Source: an optimization exercise on an open RTL-to-GDS flow (aim: small area, a short achievable clock period and few clock cycles per item). Production flows keep margins and buffers that such runs may drop.
At most, simulation tests tie the RTL to the original design; equivalence was not proved.
Not every run is shown, and edits may drop behaviour that the tests do not exercise.
Only the layout flow was run in runs 9, 10, 23 and 24; the RTL was not checked for function there.

==> flow/run.sh <==
#!/bin/bash
# synth_recipe.tcl (not shown) runs the flow's synth.tcl, then flattens the netlist and writes it again
# the make line also repeats each setting of config.mk as NAME=value (left out here)
make -C /OpenROAD-flow-scripts/flow DESIGN_CONFIG=/design/flow/config.mk WORK_HOME=/design/flow/orfs CLKGATE_MAP_FILE= SYNTH_SCRIPT=/design/flow/synth_recipe.tcl finish
==> flow/config.mk <==
export PLATFORM = sky130hd
export DESIGN_NAME = dotproduct
export DESIGN_NICKNAME = dotproduct
export VERILOG_FILES = /design/flow/design.v
export SDC_FILE = /design/flow/constraint.sdc
export NUM_CORES = 4
export LEC_CHECK = 0
export ABC_AREA = 1
export CAP_MARGIN = 20
export CORE_MARGIN = 2
export CORE_UTILIZATION = 40
export SLEW_MARGIN = 20
==> flow/constraint.sdc <==
create_clock -name core_clock -period 15.0 [get_ports {clk_i}]
set_input_delay 3.0000 -clock core_clock [delete_from_list [all_inputs] [get_ports {clk_i}]]
set_output_delay 3.0000 -clock core_clock [all_outputs]
set_load 0.01 [all_outputs]
==> flow/design.v <==
module dotproduct (
    input  logic         clk_i,
    input  logic         rst_ni,
    input  logic         start_i,
    input  logic [7:0]   nnz_i,
    input  logic [31:0]  a0_i, a1_i, a2_i, a3_i, a4_i,
                         a5_i, a6_i, a7_i, a8_i, a9_i,
    input  logic [31:0]  b0_i, b1_i, b2_i, b3_i, b4_i,
                         b5_i, b6_i, b7_i, b8_i, b9_i,
    input  logic [31:0]  c_i,
    output logic [63:0]  result_o,
    output logic         busy_o,
    output logic         result_valid_o,
    output logic [31:0]  cycle_count_o
);
    logic        fvalid;      
    logic        fetching;    
    logic        flast;       
    logic        valid_q;
    logic [3:0]  cnt_q;       
    logic [3:0]  idx;         
    logic        ch;          
    logic [31:0] M;           
    logic [7:0]  bneg, bone, btwo;    
    logic        sh;          
    logic [63:0] acc;
    wire start_ok = start_i & ~fvalid;
    wire go       = start_ok | fetching;
    logic [31:0] A, B;
    always_comb begin
        case (idx)
            4'd0: begin A = a0_i; B = b0_i; end
            4'd1: begin A = a1_i; B = b1_i; end
            4'd2: begin A = a2_i; B = b2_i; end
            4'd3: begin A = a3_i; B = b3_i; end
            4'd4: begin A = a4_i; B = b4_i; end
            4'd5: begin A = a5_i; B = b5_i; end
            4'd6: begin A = a6_i; B = b6_i; end
            4'd7: begin A = a7_i; B = b7_i; end
            4'd8: begin A = a8_i; B = b8_i; end
            default: begin A = a9_i; B = b9_i; end
        endcase
    end
    wire nA = (A[31:15] == {17{A[31]}});    
    wire nB = (B[31:15] == {17{B[31]}});
    wire two  = ~nA & ~nB;
    wire [31:0] X  = nB ? A : B;
    wire [16:0] Qn = ch ? A[31:15] : (nB ? {B[15:0], 1'b0} : {A[15:0], 1'b0});
    wire last_chunk = ~two | ch;
    wire last_elem  = ({4'd0, idx} + 8'd1 == nnz_i);
    wire last_job   = last_chunk & last_elem;
    always_ff @(posedge clk_i) begin
        M     <= X;
        for (int i = 0; i < 8; i++) begin
            bneg[i] <= go & Qn[2*i+2];
            bone[i] <= go & (Qn[2*i] ^ Qn[2*i+1]);
            btwo[i] <= go & ((Qn[2*i+2] & ~Qn[2*i+1] & ~Qn[2*i]) |
                             (~Qn[2*i+2] & Qn[2*i+1] & Qn[2*i]));
        end
        sh    <= ch;
        flast <= last_job;
    end
    always_ff @(posedge clk_i or negedge rst_ni) begin
        if (!rst_ni) begin
            fvalid   <= 1'b0;
            fetching <= 1'b0;
            valid_q  <= 1'b0;
            cnt_q    <= 4'd0;
            idx      <= 4'd0;
            ch       <= 1'b0;
        end else begin
            fvalid   <= go;
            fetching <= go & ~last_job;
            if (go) begin
                if (last_chunk) begin
                    ch  <= 1'b0;
                    idx <= last_elem ? 4'd0 : idx + 4'd1;
                end else begin
                    ch  <= 1'b1;
                end
            end
            if (start_ok) begin
                valid_q <= 1'b0;
                cnt_q   <= nnz_i[3:0];
            end else if (fvalid & flast) begin
                valid_q <= 1'b1;
            end
        end
    end
    wire [33:0] Xe  = {M[31], M[31], M};
    wire [33:0] Xe2 = {M[31], M, 1'b0};
    logic [33:0] pp0, pp1, pp2, pp3, pp4, pp5, pp6, pp7;
    assign pp0 = (({34{bone[0]}} & Xe) | ({34{btwo[0]}} & Xe2)) ^ {34{bneg[0]}};
    assign pp1 = (({34{bone[1]}} & Xe) | ({34{btwo[1]}} & Xe2)) ^ {34{bneg[1]}};
    assign pp2 = (({34{bone[2]}} & Xe) | ({34{btwo[2]}} & Xe2)) ^ {34{bneg[2]}};
    assign pp3 = (({34{bone[3]}} & Xe) | ({34{btwo[3]}} & Xe2)) ^ {34{bneg[3]}};
    assign pp4 = (({34{bone[4]}} & Xe) | ({34{btwo[4]}} & Xe2)) ^ {34{bneg[4]}};
    assign pp5 = (({34{bone[5]}} & Xe) | ({34{btwo[5]}} & Xe2)) ^ {34{bneg[5]}};
    assign pp6 = (({34{bone[6]}} & Xe) | ({34{btwo[6]}} & Xe2)) ^ {34{bneg[6]}};
    assign pp7 = (({34{bone[7]}} & Xe) | ({34{btwo[7]}} & Xe2)) ^ {34{bneg[7]}};
    wire nsh = ~sh;
    wire s0v = ~sh;
    wire s1v = sh;
    wire [63:0] fsum, fcar;
    wire ps1;
    wire pc2;
    wire ps3;
    wire pc4;
    wire ps5;
    wire pc6;
    wire ps7;
    wire pc8;
    wire ps9;
    wire pc10;
    wire ps11;
    wire pc12;
    wire ps13;
    wire pc14;
    wire ps15;
    wire pc16;
    wire ps17;
    wire pc18;
    wire ps19;
    wire pc20;
    wire ps21;
    wire pc22;
    wire ps23;
    wire pc24;
    wire ps25;
    wire pc26;
    wire ps27;
    wire pc28;
    wire ps29;
    wire pc30;
    wire ps31;
    wire pc32;
    wire ps33;
    wire pc34;
    wire ps35;
    wire pc36;
    wire ps37;
    wire pc38;
    wire ps39;
    wire pc40;
    wire ps41;
    wire pc42;
    wire ps43;
    wire pc44;
    wire ps45;
    wire pc46;
    wire ps47;
    wire pc48;
    wire ps49;
    wire pc50;
    wire ps51;
    wire pc52;
    wire ps53;
    wire pc54;
    wire ps55;
    wire pc56;
    wire ps57;
    wire pc58;
    wire ps59;
    wire pc60;
    wire ps61;
    wire pc62;
    wire ps63;
    wire pc64;
    wire ps65;
    wire pc66;
    wire ps67;
    wire pc68;
    wire ps69;
    wire pc70;
    wire ps71;
    wire pc72;
    wire ps73;
    wire pc74;
    wire ps75;
    wire pc76;
    wire ps77;
    wire pc78;
    wire ps79;
    wire pc80;
    wire ps81;
    wire pc82;
    wire ps83;
    wire pc84;
    wire ps85;
    wire pc86;
    wire ps87;
    wire pc88;
    wire ps89;
    wire pc90;
    wire ps91;
    wire pc92;
    wire ps93;
    wire pc94;
    wire ps95;
    wire pc96;
    wire ps97;
    wire pc98;
    wire ps99;
    wire pc100;
    wire ps101;
    wire pc102;
    wire ps103;
    wire pc104;
    wire ps105;
    wire pc106;
    wire ps107;
    wire pc108;
    wire ps109;
    wire pc110;
    wire ps111;
    wire pc112;
    wire ps113;
    wire pc114;
    wire ps115;
    wire pc116;
    wire ps117;
    wire pc118;
    wire ps119;
    wire pc120;
    wire ps121;
    wire pc122;
    wire ps123;
    wire pc124;
    wire ps125;
    wire pc126;
    wire ps127;
    wire pc128;
    wire ps129;
    wire pc130;
    wire ps131;
    wire pc132;
    wire ps133;
    wire pc134;
    wire ps135;
    wire pc136;
    wire ps137;
    wire ps138;
    wire pc139;
    wire ps140;
    wire pc141;
    wire ps142;
    wire pc143;
    wire ps144;
    wire pc145;
    wire ps146;
    wire pc147;
    wire ps148;
    wire pc149;
    wire ps150;
    wire pc151;
    wire ps152;
    wire pc153;
    wire ps154;
    wire pc155;
    wire ps156;
    wire pc157;
    wire ps158;
    wire pc159;
    wire ps160;
    wire pc161;
    wire ps162;
    wire pc163;
    wire ps164;
    wire pc165;
    wire ps166;
    wire pc167;
    wire ps168;
    wire pc169;
    wire ps170;
    wire pc171;
    wire ps172;
    wire pc173;
    wire ps174;
    wire pc175;
    wire ps176;
    wire pc177;
    wire ps178;
    wire pc179;
    wire ps180;
    wire pc181;
    wire ps182;
    wire pc183;
    wire ps184;
    wire pc185;
    wire ps186;
    wire pc187;
    wire ps188;
    wire pc189;
    wire ps190;
    wire pc191;
    wire ps192;
    wire pc193;
    wire ps194;
    wire pc195;
    wire ps196;
    wire pc197;
    wire ps198;
    wire pc199;
    wire ps200;
    wire pc201;
    wire ps202;
    wire pc203;
    wire ps204;
    wire pc205;
    wire ps206;
    wire pc207;
    wire ps208;
    wire pc209;
    wire ps210;
    wire pc211;
    wire ps212;
    wire pc213;
    wire ps214;
    wire pc215;
    wire ps216;
    wire pc217;
    wire ps218;
    wire pc219;
    wire ps220;
    wire pc221;
    wire ps222;
    wire pc223;
    wire ps224;
    wire pc225;
    wire ps226;
    wire pc227;
    wire ps228;
    wire pc229;
    wire ps230;
    wire pc231;
    wire ps232;
    wire pc233;
    wire ps234;
    wire pc235;
    wire ps236;
    wire pc237;
    wire ps238;
    wire pc239;
    wire ps240;
    wire pc241;
    wire ps242;
    wire pc243;
    wire ps244;
    wire pc245;
    wire ps246;
    wire pc247;
    wire ps248;
    wire pc249;
    wire ps250;
    wire pc251;
    wire ps252;
    wire pc253;
    wire ps254;
    wire pc255;
    wire ps256;
    wire pc257;
    wire ps258;
    wire pc259;
    wire ps260;
    wire pc261;
    wire ps262;
    wire pc263;
    wire ps264;
    wire pc265;
    wire ps266;
    wire pc267;
    wire ps268;
    wire pc269;
    wire ps270;
    wire pc271;
    wire ps272;
    wire pc273;
    wire ps274;
    wire pc275;
    wire ps276;
    wire pc277;
    wire ps278;
    wire pc279;
    wire ps280;
    wire pc281;
    wire ps282;
    wire pc283;
    wire ps284;
    wire ps285;
    wire pc286;
    wire ps287;
    wire pc288;
    wire ps289;
    wire pc290;
    wire ps291;
    wire pc292;
    wire ps293;
    wire pc294;
    wire ps295;
    wire pc296;
    wire ps297;
    wire pc298;
    wire ps299;
    wire pc300;
    wire ps301;
    wire pc302;
    wire ps303;
    wire pc304;
    wire ps305;
    wire pc306;
    wire ps307;
    wire pc308;
    wire ps309;
    wire pc310;
    wire ps311;
    wire pc312;
    wire ps313;
    wire pc314;
    wire ps315;
    wire pc316;
    wire ps317;
    wire pc318;
    wire ps319;
    wire pc320;
    wire ps321;
    wire pc322;
    wire ps323;
    wire pc324;
    wire ps325;
    wire pc326;
    wire ps327;
    wire pc328;
    wire ps329;
    wire pc330;
    wire ps331;
    wire pc332;
    wire ps333;
    wire pc334;
    wire ps335;
    wire pc336;
    wire ps337;
    wire pc338;
    wire ps339;
    wire pc340;
    wire ps341;
    wire pc342;
    wire ps343;
    wire pc344;
    wire ps345;
    wire pc346;
    wire ps347;
    wire pc348;
    wire ps349;
    wire pc350;
    wire ps351;
    wire pc352;
    wire ps353;
    wire pc354;
    wire ps355;
    wire pc356;
    wire ps357;
    wire pc358;
    wire ps359;
    wire pc360;
    wire ps361;
    wire pc362;
    wire ps363;
    wire pc364;
    wire ps365;
    wire pc366;
    wire ps367;
    wire pc368;
    wire ps369;
    wire pc370;
    wire ps371;
    wire pc372;
    wire ps373;
    wire pc374;
    wire ps375;
    wire pc376;
    wire ps377;
    wire pc378;
    wire ps379;
    wire pc380;
    wire ps381;
    wire pc382;
    wire ps383;
    wire pc384;
    wire ps385;
    wire pc386;
    wire ps387;
    wire pc388;
    wire ps389;
    wire pc390;
    wire ps391;
    wire pc392;
    wire ps393;
    wire pc394;
    wire ps395;
    wire pc396;
    wire ps397;
    wire pc398;
    wire ps399;
    wire pc400;
    wire ps401;
    wire pc402;
    wire ps403;
    wire pc404;
    wire ps405;
    wire pc406;
    wire ps407;
    wire pc408;
    wire ps409;
    wire pc410;
    wire ps411;
    wire pc412;
    wire ps413;
    wire pc414;
    wire ps415;
    wire pc416;
    wire ps417;
    wire pc418;
    wire ps419;
    wire pc420;
    wire ps421;
    wire pc422;
    wire ps423;
    wire pc424;
    wire ps425;
    wire pc426;
    wire ps427;
    wire pc428;
    wire ps429;
    wire pc430;
    wire ps431;
    wire pc432;
    wire ps433;
    wire pc434;
    wire ps435;
    wire pc436;
    wire ps437;
    wire pc438;
    wire ps439;
    wire pc440;
    wire ps441;
    wire pc442;
    wire ps443;
    wire pc444;
    wire ps445;
    wire pc446;
    wire ps447;
    wire pc448;
    wire ps449;
    wire pc450;
    wire ps451;
    wire pc452;
    wire ps453;
    wire pc454;
    wire ps455;
    wire pc456;
    wire ps457;
    wire pc458;
    wire ps459;
    wire ms460;
    wire ms461;
    wire ms462;
    wire ms463;
    wire ms464;
    wire ms465;
    wire ms466;
    wire ms467;
    wire ms468;
    wire ms469;
    wire ms470;
    wire ms471;
    wire ms472;
    wire ms473;
    wire ms474;
    wire ms475;
    wire ms476;
    wire ms477;
    wire ms478;
    wire ms479;
    wire ms480;
    wire ms481;
    wire ms482;
    wire ms483;
    wire ms484;
    wire ms485;
    wire ms486;
    wire ms487;
    wire ms488;
    wire ms489;
    wire ms490;
    wire ms491;
    wire ms492;
    wire ms493;
    wire ms494;
    wire ms495;
    wire ms496;
    wire ms497;
    wire ms498;
    wire ms499;
    wire ms500;
    wire ms501;
    wire ms502;
    wire ms503;
    wire ms504;
    wire ms505;
    wire ms506;
    wire ms507;
    wire ms508;
    wire ms509;
    wire ms510;
    wire ms511;
    wire ms512;
    wire ms513;
    wire ms514;
    wire ms515;
    wire ms516;
    wire ms517;
    wire ms518;
    wire ms519;
    wire ms520;
    wire ms521;
    wire ms522;
    wire ms523;
    wire mc524;
    wire mc525;
    wire mc526;
    wire mc527;
    wire mc528;
    wire mc529;
    wire mc530;
    wire mc531;
    wire mc532;
    wire mc533;
    wire mc534;
    wire mc535;
    wire mc536;
    wire mc537;
    wire mc538;
    wire mc539;
    wire mc540;
    wire mc541;
    wire mc542;
    wire mc543;
    wire mc544;
    wire mc545;
    wire mc546;
    wire mc547;
    wire mc548;
    wire mc549;
    wire mc550;
    wire mc551;
    wire mc552;
    wire mc553;
    wire mc554;
    wire mc555;
    wire mc556;
    wire mc557;
    wire mc558;
    wire mc559;
    wire mc560;
    wire mc561;
    wire mc562;
    wire mc563;
    wire mc564;
    wire mc565;
    wire mc566;
    wire mc567;
    wire mc568;
    wire mc569;
    wire mc570;
    wire mc571;
    wire mc572;
    wire mc573;
    wire mc574;
    wire mc575;
    wire mc576;
    wire mc577;
    wire mc578;
    wire mc579;
    wire mc580;
    wire mc581;
    wire mc582;
    wire mc583;
    wire mc584;
    wire mc585;
    wire mc586;
    wire fs587;
    wire fc588;
    wire fs589;
    wire fc590;
    wire fs591;
    wire fc592;
    wire fs593;
    wire fc594;
    wire fs595;
    wire fc596;
    wire fs597;
    wire fc598;
    wire fs599;
    wire fc600;
    wire fs601;
    wire fc602;
    wire fs603;
    wire fc604;
    wire fs605;
    wire fc606;
    wire fs607;
    wire fc608;
    wire fs609;
    wire fc610;
    wire fs611;
    wire fc612;
    wire fs613;
    wire fc614;
    wire fs615;
    wire fc616;
    wire fs617;
    wire fc618;
    wire fs619;
    wire fc620;
    wire fs621;
    wire fc622;
    wire fs623;
    wire fc624;
    wire fs625;
    wire fc626;
    wire fs627;
    wire fc628;
    wire fs629;
    wire fc630;
    wire fs631;
    wire fc632;
    wire fs633;
    wire fc634;
    wire fs635;
    wire fc636;
    wire fs637;
    wire fc638;
    wire fs639;
    wire fc640;
    wire fs641;
    wire fc642;
    wire fs643;
    wire fc644;
    wire fs645;
    wire fc646;
    wire fs647;
    wire fc648;
    wire fs649;
    wire fc650;
    wire fs651;
    wire fc652;
    wire fs653;
    wire fc654;
    wire fs655;
    wire fc656;
    wire fs657;
    wire fc658;
    wire fs659;
    wire fc660;
    wire fs661;
    wire fc662;
    wire fs663;
    wire fc664;
    wire fs665;
    wire fc666;
    wire fs667;
    wire fc668;
    wire fs669;
    wire fc670;
    wire fs671;
    wire fc672;
    wire fs673;
    wire fc674;
    wire fs675;
    wire fc676;
    wire fs677;
    wire fc678;
    wire fs679;
    wire fc680;
    wire fs681;
    wire fc682;
    wire fs683;
    wire fc684;
    wire fs685;
    wire fc686;
    wire fs687;
    wire fc688;
    wire fs689;
    wire fc690;
    wire fs691;
    wire fc692;
    wire fs693;
    wire fc694;
    wire fs695;
    wire fc696;
    wire fs697;
    wire fc698;
    wire fs699;
    wire fc700;
    wire fs701;
    wire fc702;
    wire fs703;
    wire fc704;
    wire fs705;
    wire fc706;
    wire fs707;
    wire fc708;
    wire fs709;
    wire fc710;
    wire fs711;
    wire fc712;
    wire fs713;
    wire fc714;
    assign ps1 = pp0[10] ^ pp1[8];
    assign pc2 = pp0[10] & pp1[8];
    assign ps3 = pp0[11] ^ pp1[9];
    assign pc4 = pp0[11] & pp1[9];
    assign ps5 = pp0[12] ^ pp1[10] ^ pp2[8];
    assign pc6 = (pp0[12] & pp1[10]) | (pp0[12] & pp2[8]) | (pp1[10] & pp2[8]);
    assign ps7 = pp3[6] ^ pp4[4];
    assign pc8 = pp3[6] & pp4[4];
    assign ps9 = pp0[13] ^ pp1[11] ^ pp2[9];
    assign pc10 = (pp0[13] & pp1[11]) | (pp0[13] & pp2[9]) | (pp1[11] & pp2[9]);
    assign ps11 = pp3[7] ^ pp4[5];
    assign pc12 = pp3[7] & pp4[5];
    assign ps13 = pp0[14] ^ pp1[12] ^ pp2[10];
    assign pc14 = (pp0[14] & pp1[12]) | (pp0[14] & pp2[10]) | (pp1[12] & pp2[10]);
    assign ps15 = pp3[8] ^ pp4[6] ^ pp5[4];
    assign pc16 = (pp3[8] & pp4[6]) | (pp3[8] & pp5[4]) | (pp4[6] & pp5[4]);
    assign ps17 = pp6[2] ^ pp7[0];
    assign pc18 = pp6[2] & pp7[0];
    assign ps19 = pp0[15] ^ pp1[13] ^ pp2[11];
    assign pc20 = (pp0[15] & pp1[13]) | (pp0[15] & pp2[11]) | (pp1[13] & pp2[11]);
    assign ps21 = pp3[9] ^ pp4[7] ^ pp5[5];
    assign pc22 = (pp3[9] & pp4[7]) | (pp3[9] & pp5[5]) | (pp4[7] & pp5[5]);
    assign ps23 = pp6[3] ^ pp7[1];
    assign pc24 = pp6[3] & pp7[1];
    assign ps25 = pp0[16] ^ pp1[14] ^ pp2[12];
    assign pc26 = (pp0[16] & pp1[14]) | (pp0[16] & pp2[12]) | (pp1[14] & pp2[12]);
    assign ps27 = pp3[10] ^ pp4[8] ^ pp5[6];
    assign pc28 = (pp3[10] & pp4[8]) | (pp3[10] & pp5[6]) | (pp4[8] & pp5[6]);
    assign ps29 = pp6[4] ^ pp7[2];
    assign pc30 = pp6[4] & pp7[2];
    assign ps31 = pp0[17] ^ pp1[15] ^ pp2[13];
    assign pc32 = (pp0[17] & pp1[15]) | (pp0[17] & pp2[13]) | (pp1[15] & pp2[13]);
    assign ps33 = pp3[11] ^ pp4[9] ^ pp5[7];
    assign pc34 = (pp3[11] & pp4[9]) | (pp3[11] & pp5[7]) | (pp4[9] & pp5[7]);
    assign ps35 = pp6[5] ^ pp7[3];
    assign pc36 = pp6[5] & pp7[3];
    assign ps37 = pp0[18] ^ pp1[16] ^ pp2[14];
    assign pc38 = (pp0[18] & pp1[16]) | (pp0[18] & pp2[14]) | (pp1[16] & pp2[14]);
    assign ps39 = pp3[12] ^ pp4[10] ^ pp5[8];
    assign pc40 = (pp3[12] & pp4[10]) | (pp3[12] & pp5[8]) | (pp4[10] & pp5[8]);
    assign ps41 = pp6[6] ^ pp7[4];
    assign pc42 = pp6[6] & pp7[4];
    assign ps43 = pp0[19] ^ pp1[17] ^ pp2[15];
    assign pc44 = (pp0[19] & pp1[17]) | (pp0[19] & pp2[15]) | (pp1[17] & pp2[15]);
    assign ps45 = pp3[13] ^ pp4[11] ^ pp5[9];
    assign pc46 = (pp3[13] & pp4[11]) | (pp3[13] & pp5[9]) | (pp4[11] & pp5[9]);
    assign ps47 = pp6[7] ^ pp7[5];
    assign pc48 = pp6[7] & pp7[5];
    assign ps49 = pp0[20] ^ pp1[18] ^ pp2[16];
    assign pc50 = (pp0[20] & pp1[18]) | (pp0[20] & pp2[16]) | (pp1[18] & pp2[16]);
    assign ps51 = pp3[14] ^ pp4[12] ^ pp5[10];
    assign pc52 = (pp3[14] & pp4[12]) | (pp3[14] & pp5[10]) | (pp4[12] & pp5[10]);
    assign ps53 = pp6[8] ^ pp7[6];
    assign pc54 = pp6[8] & pp7[6];
    assign ps55 = pp0[21] ^ pp1[19] ^ pp2[17];
    assign pc56 = (pp0[21] & pp1[19]) | (pp0[21] & pp2[17]) | (pp1[19] & pp2[17]);
    assign ps57 = pp3[15] ^ pp4[13] ^ pp5[11];
    assign pc58 = (pp3[15] & pp4[13]) | (pp3[15] & pp5[11]) | (pp4[13] & pp5[11]);
    assign ps59 = pp6[9] ^ pp7[7];
    assign pc60 = pp6[9] & pp7[7];
    assign ps61 = pp0[22] ^ pp1[20] ^ pp2[18];
    assign pc62 = (pp0[22] & pp1[20]) | (pp0[22] & pp2[18]) | (pp1[20] & pp2[18]);
    assign ps63 = pp3[16] ^ pp4[14] ^ pp5[12];
    assign pc64 = (pp3[16] & pp4[14]) | (pp3[16] & pp5[12]) | (pp4[14] & pp5[12]);
    assign ps65 = pp6[10] ^ pp7[8];
    assign pc66 = pp6[10] & pp7[8];
    assign ps67 = pp0[23] ^ pp1[21] ^ pp2[19];
    assign pc68 = (pp0[23] & pp1[21]) | (pp0[23] & pp2[19]) | (pp1[21] & pp2[19]);
    assign ps69 = pp3[17] ^ pp4[15] ^ pp5[13];
    assign pc70 = (pp3[17] & pp4[15]) | (pp3[17] & pp5[13]) | (pp4[15] & pp5[13]);
    assign ps71 = pp6[11] ^ pp7[9];
    assign pc72 = pp6[11] & pp7[9];
    assign ps73 = pp0[24] ^ pp1[22] ^ pp2[20];
    assign pc74 = (pp0[24] & pp1[22]) | (pp0[24] & pp2[20]) | (pp1[22] & pp2[20]);
    assign ps75 = pp3[18] ^ pp4[16] ^ pp5[14];
    assign pc76 = (pp3[18] & pp4[16]) | (pp3[18] & pp5[14]) | (pp4[16] & pp5[14]);
    assign ps77 = pp6[12] ^ pp7[10];
    assign pc78 = pp6[12] & pp7[10];
    assign ps79 = pp0[25] ^ pp1[23] ^ pp2[21];
    assign pc80 = (pp0[25] & pp1[23]) | (pp0[25] & pp2[21]) | (pp1[23] & pp2[21]);
    assign ps81 = pp3[19] ^ pp4[17] ^ pp5[15];
    assign pc82 = (pp3[19] & pp4[17]) | (pp3[19] & pp5[15]) | (pp4[17] & pp5[15]);
    assign ps83 = pp6[13] ^ pp7[11];
    assign pc84 = pp6[13] & pp7[11];
    assign ps85 = pp0[26] ^ pp1[24] ^ pp2[22];
    assign pc86 = (pp0[26] & pp1[24]) | (pp0[26] & pp2[22]) | (pp1[24] & pp2[22]);
    assign ps87 = pp3[20] ^ pp4[18] ^ pp5[16];
    assign pc88 = (pp3[20] & pp4[18]) | (pp3[20] & pp5[16]) | (pp4[18] & pp5[16]);
    assign ps89 = pp6[14] ^ pp7[12];
    assign pc90 = pp6[14] & pp7[12];
    assign ps91 = pp0[27] ^ pp1[25] ^ pp2[23];
    assign pc92 = (pp0[27] & pp1[25]) | (pp0[27] & pp2[23]) | (pp1[25] & pp2[23]);
    assign ps93 = pp3[21] ^ pp4[19] ^ pp5[17];
    assign pc94 = (pp3[21] & pp4[19]) | (pp3[21] & pp5[17]) | (pp4[19] & pp5[17]);
    assign ps95 = pp6[15] ^ pp7[13];
    assign pc96 = pp6[15] & pp7[13];
    assign ps97 = pp0[28] ^ pp1[26] ^ pp2[24];
    assign pc98 = (pp0[28] & pp1[26]) | (pp0[28] & pp2[24]) | (pp1[26] & pp2[24]);
    assign ps99 = pp3[22] ^ pp4[20] ^ pp5[18];
    assign pc100 = (pp3[22] & pp4[20]) | (pp3[22] & pp5[18]) | (pp4[20] & pp5[18]);
    assign ps101 = pp6[16] ^ pp7[14];
    assign pc102 = pp6[16] & pp7[14];
    assign ps103 = pp0[29] ^ pp1[27] ^ pp2[25];
    assign pc104 = (pp0[29] & pp1[27]) | (pp0[29] & pp2[25]) | (pp1[27] & pp2[25]);
    assign ps105 = pp3[23] ^ pp4[21] ^ pp5[19];
    assign pc106 = (pp3[23] & pp4[21]) | (pp3[23] & pp5[19]) | (pp4[21] & pp5[19]);
    assign ps107 = pp6[17] ^ pp7[15];
    assign pc108 = pp6[17] & pp7[15];
    assign ps109 = pp0[30] ^ pp1[28] ^ pp2[26];
    assign pc110 = (pp0[30] & pp1[28]) | (pp0[30] & pp2[26]) | (pp1[28] & pp2[26]);
    assign ps111 = pp3[24] ^ pp4[22] ^ pp5[20];
    assign pc112 = (pp3[24] & pp4[22]) | (pp3[24] & pp5[20]) | (pp4[22] & pp5[20]);
    assign ps113 = pp6[18] ^ pp7[16];
    assign pc114 = pp6[18] & pp7[16];
    assign ps115 = pp0[31] ^ pp1[29] ^ pp2[27];
    assign pc116 = (pp0[31] & pp1[29]) | (pp0[31] & pp2[27]) | (pp1[29] & pp2[27]);
    assign ps117 = pp3[25] ^ pp4[23] ^ pp5[21];
    assign pc118 = (pp3[25] & pp4[23]) | (pp3[25] & pp5[21]) | (pp4[23] & pp5[21]);
    assign ps119 = pp6[19] ^ pp7[17];
    assign pc120 = pp6[19] & pp7[17];
    assign ps121 = pp0[32] ^ pp1[30] ^ pp2[28];
    assign pc122 = (pp0[32] & pp1[30]) | (pp0[32] & pp2[28]) | (pp1[30] & pp2[28]);
    assign ps123 = pp3[26] ^ pp4[24] ^ pp5[22];
    assign pc124 = (pp3[26] & pp4[24]) | (pp3[26] & pp5[22]) | (pp4[24] & pp5[22]);
    assign ps125 = pp6[20] ^ pp7[18];
    assign pc126 = pp6[20] & pp7[18];
    assign ps127 = ~pp0[33] ^ pp1[31] ^ pp2[29];
    assign pc128 = (~pp0[33] & pp1[31]) | (~pp0[33] & pp2[29]) | (pp1[31] & pp2[29]);
    assign ps129 = pp3[27] ^ pp4[25] ^ pp5[23];
    assign pc130 = (pp3[27] & pp4[25]) | (pp3[27] & pp5[23]) | (pp4[25] & pp5[23]);
    assign ps131 = ~(pp6[21] ^ pp7[19]);
    assign pc132 = pp6[21] | pp7[19];
    assign ps133 = pp1[32] ^ pp2[30] ^ pp3[28];
    assign pc134 = (pp1[32] & pp2[30]) | (pp1[32] & pp3[28]) | (pp2[30] & pp3[28]);
    assign ps135 = pp4[26] ^ pp5[24] ^ pp6[22];
    assign pc136 = (pp4[26] & pp5[24]) | (pp4[26] & pp6[22]) | (pp5[24] & pp6[22]);
    assign ps137 = ~pp7[20];
    assign ps138 = ~pp1[33] ^ pp2[31] ^ pp3[29];
    assign pc139 = (~pp1[33] & pp2[31]) | (~pp1[33] & pp3[29]) | (pp2[31] & pp3[29]);
    assign ps140 = pp4[27] ^ pp5[25] ^ pp6[23];
    assign pc141 = (pp4[27] & pp5[25]) | (pp4[27] & pp6[23]) | (pp5[25] & pp6[23]);
    assign ps142 = pp2[32] ^ pp3[30] ^ pp4[28];
    assign pc143 = (pp2[32] & pp3[30]) | (pp2[32] & pp4[28]) | (pp3[30] & pp4[28]);
    assign ps144 = pp5[26] ^ pp6[24];
    assign pc145 = pp5[26] & pp6[24];
    assign ps146 = ~pp2[33] ^ pp3[31] ^ pp4[29];
    assign pc147 = (~pp2[33] & pp3[31]) | (~pp2[33] & pp4[29]) | (pp3[31] & pp4[29]);
    assign ps148 = pp3[32] ^ pp4[30];
    assign pc149 = pp3[32] & pp4[30];
    assign ps150 = pp0[6] ^ pp1[4];
    assign pc151 = pp0[6] & pp1[4];
    assign ps152 = pp0[7] ^ pp1[5];
    assign pc153 = pp0[7] & pp1[5];
    assign ps154 = pp0[8] ^ pp1[6] ^ pp2[4];
    assign pc155 = (pp0[8] & pp1[6]) | (pp0[8] & pp2[4]) | (pp1[6] & pp2[4]);
    assign ps156 = pp3[2] ^ pp4[0];
    assign pc157 = pp3[2] & pp4[0];
    assign ps158 = pp0[9] ^ pp1[7] ^ pp2[5];
    assign pc159 = (pp0[9] & pp1[7]) | (pp0[9] & pp2[5]) | (pp1[7] & pp2[5]);
    assign ps160 = pp3[3] ^ pp4[1];
    assign pc161 = pp3[3] & pp4[1];
    assign ps162 = ps1 ^ pp2[6] ^ pp3[4];
    assign pc163 = (ps1 & pp2[6]) | (ps1 & pp3[4]) | (pp2[6] & pp3[4]);
    assign ps164 = pp4[2] ^ pp5[0] ^ bneg[5];
    assign pc165 = (pp4[2] & pp5[0]) | (pp4[2] & bneg[5]) | (pp5[0] & bneg[5]);
    assign ps166 = ps3 ^ pp2[7] ^ pp3[5];
    assign pc167 = (ps3 & pp2[7]) | (ps3 & pp3[5]) | (pp2[7] & pp3[5]);
    assign ps168 = pp4[3] ^ pp5[1] ^ pc2;
    assign pc169 = (pp4[3] & pp5[1]) | (pp4[3] & pc2) | (pp5[1] & pc2);
    assign ps170 = ps5 ^ ps7 ^ pp5[2];
    assign pc171 = (ps5 & ps7) | (ps5 & pp5[2]) | (ps7 & pp5[2]);
    assign ps172 = pp6[0] ^ bneg[6] ^ pc4;
    assign pc173 = (pp6[0] & bneg[6]) | (pp6[0] & pc4) | (bneg[6] & pc4);
    assign ps174 = ps9 ^ ps11 ^ pp5[3];
    assign pc175 = (ps9 & ps11) | (ps9 & pp5[3]) | (ps11 & pp5[3]);
    assign ps176 = pp6[1] ^ pc6 ^ pc8;
    assign pc177 = (pp6[1] & pc6) | (pp6[1] & pc8) | (pc6 & pc8);
    assign ps178 = ps13 ^ ps15 ^ ps17;
    assign pc179 = (ps13 & ps15) | (ps13 & ps17) | (ps15 & ps17);
    assign ps180 = bneg[7] ^ pc10 ^ pc12;
    assign pc181 = (bneg[7] & pc10) | (bneg[7] & pc12) | (pc10 & pc12);
    assign ps182 = ps19 ^ ps21 ^ ps23;
    assign pc183 = (ps19 & ps21) | (ps19 & ps23) | (ps21 & ps23);
    assign ps184 = pc14 ^ pc16 ^ pc18;
    assign pc185 = (pc14 & pc16) | (pc14 & pc18) | (pc16 & pc18);
    assign ps186 = ps25 ^ ps27 ^ ps29;
    assign pc187 = (ps25 & ps27) | (ps25 & ps29) | (ps27 & ps29);
    assign ps188 = pc20 ^ pc22 ^ pc24;
    assign pc189 = (pc20 & pc22) | (pc20 & pc24) | (pc22 & pc24);
    assign ps190 = ps31 ^ ps33 ^ ps35;
    assign pc191 = (ps31 & ps33) | (ps31 & ps35) | (ps33 & ps35);
    assign ps192 = pc26 ^ pc28 ^ pc30;
    assign pc193 = (pc26 & pc28) | (pc26 & pc30) | (pc28 & pc30);
    assign ps194 = ps37 ^ ps39 ^ ps41;
    assign pc195 = (ps37 & ps39) | (ps37 & ps41) | (ps39 & ps41);
    assign ps196 = pc32 ^ pc34 ^ pc36;
    assign pc197 = (pc32 & pc34) | (pc32 & pc36) | (pc34 & pc36);
    assign ps198 = ps43 ^ ps45 ^ ps47;
    assign pc199 = (ps43 & ps45) | (ps43 & ps47) | (ps45 & ps47);
    assign ps200 = pc38 ^ pc40 ^ pc42;
    assign pc201 = (pc38 & pc40) | (pc38 & pc42) | (pc40 & pc42);
    assign ps202 = ps49 ^ ps51 ^ ps53;
    assign pc203 = (ps49 & ps51) | (ps49 & ps53) | (ps51 & ps53);
    assign ps204 = pc44 ^ pc46 ^ pc48;
    assign pc205 = (pc44 & pc46) | (pc44 & pc48) | (pc46 & pc48);
    assign ps206 = ps55 ^ ps57 ^ ps59;
    assign pc207 = (ps55 & ps57) | (ps55 & ps59) | (ps57 & ps59);
    assign ps208 = pc50 ^ pc52 ^ pc54;
    assign pc209 = (pc50 & pc52) | (pc50 & pc54) | (pc52 & pc54);
    assign ps210 = ps61 ^ ps63 ^ ps65;
    assign pc211 = (ps61 & ps63) | (ps61 & ps65) | (ps63 & ps65);
    assign ps212 = pc56 ^ pc58 ^ pc60;
    assign pc213 = (pc56 & pc58) | (pc56 & pc60) | (pc58 & pc60);
    assign ps214 = ps67 ^ ps69 ^ ps71;
    assign pc215 = (ps67 & ps69) | (ps67 & ps71) | (ps69 & ps71);
    assign ps216 = pc62 ^ pc64 ^ pc66;
    assign pc217 = (pc62 & pc64) | (pc62 & pc66) | (pc64 & pc66);
    assign ps218 = ps73 ^ ps75 ^ ps77;
    assign pc219 = (ps73 & ps75) | (ps73 & ps77) | (ps75 & ps77);
    assign ps220 = pc68 ^ pc70 ^ pc72;
    assign pc221 = (pc68 & pc70) | (pc68 & pc72) | (pc70 & pc72);
    assign ps222 = ps79 ^ ps81 ^ ps83;
    assign pc223 = (ps79 & ps81) | (ps79 & ps83) | (ps81 & ps83);
    assign ps224 = pc74 ^ pc76 ^ pc78;
    assign pc225 = (pc74 & pc76) | (pc74 & pc78) | (pc76 & pc78);
    assign ps226 = ps85 ^ ps87 ^ ps89;
    assign pc227 = (ps85 & ps87) | (ps85 & ps89) | (ps87 & ps89);
    assign ps228 = pc80 ^ pc82 ^ pc84;
    assign pc229 = (pc80 & pc82) | (pc80 & pc84) | (pc82 & pc84);
    assign ps230 = ps91 ^ ps93 ^ ps95;
    assign pc231 = (ps91 & ps93) | (ps91 & ps95) | (ps93 & ps95);
    assign ps232 = pc86 ^ pc88 ^ pc90;
    assign pc233 = (pc86 & pc88) | (pc86 & pc90) | (pc88 & pc90);
    assign ps234 = ps97 ^ ps99 ^ ps101;
    assign pc235 = (ps97 & ps99) | (ps97 & ps101) | (ps99 & ps101);
    assign ps236 = pc92 ^ pc94 ^ pc96;
    assign pc237 = (pc92 & pc94) | (pc92 & pc96) | (pc94 & pc96);
    assign ps238 = ps103 ^ ps105 ^ ps107;
    assign pc239 = (ps103 & ps105) | (ps103 & ps107) | (ps105 & ps107);
    assign ps240 = pc98 ^ pc100 ^ pc102;
    assign pc241 = (pc98 & pc100) | (pc98 & pc102) | (pc100 & pc102);
    assign ps242 = ps109 ^ ps111 ^ ps113;
    assign pc243 = (ps109 & ps111) | (ps109 & ps113) | (ps111 & ps113);
    assign ps244 = pc104 ^ pc106 ^ pc108;
    assign pc245 = (pc104 & pc106) | (pc104 & pc108) | (pc106 & pc108);
    assign ps246 = ps115 ^ ps117 ^ ps119;
    assign pc247 = (ps115 & ps117) | (ps115 & ps119) | (ps117 & ps119);
    assign ps248 = pc110 ^ pc112 ^ pc114;
    assign pc249 = (pc110 & pc112) | (pc110 & pc114) | (pc112 & pc114);
    assign ps250 = ps121 ^ ps123 ^ ps125;
    assign pc251 = (ps121 & ps123) | (ps121 & ps125) | (ps123 & ps125);
    assign ps252 = pc116 ^ pc118 ^ pc120;
    assign pc253 = (pc116 & pc118) | (pc116 & pc120) | (pc118 & pc120);
    assign ps254 = ps127 ^ ps129 ^ ps131;
    assign pc255 = (ps127 & ps129) | (ps127 & ps131) | (ps129 & ps131);
    assign ps256 = pc122 ^ pc124 ^ pc126;
    assign pc257 = (pc122 & pc124) | (pc122 & pc126) | (pc124 & pc126);
    assign ps258 = ps133 ^ ps135 ^ ps137;
    assign pc259 = (ps133 & ps135) | (ps133 & ps137) | (ps135 & ps137);
    assign ps260 = pc128 ^ pc130 ^ pc132;
    assign pc261 = (pc128 & pc130) | (pc128 & pc132) | (pc130 & pc132);
    assign ps262 = ps138 ^ ps140 ^ pp7[21];
    assign pc263 = (ps138 & ps140) | (ps138 & pp7[21]) | (ps140 & pp7[21]);
    assign ps264 = pc134 ^ pc136 ^ pp7[20];
    assign pc265 = (pc134 & pc136) | (pc134 & pp7[20]) | (pc136 & pp7[20]);
    assign ps266 = ps142 ^ ps144 ^ pp7[22];
    assign pc267 = (ps142 & ps144) | (ps142 & pp7[22]) | (ps144 & pp7[22]);
    assign ps268 = ~(pc139 ^ pc141);
    assign pc269 = pc139 | pc141;
    assign ps270 = ps146 ^ pp5[27] ^ pp6[25];
    assign pc271 = (ps146 & pp5[27]) | (ps146 & pp6[25]) | (pp5[27] & pp6[25]);
    assign ps272 = pp7[23] ^ pc143 ^ pc145;
    assign pc273 = (pp7[23] & pc143) | (pp7[23] & pc145) | (pc143 & pc145);
    assign ps274 = ps148 ^ pp5[28] ^ pp6[26];
    assign pc275 = (ps148 & pp5[28]) | (ps148 & pp6[26]) | (pp5[28] & pp6[26]);
    assign ps276 = ~(pp7[24] ^ pc147);
    assign pc277 = pp7[24] | pc147;
    assign ps278 = ~pp3[33] ^ pp4[31] ^ pp5[29];
    assign pc279 = (~pp3[33] & pp4[31]) | (~pp3[33] & pp5[29]) | (pp4[31] & pp5[29]);
    assign ps280 = pp6[27] ^ pp7[25] ^ pc149;
    assign pc281 = (pp6[27] & pp7[25]) | (pp6[27] & pc149) | (pp7[25] & pc149);
    assign ps282 = pp4[32] ^ pp5[30] ^ pp6[28];
    assign pc283 = (pp4[32] & pp5[30]) | (pp4[32] & pp6[28]) | (pp5[30] & pp6[28]);
    assign ps284 = ~pp7[26];
    assign ps285 = ~pp4[33] ^ pp5[31] ^ pp6[29];
    assign pc286 = (~pp4[33] & pp5[31]) | (~pp4[33] & pp6[29]) | (pp5[31] & pp6[29]);
    assign ps287 = pp5[32] ^ pp6[30];
    assign pc288 = pp5[32] & pp6[30];
    assign ps289 = pp0[4] ^ pp1[2];
    assign pc290 = pp0[4] & pp1[2];
    assign ps291 = pp0[5] ^ pp1[3];
    assign pc292 = pp0[5] & pp1[3];
    assign ps293 = ps150 ^ pp2[2] ^ pp3[0];
    assign pc294 = (ps150 & pp2[2]) | (ps150 & pp3[0]) | (pp2[2] & pp3[0]);
    assign ps295 = ps152 ^ pp2[3] ^ pp3[1];
    assign pc296 = (ps152 & pp2[3]) | (ps152 & pp3[1]) | (pp2[3] & pp3[1]);
    assign ps297 = ps154 ^ ps156 ^ bneg[4];
    assign pc298 = (ps154 & ps156) | (ps154 & bneg[4]) | (ps156 & bneg[4]);
    assign ps299 = ps158 ^ ps160 ^ pc155;
    assign pc300 = (ps158 & ps160) | (ps158 & pc155) | (ps160 & pc155);
    assign ps301 = ps162 ^ ps164 ^ pc159;
    assign pc302 = (ps162 & ps164) | (ps162 & pc159) | (ps164 & pc159);
    assign ps303 = ps166 ^ ps168 ^ pc163;
    assign pc304 = (ps166 & ps168) | (ps166 & pc163) | (ps168 & pc163);
    assign ps305 = ps170 ^ ps172 ^ pc167;
    assign pc306 = (ps170 & ps172) | (ps170 & pc167) | (ps172 & pc167);
    assign ps307 = ps174 ^ ps176 ^ pc171;
    assign pc308 = (ps174 & ps176) | (ps174 & pc171) | (ps176 & pc171);
    assign ps309 = ps178 ^ ps180 ^ pc175;
    assign pc310 = (ps178 & ps180) | (ps178 & pc175) | (ps180 & pc175);
    assign ps311 = ps182 ^ ps184 ^ pc179;
    assign pc312 = (ps182 & ps184) | (ps182 & pc179) | (ps184 & pc179);
    assign ps313 = ps186 ^ ps188 ^ pc183;
    assign pc314 = (ps186 & ps188) | (ps186 & pc183) | (ps188 & pc183);
    assign ps315 = ps190 ^ ps192 ^ pc187;
    assign pc316 = (ps190 & ps192) | (ps190 & pc187) | (ps192 & pc187);
    assign ps317 = ps194 ^ ps196 ^ pc191;
    assign pc318 = (ps194 & ps196) | (ps194 & pc191) | (ps196 & pc191);
    assign ps319 = ps198 ^ ps200 ^ pc195;
    assign pc320 = (ps198 & ps200) | (ps198 & pc195) | (ps200 & pc195);
    assign ps321 = ps202 ^ ps204 ^ pc199;
    assign pc322 = (ps202 & ps204) | (ps202 & pc199) | (ps204 & pc199);
    assign ps323 = ps206 ^ ps208 ^ pc203;
    assign pc324 = (ps206 & ps208) | (ps206 & pc203) | (ps208 & pc203);
    assign ps325 = ps210 ^ ps212 ^ pc207;
    assign pc326 = (ps210 & ps212) | (ps210 & pc207) | (ps212 & pc207);
    assign ps327 = ps214 ^ ps216 ^ pc211;
    assign pc328 = (ps214 & ps216) | (ps214 & pc211) | (ps216 & pc211);
    assign ps329 = ps218 ^ ps220 ^ pc215;
    assign pc330 = (ps218 & ps220) | (ps218 & pc215) | (ps220 & pc215);
    assign ps331 = ps222 ^ ps224 ^ pc219;
    assign pc332 = (ps222 & ps224) | (ps222 & pc219) | (ps224 & pc219);
    assign ps333 = ps226 ^ ps228 ^ pc223;
    assign pc334 = (ps226 & ps228) | (ps226 & pc223) | (ps228 & pc223);
    assign ps335 = ps230 ^ ps232 ^ pc227;
    assign pc336 = (ps230 & ps232) | (ps230 & pc227) | (ps232 & pc227);
    assign ps337 = ps234 ^ ps236 ^ pc231;
    assign pc338 = (ps234 & ps236) | (ps234 & pc231) | (ps236 & pc231);
    assign ps339 = ps238 ^ ps240 ^ pc235;
    assign pc340 = (ps238 & ps240) | (ps238 & pc235) | (ps240 & pc235);
    assign ps341 = ps242 ^ ps244 ^ pc239;
    assign pc342 = (ps242 & ps244) | (ps242 & pc239) | (ps244 & pc239);
    assign ps343 = ps246 ^ ps248 ^ pc243;
    assign pc344 = (ps246 & ps248) | (ps246 & pc243) | (ps248 & pc243);
    assign ps345 = ps250 ^ ps252 ^ pc247;
    assign pc346 = (ps250 & ps252) | (ps250 & pc247) | (ps252 & pc247);
    assign ps347 = ps254 ^ ps256 ^ pc251;
    assign pc348 = (ps254 & ps256) | (ps254 & pc251) | (ps256 & pc251);
    assign ps349 = ps258 ^ ps260 ^ pc255;
    assign pc350 = (ps258 & ps260) | (ps258 & pc255) | (ps260 & pc255);
    assign ps351 = ps262 ^ ps264 ^ pc259;
    assign pc352 = (ps262 & ps264) | (ps262 & pc259) | (ps264 & pc259);
    assign ps353 = ps266 ^ ps268 ^ pc263;
    assign pc354 = (ps266 & ps268) | (ps266 & pc263) | (ps268 & pc263);
    assign ps355 = ps270 ^ ps272 ^ pc267;
    assign pc356 = (ps270 & ps272) | (ps270 & pc267) | (ps272 & pc267);
    assign ps357 = ps274 ^ ps276 ^ pc271;
    assign pc358 = (ps274 & ps276) | (ps274 & pc271) | (ps276 & pc271);
    assign ps359 = ps278 ^ ps280 ^ pc275;
    assign pc360 = (ps278 & ps280) | (ps278 & pc275) | (ps280 & pc275);
    assign ps361 = ps282 ^ ps284 ^ pc279;
    assign pc362 = (ps282 & ps284) | (ps282 & pc279) | (ps284 & pc279);
    assign ps363 = ps285 ^ pp7[27] ^ pc283;
    assign pc364 = (ps285 & pp7[27]) | (ps285 & pc283) | (pp7[27] & pc283);
    assign ps365 = ~(ps287 ^ pp7[28]);
    assign pc366 = ps287 | pp7[28];
    assign ps367 = ~pp5[33] ^ pp6[31] ^ pp7[29];
    assign pc368 = (~pp5[33] & pp6[31]) | (~pp5[33] & pp7[29]) | (pp6[31] & pp7[29]);
    assign ps369 = pp6[32] ^ pp7[30];
    assign pc370 = pp6[32] & pp7[30];
    assign ps371 = pp0[2] ^ pp1[0];
    assign pc372 = pp0[2] & pp1[0];
    assign ps373 = pp0[3] ^ pp1[1];
    assign pc374 = pp0[3] & pp1[1];
    assign ps375 = ps289 ^ pp2[0] ^ bneg[2];
    assign pc376 = (ps289 & pp2[0]) | (ps289 & bneg[2]) | (pp2[0] & bneg[2]);
    assign ps377 = ps291 ^ pp2[1] ^ pc290;
    assign pc378 = (ps291 & pp2[1]) | (ps291 & pc290) | (pp2[1] & pc290);
    assign ps379 = ps293 ^ bneg[3] ^ pc292;
    assign pc380 = (ps293 & bneg[3]) | (ps293 & pc292) | (bneg[3] & pc292);
    assign ps381 = ps295 ^ pc151 ^ pc294;
    assign pc382 = (ps295 & pc151) | (ps295 & pc294) | (pc151 & pc294);
    assign ps383 = ps297 ^ pc153 ^ pc296;
    assign pc384 = (ps297 & pc153) | (ps297 & pc296) | (pc153 & pc296);
    assign ps385 = ps299 ^ pc157 ^ pc298;
    assign pc386 = (ps299 & pc157) | (ps299 & pc298) | (pc157 & pc298);
    assign ps387 = ps301 ^ pc161 ^ pc300;
    assign pc388 = (ps301 & pc161) | (ps301 & pc300) | (pc161 & pc300);
    assign ps389 = ps303 ^ pc165 ^ pc302;
    assign pc390 = (ps303 & pc165) | (ps303 & pc302) | (pc165 & pc302);
    assign ps391 = ps305 ^ pc169 ^ pc304;
    assign pc392 = (ps305 & pc169) | (ps305 & pc304) | (pc169 & pc304);
    assign ps393 = ps307 ^ pc173 ^ pc306;
    assign pc394 = (ps307 & pc173) | (ps307 & pc306) | (pc173 & pc306);
    assign ps395 = ps309 ^ pc177 ^ pc308;
    assign pc396 = (ps309 & pc177) | (ps309 & pc308) | (pc177 & pc308);
    assign ps397 = ps311 ^ pc181 ^ pc310;
    assign pc398 = (ps311 & pc181) | (ps311 & pc310) | (pc181 & pc310);
    assign ps399 = ps313 ^ pc185 ^ pc312;
    assign pc400 = (ps313 & pc185) | (ps313 & pc312) | (pc185 & pc312);
    assign ps401 = ps315 ^ pc189 ^ pc314;
    assign pc402 = (ps315 & pc189) | (ps315 & pc314) | (pc189 & pc314);
    assign ps403 = ps317 ^ pc193 ^ pc316;
    assign pc404 = (ps317 & pc193) | (ps317 & pc316) | (pc193 & pc316);
    assign ps405 = ps319 ^ pc197 ^ pc318;
    assign pc406 = (ps319 & pc197) | (ps319 & pc318) | (pc197 & pc318);
    assign ps407 = ps321 ^ pc201 ^ pc320;
    assign pc408 = (ps321 & pc201) | (ps321 & pc320) | (pc201 & pc320);
    assign ps409 = ps323 ^ pc205 ^ pc322;
    assign pc410 = (ps323 & pc205) | (ps323 & pc322) | (pc205 & pc322);
    assign ps411 = ps325 ^ pc209 ^ pc324;
    assign pc412 = (ps325 & pc209) | (ps325 & pc324) | (pc209 & pc324);
    assign ps413 = ps327 ^ pc213 ^ pc326;
    assign pc414 = (ps327 & pc213) | (ps327 & pc326) | (pc213 & pc326);
    assign ps415 = ps329 ^ pc217 ^ pc328;
    assign pc416 = (ps329 & pc217) | (ps329 & pc328) | (pc217 & pc328);
    assign ps417 = ps331 ^ pc221 ^ pc330;
    assign pc418 = (ps331 & pc221) | (ps331 & pc330) | (pc221 & pc330);
    assign ps419 = ps333 ^ pc225 ^ pc332;
    assign pc420 = (ps333 & pc225) | (ps333 & pc332) | (pc225 & pc332);
    assign ps421 = ps335 ^ pc229 ^ pc334;
    assign pc422 = (ps335 & pc229) | (ps335 & pc334) | (pc229 & pc334);
    assign ps423 = ps337 ^ pc233 ^ pc336;
    assign pc424 = (ps337 & pc233) | (ps337 & pc336) | (pc233 & pc336);
    assign ps425 = ps339 ^ pc237 ^ pc338;
    assign pc426 = (ps339 & pc237) | (ps339 & pc338) | (pc237 & pc338);
    assign ps427 = ps341 ^ pc241 ^ pc340;
    assign pc428 = (ps341 & pc241) | (ps341 & pc340) | (pc241 & pc340);
    assign ps429 = ps343 ^ pc245 ^ pc342;
    assign pc430 = (ps343 & pc245) | (ps343 & pc342) | (pc245 & pc342);
    assign ps431 = ps345 ^ pc249 ^ pc344;
    assign pc432 = (ps345 & pc249) | (ps345 & pc344) | (pc249 & pc344);
    assign ps433 = ps347 ^ pc253 ^ pc346;
    assign pc434 = (ps347 & pc253) | (ps347 & pc346) | (pc253 & pc346);
    assign ps435 = ps349 ^ pc257 ^ pc348;
    assign pc436 = (ps349 & pc257) | (ps349 & pc348) | (pc257 & pc348);
    assign ps437 = ps351 ^ pc261 ^ pc350;
    assign pc438 = (ps351 & pc261) | (ps351 & pc350) | (pc261 & pc350);
    assign ps439 = ps353 ^ pc265 ^ pc352;
    assign pc440 = (ps353 & pc265) | (ps353 & pc352) | (pc265 & pc352);
    assign ps441 = ps355 ^ pc269 ^ pc354;
    assign pc442 = (ps355 & pc269) | (ps355 & pc354) | (pc269 & pc354);
    assign ps443 = ps357 ^ pc273 ^ pc356;
    assign pc444 = (ps357 & pc273) | (ps357 & pc356) | (pc273 & pc356);
    assign ps445 = ps359 ^ pc277 ^ pc358;
    assign pc446 = (ps359 & pc277) | (ps359 & pc358) | (pc277 & pc358);
    assign ps447 = ps361 ^ pc281 ^ pc360;
    assign pc448 = (ps361 & pc281) | (ps361 & pc360) | (pc281 & pc360);
    assign ps449 = ps363 ^ pp7[26] ^ pc362;
    assign pc450 = (ps363 & pp7[26]) | (ps363 & pc362) | (pp7[26] & pc362);
    assign ps451 = ps365 ^ pc286 ^ pc364;
    assign pc452 = (ps365 & pc286) | (ps365 & pc364) | (pc286 & pc364);
    assign ps453 = ps367 ^ pc288 ^ pc366;
    assign pc454 = (ps367 & pc288) | (ps367 & pc366) | (pc288 & pc366);
    assign ps455 = ~(ps369 ^ pc368);
    assign pc456 = ps369 | pc368;
    assign ps457 = ~pp6[33] ^ pp7[31] ^ pc370;
    assign pc458 = (~pp6[33] & pp7[31]) | (~pp6[33] & pc370) | (pp7[31] & pc370);
    assign ps459 = ~pp7[32];
    assign ms460 = (s0v & pp0[0]);
    assign ms461 = (s0v & pp0[1]);
    assign ms462 = (s0v & ps371);
    assign ms463 = (s0v & ps373);
    assign ms464 = (s0v & ps375);
    assign ms465 = (s0v & ps377);
    assign ms466 = (s0v & ps379);
    assign ms467 = (s0v & ps381);
    assign ms468 = (s0v & ps383);
    assign ms469 = (s0v & ps385);
    assign ms470 = (s0v & ps387);
    assign ms471 = (s0v & ps389);
    assign ms472 = (s0v & ps391);
    assign ms473 = (s0v & ps393);
    assign ms474 = (s0v & ps395);
    assign ms475 = (s0v & ps397);
    assign ms476 = ((s1v & pp0[0]) | (s0v & ps399));
    assign ms477 = ((s1v & pp0[1]) | (s0v & ps401));
    assign ms478 = ((s1v & ps371) | (s0v & ps403));
    assign ms479 = ((s1v & ps373) | (s0v & ps405));
    assign ms480 = ((s1v & ps375) | (s0v & ps407));
    assign ms481 = ((s1v & ps377) | (s0v & ps409));
    assign ms482 = ((s1v & ps379) | (s0v & ps411));
    assign ms483 = ((s1v & ps381) | (s0v & ps413));
    assign ms484 = ((s1v & ps383) | (s0v & ps415));
    assign ms485 = ((s1v & ps385) | (s0v & ps417));
    assign ms486 = ((s1v & ps387) | (s0v & ps419));
    assign ms487 = ((s1v & ps389) | (s0v & ps421));
    assign ms488 = ((s1v & ps391) | (s0v & ps423));
    assign ms489 = ((s1v & ps393) | (s0v & ps425));
    assign ms490 = ((s1v & ps395) | (s0v & ps427));
    assign ms491 = ((s1v & ps397) | (s0v & ps429));
    assign ms492 = ((s1v & ps399) | (s0v & ps431));
    assign ms493 = ((s1v & ps401) | (s0v & ps433));
    assign ms494 = ((s1v & ps403) | (s0v & ps435));
    assign ms495 = ((s1v & ps405) | (s0v & ps437));
    assign ms496 = ((s1v & ps407) | (s0v & ps439));
    assign ms497 = ((s1v & ps409) | (s0v & ps441));
    assign ms498 = ((s1v & ps411) | (s0v & ps443));
    assign ms499 = ((s1v & ps413) | (s0v & ps445));
    assign ms500 = ((s1v & ps415) | (s0v & ps447));
    assign ms501 = ((s1v & ps417) | (s0v & ps449));
    assign ms502 = ((s1v & ps419) | (s0v & ps451));
    assign ms503 = ((s1v & ps421) | (s0v & ps453));
    assign ms504 = ((s1v & ps423) | (s0v & ps455));
    assign ms505 = ((s1v & ps425) | (s0v & ps457));
    assign ms506 = ((s1v & ps427) | (s0v & ps459));
    assign ms507 = ((s1v & ps429) | (s0v & ~pp7[33]));
    assign ms508 = ((s1v & ps431) | (s0v & 1));
    assign ms509 = ((s1v & ps433) | (s0v & 1));
    assign ms510 = ((s1v & ps435) | (s0v & 1));
    assign ms511 = ((s1v & ps437) | (s0v & 1));
    assign ms512 = ((s1v & ps439) | (s0v & 1));
    assign ms513 = ((s1v & ps441) | (s0v & 1));
    assign ms514 = ((s1v & ps443) | (s0v & 1));
    assign ms515 = ((s1v & ps445) | (s0v & 1));
    assign ms516 = ((s1v & ps447) | (s0v & 1));
    assign ms517 = ((s1v & ps449) | (s0v & 1));
    assign ms518 = ((s1v & ps451) | (s0v & 1));
    assign ms519 = ((s1v & ps453) | (s0v & 1));
    assign ms520 = ((s1v & ps455) | (s0v & 1));
    assign ms521 = ((s1v & ps457) | (s0v & 1));
    assign ms522 = ((s1v & ps459) | (s0v & 1));
    assign ms523 = ((s1v & ~pp7[33]) | (s0v & 1));
    assign mc524 = (s0v & bneg[0]);
    assign mc525 = (s0v & bneg[1]);
    assign mc526 = (s0v & pc372);
    assign mc527 = (s0v & pc374);
    assign mc528 = (s0v & pc376);
    assign mc529 = (s0v & pc378);
    assign mc530 = (s0v & pc380);
    assign mc531 = (s0v & pc382);
    assign mc532 = (s0v & pc384);
    assign mc533 = (s0v & pc386);
    assign mc534 = (s0v & pc388);
    assign mc535 = (s0v & pc390);
    assign mc536 = (s0v & pc392);
    assign mc537 = (s0v & pc394);
    assign mc538 = (s0v & pc396);
    assign mc539 = ((s1v & bneg[0]) | (s0v & pc398));
    assign mc540 = (s0v & pc400);
    assign mc541 = ((s1v & bneg[1]) | (s0v & pc402));
    assign mc542 = ((s1v & pc372) | (s0v & pc404));
    assign mc543 = ((s1v & pc374) | (s0v & pc406));
    assign mc544 = ((s1v & pc376) | (s0v & pc408));
    assign mc545 = ((s1v & pc378) | (s0v & pc410));
    assign mc546 = ((s1v & pc380) | (s0v & pc412));
    assign mc547 = ((s1v & pc382) | (s0v & pc414));
    assign mc548 = ((s1v & pc384) | (s0v & pc416));
    assign mc549 = ((s1v & pc386) | (s0v & pc418));
    assign mc550 = ((s1v & pc388) | (s0v & pc420));
    assign mc551 = ((s1v & pc390) | (s0v & pc422));
    assign mc552 = ((s1v & pc392) | (s0v & pc424));
    assign mc553 = ((s1v & pc394) | (s0v & pc426));
    assign mc554 = ((s1v & pc396) | (s0v & pc428));
    assign mc555 = ((s1v & pc398) | (s0v & pc430));
    assign mc556 = ((s1v & pc400) | (s0v & pc432));
    assign mc557 = ((s1v & pc402) | (s0v & pc434));
    assign mc558 = ((s1v & pc404) | (s0v & pc436));
    assign mc559 = ((s1v & pc406) | (s0v & pc438));
    assign mc560 = ((s1v & pc408) | (s0v & pc440));
    assign mc561 = ((s1v & pc410) | (s0v & pc442));
    assign mc562 = ((s1v & pc412) | (s0v & pc444));
    assign mc563 = ((s1v & pc414) | (s0v & pc446));
    assign mc564 = ((s1v & pc416) | (s0v & pc448));
    assign mc565 = ((s1v & pc418) | (s0v & pc450));
    assign mc566 = ((s1v & pc420) | (s0v & pc452));
    assign mc567 = ((s1v & pc422) | (s0v & pc454));
    assign mc568 = ((s1v & pc424) | (s0v & pc456));
    assign mc569 = ((s1v & pc426) | (s0v & pc458));
    assign mc570 = ((s1v & pc428) | (s0v & pp7[32]));
    assign mc571 = (s1v & pc430);
    assign mc572 = (s1v & pc432);
    assign mc573 = (s1v & pc434);
    assign mc574 = (s1v & pc436);
    assign mc575 = (s1v & pc438);
    assign mc576 = (s1v & pc440);
    assign mc577 = (s1v & pc442);
    assign mc578 = (s1v & pc444);
    assign mc579 = (s1v & pc446);
    assign mc580 = (s1v & pc448);
    assign mc581 = (s1v & pc450);
    assign mc582 = (s1v & pc452);
    assign mc583 = (s1v & pc454);
    assign mc584 = (s1v & pc456);
    assign mc585 = (s1v & pc458);
    assign mc586 = (s1v & pp7[32]);
    assign fs587 = acc[0] ^ ms460;
    assign fc588 = acc[0] & ms460;
    assign fs589 = acc[1] ^ ms461;
    assign fc590 = acc[1] & ms461;
    assign fs591 = acc[2] ^ ms462 ^ mc525;
    assign fc592 = (acc[2] & ms462) | (acc[2] & mc525) | (ms462 & mc525);
    assign fs593 = acc[3] ^ ms463 ^ mc526;
    assign fc594 = (acc[3] & ms463) | (acc[3] & mc526) | (ms463 & mc526);
    assign fs595 = acc[4] ^ ms464 ^ mc527;
    assign fc596 = (acc[4] & ms464) | (acc[4] & mc527) | (ms464 & mc527);
    assign fs597 = acc[5] ^ ms465 ^ mc528;
    assign fc598 = (acc[5] & ms465) | (acc[5] & mc528) | (ms465 & mc528);
    assign fs599 = acc[6] ^ ms466 ^ mc529;
    assign fc600 = (acc[6] & ms466) | (acc[6] & mc529) | (ms466 & mc529);
    assign fs601 = acc[7] ^ ms467 ^ mc530;
    assign fc602 = (acc[7] & ms467) | (acc[7] & mc530) | (ms467 & mc530);
    assign fs603 = acc[8] ^ ms468 ^ mc531;
    assign fc604 = (acc[8] & ms468) | (acc[8] & mc531) | (ms468 & mc531);
    assign fs605 = acc[9] ^ ms469 ^ mc532;
    assign fc606 = (acc[9] & ms469) | (acc[9] & mc532) | (ms469 & mc532);
    assign fs607 = acc[10] ^ ms470 ^ mc533;
    assign fc608 = (acc[10] & ms470) | (acc[10] & mc533) | (ms470 & mc533);
    assign fs609 = acc[11] ^ ms471 ^ mc534;
    assign fc610 = (acc[11] & ms471) | (acc[11] & mc534) | (ms471 & mc534);
    assign fs611 = acc[12] ^ ms472 ^ mc535;
    assign fc612 = (acc[12] & ms472) | (acc[12] & mc535) | (ms472 & mc535);
    assign fs613 = acc[13] ^ ms473 ^ mc536;
    assign fc614 = (acc[13] & ms473) | (acc[13] & mc536) | (ms473 & mc536);
    assign fs615 = acc[14] ^ ms474 ^ mc537;
    assign fc616 = (acc[14] & ms474) | (acc[14] & mc537) | (ms474 & mc537);
    assign fs617 = acc[15] ^ ms475 ^ mc538;
    assign fc618 = (acc[15] & ms475) | (acc[15] & mc538) | (ms475 & mc538);
    assign fs619 = acc[16] ^ ms476 ^ mc539;
    assign fc620 = (acc[16] & ms476) | (acc[16] & mc539) | (ms476 & mc539);
    assign fs621 = acc[17] ^ ms477 ^ mc540;
    assign fc622 = (acc[17] & ms477) | (acc[17] & mc540) | (ms477 & mc540);
    assign fs623 = acc[18] ^ ms478 ^ mc541;
    assign fc624 = (acc[18] & ms478) | (acc[18] & mc541) | (ms478 & mc541);
    assign fs625 = acc[19] ^ ms479 ^ mc542;
    assign fc626 = (acc[19] & ms479) | (acc[19] & mc542) | (ms479 & mc542);
    assign fs627 = acc[20] ^ ms480 ^ mc543;
    assign fc628 = (acc[20] & ms480) | (acc[20] & mc543) | (ms480 & mc543);
    assign fs629 = acc[21] ^ ms481 ^ mc544;
    assign fc630 = (acc[21] & ms481) | (acc[21] & mc544) | (ms481 & mc544);
    assign fs631 = acc[22] ^ ms482 ^ mc545;
    assign fc632 = (acc[22] & ms482) | (acc[22] & mc545) | (ms482 & mc545);
    assign fs633 = acc[23] ^ ms483 ^ mc546;
    assign fc634 = (acc[23] & ms483) | (acc[23] & mc546) | (ms483 & mc546);
    assign fs635 = acc[24] ^ ms484 ^ mc547;
    assign fc636 = (acc[24] & ms484) | (acc[24] & mc547) | (ms484 & mc547);
    assign fs637 = acc[25] ^ ms485 ^ mc548;
    assign fc638 = (acc[25] & ms485) | (acc[25] & mc548) | (ms485 & mc548);
    assign fs639 = acc[26] ^ ms486 ^ mc549;
    assign fc640 = (acc[26] & ms486) | (acc[26] & mc549) | (ms486 & mc549);
    assign fs641 = acc[27] ^ ms487 ^ mc550;
    assign fc642 = (acc[27] & ms487) | (acc[27] & mc550) | (ms487 & mc550);
    assign fs643 = acc[28] ^ ms488 ^ mc551;
    assign fc644 = (acc[28] & ms488) | (acc[28] & mc551) | (ms488 & mc551);
    assign fs645 = acc[29] ^ ms489 ^ mc552;
    assign fc646 = (acc[29] & ms489) | (acc[29] & mc552) | (ms489 & mc552);
    assign fs647 = acc[30] ^ ms490 ^ mc553;
    assign fc648 = (acc[30] & ms490) | (acc[30] & mc553) | (ms490 & mc553);
    assign fs649 = acc[31] ^ ms491 ^ mc554;
    assign fc650 = (acc[31] & ms491) | (acc[31] & mc554) | (ms491 & mc554);
    assign fs651 = acc[32] ^ ms492 ^ mc555;
    assign fc652 = (acc[32] & ms492) | (acc[32] & mc555) | (ms492 & mc555);
    assign fs653 = acc[33] ^ ms493 ^ mc556;
    assign fc654 = (acc[33] & ms493) | (acc[33] & mc556) | (ms493 & mc556);
    assign fs655 = acc[34] ^ ms494 ^ mc557;
    assign fc656 = (acc[34] & ms494) | (acc[34] & mc557) | (ms494 & mc557);
    assign fs657 = acc[35] ^ ms495 ^ mc558;
    assign fc658 = (acc[35] & ms495) | (acc[35] & mc558) | (ms495 & mc558);
    assign fs659 = acc[36] ^ ms496 ^ mc559;
    assign fc660 = (acc[36] & ms496) | (acc[36] & mc559) | (ms496 & mc559);
    assign fs661 = acc[37] ^ ms497 ^ mc560;
    assign fc662 = (acc[37] & ms497) | (acc[37] & mc560) | (ms497 & mc560);
    assign fs663 = acc[38] ^ ms498 ^ mc561;
    assign fc664 = (acc[38] & ms498) | (acc[38] & mc561) | (ms498 & mc561);
    assign fs665 = acc[39] ^ ms499 ^ mc562;
    assign fc666 = (acc[39] & ms499) | (acc[39] & mc562) | (ms499 & mc562);
    assign fs667 = acc[40] ^ ms500 ^ mc563;
    assign fc668 = (acc[40] & ms500) | (acc[40] & mc563) | (ms500 & mc563);
    assign fs669 = acc[41] ^ ms501 ^ mc564;
    assign fc670 = (acc[41] & ms501) | (acc[41] & mc564) | (ms501 & mc564);
    assign fs671 = acc[42] ^ ms502 ^ mc565;
    assign fc672 = (acc[42] & ms502) | (acc[42] & mc565) | (ms502 & mc565);
    assign fs673 = acc[43] ^ ms503 ^ mc566;
    assign fc674 = (acc[43] & ms503) | (acc[43] & mc566) | (ms503 & mc566);
    assign fs675 = acc[44] ^ ms504 ^ mc567;
    assign fc676 = (acc[44] & ms504) | (acc[44] & mc567) | (ms504 & mc567);
    assign fs677 = acc[45] ^ ms505 ^ mc568;
    assign fc678 = (acc[45] & ms505) | (acc[45] & mc568) | (ms505 & mc568);
    assign fs679 = acc[46] ^ ms506 ^ mc569;
    assign fc680 = (acc[46] & ms506) | (acc[46] & mc569) | (ms506 & mc569);
    assign fs681 = acc[47] ^ ms507 ^ mc570;
    assign fc682 = (acc[47] & ms507) | (acc[47] & mc570) | (ms507 & mc570);
    assign fs683 = acc[48] ^ ms508 ^ mc571;
    assign fc684 = (acc[48] & ms508) | (acc[48] & mc571) | (ms508 & mc571);
    assign fs685 = acc[49] ^ ms509 ^ mc572;
    assign fc686 = (acc[49] & ms509) | (acc[49] & mc572) | (ms509 & mc572);
    assign fs687 = acc[50] ^ ms510 ^ mc573;
    assign fc688 = (acc[50] & ms510) | (acc[50] & mc573) | (ms510 & mc573);
    assign fs689 = acc[51] ^ ms511 ^ mc574;
    assign fc690 = (acc[51] & ms511) | (acc[51] & mc574) | (ms511 & mc574);
    assign fs691 = acc[52] ^ ms512 ^ mc575;
    assign fc692 = (acc[52] & ms512) | (acc[52] & mc575) | (ms512 & mc575);
    assign fs693 = acc[53] ^ ms513 ^ mc576;
    assign fc694 = (acc[53] & ms513) | (acc[53] & mc576) | (ms513 & mc576);
    assign fs695 = acc[54] ^ ms514 ^ mc577;
    assign fc696 = (acc[54] & ms514) | (acc[54] & mc577) | (ms514 & mc577);
    assign fs697 = acc[55] ^ ms515 ^ mc578;
    assign fc698 = (acc[55] & ms515) | (acc[55] & mc578) | (ms515 & mc578);
    assign fs699 = acc[56] ^ ms516 ^ mc579;
    assign fc700 = (acc[56] & ms516) | (acc[56] & mc579) | (ms516 & mc579);
    assign fs701 = acc[57] ^ ms517 ^ mc580;
    assign fc702 = (acc[57] & ms517) | (acc[57] & mc580) | (ms517 & mc580);
    assign fs703 = acc[58] ^ ms518 ^ mc581;
    assign fc704 = (acc[58] & ms518) | (acc[58] & mc581) | (ms518 & mc581);
    assign fs705 = acc[59] ^ ms519 ^ mc582;
    assign fc706 = (acc[59] & ms519) | (acc[59] & mc582) | (ms519 & mc582);
    assign fs707 = acc[60] ^ ms520 ^ mc583;
    assign fc708 = (acc[60] & ms520) | (acc[60] & mc583) | (ms520 & mc583);
    assign fs709 = acc[61] ^ ms521 ^ mc584;
    assign fc710 = (acc[61] & ms521) | (acc[61] & mc584) | (ms521 & mc584);
    assign fs711 = acc[62] ^ ms522 ^ mc585;
    assign fc712 = (acc[62] & ms522) | (acc[62] & mc585) | (ms522 & mc585);
    assign fs713 = acc[63] ^ ms523 ^ mc586;
    assign fc714 = (acc[63] & ms523) | (acc[63] & mc586) | (ms523 & mc586);
    assign fsum = {fs713, fs711, fs709, fs707, fs705, fs703, fs701, fs699, fs697, fs695, fs693, fs691, fs689, fs687, fs685, fs683, fs681, fs679, fs677, fs675, fs673, fs671, fs669, fs667, fs665, fs663, fs661, fs659, fs657, fs655, fs653, fs651, fs649, fs647, fs645, fs643, fs641, fs639, fs637, fs635, fs633, fs631, fs629, fs627, fs625, fs623, fs621, fs619, fs617, fs615, fs613, fs611, fs609, fs607, fs605, fs603, fs601, fs599, fs597, fs595, fs593, fs591, fs589, fs587};
    assign fcar = {fc712, fc710, fc708, fc706, fc704, fc702, fc700, fc698, fc696, fc694, fc692, fc690, fc688, fc686, fc684, fc682, fc680, fc678, fc676, fc674, fc672, fc670, fc668, fc666, fc664, fc662, fc660, fc658, fc656, fc654, fc652, fc650, fc648, fc646, fc644, fc642, fc640, fc638, fc636, fc634, fc632, fc630, fc628, fc626, fc624, fc622, fc620, fc618, fc616, fc614, fc612, fc610, fc608, fc606, fc604, fc602, fc600, fc598, fc596, fc594, fc592, fc590, fc588, mc524};
    wire [63:0] acc_next = fsum + fcar;
    always_ff @(posedge clk_i) begin
        if (start_ok)
            acc <= {{32{c_i[31]}}, c_i};
        else
            acc <= acc_next;
    end
    assign result_o       = acc;
    assign busy_o         = fvalid;
    assign result_valid_o = valid_q;
    assign cycle_count_o  = {28'd0, cnt_q};
endmodule
Fig. 1: run 1, floorplan with the power grid
Drawn at 2 px/µm. Pins as bars on the die edge.
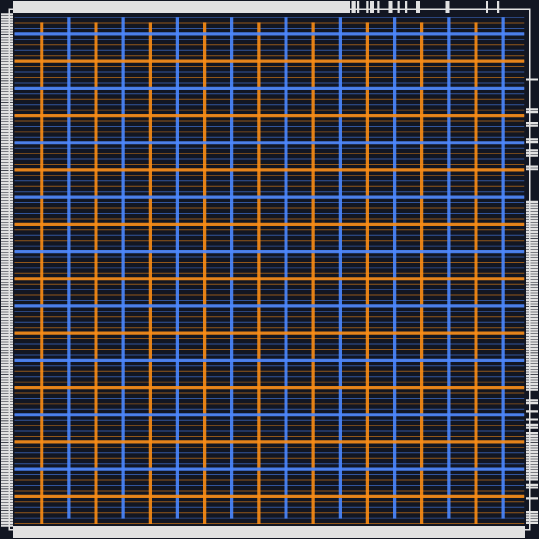
Key: blue = VDD; orange = VSS
18 straps on met4. 18 straps on met5. 94 met1 rails follow the rows.
Die Y: 259 µm
Core ar.: 64500 µm²
Chip Width: 259 µm

Fig. 2: run 1, placed cells, one colour a class
Drawn at 2 px/µm.
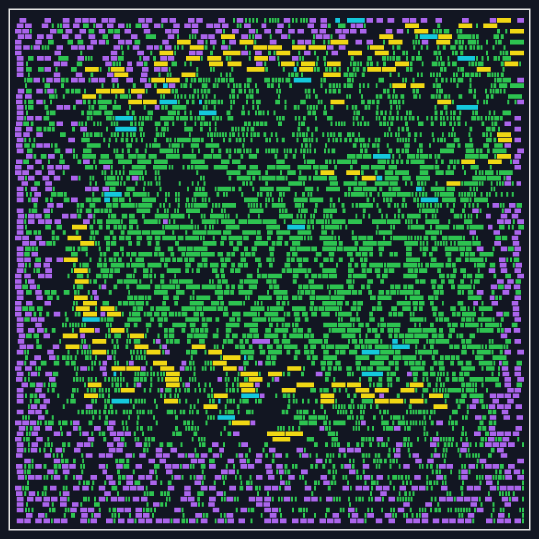
Key: purple = other buffers and delay cells [cells 808, share of their area 24%]; green = all other logic [cells 3540, share of their area 66%]; cyan = clock drivers and dummy loads [cells 31, share of their area 1.8%]; yellow = flip-flops [cells 134, share of their area 8.2%]
Finished Core Util: 0.538
cell row count: 93
fraction of area in registers: 0.0792
post-route cell area: 34700 µm²

Fig. 3: run 1, routed clock nets over the placement
Drawn at 2 px/µm.
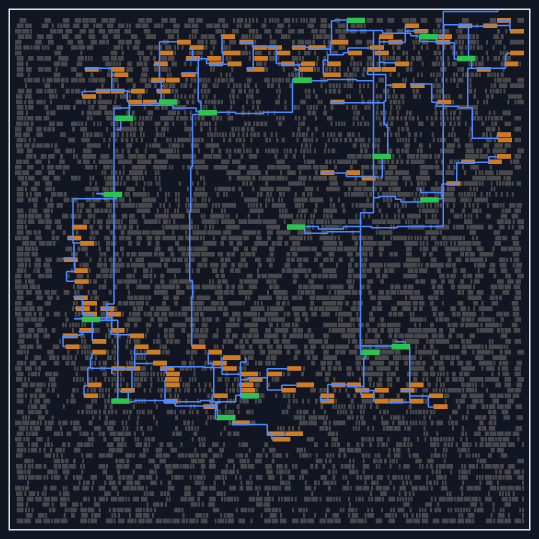
Key: blue = clock wires [length 2680 µm]; orange = flip-flops [count 134]; green = cells driving clock nets [count 17]
There are 18 routed clock nets.
worst skew pair latency: 0.51 ns
Clock Skew: 0.0257 ns

==> flow_metrics.py, run 1 <==
metrics = {
    "die": {
        "dieArea_um2": 67300,
        "start_util": 0.405,
        "taps": 855,
    },
    "hold_path": {
        "whs_path_depth": 2,
        "hp-start": "cnt_q[2]",
        "holdPathEnd": "cnt_q[2]",
    },
    "sta": {
        "hold_viol_final": 0,
        "slew_violations": 0,
        "tightest_slew_ns": 1.22,
        "setup_viol": 0,
        "timing.final.ws_setup_ns": 8.10,
        "finalCriticalPeriod_ns": 6.90,
        "max_slew_margin": 0.185,
        "period_share": 0.460,
        "rsz0062_at_grt": "false",
    },
    "layout": {
        "inverters": 551,
        "final_cells": 5387,
        "top_register": "acc",
        "nNonClkBuffers": 808,
        "syn2layout_area_growth_pct": 32.7,
        "final_cell_mix": "nand2_1 (916), clkdlybuf4s50_1 (752), inv_1 (531)",
        "layout_commonest_cell": "nand2_1",
        "nets": 5536,
        "clkCellAreaFrac": 0.0170,
        "ff_latch_area_um2": 2750,
        "drive_above_1_share": 0.0386,
        "biggestRegsByFlops": "acc: 64 flops, M: 32 flops",
        "n_fill_cell": 6559,
        "clockBufferCount": 19,
        "multi_input_area_share": 0.582,
    },
    "logic_synthesis": {
        "synth-compound-area-share": 0.185,
        "syn_area_per_cell_um2": 6.69,
        "synth_top_family_by_area": "simple AND/OR/NAND/NOR gates",
        "ys_seq_area_frac": 0.105,
        "synth_common_cells": "nand2_1 (916), inv_1 (534), nor2_1 (287)",
        "yosys.area_share.simple": 0.239,
        "yosys-top-cells-area": "fa_1 (19%), nand2_1 (13%), xor2_1 (9.5%)",
        "synth_cell_types": 56,
        "synth_top_area_share": 0.186,
        "synth_adder_area_share": 0.238,
        "async_flop_share": 0.0896,
        "yosys_most_used_dff": "dfxtp_1",
        "synthMuxAreaShare": 0.00575,
        "yosysWarnings": 1,
    },
    "critical_path": {
        "crit_buf_inv": 5,
        "crit_family": "adder cells",
        "cp_num_cells": 24,
        "crit_path_start": "bneg[4]",
        "r2r_start": "bneg[4]",
        "rr_worst_depth": 24,
        "cp-start-kind": "register",
        "rrSetupSlack_ns": 8.10,
        "worstPathCellList": "buf_4, clkinv_1, xor2_1, fa_1, fa_1, inv_1, fa_1, nand2_1, nand2_1, fa_1, ha_1, nand2_1, nor2_1, inv_1, nor2_1, inv_1, nor4_1, nand3_1, nand3_1, a21o_1, a21oi_1, nand2_1, nand2_1, o21ai_0",
        "worstReg2RegEnd": "acc[56]",
        "worstSetupPathType": "reg2reg",
        "required_ns": 15.43,
        "worst_path_max_delay_cell": "xor2_1",
        "crit_end": "acc[56]",
        "arrival_ns": 7.33,
        "slowest_delay_ns": 0.70,
    },
    "route": {
        "drt-met1-wl_um": 57900,
        "drt_first_pass_iters": 6,
        "vias_per_cell": 5.75,
        "top_layer": "met5",
        "wirelength_um": 150000,
        "routedWlPerCell_um": 27.8,
        "vias": 30971,
    },
    "global_route": {
        "overflow": 0,
        "top_usage_layer": "met2",
        "grt_use_met2": 0.648,
        "gr-usage-met3": 0.165,
    },
    "clock_network": {
        "cts_setup_buffers": 0,
        "cts_root_buf": "clkbuf_16",
        "cts_hold_buffers": 0,
        "cts_tree": "built",
        "h-tree-depth": 4,
        "path_clk_slew_ns": 0.07,
    },
    "placed_design": {
        "hpwl_um": 122000,
        "port_buffers": 752,
        "place.gp.congestion": 1.06,
        "dp_cells": 5336,
        "placed_area_um2": 34000,
    },
    "job": {
        "cap_viol_max_count": 0,
    },
    "outcome": {
        "status": "complete, no violations",
    },
}
Testbench counts for the RTL of run 1, summed over its fixed seeds: cycles 18,851, items 2,400.
==> run 2: changes to the inputs <==
--- a/flow/design.v
+++ b/flow/design.v
@@ -18,7 +18,7 @@
     logic        flast;       
     logic        valid_q;
     logic [3:0]  cnt_q;       
-    logic [3:0]  idx;         
+    logic [9:0]  sel;         
     logic        ch;          
     logic [31:0] M;           
     logic [7:0]  bneg, bone, btwo;    
@@ -28,18 +28,18 @@
     wire go       = start_ok | fetching;
     logic [31:0] A, B;
     always_comb begin
-        case (idx)
-            4'd0: begin A = a0_i; B = b0_i; end
-            4'd1: begin A = a1_i; B = b1_i; end
-            4'd2: begin A = a2_i; B = b2_i; end
-            4'd3: begin A = a3_i; B = b3_i; end
-            4'd4: begin A = a4_i; B = b4_i; end
-            4'd5: begin A = a5_i; B = b5_i; end
-            4'd6: begin A = a6_i; B = b6_i; end
-            4'd7: begin A = a7_i; B = b7_i; end
-            4'd8: begin A = a8_i; B = b8_i; end
-            default: begin A = a9_i; B = b9_i; end
-        endcase
+        A = ({32{sel[0]}} & a0_i) | ({32{sel[1]}} & a1_i) | ({32{sel[2]}} & a2_i) |
+            ({32{sel[3]}} & a3_i) | ({32{sel[4]}} & a4_i) | ({32{sel[5]}} & a5_i) |
+            ({32{sel[6]}} & a6_i) | ({32{sel[7]}} & a7_i) | ({32{sel[8]}} & a8_i) |
+            ({32{sel[9]}} & a9_i);
+        B = ({32{sel[0]}} & b0_i) | ({32{sel[1]}} & b1_i) | ({32{sel[2]}} & b2_i) |
+            ({32{sel[3]}} & b3_i) | ({32{sel[4]}} & b4_i) | ({32{sel[5]}} & b5_i) |
+            ({32{sel[6]}} & b6_i) | ({32{sel[7]}} & b7_i) | ({32{sel[8]}} & b8_i) |
+            ({32{sel[9]}} & b9_i);
+    end
+    logic [9:0] lastsel;
+    always_comb begin
+        for (int k = 0; k < 10; k++) lastsel[k] = (nnz_i == 8'(k + 1));
     end
     wire nA = (A[31:15] == {17{A[31]}});    
     wire nB = (B[31:15] == {17{B[31]}});
@@ -47,7 +47,7 @@
     wire [31:0] X  = nB ? A : B;
     wire [16:0] Qn = ch ? A[31:15] : (nB ? {B[15:0], 1'b0} : {A[15:0], 1'b0});
     wire last_chunk = ~two | ch;
-    wire last_elem  = ({4'd0, idx} + 8'd1 == nnz_i);
+    wire last_elem  = |(sel & lastsel);
     wire last_job   = last_chunk & last_elem;
     always_ff @(posedge clk_i) begin
         M     <= X;
@@ -66,7 +66,7 @@
             fetching <= 1'b0;
             valid_q  <= 1'b0;
             cnt_q    <= 4'd0;
-            idx      <= 4'd0;
+            sel      <= 10'd1;
             ch       <= 1'b0;
         end else begin
             fvalid   <= go;
@@ -74,7 +74,7 @@
             if (go) begin
                 if (last_chunk) begin
                     ch  <= 1'b0;
-                    idx <= last_elem ? 4'd0 : idx + 4'd1;
+                    sel <= last_elem ? 10'd1 : {sel[8:0], 1'b0};
                 end else begin
                     ch  <= 1'b1;
                 end
@@ -1532,14 +1532,34 @@
     assign fc714 = (acc[63] & ms523) | (acc[63] & mc586) | (ms523 & mc586);
     assign fsum = {fs713, fs711, fs709, fs707, fs705, fs703, fs701, fs699, fs697, fs695, fs693, fs691, fs689, fs687, fs685, fs683, fs681, fs679, fs677, fs675, fs673, fs671, fs669, fs667, fs665, fs663, fs661, fs659, fs657, fs655, fs653, fs651, fs649, fs647, fs645, fs643, fs641, fs639, fs637, fs635, fs633, fs631, fs629, fs627, fs625, fs623, fs621, fs619, fs617, fs615, fs613, fs611, fs609, fs607, fs605, fs603, fs601, fs599, fs597, fs595, fs593, fs591, fs589, fs587};
     assign fcar = {fc712, fc710, fc708, fc706, fc704, fc702, fc700, fc698, fc696, fc694, fc692, fc690, fc688, fc686, fc684, fc682, fc680, fc678, fc676, fc674, fc672, fc670, fc668, fc666, fc664, fc662, fc660, fc658, fc656, fc654, fc652, fc650, fc648, fc646, fc644, fc642, fc640, fc638, fc636, fc634, fc632, fc630, fc628, fc626, fc624, fc622, fc620, fc618, fc616, fc614, fc612, fc610, fc608, fc606, fc604, fc602, fc600, fc598, fc596, fc594, fc592, fc590, fc588, mc524};
-    wire [63:0] acc_next = fsum + fcar;
+    localparam int BW = 8;
+    localparam int NB = 64 / BW;
+    logic [NB-2:0] bc;
+    logic [63:0]   bcw;
+    logic [63:0]   acc_next;
+    logic [NB-2:0] bc_next;
+    always_comb begin
+        bcw = 64'd0;
+        for (int k = 1; k < NB; k++) bcw[k*BW] = bc[k-1];
+    end
+    assign {bc_next[0], acc_next[BW-1:0]} = {1'b0, fsum[BW-1:0]} + {1'b0, fcar[BW-1:0]};
+    for (genvar k = 1; k < NB; k++) begin : g_blk
+        wire [BW+1:0] t = {1'b0, fsum[k*BW +: BW], 1'b1} + {1'b0, fcar[k*BW +: BW], bc[k-1]};
+        assign acc_next[k*BW +: BW] = t[BW:1];
+        if (k < NB - 1) begin : g_co
+            assign bc_next[k] = t[BW+1];
+        end
+    end
     always_ff @(posedge clk_i) begin
-        if (start_ok)
+        if (start_ok) begin
             acc <= {{32{c_i[31]}}, c_i};
-        else
+            bc  <= '0;
+        end else begin
             acc <= acc_next;
+            bc  <= bc_next;
+        end
     end
-    assign result_o       = acc;
+    assign result_o       = acc + bcw;
     assign busy_o         = fvalid;
     assign result_valid_o = valid_q;
     assign cycle_count_o  = {28'd0, cnt_q};
==> flow/flow/run.sh (new file) <==
#!/bin/bash
set -o pipefail
export BUFFER_PORTS_ARGS="-buffer_cell sky130_fd_sc_hd__buf_1"
bash standard.sh SETUP_SLACK_MARGIN=8.5 finish > standard.log 2>&1
==> flow/standard.sh (new file) <==
#!/bin/bash
# synth_recipe.tcl (not shown) runs the flow's synth.tcl, then flattens the netlist and writes it again
# the make line also repeats each setting of config.mk as NAME=value (left out here)
make -C /OpenROAD-flow-scripts/flow DESIGN_CONFIG=/design/flow/config.mk WORK_HOME=/design/flow/orfs CLKGATE_MAP_FILE= SYNTH_SCRIPT=/design/flow/synth_recipe.tcl "${@:-finish}"
--- a/flow/config.mk
+++ b/flow/config.mk
@@ -8,5 +8,6 @@
 export ABC_AREA = 1
 export CAP_MARGIN = 20
 export CORE_MARGIN = 2
-export CORE_UTILIZATION = 40
+export CORE_UTILIZATION = 65
+export PLACE_DENSITY = 0.75
 export SLEW_MARGIN = 20
removed: flow/run.sh
==> flow_metrics.py, run 2 <==
metrics = {
    "logic_synthesis": {
        "synth.most_common_cell": "nand2_1",
        "synth_top_area_share": 0.188,
        "synth-compound-area-share": 0.141,
        "synth_adder_area_share": 0.241,
        "async_flop_share": 0.122,
        "yosys.area_share.simple": 0.266,
        "synth_cell_types": 55,
        "synth_edf_count": 0,
        "synthXorXnorAreaFrac": 0.111,
        "yosys-top-cells-area": "fa_1 (19%), nand2_1 (16%), xor2_1 (11%)",
        "yosys_most_used_dff": "dfxtp_1",
        "syn_area_um2": 26800,
        "ys_seq_area_frac": 0.113,
        "syn_area_per_cell_um2": 6.72,
        "synth_common_cells": "nand2_1 (1158), inv_1 (502), xor2_1 (323)",
        "synth_largest_area_cell": "fa_1",
        "yosysWarnings": 1,
        "synth_top_family_by_area": "simple AND/OR/NAND/NOR gates",
        "synth_cells": 3984,
        "synthMuxAreaShare": 0.00150,
        "ys_seq_elements": 147,
    },
    "die": {
        "dieHeight_um": 207,
        "num_rows": 74,
        "dieWidth_um": 207,
        "start_util": 0.657,
    },
    "outcome": {
        "error_line": "[ERROR PPL-0024] Number of IO pins (781) exceeds maximum number of available positions (742). Increase the die perimeter from 827.68um to 1062.16um.",
        "flow.stopped_at": "I/O pin placement",
        "status": "did not finish",
    },
}
Testbench counts for the RTL of run 2, summed over its fixed seeds: cycles 18,851, items 2,400.
==> run 3: changes to the inputs <==
--- a/flow/config.mk
+++ b/flow/config.mk
@@ -8,6 +8,6 @@
 export ABC_AREA = 1
 export CAP_MARGIN = 20
 export CORE_MARGIN = 2
-export CORE_UTILIZATION = 65
-export PLACE_DENSITY = 0.75
+export CORE_UTILIZATION = 40
+export PLACE_DENSITY = 0.8
 export SLEW_MARGIN = 20
Fig. 4: run 3, floorplan with the power grid
Drawn at 2 px/µm. Pins as bars on the die edge.
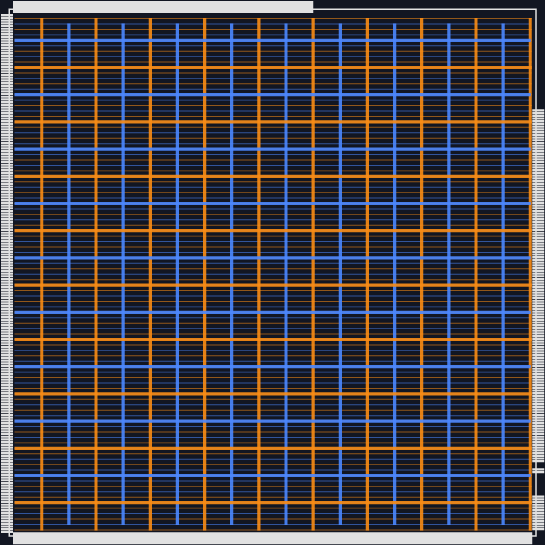
Key: blue = VDD; orange = VSS
781 signal pins sit on the boundary. 95 met1 rails follow the rows. The core has 94 rows. 19 straps on met4.
Die Y: 263 µm
Core ar.: 66000 µm²
Chip Width: 263 µm

Fig. 5: run 3, placed cells, one colour a class
Drawn at 2 px/µm.
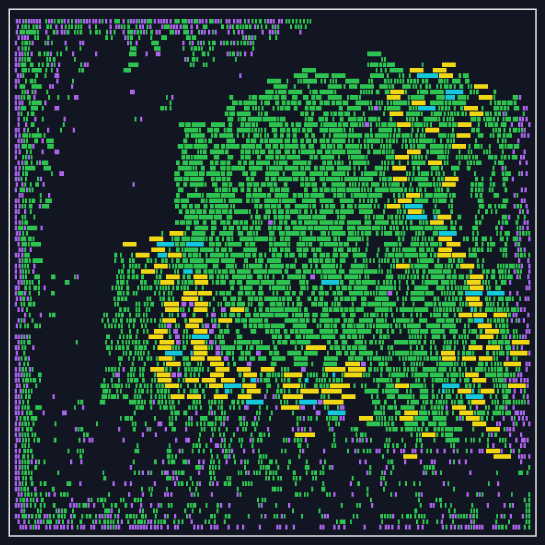
Key: yellow = flip-flops [cells 147, share of their area 11%]; green = all other logic [cells 3591, share of their area 77%]; purple = other buffers and delay cells [cells 799, share of their area 11%]; cyan = clock drivers and dummy loads [cells 32, share of their area 2.0%]
fraction of area in registers: 0.101
Finished Core Util: 0.460

==> flow_metrics.py, run 3 <==
metrics = {
    "logic_synthesis": {
        "yosysWarnings": 1,
        "syn_area_per_cell_um2": 6.72,
        "synth_adder_area_share": 0.241,
        "synth-compound-area-share": 0.141,
        "synth_top_area_share": 0.188,
        "yosys-top-cells-area": "fa_1 (19%), nand2_1 (16%), xor2_1 (11%)",
        "ys_seq_elements": 147,
        "synth_top_family_by_area": "simple AND/OR/NAND/NOR gates",
        "async_flop_share": 0.122,
        "ys_seq_area_frac": 0.113,
        "synth_cell_types": 55,
        "synthXorXnorAreaFrac": 0.111,
        "synth_largest_area_cell": "fa_1",
        "syn_area_um2": 26800,
        "yosys_most_used_dff": "dfxtp_1",
        "yosys.area_share.simple": 0.266,
        "synth.most_common_cell": "nand2_1",
        "synth_edf_count": 0,
        "synth_common_cells": "nand2_1 (1158), inv_1 (502), xor2_1 (323)",
    },
    "clock_network": {
        "h-tree-depth": 4,
        "path_clk_slew_ns": 0.06,
        "clock_latency_ns": 0.47,
        "cts_hold_buffers": 0,
        "cts_root_buf": "clkbuf_16",
        "cts_setup_buffers": 0,
    },
    "die": {
        "taps": 864,
        "num_rows": 94,
        "dieArea_um2": 69000,
    },
    "sta": {
        "rsz0062_at_grt": "false",
        "max_slew_margin": 0.221,
        "setup_viol": 0,
        "period_share": 0.418,
        "clock_skew_ns": 0.0132,
        "hold_viol_final": 0,
        "tightest_slew_ns": 1.16,
        "timing.final.ws_setup_ns": 8.72,
    },
    "layout": {
        "nNonClkBuffers": 799,
        "drive_above_1_share": 0.0313,
        "ff_latch_area_um2": 3070,
        "final_cells": 5450,
        "syn2layout_area_growth_pct": 13.5,
        "multi_input_area_share": 0.674,
        "n_fill_cell": 6982,
        "nets": 5604,
        "biggestRegsByFlops": "acc: 64 flops, M: 32 flops, sel: 10 flops",
        "inverters": 514,
        "design_area_um2": 30400,
        "top_register": "acc",
        "clockBufferCount": 23,
        "layout_commonest_cell": "nand2_1",
    },
    "hold_path": {
        "hp-start": "cnt_q[3]",
        "holdPathEnd": "cnt_q[3]",
    },
    "placed_design": {
        "hpwl_um": 108000,
        "dp_cells": 5400,
        "place.gp.congestion": 1.03,
        "port_buffers": 752,
    },
    "critical_path": {
        "crit_family": "adder cells",
        "worst_path_max_delay_cell": "o21ai_0",
        "crit_end": "acc[63]",
        "worstSetupPathType": "reg2reg",
        "rrSetupSlack_ns": 8.72,
        "r2r_start": "btwo[3]",
        "rr_worst_depth": 25,
        "slowest_delay_ns": 0.93,
        "worstReg2RegEnd": "acc[63]",
        "arrival_ns": 6.57,
        "cp-start-kind": "register",
        "cp_num_cells": 25,
        "crit_path_start": "btwo[3]",
        "required_ns": 15.29,
        "crit_buf_inv": 5,
    },
    "global_route": {
        "overflow": 0,
        "grt_use_met2": 0.605,
        "gr-usage-met3": 0.0876,
        "top_usage_layer": "met2",
    },
    "route": {
        "routedWlPerCell_um": 24.7,
        "top_layer": "met5",
        "wirelength_um": 135000,
        "vias": 31031,
        "drt_first_pass_iters": 8,
    },
    "job": {
        "cap_viol_max_count": 0,
    },
    "outcome": {
        "status": "complete, no violations",
    },
}
==> run 4: changes to the inputs <==
--- a/flow/config.mk
+++ b/flow/config.mk
@@ -9,5 +9,4 @@
 export CAP_MARGIN = 20
 export CORE_MARGIN = 2
 export CORE_UTILIZATION = 40
-export PLACE_DENSITY = 0.8
 export SLEW_MARGIN = 20
Fig. 6: run 4, floorplan with the power grid
Drawn at 2 px/µm. Pins as bars on the die edge.
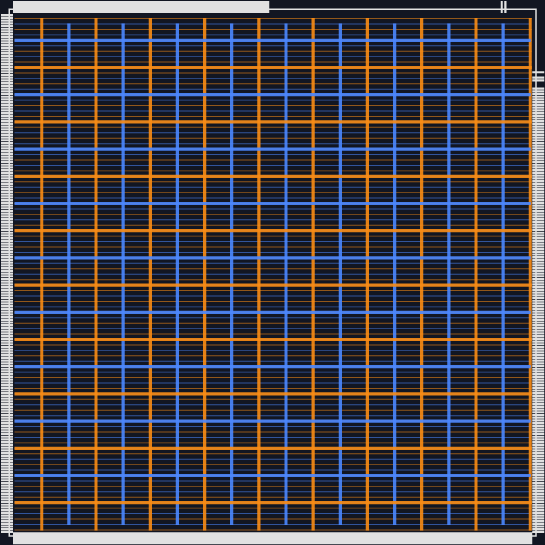
Key: blue = VDD; orange = VSS
95 met1 rails follow the rows. The core has 94 rows. 19 straps on met4.

Fig. 7: run 4, routed clock nets over the placement
Drawn at 2 px/µm.
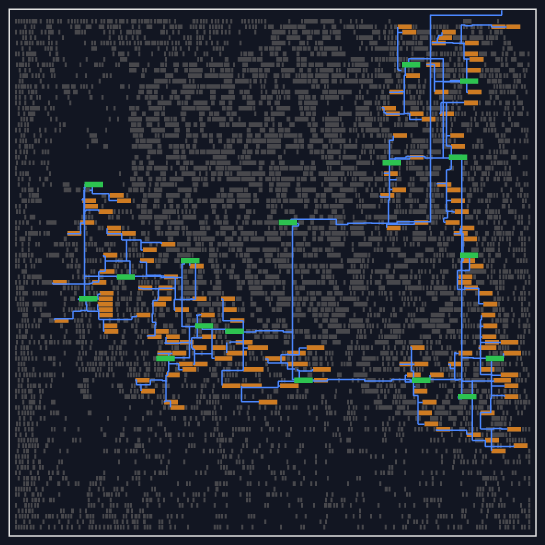
Key: blue = clock wires [length 2430 µm]; green = cells driving clock nets [count 17]; orange = flip-flops [count 147]
There are 18 routed clock nets.
worst skew pair latency: 0.49 ns

==> flow_metrics.py, run 4 <==
metrics = {
    "outcome": {
        "status": "complete, no violations",
    },
    "logic_synthesis": {
        "synth_adder_area_share": 0.241,
        "ys_seq_area_frac": 0.113,
        "synthMuxAreaShare": 0.00150,
        "ys_seq_elements": 147,
        "synth_top_family_by_area": "simple AND/OR/NAND/NOR gates",
        "synth_largest_area_cell": "fa_1",
        "synth-compound-area-share": 0.141,
        "synth_common_cells": "nand2_1 (1158), inv_1 (502), xor2_1 (323)",
        "yosys.area_share.simple": 0.266,
        "synth_edf_count": 0,
        "syn_area_um2": 26800,
        "synth_cells": 3984,
        "syn_area_per_cell_um2": 6.72,
        "yosys_most_used_dff": "dfxtp_1",
        "yosys-top-cells-area": "fa_1 (19%), nand2_1 (16%), xor2_1 (11%)",
        "synth.most_common_cell": "nand2_1",
        "yosysWarnings": 1,
        "synth_top_area_share": 0.188,
        "synth_cell_types": 55,
    },
    "placed_design": {
        "placed_area_um2": 29700,
        "port_buffers": 752,
        "hpwl_um": 116000,
        "place.gp.congestion": 1.01,
    },
    "sta": {
        "hold_viol_final": 0,
        "period_share": 0.420,
        "setup_viol": 0,
        "timing.final.ws_setup_ns": 8.70,
        "max_slew_margin": 0.283,
        "tightest_slew_ns": 1.07,
        "slew_violations": 0,
        "rsz0062_at_grt": "false",
        "finalCriticalPeriod_ns": 6.30,
    },
    "critical_path": {
        "crit_buf_inv": 2,
        "r2r_start": "bneg[2]",
        "worst_path_max_delay_cell": "dfxtp_1",
        "rr_worst_depth": 26,
        "worstSetupPathType": "reg2out",
        "crit_family": "compound AO/OA/AOI/OAI gates",
        "rrSetupSlack_ns": 8.83,
        "arrival_ns": 3.30,
        "cp-start-kind": "register",
        "worstReg2RegEnd": "acc[63]",
        "worstPathCellList": "ha_1, ha_1, nand2_1, nor2_1, nand2_1, o21ai_2, inv_1, o21ai_1, nand3_1, o2111ai_1, nand4_1, xor2_1, buf_1",
        "required_ns": 12.00,
        "crit_path_start": "bc[0]",
    },
    "clock_network": {
        "cts_root_buf": "clkbuf_16",
        "cts_setup_buffers": 0,
        "cts_hold_buffers": 0,
        "path_clk_slew_ns": 0.07,
        "h-tree-depth": 4,
    },
    "layout": {
        "design_area_um2": 30400,
        "final_cells": 5450,
        "top_register": "acc",
        "inverters": 513,
        "nNonClkBuffers": 801,
        "seq_share": 0.101,
        "nets": 5605,
        "drive_above_1_share": 0.0315,
        "clockBufferCount": 18,
        "clkCellAreaFrac": 0.0188,
        "biggestRegsByFlops": "acc: 64 flops, M: 32 flops, sel: 10 flops",
        "n_fill_cell": 7321,
        "final_cell_mix": "nand2_1 (1157), buf_1 (752), inv_1 (501)",
    },
    "route": {
        "drt-met1-wl_um": 57600,
        "vias": 30246,
        "routedWlPerCell_um": 26.1,
        "drt_first_pass_iters": 6,
        "vias_per_cell": 5.55,
        "top_layer": "met5",
    },
    "job": {
        "cap_viol_max_count": 0,
    },
    "die": {
        "dieWidth_um": 263,
        "dieArea_um2": 69000,
        "num_rows": 94,
        "start_util": 0.406,
        "fp.coreArea_um2": 66000,
    },
    "global_route": {
        "gr-usage-met3": 0.0896,
        "grt_use_met2": 0.620,
        "top_usage_layer": "met2",
    },
    "hold_path": {
        "hp-start": "cnt_q[1]",
    },
}
==> run 5: changes to the inputs <==
==> flow/flow/run.sh (replaced) <==
#!/bin/bash
set -o pipefail
export BUFFER_PORTS_ARGS="-buffer_cell sky130_fd_sc_hd__buf_1"
bash standard.sh SETUP_SLACK_MARGIN=9.0 finish > standard.log 2>&1
Fig. 8: run 5, path with the least slack
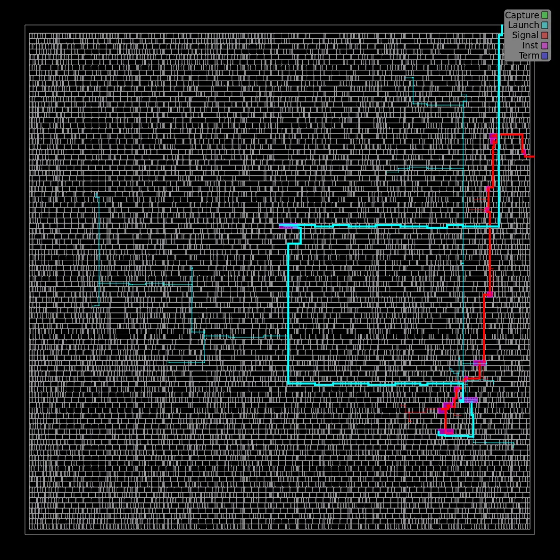
Finished Core Util: 0.476
worst setup margin: 9.11 ns
post-route insts no fill: 5526

Fig. 9: run 5, placed cells, one colour a class
Drawn at 2 px/µm.
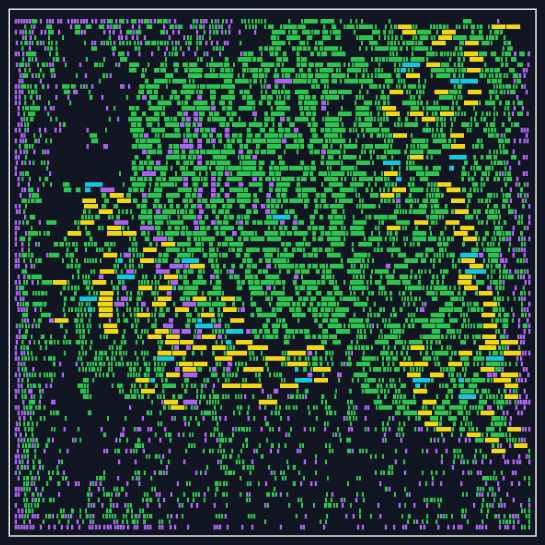
Key: cyan = clock drivers and dummy loads [cells 32, share of their area 1.9%]; purple = other buffers and delay cells [cells 881, share of their area 13%]; yellow = flip-flops [cells 147, share of their area 10%]; green = all other logic [cells 3590, share of their area 75%]
post-route cell area: 31400 µm²
cell row count: 94
fraction of area in registers: 0.0978

==> flow_metrics.py, run 5 <==
metrics = {
    "clock_network": {
        "h-tree-depth": 4,
        "cts_root_buf": "clkbuf_16",
        "cts_tree": "built",
    },
    "layout": {
        "inverters": 513,
        "top_register": "acc",
        "clockBufferCount": 18,
        "nNonClkBuffers": 881,
        "multi_input_area_share": 0.657,
        "ff_latch_area_um2": 3070,
        "syn2layout_area_growth_pct": 17.3,
    },
    "critical_path": {
        "worstPathCellList": "ha_1, ha_1, nand2_1, nor2_2, nand2_1, o21ai_4, buf_4, a21oi_1, o21ai_1, nand3_1, xor2_1, buf_1",
        "crit_family": "compound AO/OA/AOI/OAI gates",
        "worstReg2RegEnd": "acc[47]",
        "slowest_delay_ns": 0.37,
        "crit_buf_inv": 2,
        "cp-start-kind": "register",
        "rr_worst_depth": 26,
        "arrival_ns": 2.89,
    },
    "logic_synthesis": {
        "synth-compound-area-share": 0.141,
        "ys_seq_elements": 147,
        "synthXorXnorAreaFrac": 0.111,
        "yosys-top-cells-area": "fa_1 (19%), nand2_1 (16%), xor2_1 (11%)",
        "synth_adder_area_share": 0.241,
        "yosysWarnings": 1,
        "synth_top_family_by_area": "simple AND/OR/NAND/NOR gates",
    },
    "route": {
        "drt_first_pass_iters": 5,
        "vias_per_cell": 5.54,
        "top_layer": "met5",
    },
    "hold_path": {
        "whs_path_depth": 2,
        "holdPathEnd": "cnt_q[1]",
        "hp-start": "cnt_q[1]",
    },
    "sta": {
        "period_share": 0.393,
        "max_slew_margin": 0.248,
        "setup_viol": 0,
        "rsz0062_at_grt": "true",
    },
    "placed_design": {
        "placed_area_um2": 29700,
        "dp_cells": 5402,
        "place.gp.congestion": 1.01,
    },
    "job": {
        "cap_viol_max_count": 0,
    },
    "outcome": {
        "status": "complete, no violations",
    },
}
==> run 6: changes to the inputs <==
--- a/flow/config.mk
+++ b/flow/config.mk
@@ -9,4 +9,5 @@
 export CAP_MARGIN = 20
 export CORE_MARGIN = 2
 export CORE_UTILIZATION = 40
+export CTS_BUF_LIST = sky130_fd_sc_hd__clkbuf_4 sky130_fd_sc_hd__clkbuf_8
 export SLEW_MARGIN = 20
Fig. 10: run 6, path with the least slack
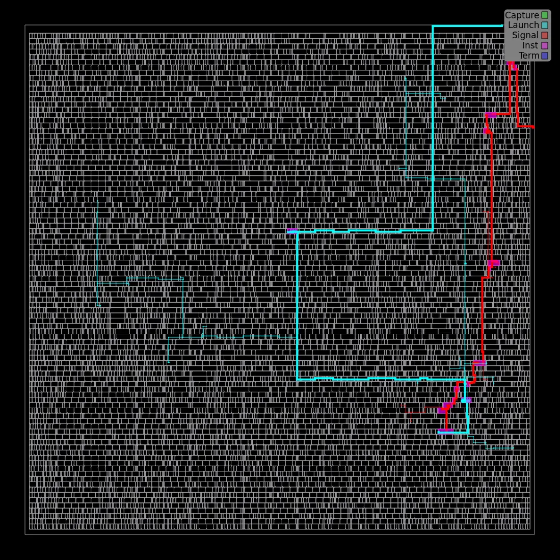
min Tclk post-route: 5.88 ns
TNS Setup: 0 ns
Finished Core Util: 0.475

Fig. 11: run 6, routed clock nets over the placement
Drawn at 2 px/µm.
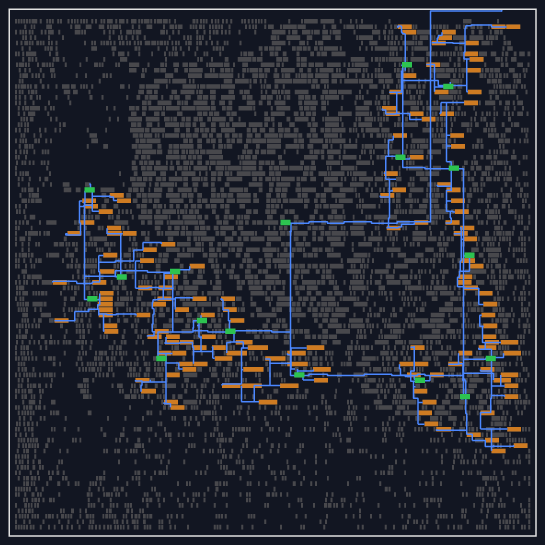
Key: orange = flip-flops [count 147]; blue = clock wires [length 2360 µm]; green = cells driving clock nets [count 17]
There are 18 routed clock nets.
Clock Skew: 0.0149 ns

==> flow_metrics.py, run 6 <==
metrics = {
    "outcome": {
        "status": "complete, no violations",
    },
    "logic_synthesis": {
        "synth_cells": 3984,
        "synth.most_common_cell": "nand2_1",
        "synthXorXnorAreaFrac": 0.111,
        "yosys-top-cells-area": "fa_1 (19%), nand2_1 (16%), xor2_1 (11%)",
        "ys_seq_area_frac": 0.113,
        "synth_edf_count": 0,
        "yosysWarnings": 1,
        "synth_common_cells": "nand2_1 (1158), inv_1 (502), xor2_1 (323)",
        "syn_area_per_cell_um2": 6.72,
        "async_flop_share": 0.122,
        "synth_cell_types": 55,
        "synth_top_family_by_area": "simple AND/OR/NAND/NOR gates",
        "synthMuxAreaShare": 0.00150,
    },
    "layout": {
        "seq_share": 0.0981,
        "inverters": 513,
        "n_fill_cell": 7272,
        "drive_above_1_share": 0.0623,
        "syn2layout_area_growth_pct": 17.0,
        "layout_commonest_cell": "nand2_1",
        "multi_input_area_share": 0.659,
        "biggestRegsByFlops": "acc: 64 flops, M: 32 flops, sel: 10 flops",
        "final_cell_mix": "nand2_1 (1154), buf_1 (750), inv_1 (472)",
    },
    "clock_network": {
        "cts_root_buf": "clkbuf_8",
        "cts_tree": "built",
        "cts_setup_buffers": 1,
        "h-tree-depth": 4,
        "clock_latency_ns": 0.55,
        "cts_hold_buffers": 0,
    },
    "placed_design": {
        "place.gp.congestion": 1.01,
        "port_buffers": 752,
        "placed_area_um2": 29700,
    },
    "sta": {
        "timing.final.ws_setup_ns": 9.12,
        "max_slew_margin": 0.266,
        "setup_viol": 0,
        "rsz0062_at_grt": "true",
        "hold_viol_final": 0,
    },
    "route": {
        "drt-met1-wl_um": 57700,
        "top_layer": "met5",
        "drt_first_pass_iters": 6,
    },
    "die": {
        "taps": 864,
        "dieArea_um2": 69000,
    },
    "critical_path": {
        "crit_buf_inv": 2,
        "required_ns": 12.00,
        "crit_end": "result_o[62]",
        "worstReg2RegEnd": "acc[31]",
        "worstSetupPathType": "reg2out",
    },
    "hold_path": {
        "holdPathEnd": "cnt_q[1]",
    },
}
==> run 7: changes to the inputs <==
--- a/flow/config.mk
+++ b/flow/config.mk
@@ -10,4 +10,5 @@
 export CORE_MARGIN = 2
 export CORE_UTILIZATION = 40
 export CTS_BUF_LIST = sky130_fd_sc_hd__clkbuf_4 sky130_fd_sc_hd__clkbuf_8
+export GPL_TIMING_DRIVEN = 1
 export SLEW_MARGIN = 20
Fig. 12: run 7, routed metal, one colour a layer
Drawn at 2 px/µm. Only two layers are drawn.
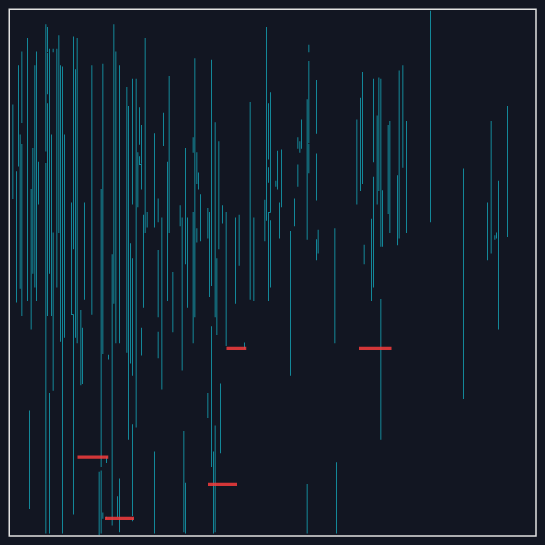
Key: cyan = met4 [wire length 9000 µm]; red = met5 [wire length 62.6 µm]
final wirelength: 143000 µm
WL per Instance: 25.9 µm
vias post-DR: 30765

Fig. 13: run 7, placed cells, one colour a class
Drawn at 2 px/µm.
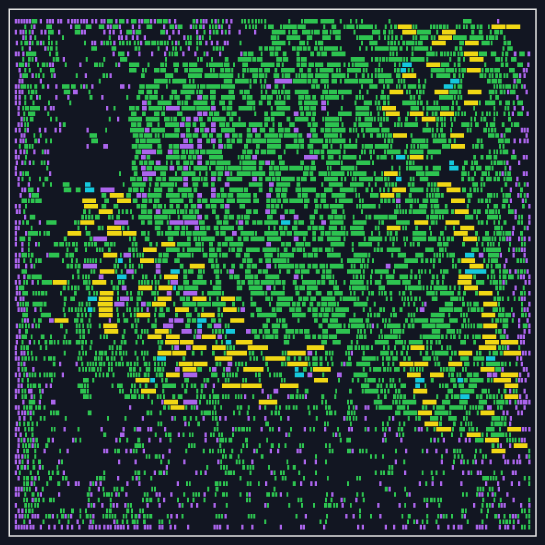
Key: yellow = flip-flops [cells 147, share of their area 10%]; purple = other buffers and delay cells [cells 883, share of their area 13%]; green = all other logic [cells 3590, share of their area 75%]; cyan = clock drivers and dummy loads [cells 32, share of their area 1.3%]
post-route cell area: 31300 µm²
fraction of area in registers: 0.0981

==> flow_metrics.py, run 7 <==
metrics = {
    "layout": {
        "biggestRegsByFlops": "acc: 64 flops, M: 32 flops, sel: 10 flops",
        "utilization": 0.475,
        "largest_register_ffs": 64,
        "syn2layout_area_growth_pct": 17.0,
        "final_cells": 5533,
        "nets": 5687,
        "clockBufferCount": 18,
        "antenna_cells": 17,
        "n_fill_cell": 7272,
        "nNonClkBuffers": 883,
        "drive_above_1_share": 0.0623,
        "inverters": 513,
        "layout_commonest_cell": "nand2_1",
        "multi_input_area_share": 0.659,
        "final_cell_mix": "nand2_1 (1154), buf_1 (750), inv_1 (472)",
        "top_register": "acc",
        "ff_latch_area_um2": 3070,
    },
    "clock_network": {
        "path_clk_slew_ns": 0.10,
        "cts_hold_buffers": 0,
        "h-tree-depth": 4,
        "clock_latency_ns": 0.55,
        "cts_setup_buffers": 1,
        "cts_root_buf": "clkbuf_8",
        "cts_tree": "built",
    },
    "die": {
        "dieArea_um2": 69000,
        "num_rows": 94,
        "fp.coreArea_um2": 66000,
        "dieHeight_um": 263,
        "start_util": 0.406,
        "dieWidth_um": 263,
    },
    "logic_synthesis": {
        "synth_cells": 3984,
        "synth_top_area_share": 0.188,
        "syn_area_um2": 26800,
        "synth_common_cells": "nand2_1 (1158), inv_1 (502), xor2_1 (323)",
        "async_flop_share": 0.122,
        "synth_largest_area_cell": "fa_1",
        "yosysWarnings": 1,
        "synthXorXnorAreaFrac": 0.111,
        "synth_top_family_by_area": "simple AND/OR/NAND/NOR gates",
        "synth_adder_area_share": 0.241,
        "synth.most_common_cell": "nand2_1",
        "synth-compound-area-share": 0.141,
        "synth_cell_types": 55,
        "syn_area_per_cell_um2": 6.72,
        "yosys.area_share.simple": 0.266,
        "synthMuxAreaShare": 0.00150,
        "ys_seq_elements": 147,
        "synth_edf_count": 0,
        "ys_seq_area_frac": 0.113,
        "yosys_most_used_dff": "dfxtp_1",
    },
    "critical_path": {
        "crit_family": "simple AND/OR/NAND/NOR gates",
        "r2r_start": "btwo[2]",
        "worstReg2RegEnd": "acc[31]",
        "arrival_ns": 2.88,
        "required_ns": 12.00,
        "cp-start-kind": "register",
        "worstPathCellList": "ha_1, ha_1, nand2_1, nor2_2, nand2_2, o21ai_4, inv_2, o21ai_4, nand3_1, o2111ai_2, nand4_1, xor2_1, buf_2",
        "slowest_delay_ns": 0.37,
        "rr_worst_depth": 25,
        "rrSetupSlack_ns": 9.17,
        "worstSetupPathType": "reg2out",
        "crit_path_start": "bc[0]",
        "cp_num_cells": 13,
        "crit_end": "result_o[62]",
        "worst_path_max_delay_cell": "dfxtp_2",
    },
    "outcome": {
        "status": "complete, no violations",
    },
    "hold_path": {
        "whs_path_depth": 2,
        "hp-start": "cnt_q[1]",
        "holdPathEnd": "cnt_q[1]",
    },
    "placed_design": {
        "pre_cts_ws_ns": 8.68,
        "dp_cells": 5402,
        "port_buffers": 752,
        "placed_area_um2": 29700,
        "place.gp.congestion": 1.01,
    },
    "sta": {
        "clock_skew_ns": 0.0149,
        "setup_tns_ns": 0,
        "timing.final.ws_setup_ns": 9.12,
        "finalCriticalPeriod_ns": 5.88,
        "rsz0062_at_grt": "true",
        "max_slew_margin": 0.266,
        "setup_viol": 0,
        "period_share": 0.392,
        "hold_viol_final": 0,
        "slew_violations": 0,
    },
    "route": {
        "drt_first_pass_iters": 6,
        "vias_per_cell": 5.56,
        "top_layer": "met5",
        "drt-met1-wl_um": 57700,
    },
    "global_route": {
        "grt_pass1_vias": 29122,
        "antenna_found_initial": 22,
        "gr-usage-met3": 0.0883,
        "overflow": 0,
        "top_usage_layer": "met2",
        "grt_use_met2": 0.620,
    },
    "job": {
        "cap_viol_max_count": 0,
    },
}
==> run 8: changes to the inputs <==
--- a/flow/design.v
+++ b/flow/design.v
@@ -1532,7 +1532,7 @@
     assign fc714 = (acc[63] & ms523) | (acc[63] & mc586) | (ms523 & mc586);
     assign fsum = {fs713, fs711, fs709, fs707, fs705, fs703, fs701, fs699, fs697, fs695, fs693, fs691, fs689, fs687, fs685, fs683, fs681, fs679, fs677, fs675, fs673, fs671, fs669, fs667, fs665, fs663, fs661, fs659, fs657, fs655, fs653, fs651, fs649, fs647, fs645, fs643, fs641, fs639, fs637, fs635, fs633, fs631, fs629, fs627, fs625, fs623, fs621, fs619, fs617, fs615, fs613, fs611, fs609, fs607, fs605, fs603, fs601, fs599, fs597, fs595, fs593, fs591, fs589, fs587};
     assign fcar = {fc712, fc710, fc708, fc706, fc704, fc702, fc700, fc698, fc696, fc694, fc692, fc690, fc688, fc686, fc684, fc682, fc680, fc678, fc676, fc674, fc672, fc670, fc668, fc666, fc664, fc662, fc660, fc658, fc656, fc654, fc652, fc650, fc648, fc646, fc644, fc642, fc640, fc638, fc636, fc634, fc632, fc630, fc628, fc626, fc624, fc622, fc620, fc618, fc616, fc614, fc612, fc610, fc608, fc606, fc604, fc602, fc600, fc598, fc596, fc594, fc592, fc590, fc588, mc524};
-    localparam int BW = 8;
+    localparam int BW = 16;
     localparam int NB = 64 / BW;
     logic [NB-2:0] bc;
     logic [63:0]   bcw;
--- a/flow/config.mk
+++ b/flow/config.mk
@@ -10,5 +10,4 @@
 export CORE_MARGIN = 2
 export CORE_UTILIZATION = 40
 export CTS_BUF_LIST = sky130_fd_sc_hd__clkbuf_4 sky130_fd_sc_hd__clkbuf_8
-export GPL_TIMING_DRIVEN = 1
 export SLEW_MARGIN = 20
Fig. 14: run 8, routed metal, one colour a layer
Drawn at 2 px/µm. Only two layers are drawn.
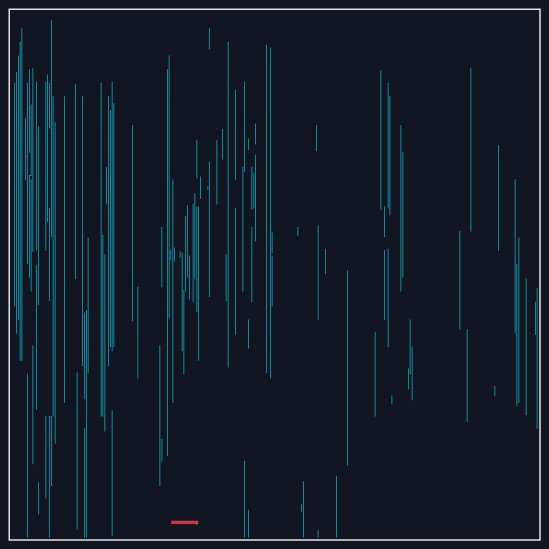
Key: red = met5 [wire length 12.0 µm]; cyan = met4 [wire length 7600 µm]
vias post-DR: 30703
WL per Instance: 24.9 µm
final wirelength: 139000 µm

Fig. 15: run 8, placed cells, one colour a class
Drawn at 2 px/µm.
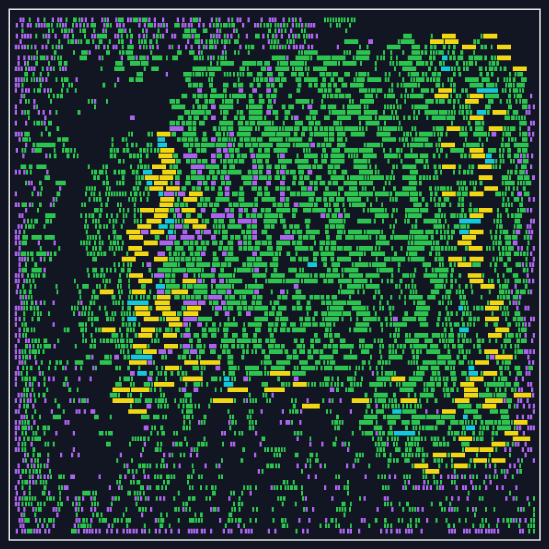
Key: purple = other buffers and delay cells [cells 883, share of their area 13%]; cyan = clock drivers and dummy loads [cells 32, share of their area 1.5%]; green = all other logic [cells 3643, share of their area 76%]; yellow = flip-flops [cells 143, share of their area 9.8%]
post-route cell area: 31700 µm²
Finished Core Util: 0.472

==> flow_metrics.py, run 8 <==
metrics = {
    "outcome": {
        "status": "complete, no violations",
    },
    "sta": {
        "period_share": 0.389,
        "rsz0062_at_grt": "true",
        "max_slew_margin": 0.296,
        "finalCriticalPeriod_ns": 5.83,
        "hold_viol_final": 0,
    },
    "layout": {
        "layout_commonest_cell": "nand2_1",
        "inverters": 504,
        "clockBufferCount": 18,
        "seq_share": 0.0946,
        "biggestRegsByFlops": "acc: 64 flops, M: 32 flops, sel: 10 flops",
        "top_register": "acc",
        "antenna_cells": 22,
    },
    "global_route": {
        "antenna_found_initial": 26,
        "top_usage_layer": "met2",
        "grt_use_met2": 0.586,
        "grt_pass1_vias": 28744,
    },
    "critical_path": {
        "cp_num_cells": 10,
        "crit_buf_inv": 4,
        "r2r_start": "M[2]",
        "crit_family": "simple AND/OR/NAND/NOR gates",
    },
    "logic_synthesis": {
        "synth_cells": 4042,
        "synth_largest_area_cell": "fa_1",
        "synth_adder_area_share": 0.231,
        "synth_top_area_share": 0.180,
        "synth.most_common_cell": "nand2_1",
        "async_flop_share": 0.126,
        "synthXorXnorAreaFrac": 0.109,
    },
    "placed_design": {
        "port_buffers": 752,
        "place.gp.congestion": 1.03,
        "dp_cells": 5458,
    },
    "clock_network": {
        "cts_hold_buffers": 0,
        "path_clk_slew_ns": 0.11,
    },
    "die": {
        "dieWidth_um": 265,
        "taps": 873,
    },
    "route": {
        "vias_per_cell": 5.49,
    },
    "job": {
        "cap_viol_max_count": 0,
    },
}
Testbench counts for the RTL of run 8, summed over its fixed seeds: cycles 18,851, items 2,400.
==> run 9: changes to the inputs <==
--- a/flow/design.v
+++ b/flow/design.v
@@ -1532,7 +1532,7 @@
     assign fc714 = (acc[63] & ms523) | (acc[63] & mc586) | (ms523 & mc586);
     assign fsum = {fs713, fs711, fs709, fs707, fs705, fs703, fs701, fs699, fs697, fs695, fs693, fs691, fs689, fs687, fs685, fs683, fs681, fs679, fs677, fs675, fs673, fs671, fs669, fs667, fs665, fs663, fs661, fs659, fs657, fs655, fs653, fs651, fs649, fs647, fs645, fs643, fs641, fs639, fs637, fs635, fs633, fs631, fs629, fs627, fs625, fs623, fs621, fs619, fs617, fs615, fs613, fs611, fs609, fs607, fs605, fs603, fs601, fs599, fs597, fs595, fs593, fs591, fs589, fs587};
     assign fcar = {fc712, fc710, fc708, fc706, fc704, fc702, fc700, fc698, fc696, fc694, fc692, fc690, fc688, fc686, fc684, fc682, fc680, fc678, fc676, fc674, fc672, fc670, fc668, fc666, fc664, fc662, fc660, fc658, fc656, fc654, fc652, fc650, fc648, fc646, fc644, fc642, fc640, fc638, fc636, fc634, fc632, fc630, fc628, fc626, fc624, fc622, fc620, fc618, fc616, fc614, fc612, fc610, fc608, fc606, fc604, fc602, fc600, fc598, fc596, fc594, fc592, fc590, fc588, mc524};
-    localparam int BW = 16;
+    localparam int BW = 4;
     localparam int NB = 64 / BW;
     logic [NB-2:0] bc;
     logic [63:0]   bcw;
Fig. 16: run 9, floorplan with the power grid
Drawn at 2 px/µm. Pins as bars on the die edge.
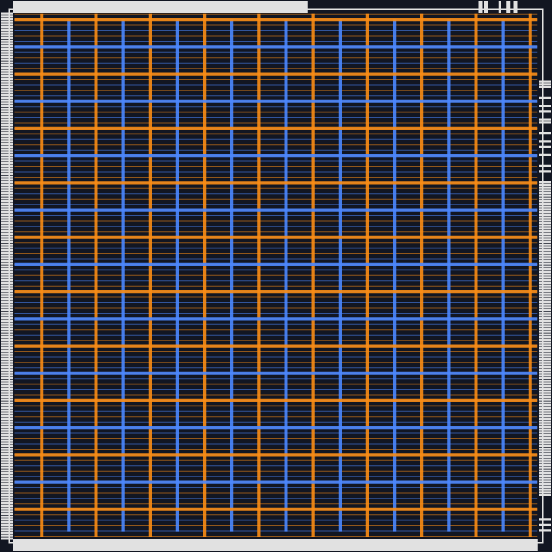
Key: orange = VSS; blue = VDD
19 straps on met5. 97 met1 rails follow the rows. 19 straps on met4.
Core ar.: 68200 µm²
Die Y: 266 µm

Fig. 17: run 9, placed cells, one colour a class
Drawn at 2 px/µm.
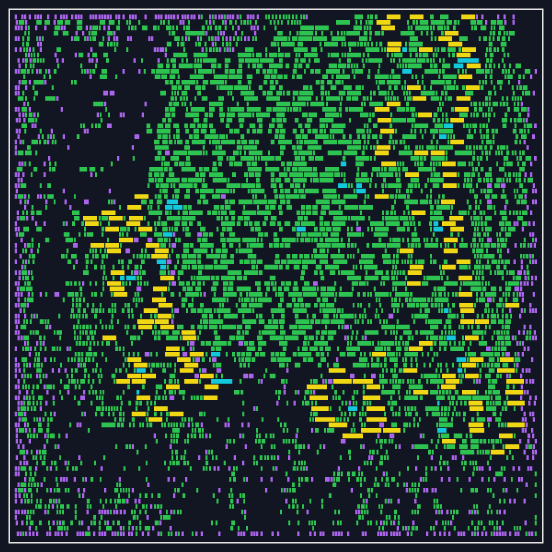
Key: green = all other logic [cells 3669, share of their area 77%]; purple = other buffers and delay cells [cells 807, share of their area 11%]; yellow = flip-flops [cells 155, share of their area 11%]; cyan = clock drivers and dummy loads [cells 32, share of their area 1.3%]
post-route cell area: 31400 µm²
cell row count: 96
Finished Core Util: 0.461
fraction of area in registers: 0.103

==> flow_metrics.py, run 9 <==
metrics = {
    "clock_network": {
        "path_clk_slew_ns": 0.09,
        "cts_hold_buffers": 0,
        "cts_setup_buffers": 3,
        "h-tree-depth": 4,
        "clock_latency_ns": 0.55,
        "cts_tree": "built",
        "cts_root_buf": "clkbuf_8",
    },
    "logic_synthesis": {
        "ys_seq_area_frac": 0.116,
        "async_flop_share": 0.116,
        "synth_cell_types": 58,
        "yosysWarnings": 1,
        "yosys.area_share.simple": 0.258,
        "synth-compound-area-share": 0.141,
        "synth_largest_area_cell": "fa_1",
        "syn_area_per_cell_um2": 6.75,
        "synth_adder_area_share": 0.245,
        "synthXorXnorAreaFrac": 0.108,
        "ys_seq_elements": 155,
        "synth_top_family_by_area": "simple AND/OR/NAND/NOR gates",
        "synth.most_common_cell": "nand2_1",
        "synth_top_area_share": 0.189,
        "synth_cells": 4066,
        "synth_edf_count": 0,
        "yosys_most_used_dff": "dfxtp_1",
        "synthMuxAreaShare": 0.00656,
    },
    "route": {
        "wirelength_um": 146000,
        "vias_per_cell": 5.59,
        "vias": 31192,
        "routedWlPerCell_um": 26.1,
        "top_layer": "met4",
        "drt-met1-wl_um": 58500,
        "drt_first_pass_iters": 7,
    },
    "sta": {
        "period_share": 0.395,
        "slew_violations": 0,
        "setup_viol": 0,
        "clock_skew_ns": 0.0191,
        "max_slew_margin": 0.197,
        "setup_tns_ns": 0,
        "rsz0062_at_grt": "true",
        "timing.final.ws_setup_ns": 9.07,
    },
    "critical_path": {
        "r2r_start": "bneg[5]",
        "worstReg2RegEnd": "acc[19]",
        "crit_path_start": "bc[11]",
        "slowest_delay_ns": 0.37,
        "cp-start-kind": "register",
        "worstPathCellList": "ha_1, inv_1, nor3_1, inv_1, o22ai_1, a22oi_1, o21ai_0, a21oi_1, o21ai_1, xor2_1, buf_1",
        "worstSetupPathType": "reg2out",
        "arrival_ns": 2.93,
        "crit_family": "compound AO/OA/AOI/OAI gates",
        "crit_end": "result_o[59]",
        "required_ns": 12.00,
        "worst_path_max_delay_cell": "ha_1",
        "cp_num_cells": 11,
        "rr_worst_depth": 17,
        "crit_buf_inv": 3,
    },
    "placed_design": {
        "dp_cells": 5503,
        "placed_area_um2": 30600,
        "hpwl_um": 118000,
        "pre_cts_ws_ns": 8.63,
        "port_buffers": 752,
        "place.gp.congestion": 1.02,
    },
    "die": {
        "dieWidth_um": 266,
        "start_util": 0.402,
        "ioPinCount": 781,
        "dieArea_um2": 70700,
    },
    "global_route": {
        "grt_use_met2": 0.611,
        "grt_pass1_vias": 29328,
        "overflow": 0,
        "top_usage_layer": "met2",
        "antenna_found_initial": 39,
    },
    "layout": {
        "antenna_cells": 38,
        "top_register": "acc",
        "nNonClkBuffers": 807,
        "inverters": 569,
        "multi_input_area_share": 0.675,
        "clockBufferCount": 18,
        "n_fill_cell": 7392,
        "layout_commonest_cell": "nand2_1",
        "drive_above_1_share": 0.0465,
    },
    "outcome": {
        "status": "complete, no violations",
    },
    "hold_path": {
        "whs_path_depth": 2,
        "holdPathEnd": "cnt_q[1]",
        "hp-start": "cnt_q[1]",
    },
    "job": {
        "cap_viol_max_count": 0,
    },
}
==> run 10: changes to the inputs <==
--- a/flow/design.v
+++ b/flow/design.v
@@ -1532,7 +1532,7 @@
     assign fc714 = (acc[63] & ms523) | (acc[63] & mc586) | (ms523 & mc586);
     assign fsum = {fs713, fs711, fs709, fs707, fs705, fs703, fs701, fs699, fs697, fs695, fs693, fs691, fs689, fs687, fs685, fs683, fs681, fs679, fs677, fs675, fs673, fs671, fs669, fs667, fs665, fs663, fs661, fs659, fs657, fs655, fs653, fs651, fs649, fs647, fs645, fs643, fs641, fs639, fs637, fs635, fs633, fs631, fs629, fs627, fs625, fs623, fs621, fs619, fs617, fs615, fs613, fs611, fs609, fs607, fs605, fs603, fs601, fs599, fs597, fs595, fs593, fs591, fs589, fs587};
     assign fcar = {fc712, fc710, fc708, fc706, fc704, fc702, fc700, fc698, fc696, fc694, fc692, fc690, fc688, fc686, fc684, fc682, fc680, fc678, fc676, fc674, fc672, fc670, fc668, fc666, fc664, fc662, fc660, fc658, fc656, fc654, fc652, fc650, fc648, fc646, fc644, fc642, fc640, fc638, fc636, fc634, fc632, fc630, fc628, fc626, fc624, fc622, fc620, fc618, fc616, fc614, fc612, fc610, fc608, fc606, fc604, fc602, fc600, fc598, fc596, fc594, fc592, fc590, fc588, mc524};
-    localparam int BW = 4;
+    localparam int BW = 32;
     localparam int NB = 64 / BW;
     logic [NB-2:0] bc;
     logic [63:0]   bcw;
Fig. 18: run 10, floorplan with the power grid
Drawn at 2 px/µm. Pins as bars on the die edge.
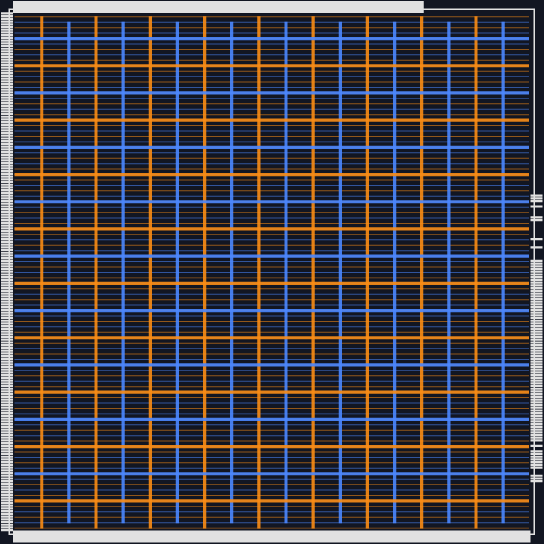
Key: blue = VDD; orange = VSS
781 signal pins sit on the boundary. 18 straps on met5.
Chip Width: 262 µm

Fig. 19: run 10, path with the least slack
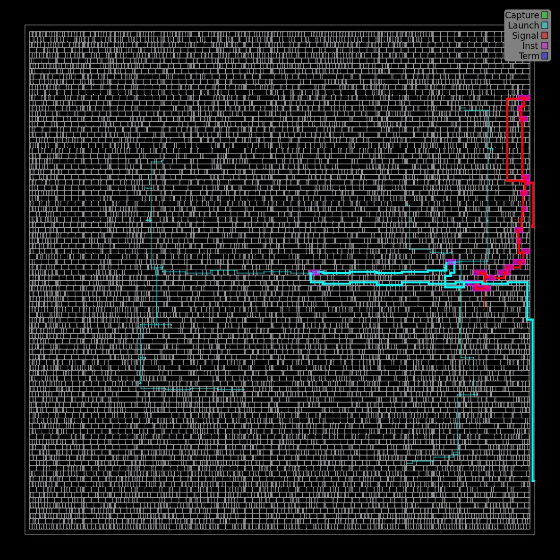
worst setup margin: 9.04 ns
min Tclk post-route: 5.96 ns
post-route insts no fill: 5564
Finished Core Util: 0.492

==> flow_metrics.py, run 10 <==
metrics = {
    "critical_path": {
        "slowest_delay_ns": 0.36,
        "crit_buf_inv": 1,
        "worst_path_max_delay_cell": "dfxtp_2",
        "worstSetupPathType": "reg2out",
        "crit_path_start": "acc[32]",
        "arrival_ns": 2.96,
    },
    "layout": {
        "seq_share": 0.0919,
        "inverters": 475,
        "design_area_um2": 32300,
        "nNonClkBuffers": 953,
        "drive_above_1_share": 0.106,
        "final_cell_mix": "nand2_1 (1125), buf_1 (743), inv_1 (426)",
        "layout_commonest_cell": "nand2_1",
        "multi_input_area_share": 0.654,
        "largest_register_ffs": 64,
    },
    "route": {
        "routedWlPerCell_um": 25.3,
        "top_layer": "met5",
        "vias": 31228,
        "drt-met1-wl_um": 55000,
    },
    "global_route": {
        "antenna_found_initial": 24,
        "grt_use_met2": 0.613,
        "top_usage_layer": "met2",
    },
    "clock_network": {
        "path_clk_slew_ns": 0.09,
        "cts_hold_buffers": 0,
        "h-tree-depth": 4,
    },
    "logic_synthesis": {
        "yosysWarnings": 1,
        "syn_area_um2": 26600,
        "synth_cell_types": 57,
        "syn_area_per_cell_um2": 6.72,
        "synth_adder_area_share": 0.234,
        "yosys-top-cells-area": "fa_1 (18%), nand2_1 (16%), xor2_1 (9.8%)",
        "synth_common_cells": "nand2_1 (1135), inv_1 (465), xor2_1 (297)",
        "synth-compound-area-share": 0.150,
        "async_flop_share": 0.128,
        "synth_cells": 3958,
        "synth_top_family_by_area": "simple AND/OR/NAND/NOR gates",
        "synth.most_common_cell": "nand2_1",
    },
    "hold_path": {
        "holdPathEnd": "cnt_q[1]",
        "hp-start": "cnt_q[1]",
    },
    "die": {
        "dieArea_um2": 68500,
    },
    "outcome": {
        "status": "complete, no violations",
    },
    "placed_design": {
        "place.gp.congestion": 1.03,
        "dp_cells": 5370,
        "pre_cts_ws_ns": 8.46,
    },
    "sta": {
        "period_share": 0.397,
        "rsz0062_at_grt": "true",
        "slew_violations": 0,
    },
}
==> run 11: changes to the inputs <==
--- a/flow/design.v
+++ b/flow/design.v
@@ -1532,7 +1532,7 @@
     assign fc714 = (acc[63] & ms523) | (acc[63] & mc586) | (ms523 & mc586);
     assign fsum = {fs713, fs711, fs709, fs707, fs705, fs703, fs701, fs699, fs697, fs695, fs693, fs691, fs689, fs687, fs685, fs683, fs681, fs679, fs677, fs675, fs673, fs671, fs669, fs667, fs665, fs663, fs661, fs659, fs657, fs655, fs653, fs651, fs649, fs647, fs645, fs643, fs641, fs639, fs637, fs635, fs633, fs631, fs629, fs627, fs625, fs623, fs621, fs619, fs617, fs615, fs613, fs611, fs609, fs607, fs605, fs603, fs601, fs599, fs597, fs595, fs593, fs591, fs589, fs587};
     assign fcar = {fc712, fc710, fc708, fc706, fc704, fc702, fc700, fc698, fc696, fc694, fc692, fc690, fc688, fc686, fc684, fc682, fc680, fc678, fc676, fc674, fc672, fc670, fc668, fc666, fc664, fc662, fc660, fc658, fc656, fc654, fc652, fc650, fc648, fc646, fc644, fc642, fc640, fc638, fc636, fc634, fc632, fc630, fc628, fc626, fc624, fc622, fc620, fc618, fc616, fc614, fc612, fc610, fc608, fc606, fc604, fc602, fc600, fc598, fc596, fc594, fc592, fc590, fc588, mc524};
-    localparam int BW = 32;
+    localparam int BW = 8;
     localparam int NB = 64 / BW;
     logic [NB-2:0] bc;
     logic [63:0]   bcw;
--- a/flow/config.mk
+++ b/flow/config.mk
@@ -6,8 +6,8 @@
 export NUM_CORES = 4
 export LEC_CHECK = 0
 export ABC_AREA = 1
-export CAP_MARGIN = 20
+export CAP_MARGIN = 50
 export CORE_MARGIN = 2
 export CORE_UTILIZATION = 40
 export CTS_BUF_LIST = sky130_fd_sc_hd__clkbuf_4 sky130_fd_sc_hd__clkbuf_8
-export SLEW_MARGIN = 20
+export SLEW_MARGIN = 60
Fig. 20: run 11, placed cells, one colour a class
Drawn at 2 px/µm.
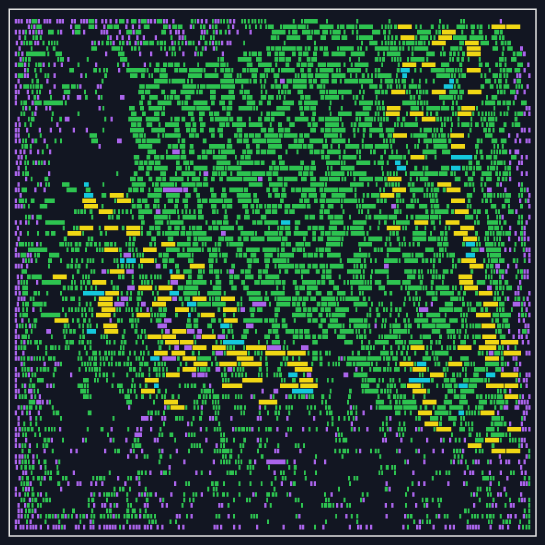
Key: cyan = clock drivers and dummy loads [cells 32, share of their area 1.6%]; purple = other buffers and delay cells [cells 816, share of their area 12%]; green = all other logic [cells 3590, share of their area 76%]; yellow = flip-flops [cells 147, share of their area 10%]
fraction of area in registers: 0.0997
Finished Core Util: 0.468
post-route cell area: 30900 µm²

Fig. 21: run 11, routed clock nets over the placement
Drawn at 2 px/µm.
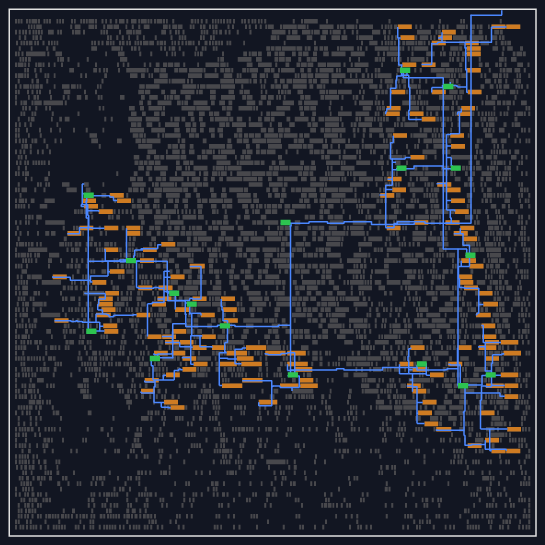
Key: green = cells driving clock nets [count 17]; orange = flip-flops [count 147]; blue = clock wires [length 2440 µm]
There are 18 routed clock nets.
worst skew pair latency: 0.55 ns
Clock Skew: 0.0124 ns

==> flow_metrics.py, run 11 <==
metrics = {
    "critical_path": {
        "required_ns": 12.00,
        "worstPathCellList": "ha_1, ha_1, nand2_1, nor2_2, nand2_1, o21ai_4, buf_4, buf_4, nand3_1, o2111ai_2, nand4_1, xnor2_1, buf_1",
        "crit_buf_inv": 3,
        "worstSetupPathType": "reg2out",
        "cp-start-kind": "register",
        "slowest_delay_ns": 0.37,
        "r2r_start": "bone[0]",
        "critPathCaptureType": "primary output",
        "worstReg2RegEnd": "acc[31]",
        "rrSetupSlack_ns": 9.30,
        "crit_end": "result_o[54]",
        "rr_worst_depth": 25,
        "crit_path_start": "bc[0]",
        "cp_num_cells": 13,
        "worst_path_max_delay_cell": "dfxtp_2",
        "arrival_ns": 2.86,
    },
    "route": {
        "vias_per_cell": 5.57,
        "routedWlPerCell_um": 26.1,
        "top_layer": "met5",
        "drt-met1-wl_um": 57900,
    },
    "layout": {
        "final_cells": 5464,
        "n_fill_cell": 7220,
        "nets": 5620,
        "top_register": "acc",
        "syn2layout_area_growth_pct": 15.3,
        "clockBufferCount": 19,
        "ff_latch_area_um2": 3080,
        "nNonClkBuffers": 816,
        "biggestRegsByFlops": "acc: 64 flops, M: 32 flops, sel: 10 flops",
        "drive_above_1_share": 0.0519,
        "antenna_cells": 15,
        "inverters": 513,
        "largest_register_ffs": 64,
        "final_cell_mix": "nand2_1 (1154), buf_1 (750), inv_1 (466)",
    },
    "placed_design": {
        "hpwl_um": 116000,
        "dp_cells": 5404,
        "place.gp.congestion": 1.01,
        "pre_cts_ws_ns": 9.02,
        "port_buffers": 752,
    },
    "sta": {
        "period_share": 0.391,
        "tightest_slew_ns": 0.600,
        "setup_tns_ns": 0,
        "slew_violations": 0,
        "max_slew_margin": 0.596,
        "hold_viol_final": 0,
        "setup_viol": 0,
        "timing.final.ws_setup_ns": 9.14,
    },
    "logic_synthesis": {
        "yosys_most_used_dff": "dfxtp_1",
        "ys_seq_elements": 147,
        "ys_seq_area_frac": 0.113,
        "async_flop_share": 0.122,
        "syn_area_per_cell_um2": 6.72,
        "synth_common_cells": "nand2_1 (1158), inv_1 (502), xor2_1 (323)",
        "yosysWarnings": 1,
        "synth-compound-area-share": 0.141,
        "yosys-top-cells-area": "fa_1 (19%), nand2_1 (16%), xor2_1 (11%)",
        "synthXorXnorAreaFrac": 0.111,
        "synth_cell_types": 55,
        "synth.most_common_cell": "nand2_1",
        "synth_edf_count": 0,
        "synth_adder_area_share": 0.241,
        "synthMuxAreaShare": 0.00150,
        "synth_cells": 3984,
        "yosys.area_share.simple": 0.266,
    },
    "clock_network": {
        "cts_root_buf": "clkbuf_8",
        "h-tree-depth": 4,
        "cts_tree": "built",
        "cts_hold_buffers": 0,
        "cts_setup_buffers": 3,
        "path_clk_slew_ns": 0.09,
    },
    "die": {
        "taps": 864,
        "fp.coreArea_um2": 66000,
        "start_util": 0.406,
        "dieHeight_um": 263,
        "dieWidth_um": 263,
        "dieArea_um2": 69000,
        "ioPinCount": 781,
    },
    "global_route": {
        "top_usage_layer": "met2",
        "overflow": 0,
        "grt_use_met2": 0.620,
        "grt_pass1_vias": 29016,
        "antenna_found_initial": 22,
    },
    "job": {
        "cap_viol_max_count": 0,
    },
    "outcome": {
        "status": "complete, no violations",
    },
}
Testbench counts for the RTL of run 11, summed over its fixed seeds: cycles 18,851, items 2,400.
==> run 12: changes to the inputs <==
--- a/flow/config.mk
+++ b/flow/config.mk
@@ -6,8 +6,8 @@
 export NUM_CORES = 4
 export LEC_CHECK = 0
 export ABC_AREA = 1
-export CAP_MARGIN = 50
+export CAP_MARGIN = 70
 export CORE_MARGIN = 2
 export CORE_UTILIZATION = 40
 export CTS_BUF_LIST = sky130_fd_sc_hd__clkbuf_4 sky130_fd_sc_hd__clkbuf_8
-export SLEW_MARGIN = 60
+export SLEW_MARGIN = 80
Fig. 22: run 12, placed cells, one colour a class
Drawn at 2 px/µm.
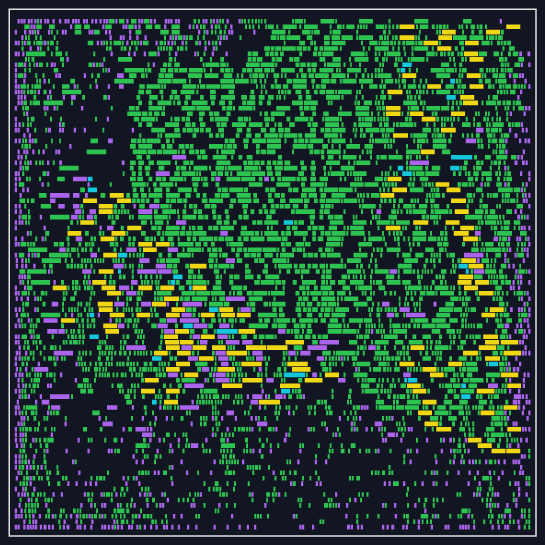
Key: cyan = clock drivers and dummy loads [cells 32, share of their area 1.3%]; purple = other buffers and delay cells [cells 892, share of their area 15%]; green = all other logic [cells 3590, share of their area 74%]; yellow = flip-flops [cells 147, share of their area 9.9%]
post-route cell area: 32700 µm²
Finished Core Util: 0.496
fraction of area in registers: 0.0951
Core ar.: 66000 µm²
cell row count: 94

Fig. 23: run 12, routed clock nets over the placement
Drawn at 2 px/µm.
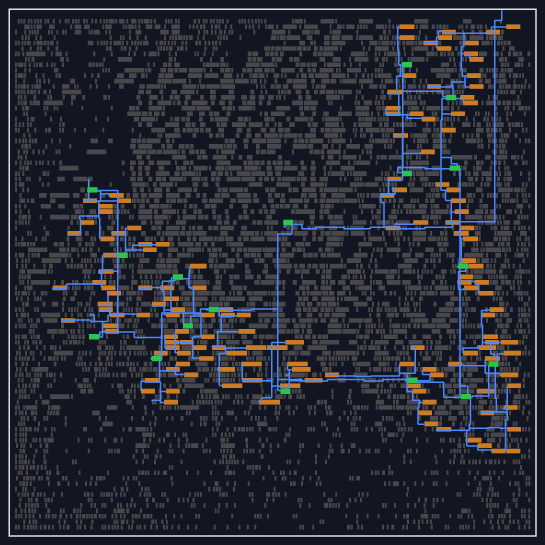
Key: orange = flip-flops [count 147]; blue = clock wires [length 2530 µm]; green = cells driving clock nets [count 17]
There are 18 routed clock nets.
Clock Skew: 0.0190 ns

==> flow_metrics.py, run 12 <==
metrics = {
    "placed_design": {
        "placed_area_um2": 32000,
        "port_buffers": 752,
        "place.gp.congestion": 1.01,
    },
    "die": {
        "dieWidth_um": 263,
        "start_util": 0.406,
    },
    "logic_synthesis": {
        "synth_common_cells": "nand2_1 (1158), inv_1 (502), xor2_1 (323)",
        "ys_seq_area_frac": 0.113,
        "ys_seq_elements": 147,
        "synth_adder_area_share": 0.241,
        "yosysWarnings": 1,
        "synth_top_family_by_area": "simple AND/OR/NAND/NOR gates",
        "yosys-top-cells-area": "fa_1 (19%), nand2_1 (16%), xor2_1 (11%)",
        "synth_cells": 3984,
        "synth_cell_types": 55,
        "synthXorXnorAreaFrac": 0.111,
        "synth_top_area_share": 0.188,
        "async_flop_share": 0.122,
        "synthMuxAreaShare": 0.00150,
    },
    "clock_network": {
        "clock_latency_ns": 0.57,
        "cts_hold_buffers": 0,
        "h-tree-depth": 4,
        "cts_root_buf": "clkbuf_8",
    },
    "sta": {
        "finalCriticalPeriod_ns": 5.90,
        "setup_tns_ns": 0,
        "slew_violations": 0,
        "setup_viol": 0,
        "timing.final.ws_setup_ns": 9.10,
        "period_share": 0.393,
    },
    "layout": {
        "multi_input_area_share": 0.653,
        "nNonClkBuffers": 892,
        "biggestRegsByFlops": "acc: 64 flops, M: 32 flops, sel: 10 flops",
        "drive_above_1_share": 0.0871,
        "antenna_cells": 15,
        "layout_commonest_cell": "nand2_1",
        "n_fill_cell": 6975,
        "clkCellAreaFrac": 0.0124,
        "top_register": "acc",
    },
    "critical_path": {
        "crit_path_start": "bc[0]",
        "rrSetupSlack_ns": 9.33,
        "crit_family": "simple AND/OR/NAND/NOR gates",
        "arrival_ns": 2.90,
        "slowest_delay_ns": 0.37,
        "r2r_start": "bone[4]",
        "cp_num_cells": 12,
    },
    "global_route": {
        "top_usage_layer": "met2",
        "gr-usage-met3": 0.0981,
        "grt_use_met2": 0.623,
    },
    "hold_path": {
        "whs_path_depth": 2,
    },
    "route": {
        "drt_first_pass_iters": 6,
        "wirelength_um": 143000,
        "drt-met1-wl_um": 57800,
        "vias_per_cell": 5.51,
    },
    "outcome": {
        "status": "complete, no violations",
    },
}
==> run 13: changes to the inputs <==
==> flow/flow/run.sh (replaced) <==
#!/bin/bash
set -o pipefail
export BUFFER_PORTS_ARGS="-buffer_cell sky130_fd_sc_hd__buf_1"
bash standard.sh SETUP_SLACK_MARGIN=9.25 finish > standard.log 2>&1
--- a/flow/config.mk
+++ b/flow/config.mk
@@ -6,8 +6,8 @@
 export NUM_CORES = 4
 export LEC_CHECK = 0
 export ABC_AREA = 1
-export CAP_MARGIN = 70
+export CAP_MARGIN = 40
 export CORE_MARGIN = 2
 export CORE_UTILIZATION = 40
 export CTS_BUF_LIST = sky130_fd_sc_hd__clkbuf_4 sky130_fd_sc_hd__clkbuf_8
-export SLEW_MARGIN = 80
+export SLEW_MARGIN = 50
Fig. 24: run 13, path with the least slack
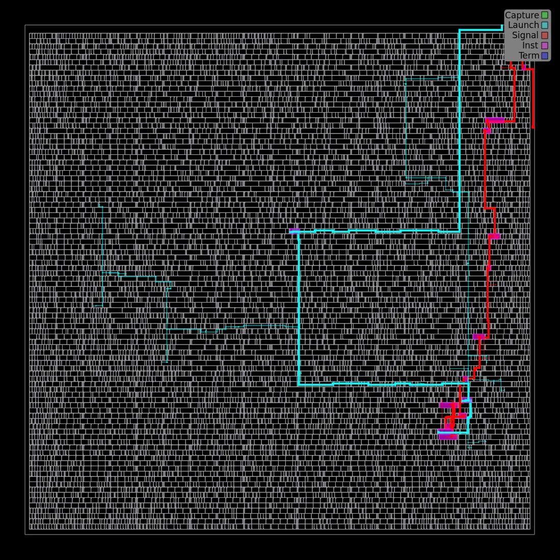
post-route insts no fill: 5550
worst setup margin: 9.34 ns
min Tclk post-route: 5.66 ns
Finished Core Util: 0.487

Fig. 25: run 13, routed metal, one colour a layer
Drawn at 2 px/µm. Only two layers are drawn.
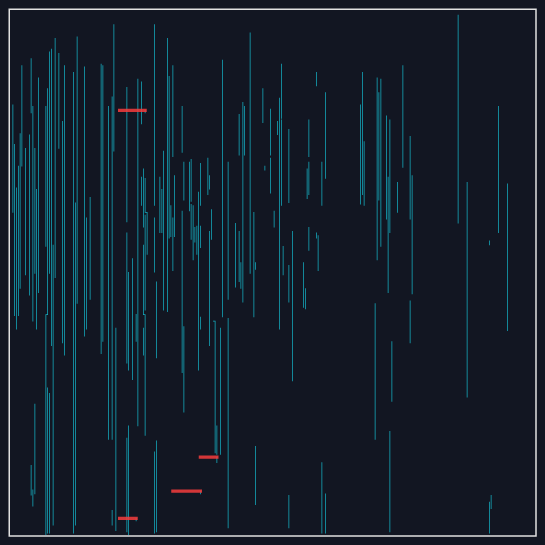
Key: cyan = met4 [wire length 8600 µm]; red = met5 [wire length 43.2 µm]
WL per Instance: 26.0 µm
vias post-DR: 30750
final wirelength: 144000 µm
GRT Util Overall: 0.405

==> flow_metrics.py, run 13 <==
metrics = {
    "clock_network": {
        "h-tree-depth": 4,
        "cts_tree": "built",
        "cts_hold_buffers": 0,
        "clock_latency_ns": 0.56,
        "cts_root_buf": "clkbuf_8",
    },
    "logic_synthesis": {
        "async_flop_share": 0.122,
        "synth_top_family_by_area": "simple AND/OR/NAND/NOR gates",
        "synth_largest_area_cell": "fa_1",
        "synthMuxAreaShare": 0.00150,
        "ys_seq_elements": 147,
        "syn_area_per_cell_um2": 6.72,
        "synth_edf_count": 0,
        "synth_common_cells": "nand2_1 (1158), inv_1 (502), xor2_1 (323)",
        "yosysWarnings": 1,
        "synth_adder_area_share": 0.241,
        "synth_top_area_share": 0.188,
        "synth_cell_types": 55,
        "synthXorXnorAreaFrac": 0.111,
        "syn_area_um2": 26800,
        "yosys-top-cells-area": "fa_1 (19%), nand2_1 (16%), xor2_1 (11%)",
        "yosys_most_used_dff": "dfxtp_1",
        "ys_seq_area_frac": 0.113,
        "synth_cells": 3984,
        "synth-compound-area-share": 0.141,
        "synth.most_common_cell": "nand2_1",
    },
    "global_route": {
        "top_usage_layer": "met2",
        "antenna_found_initial": 22,
        "grt_use_met2": 0.628,
        "gr-usage-met3": 0.0945,
        "grt_pass1_vias": 29199,
        "overflow": 0,
    },
    "layout": {
        "design_area_um2": 32100,
        "ff_latch_area_um2": 3110,
        "largest_register_ffs": 64,
        "multi_input_area_share": 0.660,
        "final_cell_mix": "nand2_1 (1150), buf_1 (743), inv_1 (469)",
        "nNonClkBuffers": 898,
        "nets": 5704,
        "syn2layout_area_growth_pct": 20.0,
        "seq_share": 0.0969,
        "layout_commonest_cell": "nand2_1",
        "drive_above_1_share": 0.0895,
        "biggestRegsByFlops": "acc: 64 flops, M: 32 flops, sel: 10 flops",
        "antenna_cells": 17,
        "clkCellAreaFrac": 0.0125,
        "clockBufferCount": 18,
        "top_register": "acc",
        "n_fill_cell": 7116,
        "inverters": 515,
    },
    "route": {
        "top_layer": "met5",
        "drt-met1-wl_um": 58800,
        "met2_length_um": 63000,
        "vias_per_cell": 5.54,
        "drt_first_pass_iters": 6,
    },
    "sta": {
        "slew_violations": 0,
        "max_slew_margin": 0.507,
        "rsz0062_at_grt": "true",
        "tightest_slew_ns": 0.738,
        "period_share": 0.378,
        "hold_viol_final": 0,
        "clock_skew_ns": 0.0208,
        "setup_viol": 0,
    },
    "critical_path": {
        "worstReg2RegEnd": "acc[31]",
        "rr_worst_depth": 22,
        "crit_buf_inv": 2,
        "required_ns": 12.00,
        "slowest_delay_ns": 0.37,
        "rrSetupSlack_ns": 9.36,
        "arrival_ns": 2.66,
        "crit_end": "result_o[62]",
        "critPathCaptureType": "primary output",
        "crit_family": "compound AO/OA/AOI/OAI gates",
        "cp-start-kind": "register",
        "r2r_start": "M[27]",
        "worstSetupPathType": "reg2out",
    },
    "die": {
        "ioPinCount": 781,
        "start_util": 0.406,
        "taps": 864,
        "dieHeight_um": 263,
        "dieWidth_um": 263,
        "fp.coreArea_um2": 66000,
        "dieArea_um2": 69000,
        "num_rows": 94,
    },
    "placed_design": {
        "hpwl_um": 116000,
        "dp_cells": 5403,
        "pre_cts_ws_ns": 8.92,
        "port_buffers": 752,
        "placed_area_um2": 29800,
        "place.gp.congestion": 1.01,
    },
    "job": {
        "cap_viol_max_count": 0,
    },
    "outcome": {
        "status": "complete, no violations",
    },
    "hold_path": {
        "hp-start": "cnt_q[1]",
        "whs_path_depth": 2,
        "holdPathEnd": "cnt_q[1]",
    },
}
==> run 14: changes to the inputs <==
--- a/flow/config.mk
+++ b/flow/config.mk
@@ -6,8 +6,8 @@
 export NUM_CORES = 4
 export LEC_CHECK = 0
 export ABC_AREA = 1
-export CAP_MARGIN = 40
+export CAP_MARGIN = 50
 export CORE_MARGIN = 2
 export CORE_UTILIZATION = 40
 export CTS_BUF_LIST = sky130_fd_sc_hd__clkbuf_4 sky130_fd_sc_hd__clkbuf_8
-export SLEW_MARGIN = 50
+export SLEW_MARGIN = 60
Fig. 26: run 14, routed clock nets over the placement
Drawn at 2 px/µm.
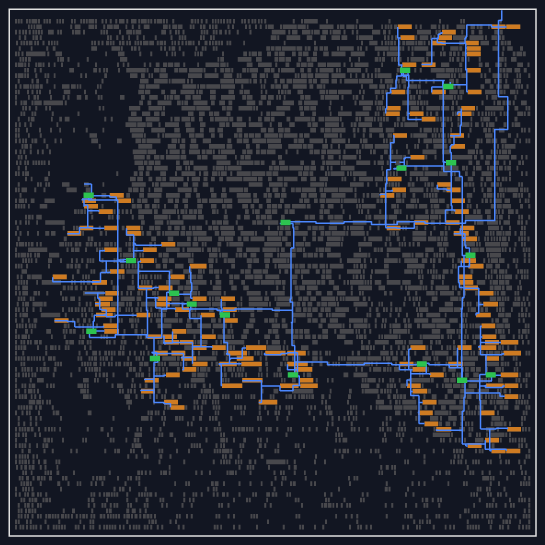
Key: blue = clock wires [length 2430 µm]; green = cells driving clock nets [count 17]; orange = flip-flops [count 147]
There are 18 routed clock nets.

Fig. 27: run 14, path with the least slack
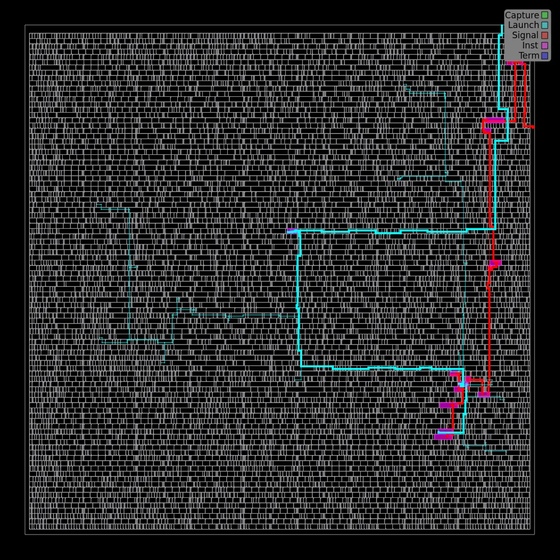
post-route insts no fill: 5483
min Tclk post-route: 5.69 ns

==> flow_metrics.py, run 14 <==
metrics = {
    "clock_network": {
        "cts_tree": "built",
        "path_clk_slew_ns": 0.09,
        "cts_hold_buffers": 0,
        "h-tree-depth": 4,
        "clock_latency_ns": 0.55,
        "cts_setup_buffers": 9,
        "cts_root_buf": "clkbuf_8",
    },
    "sta": {
        "max_slew_margin": 0.576,
        "hold_viol_final": 0,
        "setup_viol": 0,
        "setup_tns_ns": 0,
        "slew_violations": 0,
        "timing.final.ws_setup_ns": 9.31,
        "rsz0062_at_grt": "true",
    },
    "die": {
        "dieArea_um2": 69000,
        "dieHeight_um": 263,
        "start_util": 0.406,
        "fp.coreArea_um2": 66000,
        "dieWidth_um": 263,
        "ioPinCount": 781,
    },
    "critical_path": {
        "rrSetupSlack_ns": 9.45,
        "r2r_start": "M[20]",
        "arrival_ns": 2.69,
        "cp_num_cells": 13,
        "crit_buf_inv": 2,
        "worstSetupPathType": "reg2out",
        "rr_worst_depth": 24,
        "slowest_delay_ns": 0.36,
        "cp-start-kind": "register",
        "required_ns": 12.00,
        "crit_family": "compound AO/OA/AOI/OAI gates",
        "worstPathCellList": "ha_4, ha_4, nand2_4, nor2_4, nand2_2, o21ai_4, inv_2, o21ai_4, nand3_2, o2111ai_4, nand4_1, xor2_1, buf_2",
        "critPathCaptureType": "primary output",
    },
    "logic_synthesis": {
        "ys_seq_elements": 147,
        "yosys-top-cells-area": "fa_1 (19%), nand2_1 (16%), xor2_1 (11%)",
        "yosys_most_used_dff": "dfxtp_1",
        "synthMuxAreaShare": 0.00150,
        "async_flop_share": 0.122,
        "synth_top_family_by_area": "simple AND/OR/NAND/NOR gates",
        "synth_edf_count": 0,
        "synth_cells": 3984,
        "synth_common_cells": "nand2_1 (1158), inv_1 (502), xor2_1 (323)",
        "syn_area_per_cell_um2": 6.72,
        "synth_largest_area_cell": "fa_1",
        "synth.most_common_cell": "nand2_1",
        "synthXorXnorAreaFrac": 0.111,
        "synth_top_area_share": 0.188,
        "yosys.area_share.simple": 0.266,
    },
    "global_route": {
        "overflow": 0,
        "grt_pass1_vias": 29099,
        "antenna_found_initial": 22,
        "top_usage_layer": "met2",
        "grt_use_met2": 0.623,
        "grt_usage": 0.403,
    },
    "hold_path": {
        "hp-start": "cnt_q[1]",
        "whs_path_depth": 2,
        "holdPathEnd": "cnt_q[1]",
    },
    "job": {
        "cap_viol_max_count": 0,
    },
    "route": {
        "vias": 30561,
        "vias_per_cell": 5.57,
        "top_layer": "met5",
        "met2_length_um": 63000,
        "routedWlPerCell_um": 26.2,
        "drt_first_pass_iters": 8,
    },
    "layout": {
        "nets": 5638,
        "multi_input_area_share": 0.671,
        "final_cell_mix": "nand2_1 (1149), buf_1 (743), inv_1 (466)",
        "n_fill_cell": 7124,
        "syn2layout_area_growth_pct": 18.3,
        "seq_share": 0.0979,
        "clkCellAreaFrac": 0.0146,
        "layout_commonest_cell": "nand2_1",
        "ff_latch_area_um2": 3100,
        "utilization": 0.480,
        "top_register": "acc",
        "design_area_um2": 31700,
        "biggestRegsByFlops": "acc: 64 flops, M: 32 flops, sel: 10 flops",
        "clockBufferCount": 19,
    },
    "placed_design": {
        "dp_cells": 5404,
        "placed_area_um2": 29900,
        "hpwl_um": 116000,
        "port_buffers": 752,
        "place.gp.congestion": 1.01,
    },
    "outcome": {
        "status": "complete, no violations",
    },
}
==> run 15: changes to the inputs <==
--- a/flow/config.mk
+++ b/flow/config.mk
@@ -9,5 +9,4 @@
 export CAP_MARGIN = 50
 export CORE_MARGIN = 2
 export CORE_UTILIZATION = 40
-export CTS_BUF_LIST = sky130_fd_sc_hd__clkbuf_4 sky130_fd_sc_hd__clkbuf_8
 export SLEW_MARGIN = 60
Fig. 28: run 15, path with the least slack
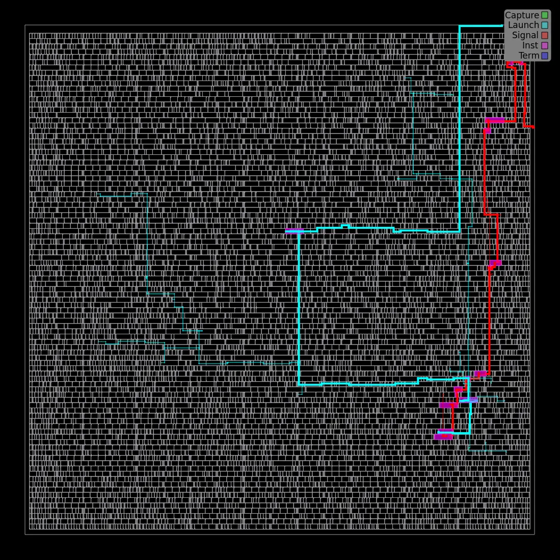
post-route insts no fill: 5475
min Tclk post-route: 5.64 ns
worst setup margin: 9.36 ns
Finished Core Util: 0.481

Fig. 29: run 15, placed cells, one colour a class
Drawn at 2 px/µm.
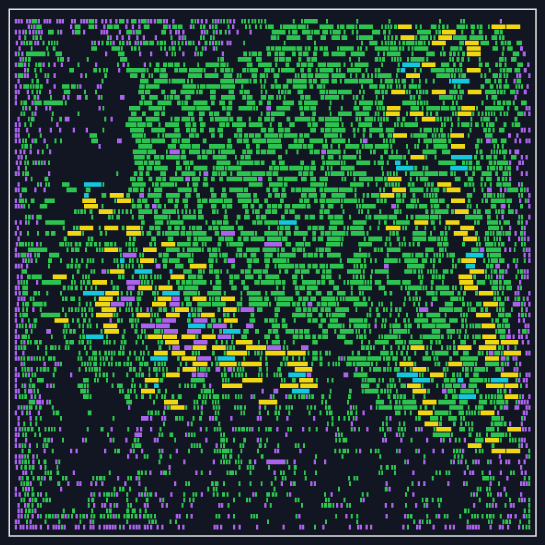
Key: yellow = flip-flops [cells 147, share of their area 10%]; green = all other logic [cells 3590, share of their area 76%]; cyan = clock drivers and dummy loads [cells 32, share of their area 2.1%]; purple = other buffers and delay cells [cells 824, share of their area 12%]
post-route cell area: 31700 µm²
fraction of area in registers: 0.0976

==> flow_metrics.py, run 15 <==
metrics = {
    "placed_design": {
        "port_buffers": 752,
        "placed_area_um2": 29900,
        "dp_cells": 5404,
        "place.gp.congestion": 1.01,
        "hpwl_um": 116000,
        "pre_cts_ws_ns": 9.02,
    },
    "global_route": {
        "top_usage_layer": "met2",
        "overflow": 0,
        "antenna_found_initial": 24,
        "grt_max_degree": 95,
        "gr-usage-met3": 0.108,
        "grt_pass1_vias": 29181,
        "grt_usage": 0.404,
    },
    "route": {
        "vias": 30569,
        "met2_length_um": 62600,
        "wirelength_um": 144000,
        "vias_per_cell": 5.58,
        "drt_first_pass_iters": 8,
        "drt-met1-wl_um": 57500,
        "routedWlPerCell_um": 26.2,
        "top_layer": "met5",
    },
    "layout": {
        "largest_register_ffs": 64,
        "biggestRegsByFlops": "acc: 64 flops, M: 32 flops, sel: 10 flops",
        "inverters": 513,
        "syn2layout_area_growth_pct": 18.5,
        "multi_input_area_share": 0.669,
        "layout_commonest_cell": "nand2_1",
        "nets": 5628,
        "antenna_cells": 18,
        "final_cell_mix": "nand2_1 (1151), buf_1 (746), inv_1 (466)",
        "top_register": "acc",
        "nNonClkBuffers": 824,
        "n_fill_cell": 7139,
        "ff_latch_area_um2": 3100,
        "clockBufferCount": 21,
        "clkCellAreaFrac": 0.0202,
        "drive_above_1_share": 0.0697,
    },
    "clock_network": {
        "cts_hold_buffers": 0,
        "cts_setup_buffers": 8,
        "cts_tree": "built",
        "clock_latency_ns": 0.49,
        "h-tree-depth": 4,
        "path_clk_slew_ns": 0.07,
    },
    "logic_synthesis": {
        "yosysWarnings": 1,
        "yosys_most_used_dff": "dfxtp_1",
        "synth_top_area_share": 0.188,
        "synth_top_family_by_area": "simple AND/OR/NAND/NOR gates",
        "synth_cell_types": 55,
        "yosys.area_share.simple": 0.266,
        "synth-compound-area-share": 0.141,
        "synthXorXnorAreaFrac": 0.111,
        "synthMuxAreaShare": 0.00150,
        "syn_area_um2": 26800,
        "async_flop_share": 0.122,
        "synth_largest_area_cell": "fa_1",
        "syn_area_per_cell_um2": 6.72,
        "synth.most_common_cell": "nand2_1",
        "synth_adder_area_share": 0.241,
        "yosys-top-cells-area": "fa_1 (19%), nand2_1 (16%), xor2_1 (11%)",
        "synth_common_cells": "nand2_1 (1158), inv_1 (502), xor2_1 (323)",
        "ys_seq_area_frac": 0.113,
        "ys_seq_elements": 147,
    },
    "critical_path": {
        "critPathCaptureType": "primary output",
        "cp_num_cells": 13,
        "r2r_start": "bone[4]",
        "crit_buf_inv": 2,
        "crit_family": "compound AO/OA/AOI/OAI gates",
        "arrival_ns": 2.64,
        "rr_worst_depth": 25,
        "crit_path_start": "bc[0]",
        "worstPathCellList": "ha_4, ha_4, nand2_1, nor2_4, nand2_2, o21ai_4, inv_2, o21ai_4, nand3_2, o2111ai_4, nand4_1, xor2_1, buf_2",
        "slowest_delay_ns": 0.36,
        "crit_end": "result_o[62]",
        "required_ns": 12.00,
        "rrSetupSlack_ns": 9.46,
        "worst_path_max_delay_cell": "dfxtp_2",
        "worstSetupPathType": "reg2out",
        "worstReg2RegEnd": "acc[31]",
    },
    "die": {
        "dieArea_um2": 69000,
        "dieWidth_um": 263,
        "fp.coreArea_um2": 66000,
        "taps": 864,
        "dieHeight_um": 263,
        "num_rows": 94,
        "start_util": 0.406,
        "ioPinCount": 781,
    },
    "sta": {
        "clock_skew_ns": 0.0105,
        "setup_tns_ns": 0,
        "rsz0062_at_grt": "true",
        "max_slew_margin": 0.562,
        "hold_viol_final": 0,
    },
    "outcome": {
        "status": "complete, no violations",
    },
    "hold_path": {
        "hp-start": "cnt_q[1]",
        "whs_path_depth": 2,
    },
    "job": {
        "cap_viol_max_count": 0,
    },
}
==> run 16: changes to the inputs <==
--- a/flow/config.mk
+++ b/flow/config.mk
@@ -9,4 +9,6 @@
 export CAP_MARGIN = 50
 export CORE_MARGIN = 2
 export CORE_UTILIZATION = 40
+export CTS_CLUSTER_DIAMETER = 150
+export CTS_CLUSTER_SIZE = 40
 export SLEW_MARGIN = 60
Fig. 30: run 16, routed metal, one colour a layer
Drawn at 2 px/µm. Only two layers are drawn.
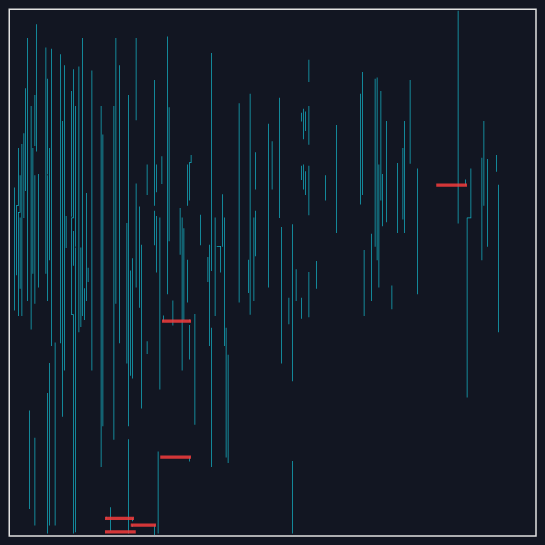
Key: cyan = met4 [wire length 8060 µm]; red = met5 [wire length 78.2 µm]
GRT Util Overall: 0.404
vias post-DR: 30569
final wirelength: 144000 µm

Fig. 31: run 16, routed clock nets over the placement
Drawn at 2 px/µm.
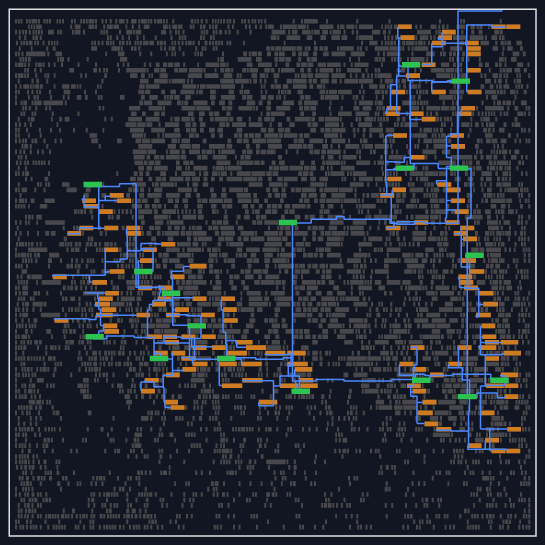
Key: orange = flip-flops [count 147]; green = cells driving clock nets [count 17]; blue = clock wires [length 2470 µm]
There are 18 routed clock nets.
Clock Skew: 0.0105 ns

==> flow_metrics.py, run 16 <==
metrics = {
    "outcome": {
        "status": "complete, no violations",
    },
    "sta": {
        "slew_violations": 0,
        "timing.final.ws_setup_ns": 9.36,
        "period_share": 0.376,
    },
    "die": {
        "fp.coreArea_um2": 66000,
        "taps": 864,
        "dieArea_um2": 69000,
        "dieWidth_um": 263,
    },
    "layout": {
        "final_cells": 5475,
        "antenna_cells": 18,
        "nets": 5628,
        "final_cell_mix": "nand2_1 (1151), buf_1 (746), inv_1 (466)",
        "drive_above_1_share": 0.0697,
        "top_register": "acc",
        "clockBufferCount": 21,
        "design_area_um2": 31700,
        "biggestRegsByFlops": "acc: 64 flops, M: 32 flops, sel: 10 flops",
    },
    "global_route": {
        "overflow": 0,
        "top_usage_layer": "met2",
        "grt_pass1_vias": 29181,
    },
    "hold_path": {
        "holdPathEnd": "cnt_q[1]",
        "whs_path_depth": 2,
        "hp-start": "cnt_q[1]",
    },
    "logic_synthesis": {
        "synth_top_area_share": 0.188,
        "ys_seq_elements": 147,
        "syn_area_um2": 26800,
        "yosys_most_used_dff": "dfxtp_1",
        "synth_top_family_by_area": "simple AND/OR/NAND/NOR gates",
        "synth_largest_area_cell": "fa_1",
        "syn_area_per_cell_um2": 6.72,
        "synthMuxAreaShare": 0.00150,
        "synth-compound-area-share": 0.141,
        "synth_cell_types": 55,
        "synth_common_cells": "nand2_1 (1158), inv_1 (502), xor2_1 (323)",
        "synthXorXnorAreaFrac": 0.111,
        "synth_cells": 3984,
        "yosys-top-cells-area": "fa_1 (19%), nand2_1 (16%), xor2_1 (11%)",
    },
    "clock_network": {
        "cts_tree": "built",
        "path_clk_slew_ns": 0.07,
        "h-tree-depth": 4,
        "cts_hold_buffers": 0,
        "cts_setup_buffers": 8,
        "cts_root_buf": "clkbuf_16",
    },
    "route": {
        "drt_first_pass_iters": 8,
        "top_layer": "met5",
    },
    "job": {
        "cap_viol_max_count": 0,
    },
    "critical_path": {
        "rr_worst_depth": 25,
        "required_ns": 12.00,
        "critPathCaptureType": "primary output",
        "r2r_start": "bone[4]",
        "crit_path_start": "bc[0]",
        "worstPathCellList": "ha_4, ha_4, nand2_1, nor2_4, nand2_2, o21ai_4, inv_2, o21ai_4, nand3_2, o2111ai_4, nand4_1, xor2_1, buf_2",
        "worstReg2RegEnd": "acc[31]",
    },
    "placed_design": {
        "dp_cells": 5404,
        "pre_cts_ws_ns": 9.02,
        "place.gp.congestion": 1.01,
        "port_buffers": 752,
        "placed_area_um2": 29900,
    },
}
==> run 17: changes to the inputs <==
==> flow/flow/run.sh (replaced) <==
#!/bin/bash
set -o pipefail
export BUFFER_PORTS_ARGS="-buffer_cell sky130_fd_sc_hd__buf_1"
bash standard.sh SETUP_SLACK_MARGIN=9.1 finish > standard.log 2>&1
--- a/flow/config.mk
+++ b/flow/config.mk
@@ -9,6 +9,4 @@
 export CAP_MARGIN = 50
 export CORE_MARGIN = 2
 export CORE_UTILIZATION = 40
-export CTS_CLUSTER_DIAMETER = 150
-export CTS_CLUSTER_SIZE = 40
 export SLEW_MARGIN = 60
Fig. 32: run 17, placed cells, one colour a class
Drawn at 2 px/µm.
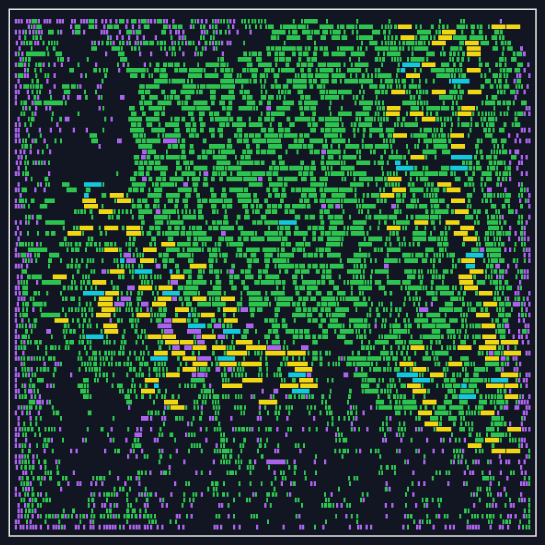
Key: yellow = flip-flops [cells 147, share of their area 10%]; green = all other logic [cells 3590, share of their area 76%]; purple = other buffers and delay cells [cells 821, share of their area 12%]; cyan = clock drivers and dummy loads [cells 32, share of their area 2.1%]
Finished Core Util: 0.473
post-route cell area: 31200 µm²
fraction of area in registers: 0.0987

Fig. 33: run 17, routed clock nets over the placement
Drawn at 2 px/µm.
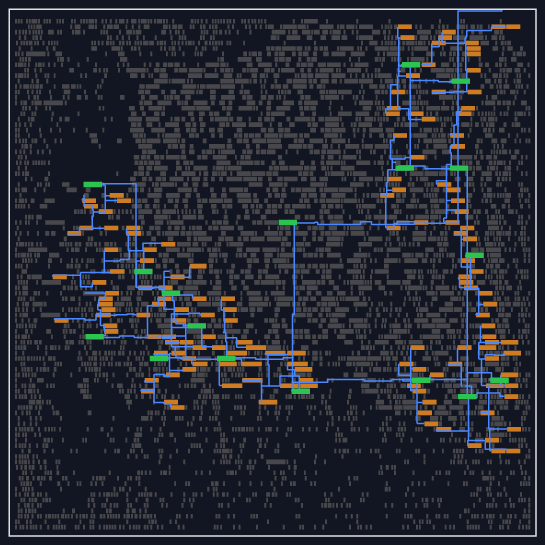
Key: green = cells driving clock nets [count 17]; blue = clock wires [length 2490 µm]; orange = flip-flops [count 147]
There are 18 routed clock nets.
worst skew pair latency: 0.49 ns
Clock Skew: 0.0113 ns

==> flow_metrics.py, run 17 <==
metrics = {
    "layout": {
        "largest_cell_class": "multi-input gates",
        "nets": 5625,
        "final_cells": 5473,
        "biggestRegsByFlops": "acc: 64 flops, M: 32 flops, sel: 10 flops",
        "largest_register_ffs": 64,
        "top_register": "acc",
        "syn2layout_area_growth_pct": 16.5,
        "inverters": 513,
        "multi_input_area_share": 0.669,
        "ff_latch_area_um2": 3080,
        "antenna_cells": 19,
        "nNonClkBuffers": 821,
        "layout_commonest_cell": "nand2_1",
        "drive_above_1_share": 0.0553,
        "final_cell_mix": "nand2_1 (1153), buf_1 (750), inv_1 (466)",
    },
    "global_route": {
        "gr-usage-met3": 0.105,
        "overflow": 0,
        "grt_max_degree": 95,
        "antenna_found_initial": 23,
        "grt_use_met2": 0.620,
        "top_usage_layer": "met2",
        "grt_pass1_vias": 29089,
    },
    "critical_path": {
        "crit_path_start": "bc[0]",
        "crit_buf_inv": 2,
        "cp_num_cells": 13,
        "rr_worst_depth": 23,
        "slowest_delay_ns": 0.36,
        "worstSetupPathType": "reg2out",
        "critPathCaptureType": "primary output",
        "worst_path_max_delay_cell": "dfxtp_2",
        "rrSetupSlack_ns": 9.36,
        "required_ns": 12.00,
        "worstReg2RegEnd": "bc[4]",
        "r2r_start": "btwo[3]",
        "worstPathCellList": "ha_1, ha_1, nand2_1, nor2_4, nand2_2, o21ai_4, inv_2, o21ai_4, nand3_1, o2111ai_2, nand4_1, xor2_1, buf_2",
        "crit_family": "simple AND/OR/NAND/NOR gates",
    },
    "die": {
        "num_rows": 94,
        "dieHeight_um": 263,
        "taps": 864,
        "ioPinCount": 781,
        "fp.coreArea_um2": 66000,
        "start_util": 0.406,
        "dieWidth_um": 263,
        "dieArea_um2": 69000,
    },
    "route": {
        "vias": 30411,
        "dr.first_iter.drc_count": 3596,
        "routedWlPerCell_um": 26.1,
        "drt_first_pass_iters": 6,
        "met2_length_um": 62100,
        "drt-met1-wl_um": 57800,
        "vias_per_cell": 5.56,
        "wirelength_um": 143000,
        "top_layer": "met5",
    },
    "clock_network": {
        "cts_hold_buffers": 0,
        "h-tree-depth": 4,
        "cts_tree": "built",
        "path_clk_slew_ns": 0.07,
        "cts_setup_buffers": 3,
        "cts_root_buf": "clkbuf_16",
    },
    "sta": {
        "max_slew_margin": 0.584,
        "timing.final.ws_setup_ns": 9.21,
        "setup_tns_ns": 0,
        "setup_viol": 0,
        "period_share": 0.386,
        "slew_violations": 0,
        "tightest_slew_ns": 0.617,
        "hold_viol_final": 0,
        "finalCriticalPeriod_ns": 5.79,
        "rsz0062_at_grt": "true",
    },
    "logic_synthesis": {
        "yosys_most_used_dff": "dfxtp_1",
        "synth_cells": 3984,
        "syn_area_um2": 26800,
        "syn_area_per_cell_um2": 6.72,
        "synth_top_family_by_area": "simple AND/OR/NAND/NOR gates",
        "synthMuxAreaShare": 0.00150,
        "ys_seq_elements": 147,
        "yosysWarnings": 1,
        "yosys-top-cells-area": "fa_1 (19%), nand2_1 (16%), xor2_1 (11%)",
        "synth_common_cells": "nand2_1 (1158), inv_1 (502), xor2_1 (323)",
        "synth_adder_area_share": 0.241,
        "synth_cell_types": 55,
        "ys_seq_area_frac": 0.113,
        "synth-compound-area-share": 0.141,
        "synth_largest_area_cell": "fa_1",
        "async_flop_share": 0.122,
        "synth_edf_count": 0,
    },
    "hold_path": {
        "hp-start": "cnt_q[1]",
        "whs_path_depth": 2,
        "holdPathEnd": "cnt_q[1]",
    },
    "placed_design": {
        "place.gp.congestion": 1.01,
        "pre_cts_ws_ns": 9.02,
        "port_buffers": 752,
        "placed_area_um2": 29900,
        "dp_cells": 5404,
        "hpwl_um": 116000,
    },
    "outcome": {
        "status": "complete, no violations",
    },
    "job": {
        "cap_viol_max_count": 0,
    },
}
==> run 18: changes to the inputs <==
==> flow/flow/run.sh (replaced) <==
#!/bin/bash
set -o pipefail
export BUFFER_PORTS_ARGS="-buffer_cell sky130_fd_sc_hd__buf_1"
bash standard.sh SETUP_SLACK_MARGIN=9.4 finish > standard.log 2>&1
Fig. 34: run 18, routed clock nets over the placement
Drawn at 2 px/µm.
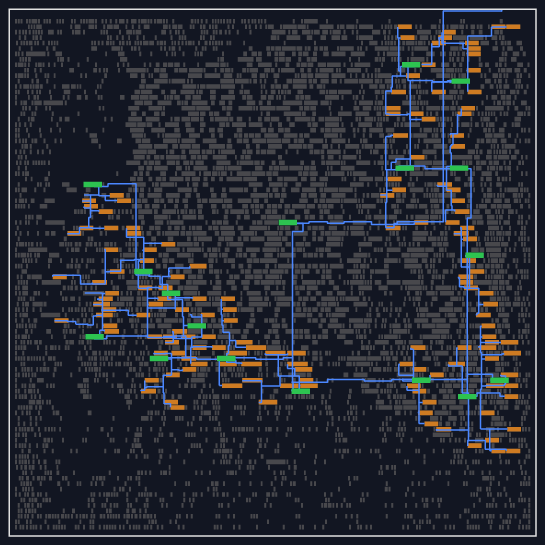
Key: green = cells driving clock nets [count 17]; blue = clock wires [length 2480 µm]; orange = flip-flops [count 147]
There are 18 routed clock nets.
Clock Skew: 0.0114 ns
worst skew pair latency: 0.50 ns

Fig. 35: run 18, path with the least slack
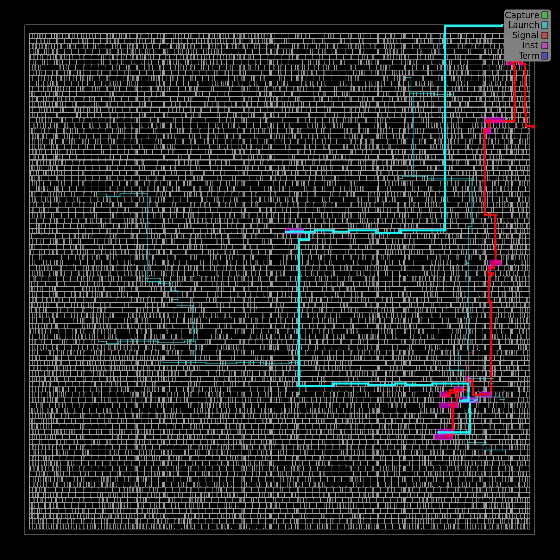
post-route insts no fill: 5510
min Tclk post-route: 5.60 ns

==> flow_metrics.py, run 18 <==
metrics = {
    "critical_path": {
        "worstPathCellList": "ha_4, ha_4, nand2_4, nor2_4, nand2_2, o21ai_4, inv_2, o21ai_4, nand3_2, o2111ai_4, nand4_1, xor2_1, buf_2",
        "worstSetupPathType": "reg2out",
        "arrival_ns": 2.60,
        "critPathCaptureType": "primary output",
        "crit_buf_inv": 2,
        "crit_path_start": "bc[0]",
        "crit_family": "compound AO/OA/AOI/OAI gates",
        "r2r_start": "M[21]",
    },
    "hold_path": {
        "hp-start": "cnt_q[1]",
    },
    "layout": {
        "seq_share": 0.0958,
        "clkCellAreaFrac": 0.0197,
        "utilization": 0.494,
        "largest_register_ffs": 64,
        "drive_above_1_share": 0.0960,
        "top_register": "acc",
        "syn2layout_area_growth_pct": 21.7,
        "ff_latch_area_um2": 3120,
        "biggestRegsByFlops": "acc: 64 flops, M: 32 flops, sel: 10 flops",
    },
    "global_route": {
        "overflow": 0,
    },
    "route": {
        "dr.first_iter.drc_count": 3629,
        "vias": 30874,
        "wirelength_um": 146000,
        "drt-met1-wl_um": 57800,
    },
    "sta": {
        "period_share": 0.373,
        "slew_violations": 0,
        "setup_viol": 0,
        "rsz0062_at_grt": "true",
        "setup_tns_ns": 0,
    },
    "die": {
        "fp.coreArea_um2": 66000,
        "dieHeight_um": 263,
        "dieWidth_um": 263,
        "taps": 864,
        "start_util": 0.406,
    },
    "clock_network": {
        "cts_hold_buffers": 0,
        "path_clk_slew_ns": 0.07,
        "cts_tree": "built",
    },
    "placed_design": {
        "place.gp.congestion": 1.01,
        "hpwl_um": 116000,
        "port_buffers": 752,
    },
    "logic_synthesis": {
        "synth_top_area_share": 0.188,
        "syn_area_per_cell_um2": 6.72,
        "synth-compound-area-share": 0.141,
        "synth_common_cells": "nand2_1 (1158), inv_1 (502), xor2_1 (323)",
        "yosys.area_share.simple": 0.266,
        "ys_seq_area_frac": 0.113,
    },
    "outcome": {
        "status": "complete, no violations",
    },
    "job": {
        "cap_viol_max_count": 0,
    },
}
==> run 19: changes to the inputs <==
==> flow/flow/run.sh (replaced) <==
#!/bin/bash
set -o pipefail
export BUFFER_PORTS_ARGS="-buffer_cell sky130_fd_sc_hd__buf_1"
bash standard.sh SYNTH_ARGS=-noabc SETUP_SLACK_MARGIN=9.5 finish > standard.log 2>&1
Fig. 36: run 19, routed clock nets over the placement
Drawn at 2 px/µm.
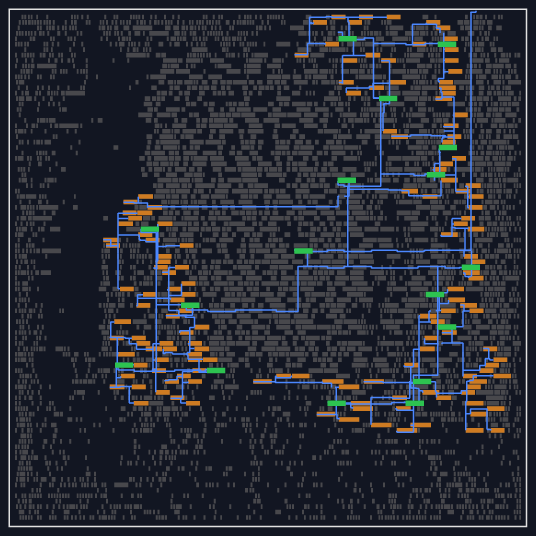
Key: green = cells driving clock nets [count 17]; blue = clock wires [length 2560 µm]; orange = flip-flops [count 147]
Position of the flops: widely spread. There are 18 routed clock nets.
Clock Skew: 0.0245 ns

Fig. 37: run 19, placed cells, one colour a class
Drawn at 2 px/µm.
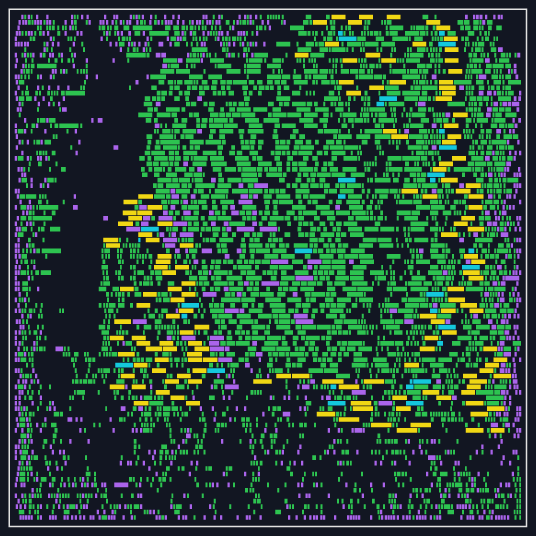
Key: green = all other logic [cells 3292, share of their area 74%]; yellow = flip-flops [cells 147, share of their area 10%]; cyan = clock drivers and dummy loads [cells 31, share of their area 1.8%]; purple = other buffers and delay cells [cells 912, share of their area 14%]
Core ar.: 64100 µm²
Finished Core Util: 0.502
post-route cell area: 32200 µm²
fraction of area in registers: 0.0987

==> flow_metrics.py, run 19 <==
metrics = {
    "die": {
        "dieArea_um2": 66500,
        "ioPinCount": 781,
        "num_rows": 93,
        "dieHeight_um": 258,
        "start_util": 0.402,
    },
    "logic_synthesis": {
        "synthMuxAreaShare": 0.00583,
        "synth_largest_area_cell": "fa_1",
        "synth_cell_types": 55,
        "synthXorXnorAreaFrac": 0.110,
        "synth_adder_area_share": 0.256,
        "ys_seq_elements": 147,
        "yosys.area_share.simple": 0.267,
        "yosysWarnings": 1,
        "synth.most_common_cell": "nand2_1",
        "yosys_most_used_dff": "dfxtp_1",
        "synth_edf_count": 0,
        "synth-compound-area-share": 0.138,
        "syn_area_per_cell_um2": 7.01,
    },
    "clock_network": {
        "h-tree-depth": 4,
        "path_clk_slew_ns": 0.07,
        "clock_latency_ns": 0.50,
        "cts_setup_buffers": 38,
    },
    "layout": {
        "syn2layout_area_growth_pct": 24.9,
        "nNonClkBuffers": 912,
        "nets": 5426,
        "largest_cell_class": "multi-input gates",
        "n_fill_cell": 6615,
        "antenna_cells": 9,
        "drive_above_1_share": 0.138,
        "inverters": 332,
        "biggestRegsByFlops": "acc: 64 flops, M: 32 flops, sel: 10 flops",
        "final_cells": 5246,
        "final_cell_mix": "nand2_1 (1084), buf_1 (736), xor2_1 (287)",
        "clockBufferCount": 18,
        "multi_input_area_share": 0.669,
    },
    "sta": {
        "setup_tns_ns": 0,
        "tightest_slew_ns": 0.676,
        "rsz0062_at_grt": "true",
        "finalCriticalPeriod_ns": 5.58,
        "setup_viol": 0,
        "hold_viol_final": 0,
        "period_share": 0.372,
        "timing.final.ws_setup_ns": 9.42,
        "max_slew_margin": 0.544,
    },
    "global_route": {
        "gr-usage-met3": 0.0946,
        "grt_max_degree": 89,
        "overflow": 0,
        "grt_usage": 0.398,
        "grt_pass1_vias": 27580,
    },
    "placed_design": {
        "port_buffers": 752,
        "pre_cts_ws_ns": 8.90,
        "place.gp.congestion": 0.978,
        "hpwl_um": 108000,
        "dp_cells": 5103,
    },
    "route": {
        "met2_length_um": 60800,
        "drt-met1-wl_um": 55300,
        "vias": 29614,
        "wirelength_um": 138000,
    },
    "outcome": {
        "status": "complete, no violations",
    },
    "hold_path": {
        "hp-start": "cnt_q[0]",
        "holdPathEnd": "cnt_q[0]",
    },
    "job": {
        "cap_viol_max_count": 0,
    },
    "critical_path": {
        "crit_end": "result_o[52]",
        "required_ns": 12.00,
        "rrSetupSlack_ns": 9.55,
        "slowest_delay_ns": 0.37,
        "cp_num_cells": 14,
        "rr_worst_depth": 22,
        "worst_path_max_delay_cell": "dfxtp_4",
        "worstPathCellList": "ha_4, ha_4, nand3_4, nor2_4, a21oi_4, o21ai_2, nand2_2, o21ai_4, nand3_2, nand2_2, nand2_4, o21ai_4, xor2_1, buf_2",
        "crit_buf_inv": 1,
        "r2r_start": "M[6]",
    },
}
==> run 20: changes to the inputs <==
==> flow/flow/run.sh (replaced) <==
#!/bin/bash
set -o pipefail
export BUFFER_PORTS_ARGS="-buffer_cell sky130_fd_sc_hd__buf_1"
bash standard.sh SYNTH_ARGS=-noabc SETUP_SLACK_MARGIN=9.0 finish > standard.log 2>&1
Fig. 38: run 20, floorplan with the power grid
Drawn at 2 px/µm. Pins as bars on the die edge.
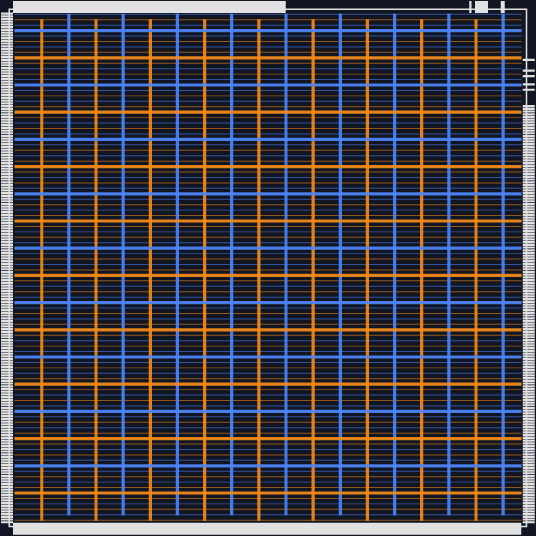
Key: blue = VDD; orange = VSS
18 straps on met4. 18 straps on met5. The core has 93 rows. 94 met1 rails follow the rows. 781 signal pins sit on the boundary.
Chip Width: 258 µm
Die Y: 258 µm

Fig. 39: run 20, routed metal, one colour a layer
Drawn at 2 px/µm. Only two layers are drawn.
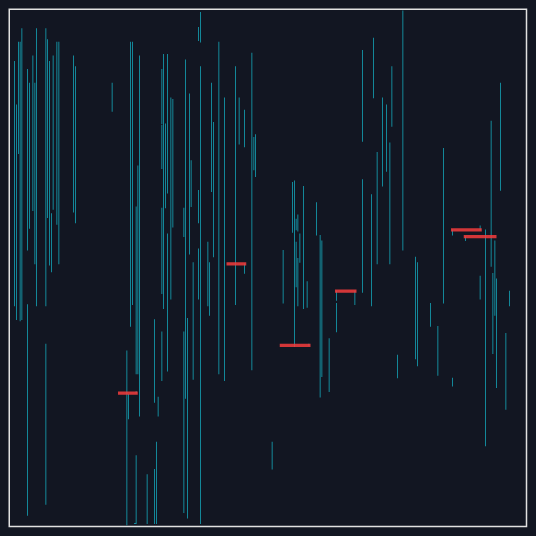
Key: red = met5 [wire length 68.1 µm]; cyan = met4 [wire length 6930 µm]
WL per Instance: 25.9 µm
vias post-DR: 28652

==> flow_metrics.py, run 20 <==
metrics = {
    "global_route": {
        "gr-usage-met3": 0.0879,
        "overflow": 0,
        "grt_use_met2": 0.611,
        "grt_pass1_vias": 27290,
    },
    "sta": {
        "rsz0062_at_grt": "true",
        "tightest_slew_ns": 0.714,
        "timing.final.ws_setup_ns": 9.19,
        "clock_skew_ns": 0.0234,
        "hold_viol_final": 0,
        "setup_viol": 0,
        "period_share": 0.387,
        "max_slew_margin": 0.519,
    },
    "layout": {
        "ff_latch_area_um2": 3090,
        "seq_share": 0.103,
        "design_area_um2": 30000,
        "final_cell_mix": "nand2_1 (1097), buf_1 (749), xor2_1 (299)",
        "syn2layout_area_growth_pct": 16.5,
        "clkCellAreaFrac": 0.0183,
        "largest_register_ffs": 64,
        "nNonClkBuffers": 818,
        "utilization": 0.468,
        "n_fill_cell": 6879,
        "drive_above_1_share": 0.0651,
        "top_register": "acc",
        "largest_cell_class": "multi-input gates",
        "nets": 5331,
        "layout_commonest_cell": "nand2_1",
        "clockBufferCount": 18,
        "multi_input_area_share": 0.685,
    },
    "logic_synthesis": {
        "synth_top_family_by_area": "simple AND/OR/NAND/NOR gates",
        "synth_edf_count": 0,
        "syn_area_um2": 25800,
        "synthXorXnorAreaFrac": 0.110,
        "ys_seq_elements": 147,
        "syn_area_per_cell_um2": 7.01,
        "synth_top_area_share": 0.200,
        "synth_largest_area_cell": "fa_1",
        "synth.most_common_cell": "nand2_1",
        "synth-compound-area-share": 0.138,
        "synth_cell_types": 55,
        "synth_adder_area_share": 0.256,
        "synthMuxAreaShare": 0.00583,
        "synth_cells": 3678,
        "yosysWarnings": 1,
    },
    "placed_design": {
        "port_buffers": 752,
        "place.gp.congestion": 0.978,
        "hpwl_um": 108000,
        "dp_cells": 5103,
        "placed_area_um2": 29100,
    },
    "route": {
        "wirelength_um": 134000,
        "met2_length_um": 58900,
        "drt_first_pass_iters": 5,
        "dr.first_iter.drc_count": 3356,
        "top_layer": "met5",
        "vias_per_cell": 5.56,
    },
    "clock_network": {
        "cts_tree": "built",
        "cts_hold_buffers": 0,
        "path_clk_slew_ns": 0.07,
        "clock_latency_ns": 0.50,
        "cts_root_buf": "clkbuf_16",
        "h-tree-depth": 4,
        "cts_setup_buffers": 2,
    },
    "critical_path": {
        "crit_end": "result_o[52]",
        "crit_buf_inv": 1,
        "cp-start-kind": "register",
        "worstSetupPathType": "reg2out",
        "worstPathCellList": "ha_4, ha_4, nand3_4, nor2_4, a21oi_4, o21ai_2, nand2_2, o21ai_4, nand3_2, nand2_2, nand2_1, o21ai_2, xor2_1, buf_2",
        "critPathCaptureType": "primary output",
        "worst_path_max_delay_cell": "dfxtp_4",
        "crit_family": "compound AO/OA/AOI/OAI gates",
        "worstReg2RegEnd": "bc[4]",
        "crit_path_start": "bc[0]",
        "arrival_ns": 2.81,
    },
    "die": {
        "start_util": 0.402,
        "fp.coreArea_um2": 64100,
        "ioPinCount": 781,
        "taps": 855,
        "num_rows": 93,
    },
    "hold_path": {
        "whs_path_depth": 2,
        "hp-start": "cnt_q[0]",
        "holdPathEnd": "cnt_q[0]",
    },
    "outcome": {
        "status": "complete, no violations",
    },
    "job": {
        "cap_viol_max_count": 0,
    },
}
==> run 21: changes to the inputs <==
==> flow/flow/run.sh (replaced) <==
#!/bin/bash
set -o pipefail
export BUFFER_PORTS_ARGS="-buffer_cell sky130_fd_sc_hd__buf_1"
bash standard.sh SYNTH_ARGS=-noabc SETUP_SLACK_MARGIN=9.35 finish > standard.log 2>&1
Fig. 40: run 21, routed metal, one colour a layer
Drawn at 2 px/µm. Only two layers are drawn.
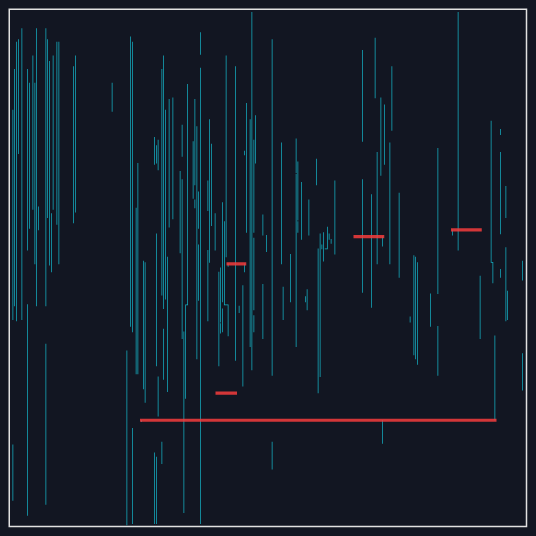
Key: cyan = met4 [wire length 7490 µm]; red = met5 [wire length 222 µm]
WL per Instance: 26.2 µm
final wirelength: 136000 µm
vias post-DR: 29214

Fig. 41: run 21, path with the least slack
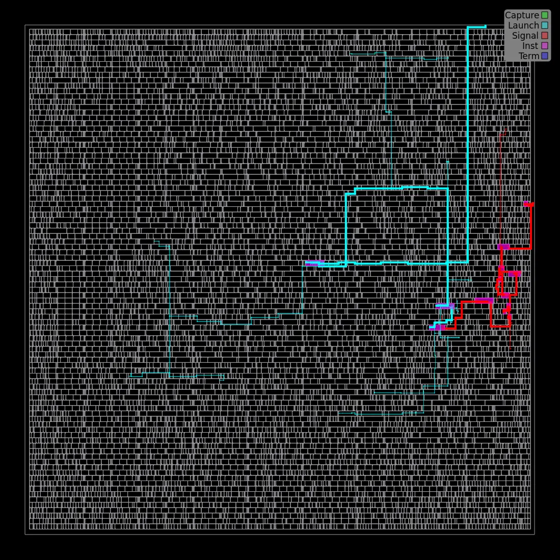
Finished Core Util: 0.485
post-route insts no fill: 5200

==> flow_metrics.py, run 21 <==
metrics = {
    "outcome": {
        "status": "complete, no violations",
    },
    "sta": {
        "finalCriticalPeriod_ns": 5.60,
        "rsz0062_at_grt": "true",
        "setup_tns_ns": 0,
        "max_slew_margin": 0.546,
        "slew_violations": 0,
        "period_share": 0.374,
        "clock_skew_ns": 0.0254,
        "hold_viol_final": 0,
        "tightest_slew_ns": 0.680,
    },
    "global_route": {
        "top_usage_layer": "met2",
        "antenna_found_initial": 14,
        "grt_usage": 0.397,
        "grt_max_degree": 89,
        "overflow": 0,
        "gr-usage-met3": 0.0829,
        "grt_pass1_vias": 27488,
    },
    "clock_network": {
        "clock_latency_ns": 0.50,
        "cts_tree": "built",
        "cts_hold_buffers": 0,
        "path_clk_slew_ns": 0.08,
        "h-tree-depth": 4,
        "cts_root_buf": "clkbuf_16",
    },
    "logic_synthesis": {
        "ys_seq_elements": 147,
        "ys_seq_area_frac": 0.118,
        "yosysWarnings": 1,
        "synthXorXnorAreaFrac": 0.110,
        "synth-compound-area-share": 0.138,
        "yosys-top-cells-area": "fa_1 (20%), nand2_1 (16%), xor2_1 (10%)",
        "synth_common_cells": "nand2_1 (1099), inv_1 (317), xor2_1 (303)",
        "yosys.area_share.simple": 0.267,
        "yosys_most_used_dff": "dfxtp_1",
        "synth_top_family_by_area": "simple AND/OR/NAND/NOR gates",
        "synth_cells": 3678,
        "async_flop_share": 0.122,
        "syn_area_um2": 25800,
        "synthMuxAreaShare": 0.00583,
        "synth_cell_types": 55,
        "synth_largest_area_cell": "fa_1",
    },
    "layout": {
        "nets": 5379,
        "drive_above_1_share": 0.103,
        "biggestRegsByFlops": "acc: 64 flops, M: 32 flops, sel: 10 flops",
        "top_register": "acc",
        "antenna_cells": 10,
        "clkCellAreaFrac": 0.0176,
        "syn2layout_area_growth_pct": 20.7,
        "design_area_um2": 31100,
        "inverters": 331,
        "nNonClkBuffers": 866,
        "n_fill_cell": 6770,
        "clockBufferCount": 18,
        "ff_latch_area_um2": 3130,
        "layout_commonest_cell": "nand2_1",
        "final_cell_mix": "nand2_1 (1094), buf_1 (741), xor2_1 (292)",
        "seq_share": 0.101,
        "multi_input_area_share": 0.675,
    },
    "critical_path": {
        "cp_num_cells": 10,
        "worstReg2RegEnd": "acc[23]",
        "worst_path_max_delay_cell": "dfxtp_2",
        "crit_buf_inv": 3,
        "worstPathCellList": "ha_4, inv_1, nor3_1, nand2_1, o21ai_4, buf_6, nand3_1, nand3b_1, xnor2_2, buf_2",
        "worstSetupPathType": "reg2out",
        "required_ns": 12.00,
        "critPathCaptureType": "primary output",
        "crit_family": "simple AND/OR/NAND/NOR gates",
        "r2r_start": "M[15]",
        "arrival_ns": 2.60,
    },
    "route": {
        "vias_per_cell": 5.62,
        "met2_length_um": 60000,
        "top_layer": "met5",
        "drt-met1-wl_um": 54800,
        "drt_first_pass_iters": 8,
        "dr.first_iter.drc_count": 3578,
    },
    "hold_path": {
        "hp-start": "cnt_q[0]",
        "whs_path_depth": 2,
        "holdPathEnd": "cnt_q[0]",
    },
    "placed_design": {
        "placed_area_um2": 29100,
        "hpwl_um": 108000,
        "port_buffers": 752,
        "place.gp.congestion": 0.978,
        "dp_cells": 5103,
    },
    "die": {
        "dieArea_um2": 66500,
        "taps": 855,
        "fp.coreArea_um2": 64100,
        "ioPinCount": 781,
        "start_util": 0.402,
        "num_rows": 93,
        "dieWidth_um": 258,
    },
    "job": {
        "cap_viol_max_count": 0,
    },
}
==> run 22: changes to the inputs <==
==> flow/flow/run.sh (replaced) <==
#!/bin/bash
set -o pipefail
export BUFFER_PORTS_ARGS="-buffer_cell sky130_fd_sc_hd__buf_1"
bash standard.sh SYNTH_ARGS=-noabc SETUP_SLACK_MARGIN=9.25 finish > standard.log 2>&1
Fig. 42: run 22, path with the least slack
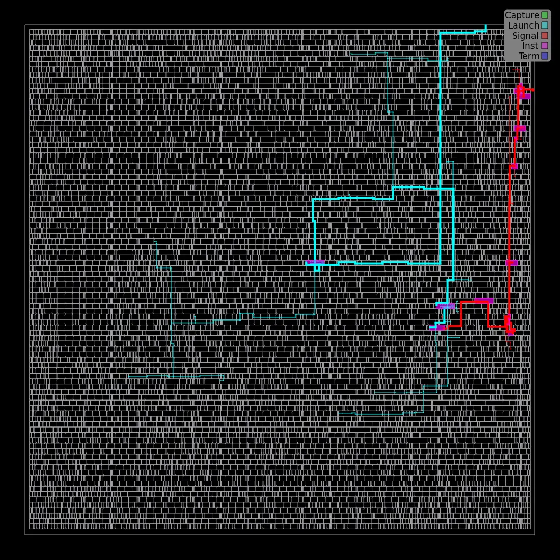
min Tclk post-route: 5.66 ns
post-route insts no fill: 5188
Finished Core Util: 0.480
worst setup margin: 9.34 ns

Fig. 43: run 22, routed clock nets over the placement
Drawn at 2 px/µm.
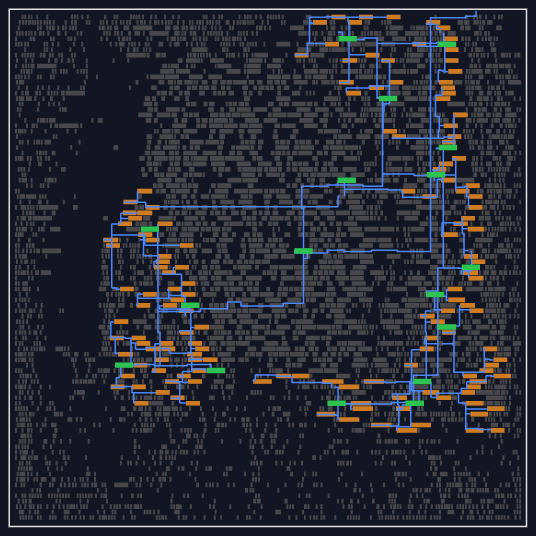
Key: green = cells driving clock nets [count 17]; blue = clock wires [length 2600 µm]; orange = flip-flops [count 147]
There are 18 routed clock nets. Position of the flops: widely spread.
Clock Skew: 0.0262 ns

==> flow_metrics.py, run 22 <==
metrics = {
    "critical_path": {
        "crit_path_start": "bc[1]",
        "crit_end": "result_o[49]",
        "cp_num_cells": 12,
        "worstPathCellList": "ha_4, inv_1, nor3_1, a21o_1, a21oi_4, o21ai_2, inv_2, o21ai_4, inv_1, o21bai_4, xor2_1, buf_1",
        "worstReg2RegEnd": "acc[23]",
        "crit_buf_inv": 4,
    },
    "outcome": {
        "status": "complete, no violations",
    },
    "layout": {
        "largest_register_ffs": 64,
        "nets": 5367,
        "final_cell_mix": "nand2_1 (1095), buf_1 (748), xor2_1 (294)",
        "design_area_um2": 30800,
        "top_register": "acc",
        "drive_above_1_share": 0.0895,
        "nNonClkBuffers": 854,
        "seq_share": 0.101,
    },
    "logic_synthesis": {
        "synthXorXnorAreaFrac": 0.110,
        "syn_area_per_cell_um2": 7.01,
        "syn_area_um2": 25800,
        "synth_largest_area_cell": "fa_1",
        "ys_seq_area_frac": 0.118,
    },
    "sta": {
        "setup_viol": 0,
        "max_slew_margin": 0.547,
        "rsz0062_at_grt": "true",
    },
    "route": {
        "wirelength_um": 135000,
        "top_layer": "met5",
        "drt-met1-wl_um": 55300,
        "met2_length_um": 59800,
    },
    "placed_design": {
        "pre_cts_ws_ns": 8.90,
        "dp_cells": 5103,
        "hpwl_um": 108000,
        "port_buffers": 752,
    },
    "global_route": {
        "overflow": 0,
    },
    "clock_network": {
        "path_clk_slew_ns": 0.08,
        "cts_tree": "built",
        "h-tree-depth": 4,
    },
    "die": {
        "dieArea_um2": 66500,
    },
}
==> run 23: changes to the inputs <==
--- a/flow/design.v
+++ b/flow/design.v
@@ -1532,7 +1532,7 @@
     assign fc714 = (acc[63] & ms523) | (acc[63] & mc586) | (ms523 & mc586);
     assign fsum = {fs713, fs711, fs709, fs707, fs705, fs703, fs701, fs699, fs697, fs695, fs693, fs691, fs689, fs687, fs685, fs683, fs681, fs679, fs677, fs675, fs673, fs671, fs669, fs667, fs665, fs663, fs661, fs659, fs657, fs655, fs653, fs651, fs649, fs647, fs645, fs643, fs641, fs639, fs637, fs635, fs633, fs631, fs629, fs627, fs625, fs623, fs621, fs619, fs617, fs615, fs613, fs611, fs609, fs607, fs605, fs603, fs601, fs599, fs597, fs595, fs593, fs591, fs589, fs587};
     assign fcar = {fc712, fc710, fc708, fc706, fc704, fc702, fc700, fc698, fc696, fc694, fc692, fc690, fc688, fc686, fc684, fc682, fc680, fc678, fc676, fc674, fc672, fc670, fc668, fc666, fc664, fc662, fc660, fc658, fc656, fc654, fc652, fc650, fc648, fc646, fc644, fc642, fc640, fc638, fc636, fc634, fc632, fc630, fc628, fc626, fc624, fc622, fc620, fc618, fc616, fc614, fc612, fc610, fc608, fc606, fc604, fc602, fc600, fc598, fc596, fc594, fc592, fc590, fc588, mc524};
-    localparam int BW = 8;
+    localparam int BW = 4;
     localparam int NB = 64 / BW;
     logic [NB-2:0] bc;
     logic [63:0]   bcw;
Fig. 44: run 23, path with the least slack
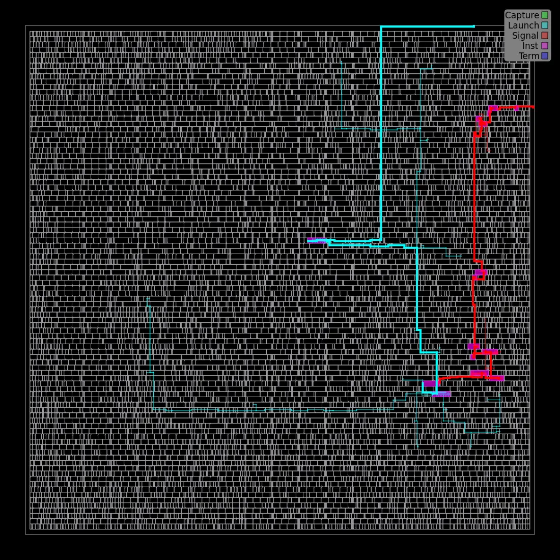
min Tclk post-route: 5.70 ns
Finished Core Util: 0.478

Fig. 45: run 23, placed cells, one colour a class
Drawn at 2 px/µm.
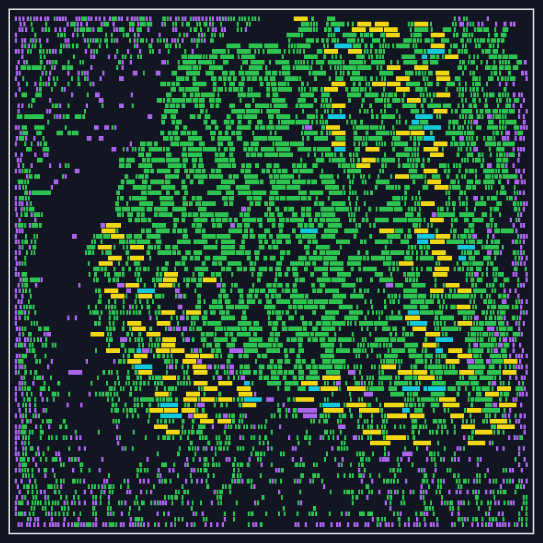
Key: green = all other logic [cells 3414, share of their area 75%]; purple = other buffers and delay cells [cells 838, share of their area 12%]; cyan = clock drivers and dummy loads [cells 32, share of their area 2.1%]; yellow = flip-flops [cells 155, share of their area 11%]
post-route cell area: 31400 µm²
fraction of area in registers: 0.104

==> flow_metrics.py, run 23 <==
metrics = {
    "logic_synthesis": {
        "syn_area_um2": 26500,
        "ys_seq_area_frac": 0.121,
        "synth.most_common_cell": "nand2_1",
        "synth_cells": 3806,
        "synth_adder_area_share": 0.259,
        "ys_seq_elements": 155,
        "synthMuxAreaShare": 0.00567,
        "synth_cell_types": 51,
        "yosys.area_share.simple": 0.261,
        "synth_common_cells": "nand2_1 (1119), inv_1 (352), xor2_1 (319)",
        "synthXorXnorAreaFrac": 0.110,
        "syn_area_per_cell_um2": 6.96,
        "synth_edf_count": 0,
    },
    "clock_network": {
        "cts_setup_buffers": 9,
        "cts_tree": "built",
        "cts_root_buf": "clkbuf_16",
        "clock_latency_ns": 0.49,
        "path_clk_slew_ns": 0.08,
        "h-tree-depth": 4,
    },
    "route": {
        "drt-met1-wl_um": 57500,
        "routedWlPerCell_um": 26.6,
        "drt_first_pass_iters": 8,
        "vias_per_cell": 5.67,
    },
    "die": {
        "fp.coreArea_um2": 65600,
        "dieHeight_um": 261,
        "dieWidth_um": 261,
        "num_rows": 94,
        "dieArea_um2": 68300,
        "ioPinCount": 781,
        "start_util": 0.404,
    },
    "critical_path": {
        "required_ns": 12.00,
        "slowest_delay_ns": 0.37,
        "cp_num_cells": 15,
        "crit_buf_inv": 1,
        "worstReg2RegEnd": "acc[35]",
        "rrSetupSlack_ns": 9.51,
        "cp-start-kind": "register",
        "worst_path_max_delay_cell": "dfxtp_4",
        "worstSetupPathType": "reg2out",
        "crit_family": "simple AND/OR/NAND/NOR gates",
        "worstPathCellList": "ha_4, nand2_8, o31ai_4, nand2_2, o21ai_4, nand2_2, o21ai_4, nand2_1, nand2_2, nand2_1, nand2_2, nand2_1, nand2_1, xor2_1, buf_2",
        "critPathCaptureType": "primary output",
        "r2r_start": "bneg[0]",
    },
    "placed_design": {
        "hpwl_um": 115000,
        "pre_cts_ws_ns": 9.06,
        "dp_cells": 5246,
        "port_buffers": 752,
        "place.gp.congestion": 1.08,
    },
    "layout": {
        "drive_above_1_share": 0.0766,
        "n_fill_cell": 7004,
        "ff_latch_area_um2": 3260,
        "final_cell_mix": "nand2_1 (1106), buf_1 (743), xor2_1 (318)",
        "largest_register_ffs": 64,
        "clkCellAreaFrac": 0.0198,
        "antenna_cells": 14,
        "inverters": 358,
        "syn2layout_area_growth_pct": 18.4,
        "top_register": "acc",
        "layout_commonest_cell": "nand2_1",
        "final_cells": 5317,
        "nNonClkBuffers": 838,
    },
    "sta": {
        "tightest_slew_ns": 0.647,
        "slew_violations": 0,
        "timing.final.ws_setup_ns": 9.30,
        "period_share": 0.380,
        "hold_viol_final": 0,
        "rsz0062_at_grt": "true",
        "setup_viol": 0,
    },
    "outcome": {
        "status": "complete, no violations",
    },
    "job": {
        "cap_viol_max_count": 0,
    },
    "hold_path": {
        "holdPathEnd": "cnt_q[3]",
        "hp-start": "cnt_q[3]",
    },
    "global_route": {
        "grt_usage": 0.403,
        "antenna_found_initial": 25,
    },
}
==> run 24: changes to the inputs <==
--- a/flow/design.v
+++ b/flow/design.v
@@ -1532,7 +1532,7 @@
     assign fc714 = (acc[63] & ms523) | (acc[63] & mc586) | (ms523 & mc586);
     assign fsum = {fs713, fs711, fs709, fs707, fs705, fs703, fs701, fs699, fs697, fs695, fs693, fs691, fs689, fs687, fs685, fs683, fs681, fs679, fs677, fs675, fs673, fs671, fs669, fs667, fs665, fs663, fs661, fs659, fs657, fs655, fs653, fs651, fs649, fs647, fs645, fs643, fs641, fs639, fs637, fs635, fs633, fs631, fs629, fs627, fs625, fs623, fs621, fs619, fs617, fs615, fs613, fs611, fs609, fs607, fs605, fs603, fs601, fs599, fs597, fs595, fs593, fs591, fs589, fs587};
     assign fcar = {fc712, fc710, fc708, fc706, fc704, fc702, fc700, fc698, fc696, fc694, fc692, fc690, fc688, fc686, fc684, fc682, fc680, fc678, fc676, fc674, fc672, fc670, fc668, fc666, fc664, fc662, fc660, fc658, fc656, fc654, fc652, fc650, fc648, fc646, fc644, fc642, fc640, fc638, fc636, fc634, fc632, fc630, fc628, fc626, fc624, fc622, fc620, fc618, fc616, fc614, fc612, fc610, fc608, fc606, fc604, fc602, fc600, fc598, fc596, fc594, fc592, fc590, fc588, mc524};
-    localparam int BW = 4;
+    localparam int BW = 32;
     localparam int NB = 64 / BW;
     logic [NB-2:0] bc;
     logic [63:0]   bcw;
Fig. 46: run 24, routed metal, one colour a layer
Drawn at 2 px/µm. Only two layers are drawn.
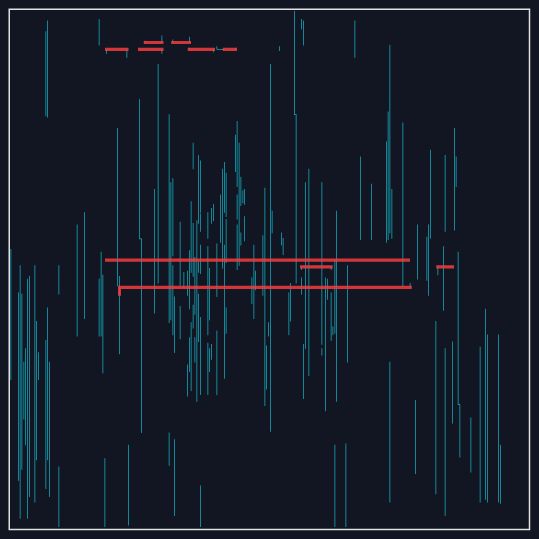
Key: red = met5 [wire length 377 µm]; cyan = met4 [wire length 6330 µm]
GRT Util Overall: 0.390
final wirelength: 137000 µm

Fig. 47: run 24, path with the least slack
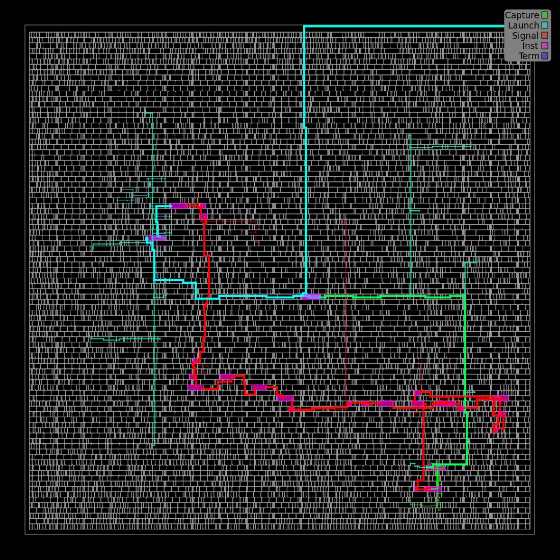
min Tclk post-route: 5.82 ns
worst setup margin: 9.18 ns
Finished Core Util: 0.491
post-route insts no fill: 5292

==> flow_metrics.py, run 24 <==
metrics = {
    "layout": {
        "nets": 5462,
        "antenna_cells": 6,
        "final_cell_mix": "nand2_1 (1092), buf_1 (745), inv_1 (291)",
        "top_register": "acc",
        "ff_latch_area_um2": 2980,
        "seq_share": 0.0942,
        "syn2layout_area_growth_pct": 21.4,
        "largest_cell_class": "multi-input gates",
        "clkCellAreaFrac": 0.0209,
        "biggestRegsByFlops": "acc: 64 flops, M: 32 flops, sel: 10 flops",
        "largest_register_ffs": 64,
        "design_area_um2": 31700,
        "layout_commonest_cell": "nand2_1",
    },
    "logic_synthesis": {
        "yosysWarnings": 1,
        "synthMuxAreaShare": 0.00576,
        "synth_adder_area_share": 0.245,
        "syn_area_per_cell_um2": 6.88,
        "synth_top_family_by_area": "simple AND/OR/NAND/NOR gates",
        "synth_common_cells": "nand2_1 (1118), inv_1 (340), xor2_1 (288)",
        "yosys-top-cells-area": "fa_1 (19%), nand2_1 (16%), xor2_1 (9.7%)",
        "yosys_most_used_dff": "dfxtp_1",
        "syn_area_um2": 26100,
        "async_flop_share": 0.128,
        "yosys.area_share.simple": 0.271,
        "synth.most_common_cell": "nand2_1",
        "synth_edf_count": 0,
        "synthXorXnorAreaFrac": 0.103,
        "synth_largest_area_cell": "fa_1",
        "synth_cell_types": 56,
    },
    "sta": {
        "period_share": 0.388,
        "setup_tns_ns": 0,
        "tightest_slew_ns": 0.621,
        "clock_skew_ns": 0.0206,
    },
    "placed_design": {
        "place.gp.congestion": 1.01,
        "pre_cts_ws_ns": 8.21,
        "hpwl_um": 107000,
        "dp_cells": 5189,
    },
    "critical_path": {
        "crit_path_start": "bone[4]",
        "arrival_ns": 6.25,
        "crit_family": "adder cells",
        "required_ns": 15.44,
        "worst_path_max_delay_cell": "fa_2",
        "cp-start-kind": "register",
        "crit_end": "acc[27]",
        "worstReg2RegEnd": "acc[27]",
        "crit_buf_inv": 3,
        "rrSetupSlack_ns": 9.18,
    },
    "route": {
        "top_layer": "met5",
        "vias_per_cell": 5.74,
        "drt_first_pass_iters": 6,
        "vias": 30373,
        "dr.first_iter.drc_count": 3765,
    },
    "global_route": {
        "grt_pass1_vias": 28475,
        "gr-usage-met3": 0.115,
        "overflow": 0,
        "grt_max_degree": 79,
        "top_usage_layer": "met2",
    },
    "die": {
        "dieWidth_um": 259,
        "fp.coreArea_um2": 64500,
        "taps": 855,
    },
    "clock_network": {
        "cts_root_buf": "clkbuf_16",
        "clock_latency_ns": 0.51,
        "cts_tree": "built",
    },
    "hold_path": {
        "hp-start": "cnt_q[1]",
        "whs_path_depth": 2,
        "holdPathEnd": "cnt_q[1]",
    },
    "outcome": {
        "status": "complete, no violations",
    },
}
==> run 25: changes to the inputs <==
--- a/flow/design.v
+++ b/flow/design.v
@@ -1532,7 +1532,7 @@
     assign fc714 = (acc[63] & ms523) | (acc[63] & mc586) | (ms523 & mc586);
     assign fsum = {fs713, fs711, fs709, fs707, fs705, fs703, fs701, fs699, fs697, fs695, fs693, fs691, fs689, fs687, fs685, fs683, fs681, fs679, fs677, fs675, fs673, fs671, fs669, fs667, fs665, fs663, fs661, fs659, fs657, fs655, fs653, fs651, fs649, fs647, fs645, fs643, fs641, fs639, fs637, fs635, fs633, fs631, fs629, fs627, fs625, fs623, fs621, fs619, fs617, fs615, fs613, fs611, fs609, fs607, fs605, fs603, fs601, fs599, fs597, fs595, fs593, fs591, fs589, fs587};
     assign fcar = {fc712, fc710, fc708, fc706, fc704, fc702, fc700, fc698, fc696, fc694, fc692, fc690, fc688, fc686, fc684, fc682, fc680, fc678, fc676, fc674, fc672, fc670, fc668, fc666, fc664, fc662, fc660, fc658, fc656, fc654, fc652, fc650, fc648, fc646, fc644, fc642, fc640, fc638, fc636, fc634, fc632, fc630, fc628, fc626, fc624, fc622, fc620, fc618, fc616, fc614, fc612, fc610, fc608, fc606, fc604, fc602, fc600, fc598, fc596, fc594, fc592, fc590, fc588, mc524};
-    localparam int BW = 32;
+    localparam int BW = 16;
     localparam int NB = 64 / BW;
     logic [NB-2:0] bc;
     logic [63:0]   bcw;
Fig. 48: run 25, placed cells, one colour a class
Drawn at 2 px/µm.
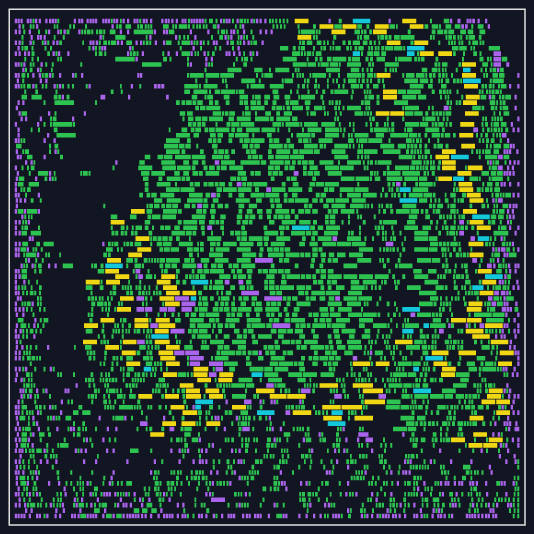
Key: yellow = flip-flops [cells 143, share of their area 10%]; purple = other buffers and delay cells [cells 834, share of their area 13%]; cyan = clock drivers and dummy loads [cells 32, share of their area 2.1%]; green = all other logic [cells 3301, share of their area 75%]
post-route cell area: 30400 µm²
cell row count: 92

Fig. 49: run 25, routed metal, one colour a layer
Drawn at 2 px/µm. Only two layers are drawn.
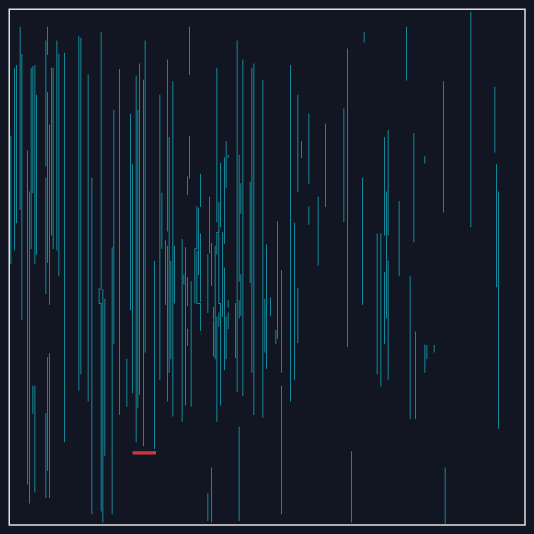
Key: red = met5 [wire length 10.1 µm]; cyan = met4 [wire length 10000 µm]
WL per Instance: 26.1 µm
GRT Util Overall: 0.394
final wirelength: 135000 µm
vias post-DR: 29262

==> flow_metrics.py, run 25 <==
metrics = {
    "outcome": {
        "status": "complete, no violations",
    },
    "logic_synthesis": {
        "synth_cell_types": 55,
        "async_flop_share": 0.126,
        "synth_edf_count": 0,
        "synth_adder_area_share": 0.252,
        "yosys-top-cells-area": "fa_1 (20%), nand2_1 (16%), xor2_1 (10%)",
        "synth_top_family_by_area": "simple AND/OR/NAND/NOR gates",
        "yosys.area_share.simple": 0.269,
        "synthMuxAreaShare": 0.00586,
        "yosys_most_used_dff": "dfxtp_1",
        "yosysWarnings": 1,
        "synth.most_common_cell": "nand2_1",
        "synth_common_cells": "nand2_1 (1118), xor2_1 (304), inv_1 (301)",
        "synth-compound-area-share": 0.142,
        "ys_seq_area_frac": 0.115,
        "synth_largest_area_cell": "fa_1",
        "ys_seq_elements": 143,
        "synth_top_area_share": 0.198,
        "synthXorXnorAreaFrac": 0.112,
        "syn_area_um2": 25600,
    },
    "hold_path": {
        "holdPathEnd": "cnt_q[3]",
        "whs_path_depth": 2,
        "hp-start": "cnt_q[3]",
    },
    "layout": {
        "clockBufferCount": 17,
        "nets": 5345,
        "seq_share": 0.0989,
        "multi_input_area_um2": 20700,
        "top_register": "acc",
        "syn2layout_area_growth_pct": 18.5,
        "multi_input_area_share": 0.683,
        "drive_above_1_share": 0.0789,
        "layout_commonest_cell": "nand2_1",
        "clkCellAreaFrac": 0.0204,
        "largest_cell_class": "multi-input gates",
        "n_fill_cell": 6716,
        "utilization": 0.481,
        "antenna_cells": 7,
        "ff_latch_area_um2": 3000,
        "nNonClkBuffers": 834,
        "final_cell_mix": "nand2_1 (1113), buf_1 (748), xor2_1 (297)",
        "biggestRegsByFlops": "acc: 64 flops, M: 32 flops, sel: 10 flops",
        "inverters": 313,
        "final_cells": 5163,
    },
    "sta": {
        "setup_tns_ns": 0,
        "max_slew_margin": 0.531,
        "clock_skew_ns": 0.0229,
        "period_share": 0.376,
        "setup_viol": 0,
        "slew_violations": 0,
        "finalCriticalPeriod_ns": 5.64,
        "timing.final.ws_setup_ns": 9.36,
        "tightest_slew_ns": 0.696,
        "rsz0062_at_grt": "true",
    },
    "clock_network": {
        "clock_latency_ns": 0.50,
        "cts_setup_buffers": 16,
        "cts_tree": "built",
        "path_clk_slew_ns": 0.07,
        "cts_hold_buffers": 0,
    },
    "critical_path": {
        "crit_path_start": "bc[0]",
        "worstPathCellList": "ha_4, buf_4, nand4_1, nor2_2, nand2_1, nand2_4, nand3_4, nor3_4, a21oi_4, nor2_2, nand2_1, xnor2_1, clkbuf_2",
        "r2r_start": "M[23]",
        "cp-start-kind": "register",
        "slowest_delay_ns": 0.37,
        "crit_family": "simple AND/OR/NAND/NOR gates",
        "rrSetupSlack_ns": 9.37,
        "crit_buf_inv": 2,
        "worst_path_max_delay_cell": "dfxtp_4",
        "required_ns": 12.00,
        "worstReg2RegEnd": "acc[45]",
        "worstSetupPathType": "reg2out",
        "critPathCaptureType": "primary output",
        "crit_end": "result_o[59]",
        "cp_num_cells": 13,
    },
    "global_route": {
        "gr-usage-met3": 0.102,
        "grt_pass1_vias": 27659,
        "top_usage_layer": "met2",
        "overflow": 0,
        "grt_max_degree": 83,
    },
    "die": {
        "ioPinCount": 781,
        "fp.coreArea_um2": 63200,
        "dieWidth_um": 257,
        "taps": 846,
        "dieArea_um2": 66100,
        "dieHeight_um": 257,
        "start_util": 0.405,
    },
    "route": {
        "vias_per_cell": 5.67,
        "top_layer": "met5",
        "drt-met1-wl_um": 52800,
        "met2_length_um": 56600,
        "dr.first_iter.drc_count": 3310,
        "wl_met3_um": 15200,
        "drt_first_pass_iters": 7,
    },
    "placed_design": {
        "dp_cells": 5088,
        "placed_area_um2": 28800,
        "pre_cts_ws_ns": 8.78,
        "hpwl_um": 108000,
    },
    "job": {
        "cap_viol_max_count": 0,
    },
}
Testbench counts for the RTL of run 25, summed over its fixed seeds: cycles 18,851, items 2,400.
==> run 26: changes to the inputs <==
--- a/flow/config.mk
+++ b/flow/config.mk
@@ -6,7 +6,7 @@
 export NUM_CORES = 4
 export LEC_CHECK = 0
 export ABC_AREA = 1
-export CAP_MARGIN = 50
+export CAP_MARGIN = 60
 export CORE_MARGIN = 2
 export CORE_UTILIZATION = 40
-export SLEW_MARGIN = 60
+export SLEW_MARGIN = 70
Fig. 50: run 26, routed metal, one colour a layer
Drawn at 2 px/µm. Only two layers are drawn.
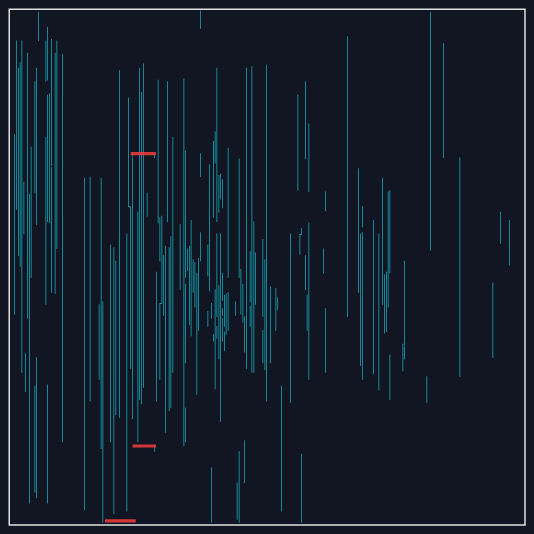
Key: red = met5 [wire length 35.0 µm]; cyan = met4 [wire length 8800 µm]
vias post-DR: 29455
GRT Util Overall: 0.396
WL per Instance: 25.8 µm
final wirelength: 134000 µm

Fig. 51: run 26, floorplan with the power grid
Drawn at 2 px/µm. Pins as bars on the die edge.
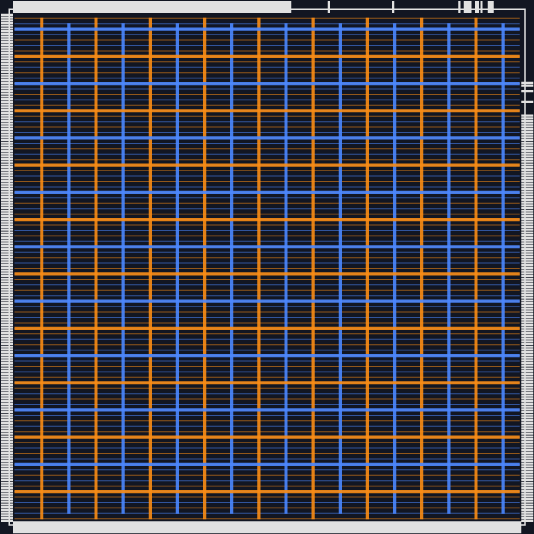
Key: blue = VDD; orange = VSS
18 straps on met5. 93 met1 rails follow the rows.
Core ar.: 63200 µm²
Chip Width: 257 µm
Die Y: 257 µm

==> flow_metrics.py, run 26 <==
metrics = {
    "route": {
        "vias_per_cell": 5.67,
        "drt-met1-wl_um": 52600,
        "met2_length_um": 57700,
        "wl_met3_um": 15100,
    },
    "logic_synthesis": {
        "ys_seq_area_frac": 0.115,
        "yosys.area_share.simple": 0.269,
        "synth_edf_count": 0,
        "syn_area_um2": 25600,
        "synth_largest_area_cell": "fa_1",
        "synth_top_family_by_area": "simple AND/OR/NAND/NOR gates",
        "synth-compound-area-share": 0.142,
        "synthXorXnorAreaFrac": 0.112,
        "synth_cells": 3691,
        "synth_common_cells": "nand2_1 (1118), xor2_1 (304), inv_1 (301)",
    },
    "placed_design": {
        "pre_cts_ws_ns": 9.07,
        "place.gp.congestion": 1.01,
        "dp_cells": 5110,
    },
    "hold_path": {
        "hp-start": "cnt_q[3]",
        "holdPathEnd": "cnt_q[3]",
    },
    "critical_path": {
        "crit_buf_inv": 1,
        "cp-start-kind": "register",
        "worstPathCellList": "ha_4, ha_4, nand3_4, nor2_4, nand4_4, o21ai_4, nand2_2, nor2_4, nand4_1, nand2_2, nand2_4, nor2_4, nand2_2, xnor2_1, buf_2",
        "crit_family": "simple AND/OR/NAND/NOR gates",
        "arrival_ns": 2.66,
        "worst_path_max_delay_cell": "dfxtp_4",
        "crit_end": "result_o[58]",
        "worstSetupPathType": "reg2out",
        "rrSetupSlack_ns": 9.44,
    },
    "clock_network": {
        "clock_latency_ns": 0.51,
        "cts_root_buf": "clkbuf_16",
        "cts_tree": "built",
        "cts_hold_buffers": 0,
        "path_clk_slew_ns": 0.07,
    },
    "layout": {
        "final_cell_mix": "nand2_1 (1111), buf_1 (754), xor2_1 (296)",
        "clockBufferCount": 17,
        "nNonClkBuffers": 866,
        "utilization": 0.487,
        "design_area_um2": 30800,
        "nets": 5377,
        "clkCellAreaFrac": 0.0199,
        "multi_input_area_share": 0.676,
        "biggestRegsByFlops": "acc: 64 flops, M: 32 flops, sel: 10 flops",
        "largest_cell_class": "multi-input gates",
        "top_register": "acc",
        "antenna_cells": 9,
        "drive_above_1_share": 0.0894,
    },
    "sta": {
        "setup_tns_ns": 0,
        "setup_viol": 0,
        "slew_violations": 0,
        "timing.final.ws_setup_ns": 9.34,
        "clock_skew_ns": 0.0350,
        "hold_viol_final": 0,
    },
    "job": {
        "cap_viol_max_count": 0,
    },
    "global_route": {
        "antenna_found_initial": 12,
        "top_usage_layer": "met2",
        "gr-usage-met3": 0.103,
        "grt_pass1_vias": 28128,
        "grt_use_met2": 0.597,
    },
    "die": {
        "start_util": 0.405,
        "num_rows": 92,
        "ioPinCount": 781,
        "taps": 846,
    },
    "outcome": {
        "status": "complete, no violations",
    },
}
==> run 27: changes to the inputs <==
==> flow/flow/run.sh (replaced) <==
#!/bin/bash
set -o pipefail
export BUFFER_PORTS_ARGS="-buffer_cell sky130_fd_sc_hd__buf_1"
bash standard.sh SYNTH_ARGS=-noabc finish > standard.log 2>&1
--- a/flow/config.mk
+++ b/flow/config.mk
@@ -6,7 +6,7 @@
 export NUM_CORES = 4
 export LEC_CHECK = 0
 export ABC_AREA = 1
-export CAP_MARGIN = 60
+export CAP_MARGIN = 50
 export CORE_MARGIN = 2
 export CORE_UTILIZATION = 40
-export SLEW_MARGIN = 70
+export SLEW_MARGIN = 60
Fig. 52: run 27, routed metal, one colour a layer
Drawn at 2 px/µm. Only two layers are drawn.
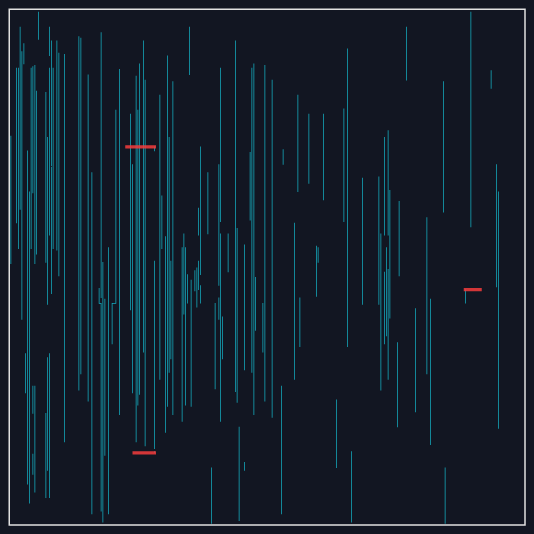
Key: cyan = met4 [wire length 9540 µm]; red = met5 [wire length 31.3 µm]
WL per Instance: 25.8 µm
GRT Util Overall: 0.392

Fig. 53: run 27, path with the least slack
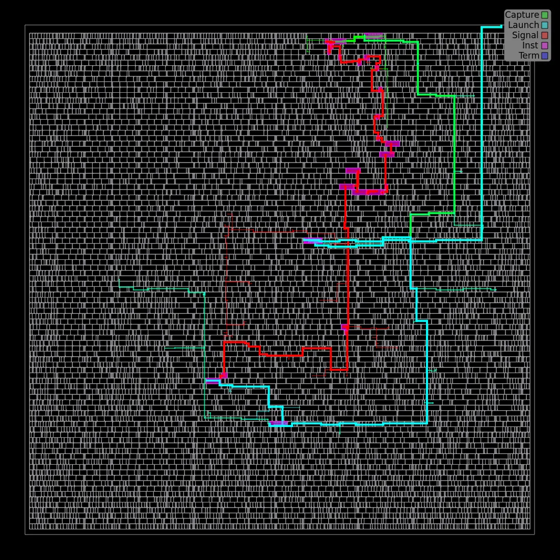
worst setup margin: 8.77 ns
min Tclk post-route: 6.23 ns
post-route insts no fill: 5131
Finished Core Util: 0.467

==> flow_metrics.py, run 27 <==
metrics = {
    "outcome": {
        "status": "complete, no violations",
    },
    "logic_synthesis": {
        "synth_top_family_by_area": "simple AND/OR/NAND/NOR gates",
        "yosys-top-cells-area": "fa_1 (20%), nand2_1 (16%), xor2_1 (10%)",
        "syn_area_per_cell_um2": 6.94,
        "synth_common_cells": "nand2_1 (1118), xor2_1 (304), inv_1 (301)",
        "yosys.area_share.simple": 0.269,
        "synth_largest_area_cell": "fa_1",
        "ys_seq_area_frac": 0.115,
    },
    "critical_path": {
        "cp-start-kind": "register",
        "worstPathCellList": "buf_4, inv_1, xor2_1, fa_1, fa_1, fa_1, fa_1, inv_1, nand2_1, fa_1, fa_1, nand2_1, o21ai_1, a21oi_1, o21ai_1, a21boi_0, o21ai_0, nand2_1, nand2_1, nand2_1, nand2_1, o21ai_0",
        "crit_end": "acc[61]",
        "cp_num_cells": 22,
        "r2r_start": "bneg[0]",
        "rrSetupSlack_ns": 8.77,
        "worstSetupPathType": "reg2reg",
        "required_ns": 15.42,
        "slowest_delay_ns": 0.54,
        "worstReg2RegEnd": "acc[61]",
    },
    "sta": {
        "setup_tns_ns": 0,
        "rsz0062_at_grt": "false",
        "slew_violations": 0,
        "tightest_slew_ns": 0.620,
    },
    "layout": {
        "inverters": 313,
        "largest_register_ffs": 64,
        "multi_input_area_share": 0.690,
        "final_cell_mix": "nand2_1 (1117), buf_1 (753), xor2_1 (304)",
        "largest_cell_class": "multi-input gates",
        "seq_share": 0.101,
        "top_register": "acc",
        "nNonClkBuffers": 801,
        "nets": 5312,
        "clockBufferCount": 17,
        "biggestRegsByFlops": "acc: 64 flops, M: 32 flops, sel: 10 flops",
        "antenna_cells": 8,
    },
    "clock_network": {
        "cts_root_buf": "clkbuf_16",
        "cts_setup_buffers": 0,
        "path_clk_slew_ns": 0.07,
        "h-tree-depth": 4,
        "cts_hold_buffers": 0,
        "clock_latency_ns": 0.50,
    },
    "die": {
        "fp.coreArea_um2": 63200,
        "taps": 846,
        "num_rows": 92,
    },
    "placed_design": {
        "placed_area_um2": 28800,
    },
    "job": {
        "cap_viol_max_count": 0,
    },
    "route": {
        "top_layer": "met5",
        "wirelength_um": 132000,
        "dr.first_iter.drc_count": 3252,
        "vias": 28824,
        "met2_length_um": 55700,
    },
    "global_route": {
        "antenna_found_initial": 11,
        "grt_pass1_vias": 27505,
        "grt_max_degree": 83,
    },
    "hold_path": {
        "holdPathEnd": "sel[0]",
    },
}
==> run 28: changes to the inputs <==
==> flow/flow/run.sh (replaced) <==
#!/bin/bash
set -o pipefail
export BUFFER_PORTS_ARGS="-buffer_cell sky130_fd_sc_hd__buf_1"
bash standard.sh SYNTH_ARGS=-noabc SETUP_SLACK_MARGIN=9.4 finish > standard.log 2>&1
Fig. 54: run 28, routed clock nets over the placement
Drawn at 2 px/µm.
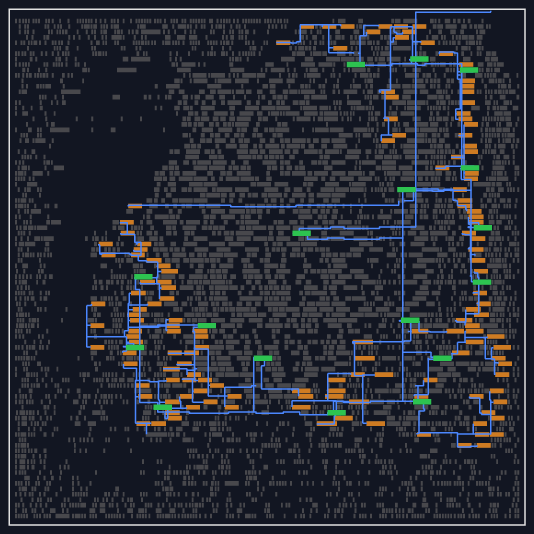
Key: blue = clock wires [length 2540 µm]; orange = flip-flops [count 143]; green = cells driving clock nets [count 17]
There are 18 routed clock nets.
Clock Skew: 0.0222 ns

Fig. 55: run 28, floorplan with the power grid
Drawn at 2 px/µm. Pins as bars on the die edge.
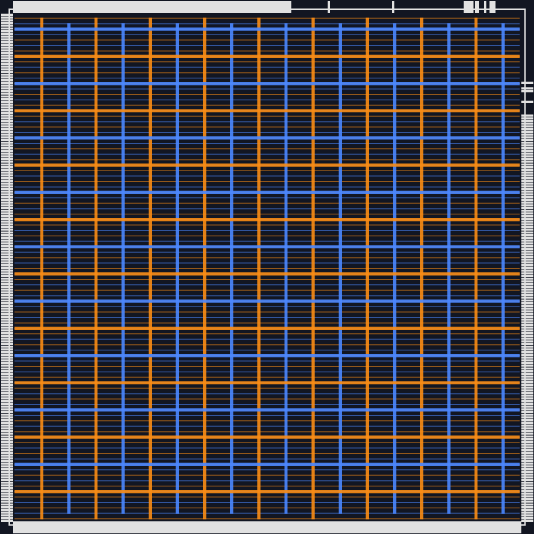
Key: blue = VDD; orange = VSS
18 straps on met4. The core has 92 rows. 18 straps on met5. 781 signal pins sit on the boundary.

==> flow_metrics.py, run 28 <==
metrics = {
    "placed_design": {
        "placed_area_um2": 28800,
        "dp_cells": 5087,
        "hpwl_um": 108000,
        "pre_cts_ws_ns": 8.79,
    },
    "critical_path": {
        "arrival_ns": 2.62,
        "worstPathCellList": "ha_4, ha_4, nand3_4, nor2_4, nand4_4, o21ai_4, nand2_2, nor2_4, buf_4, buf_6, buf_6, nand2_4, nor2_4, xor2_1, buf_2",
        "r2r_start": "M[15]",
        "crit_buf_inv": 4,
        "slowest_delay_ns": 0.37,
        "worstReg2RegEnd": "acc[45]",
        "crit_path_start": "bc[0]",
        "crit_end": "result_o[44]",
        "worst_path_max_delay_cell": "dfxtp_4",
        "crit_family": "simple AND/OR/NAND/NOR gates",
        "rrSetupSlack_ns": 9.43,
        "cp-start-kind": "register",
        "required_ns": 12.00,
        "rr_worst_depth": 19,
    },
    "logic_synthesis": {
        "synth_cells": 3691,
        "ys_seq_area_frac": 0.115,
        "yosys-top-cells-area": "fa_1 (20%), nand2_1 (16%), xor2_1 (10%)",
        "synth_adder_area_share": 0.252,
        "synth_largest_area_cell": "fa_1",
        "synth-compound-area-share": 0.142,
        "synth_edf_count": 0,
        "synth.most_common_cell": "nand2_1",
        "async_flop_share": 0.126,
        "yosysWarnings": 1,
        "synth_cell_types": 55,
        "synthMuxAreaShare": 0.00586,
        "synth_top_area_share": 0.198,
        "syn_area_per_cell_um2": 6.94,
        "ys_seq_elements": 143,
        "synth_top_family_by_area": "simple AND/OR/NAND/NOR gates",
        "synthXorXnorAreaFrac": 0.112,
        "synth_common_cells": "nand2_1 (1118), xor2_1 (304), inv_1 (301)",
    },
    "route": {
        "wirelength_um": 136000,
        "routedWlPerCell_um": 26.2,
        "vias": 29364,
        "drt-met1-wl_um": 53800,
        "wl_met3_um": 14700,
        "dr.first_iter.drc_count": 3340,
        "top_layer": "met5",
    },
    "layout": {
        "final_cell_mix": "nand2_1 (1106), buf_1 (740), xor2_1 (297)",
        "syn2layout_area_growth_pct": 20.3,
        "n_fill_cell": 6671,
        "utilization": 0.488,
        "inverters": 313,
        "antenna_cells": 14,
        "seq_share": 0.0980,
        "ff_latch_area_um2": 3020,
        "multi_input_area_share": 0.680,
        "clockBufferCount": 18,
        "top_register": "acc",
        "largest_cell_class": "multi-input gates",
    },
    "clock_network": {
        "cts_tree": "built",
        "path_clk_slew_ns": 0.07,
        "cts_hold_buffers": 0,
        "clock_latency_ns": 0.50,
        "h-tree-depth": 4,
    },
    "global_route": {
        "top_usage_layer": "met2",
        "gr-usage-met3": 0.102,
        "grt_pass1_vias": 27896,
        "antenna_found_initial": 17,
        "grt_usage": 0.395,
        "grt_use_met2": 0.599,
    },
    "hold_path": {
        "whs_path_depth": 2,
        "hp-start": "cnt_q[2]",
    },
    "sta": {
        "setup_tns_ns": 0,
        "max_slew_margin": 0.556,
        "tightest_slew_ns": 0.658,
        "rsz0062_at_grt": "true",
        "finalCriticalPeriod_ns": 5.62,
        "setup_viol": 0,
        "timing.final.ws_setup_ns": 9.38,
        "slew_violations": 0,
        "hold_viol_final": 0,
    },
    "die": {
        "ioPinCount": 781,
        "taps": 846,
        "start_util": 0.405,
        "dieHeight_um": 257,
        "dieWidth_um": 257,
        "dieArea_um2": 66100,
    },
    "job": {
        "cap_viol_max_count": 0,
    },
    "outcome": {
        "status": "complete, no violations",
    },
}
==> run 29: changes to the inputs <==
--- a/flow/design.v
+++ b/flow/design.v
@@ -1532,7 +1532,7 @@
     assign fc714 = (acc[63] & ms523) | (acc[63] & mc586) | (ms523 & mc586);
     assign fsum = {fs713, fs711, fs709, fs707, fs705, fs703, fs701, fs699, fs697, fs695, fs693, fs691, fs689, fs687, fs685, fs683, fs681, fs679, fs677, fs675, fs673, fs671, fs669, fs667, fs665, fs663, fs661, fs659, fs657, fs655, fs653, fs651, fs649, fs647, fs645, fs643, fs641, fs639, fs637, fs635, fs633, fs631, fs629, fs627, fs625, fs623, fs621, fs619, fs617, fs615, fs613, fs611, fs609, fs607, fs605, fs603, fs601, fs599, fs597, fs595, fs593, fs591, fs589, fs587};
     assign fcar = {fc712, fc710, fc708, fc706, fc704, fc702, fc700, fc698, fc696, fc694, fc692, fc690, fc688, fc686, fc684, fc682, fc680, fc678, fc676, fc674, fc672, fc670, fc668, fc666, fc664, fc662, fc660, fc658, fc656, fc654, fc652, fc650, fc648, fc646, fc644, fc642, fc640, fc638, fc636, fc634, fc632, fc630, fc628, fc626, fc624, fc622, fc620, fc618, fc616, fc614, fc612, fc610, fc608, fc606, fc604, fc602, fc600, fc598, fc596, fc594, fc592, fc590, fc588, mc524};
-    localparam int BW = 16;
+    localparam int BW = 8;
     localparam int NB = 64 / BW;
     logic [NB-2:0] bc;
     logic [63:0]   bcw;
==> flow/flow/run.sh (replaced) <==
#!/bin/bash
set -o pipefail
export BUFFER_PORTS_ARGS="-buffer_cell sky130_fd_sc_hd__buf_1"
bash standard.sh  finish > standard.log 2>&1
--- a/flow/config.mk
+++ b/flow/config.mk
@@ -6,7 +6,7 @@
 export NUM_CORES = 4
 export LEC_CHECK = 0
 export ABC_AREA = 1
-export CAP_MARGIN = 50
+export CAP_MARGIN = 20
 export CORE_MARGIN = 2
 export CORE_UTILIZATION = 40
-export SLEW_MARGIN = 60
+export SLEW_MARGIN = 20
Fig. 56: run 29, routed metal, one colour a layer
Drawn at 2 px/µm. Only two layers are drawn.
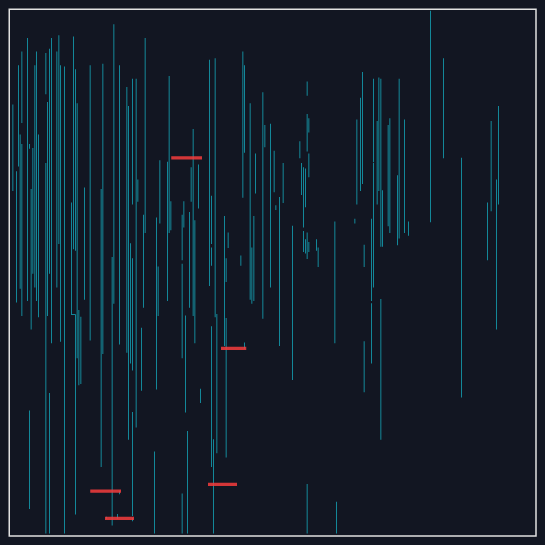
Key: cyan = met4 [wire length 8350 µm]; red = met5 [wire length 64.4 µm]
final wirelength: 142000 µm
GRT Util Overall: 0.403
WL per Instance: 26.1 µm
vias post-DR: 30228

Fig. 57: run 29, path with the least slack
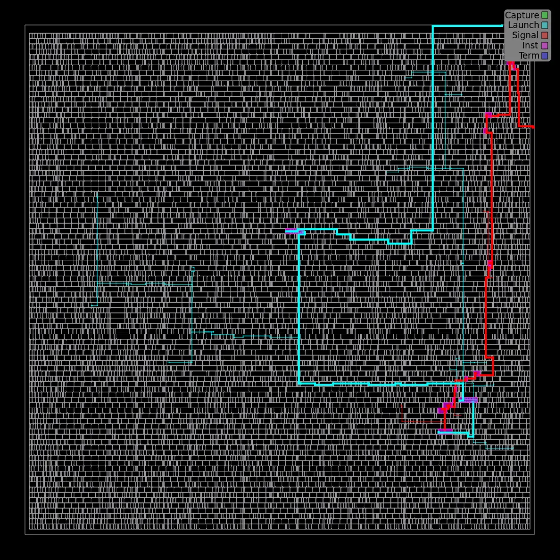
worst setup margin: 8.55 ns
min Tclk post-route: 6.45 ns
Finished Core Util: 0.460
post-route insts no fill: 5450

==> flow_metrics.py, run 29 <==
metrics = {
    "placed_design": {
        "hpwl_um": 116000,
        "dp_cells": 5402,
    },
    "outcome": {
        "status": "complete, no violations",
    },
    "layout": {
        "ff_latch_area_um2": 3070,
        "seq_share": 0.101,
        "syn2layout_area_growth_pct": 13.4,
        "n_fill_cell": 7322,
        "layout_commonest_cell": "nand2_1",
        "inverters": 513,
        "top_register": "acc",
        "largest_cell_class": "multi-input gates",
        "drive_above_1_share": 0.0311,
    },
    "sta": {
        "max_slew_margin": 0.293,
        "hold_viol_final": 0,
        "tightest_slew_ns": 1.06,
        "clock_skew_ns": 0.00939,
    },
    "route": {
        "drt_first_pass_iters": 6,
    },
    "hold_path": {
        "hp-start": "cnt_q[1]",
    },
    "logic_synthesis": {
        "yosys.area_share.simple": 0.266,
        "synth_top_family_by_area": "simple AND/OR/NAND/NOR gates",
        "synth_adder_area_share": 0.241,
        "synth_edf_count": 0,
    },
    "die": {
        "start_util": 0.406,
        "dieHeight_um": 263,
    },
    "critical_path": {
        "rr_worst_depth": 26,
        "arrival_ns": 3.45,
        "critPathCaptureType": "primary output",
        "crit_family": "compound AO/OA/AOI/OAI gates",
        "required_ns": 12.00,
        "worstPathCellList": "ha_1, ha_1, nand2_1, nor2_1, nand2_1, o21ai_2, inv_1, o21ai_0, nand3_1, o2111ai_1, nand4_1, xor2_1, buf_1",
        "worstSetupPathType": "reg2out",
        "crit_buf_inv": 2,
        "worstReg2RegEnd": "acc[63]",
    },
    "global_route": {
        "antenna_found_initial": 23,
        "grt_pass1_vias": 29080,
        "top_usage_layer": "met2",
    },
    "clock_network": {
        "h-tree-depth": 4,
    },
}
Testbench counts for the RTL of run 29, summed over its fixed seeds: cycles 18,851, items 2,400.
==> run 30: changes to the inputs <==
==> flow/flow/run.sh (replaced) <==
#!/bin/bash
set -o pipefail
export BUFFER_PORTS_ARGS="-buffer_cell sky130_fd_sc_hd__buf_1"
bash standard.sh SETUP_SLACK_MARGIN=9.5 finish > standard.log 2>&1
Fig. 58: run 30, placed cells, one colour a class
Drawn at 2 px/µm.
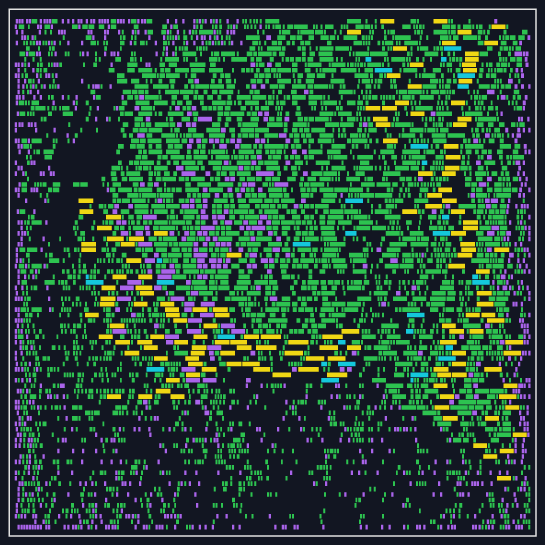
Key: yellow = flip-flops [cells 147, share of their area 9.7%]; purple = other buffers and delay cells [cells 976, share of their area 15%]; green = all other logic [cells 3592, share of their area 73%]; cyan = clock drivers and dummy loads [cells 32, share of their area 1.7%]
post-route cell area: 33800 µm²
Core ar.: 66000 µm²

Fig. 59: run 30, routed clock nets over the placement
Drawn at 2 px/µm.
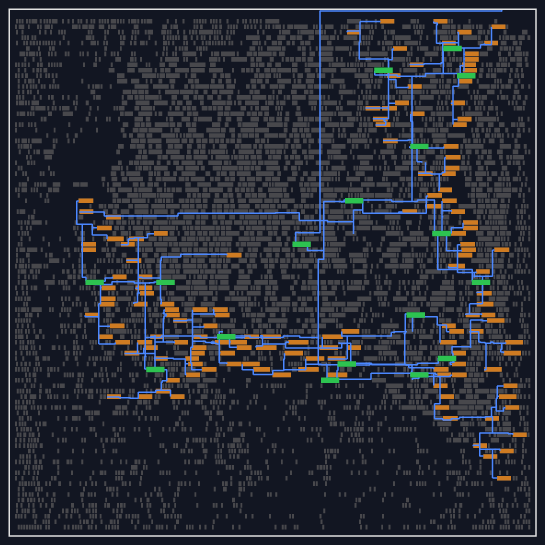
Key: green = cells driving clock nets [count 17]; orange = flip-flops [count 147]; blue = clock wires [length 2770 µm]
There are 18 routed clock nets.
Clock Skew: 0.0300 ns

==> flow_metrics.py, run 30 <==
metrics = {
    "hold_path": {
        "hp-start": "cnt_q[3]",
    },
    "die": {
        "num_rows": 94,
        "dieArea_um2": 69000,
        "taps": 864,
        "dieHeight_um": 263,
        "dieWidth_um": 263,
    },
    "sta": {
        "slew_violations": 0,
        "setup_viol": 0,
        "timing.final.ws_setup_ns": 9.43,
    },
    "layout": {
        "nNonClkBuffers": 976,
        "nets": 5782,
        "layout_commonest_cell": "nand2_1",
        "utilization": 0.512,
        "seq_share": 0.0934,
        "n_fill_cell": 6946,
        "top_register": "acc",
        "multi_input_area_share": 0.647,
        "largest_register_ffs": 64,
        "multi_input_area_um2": 21900,
    },
    "global_route": {
        "grt_max_degree": 97,
        "overflow": 0,
        "grt_pass1_vias": 30255,
    },
    "critical_path": {
        "crit_family": "compound AO/OA/AOI/OAI gates",
        "r2r_start": "M[24]",
        "crit_path_start": "bc[0]",
        "crit_end": "result_o[44]",
    },
    "job": {
        "cap_viol_max_count": 0,
    },
    "placed_design": {
        "hpwl_um": 118000,
        "dp_cells": 5396,
    },
    "clock_network": {
        "path_clk_slew_ns": 0.08,
        "h-tree-depth": 4,
        "cts_tree": "built",
        "cts_hold_buffers": 0,
    },
    "route": {
        "drt_first_pass_iters": 7,
        "dr.first_iter.drc_count": 3755,
        "routedWlPerCell_um": 26.6,
        "wl_met3_um": 16100,
    },
    "logic_synthesis": {
        "synth_common_cells": "nand2_1 (1158), inv_1 (502), xor2_1 (323)",
        "yosys-top-cells-area": "fa_1 (19%), nand2_1 (16%), xor2_1 (11%)",
        "synth-compound-area-share": 0.141,
        "synth_adder_area_share": 0.241,
        "synth_cell_types": 55,
        "synth.most_common_cell": "nand2_1",
        "yosys.area_share.simple": 0.266,
    },
    "outcome": {
        "status": "complete, no violations",
    },
}

## Gallery

Placed cells, one colour a class.
Drawn at 2 px/µm.
Plate I
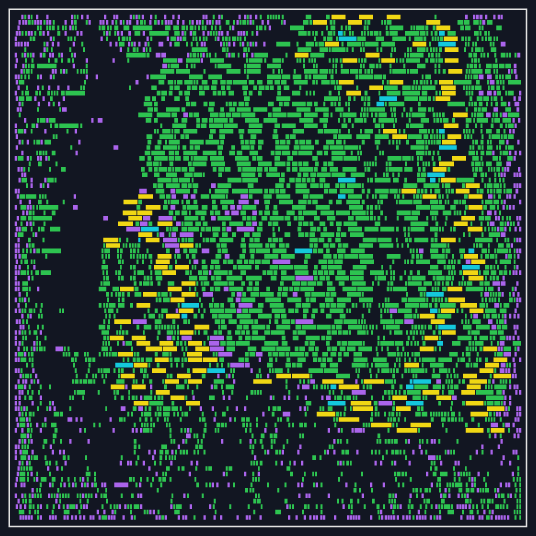
Plate II
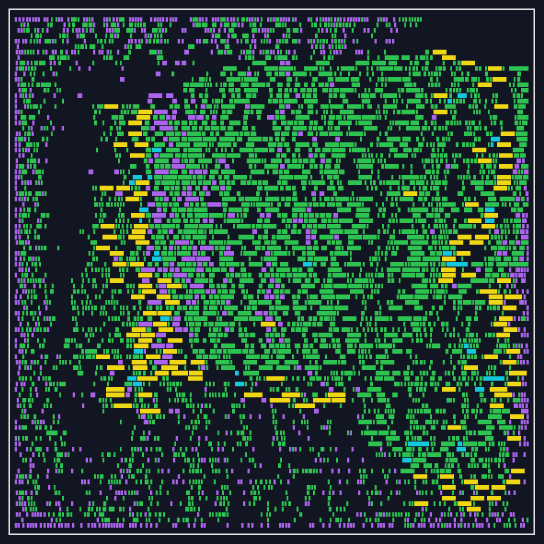
Plate III
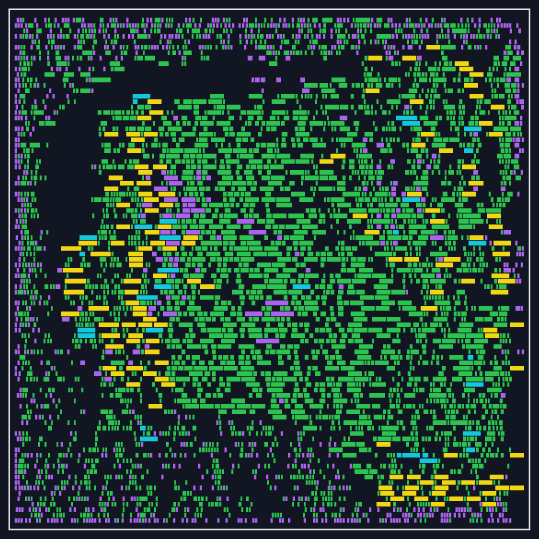
For run 24, see Plate III.
For run 10, see Plate II.
For run 21, see Plate I.

Key to Plate I:
Key: green = all other logic [cells 3291, share of their area 74%]; purple = other buffers and delay cells [cells 866, share of their area 13%]; yellow = flip-flops [cells 147, share of their area 10%]; cyan = clock drivers and dummy loads [cells 31, share of their area 1.8%]

-- re-timing with driven ports --
Ports are ideal in the flow. The routed layouts listed here were re-timed in OpenROAD. Step 1, drivers: a clkbuf_16 drives clk_i and a buf_2 each remaining input, both assumed. Step 2 adds t to the input delays and takes it off the output delays; t is the mean of the earliest and latest rising clock arrival at the registers after step 1. Input paths then give back, and output paths get back, about the clock's delay inside the block. Three values: no drivers, after step 1, after step 2; two values: the first two.
run | t (ns) | setup slack, ns | worst register clock-pin slew, ns
run 1 | 0.560 | 8.100 / 8.100 / 8.100 | 0.08 / 0.08
run 3 | 0.526 | 8.724 / 8.665 / 8.343 | 0.06 / 0.06
run 4 | 0.542 | 8.699 / 8.639 / 8.587 | 0.07 / 0.07
run 5 | 0.548 | 9.109 / 9.045 / 8.823 | 0.07 / 0.07
run 6 | 0.597 | 9.124 / 9.068 / 8.818 | 0.10 / 0.10
run 7 | 0.597 | 9.124 / 9.068 / 8.818 | 0.10 / 0.10
run 8 | 0.597 | 9.166 / 9.106 / 8.693 | 0.11 / 0.11
run 9 | 0.597 | 9.072 / 9.017 / 8.755 | 0.10 / 0.10
run 10 | 0.607 | 9.044 / 8.983 / 9.056 | 0.10 / 0.10
run 11 | 0.605 | 9.139 / 9.082 / 9.282 | 0.09 / 0.09
run 12 | 0.615 | 9.102 / 9.042 / 8.651 | 0.10 / 0.10
run 13 | 0.606 | 9.337 / 9.281 / 9.067 | 0.10 / 0.10
run 14 | 0.605 | 9.312 / 9.250 / 9.323 | 0.09 / 0.09
run 15 | 0.544 | 9.361 / 9.301 / 9.117 | 0.07 / 0.07
run 16 | 0.544 | 9.361 / 9.301 / 9.117 | 0.07 / 0.07
run 17 | 0.546 | 9.211 / 9.151 / 9.112 | 0.07 / 0.07
run 18 | 0.550 | 9.402 / 9.343 / 9.098 | 0.07 / 0.07
run 19 | 0.554 | 9.416 / 9.353 / 9.261 | 0.09 / 0.09
run 20 | 0.553 | 9.194 / 9.130 / 9.277 | 0.09 / 0.09
run 21 | 0.551 | 9.397 / 9.336 / 9.229 | 0.09 / 0.09
run 22 | 0.555 | 9.341 / 9.279 / 9.262 | 0.09 / 0.09
run 23 | 0.532 | 9.302 / 9.243 / 9.356 | 0.08 / 0.08
run 24 | 0.567 | 9.184 / 9.184 / 9.184 | 0.08 / 0.08
run 25 | 0.550 | 9.360 / 9.301 / 9.226 | 0.09 / 0.09
run 26 | 0.559 | 9.337 / 9.275 / 9.205 | 0.10 / 0.10
run 27 | 0.549 | 8.771 / 8.766 / 8.771 | 0.09 / 0.09
run 28 | 0.547 | 9.379 / 9.322 / 9.262 | 0.08 / 0.08
run 29 | 0.544 | 8.549 / 8.487 / 8.564 | 0.07 / 0.07
run 30 | 0.542 | 9.428 / 9.372 / 9.089 | 0.09 / 0.09
After both steps setup and hold are still met in every run listed. The setup slack of run 8, which loses most, moves by -0.060 ns with the drivers and by -0.473 ns with both steps.
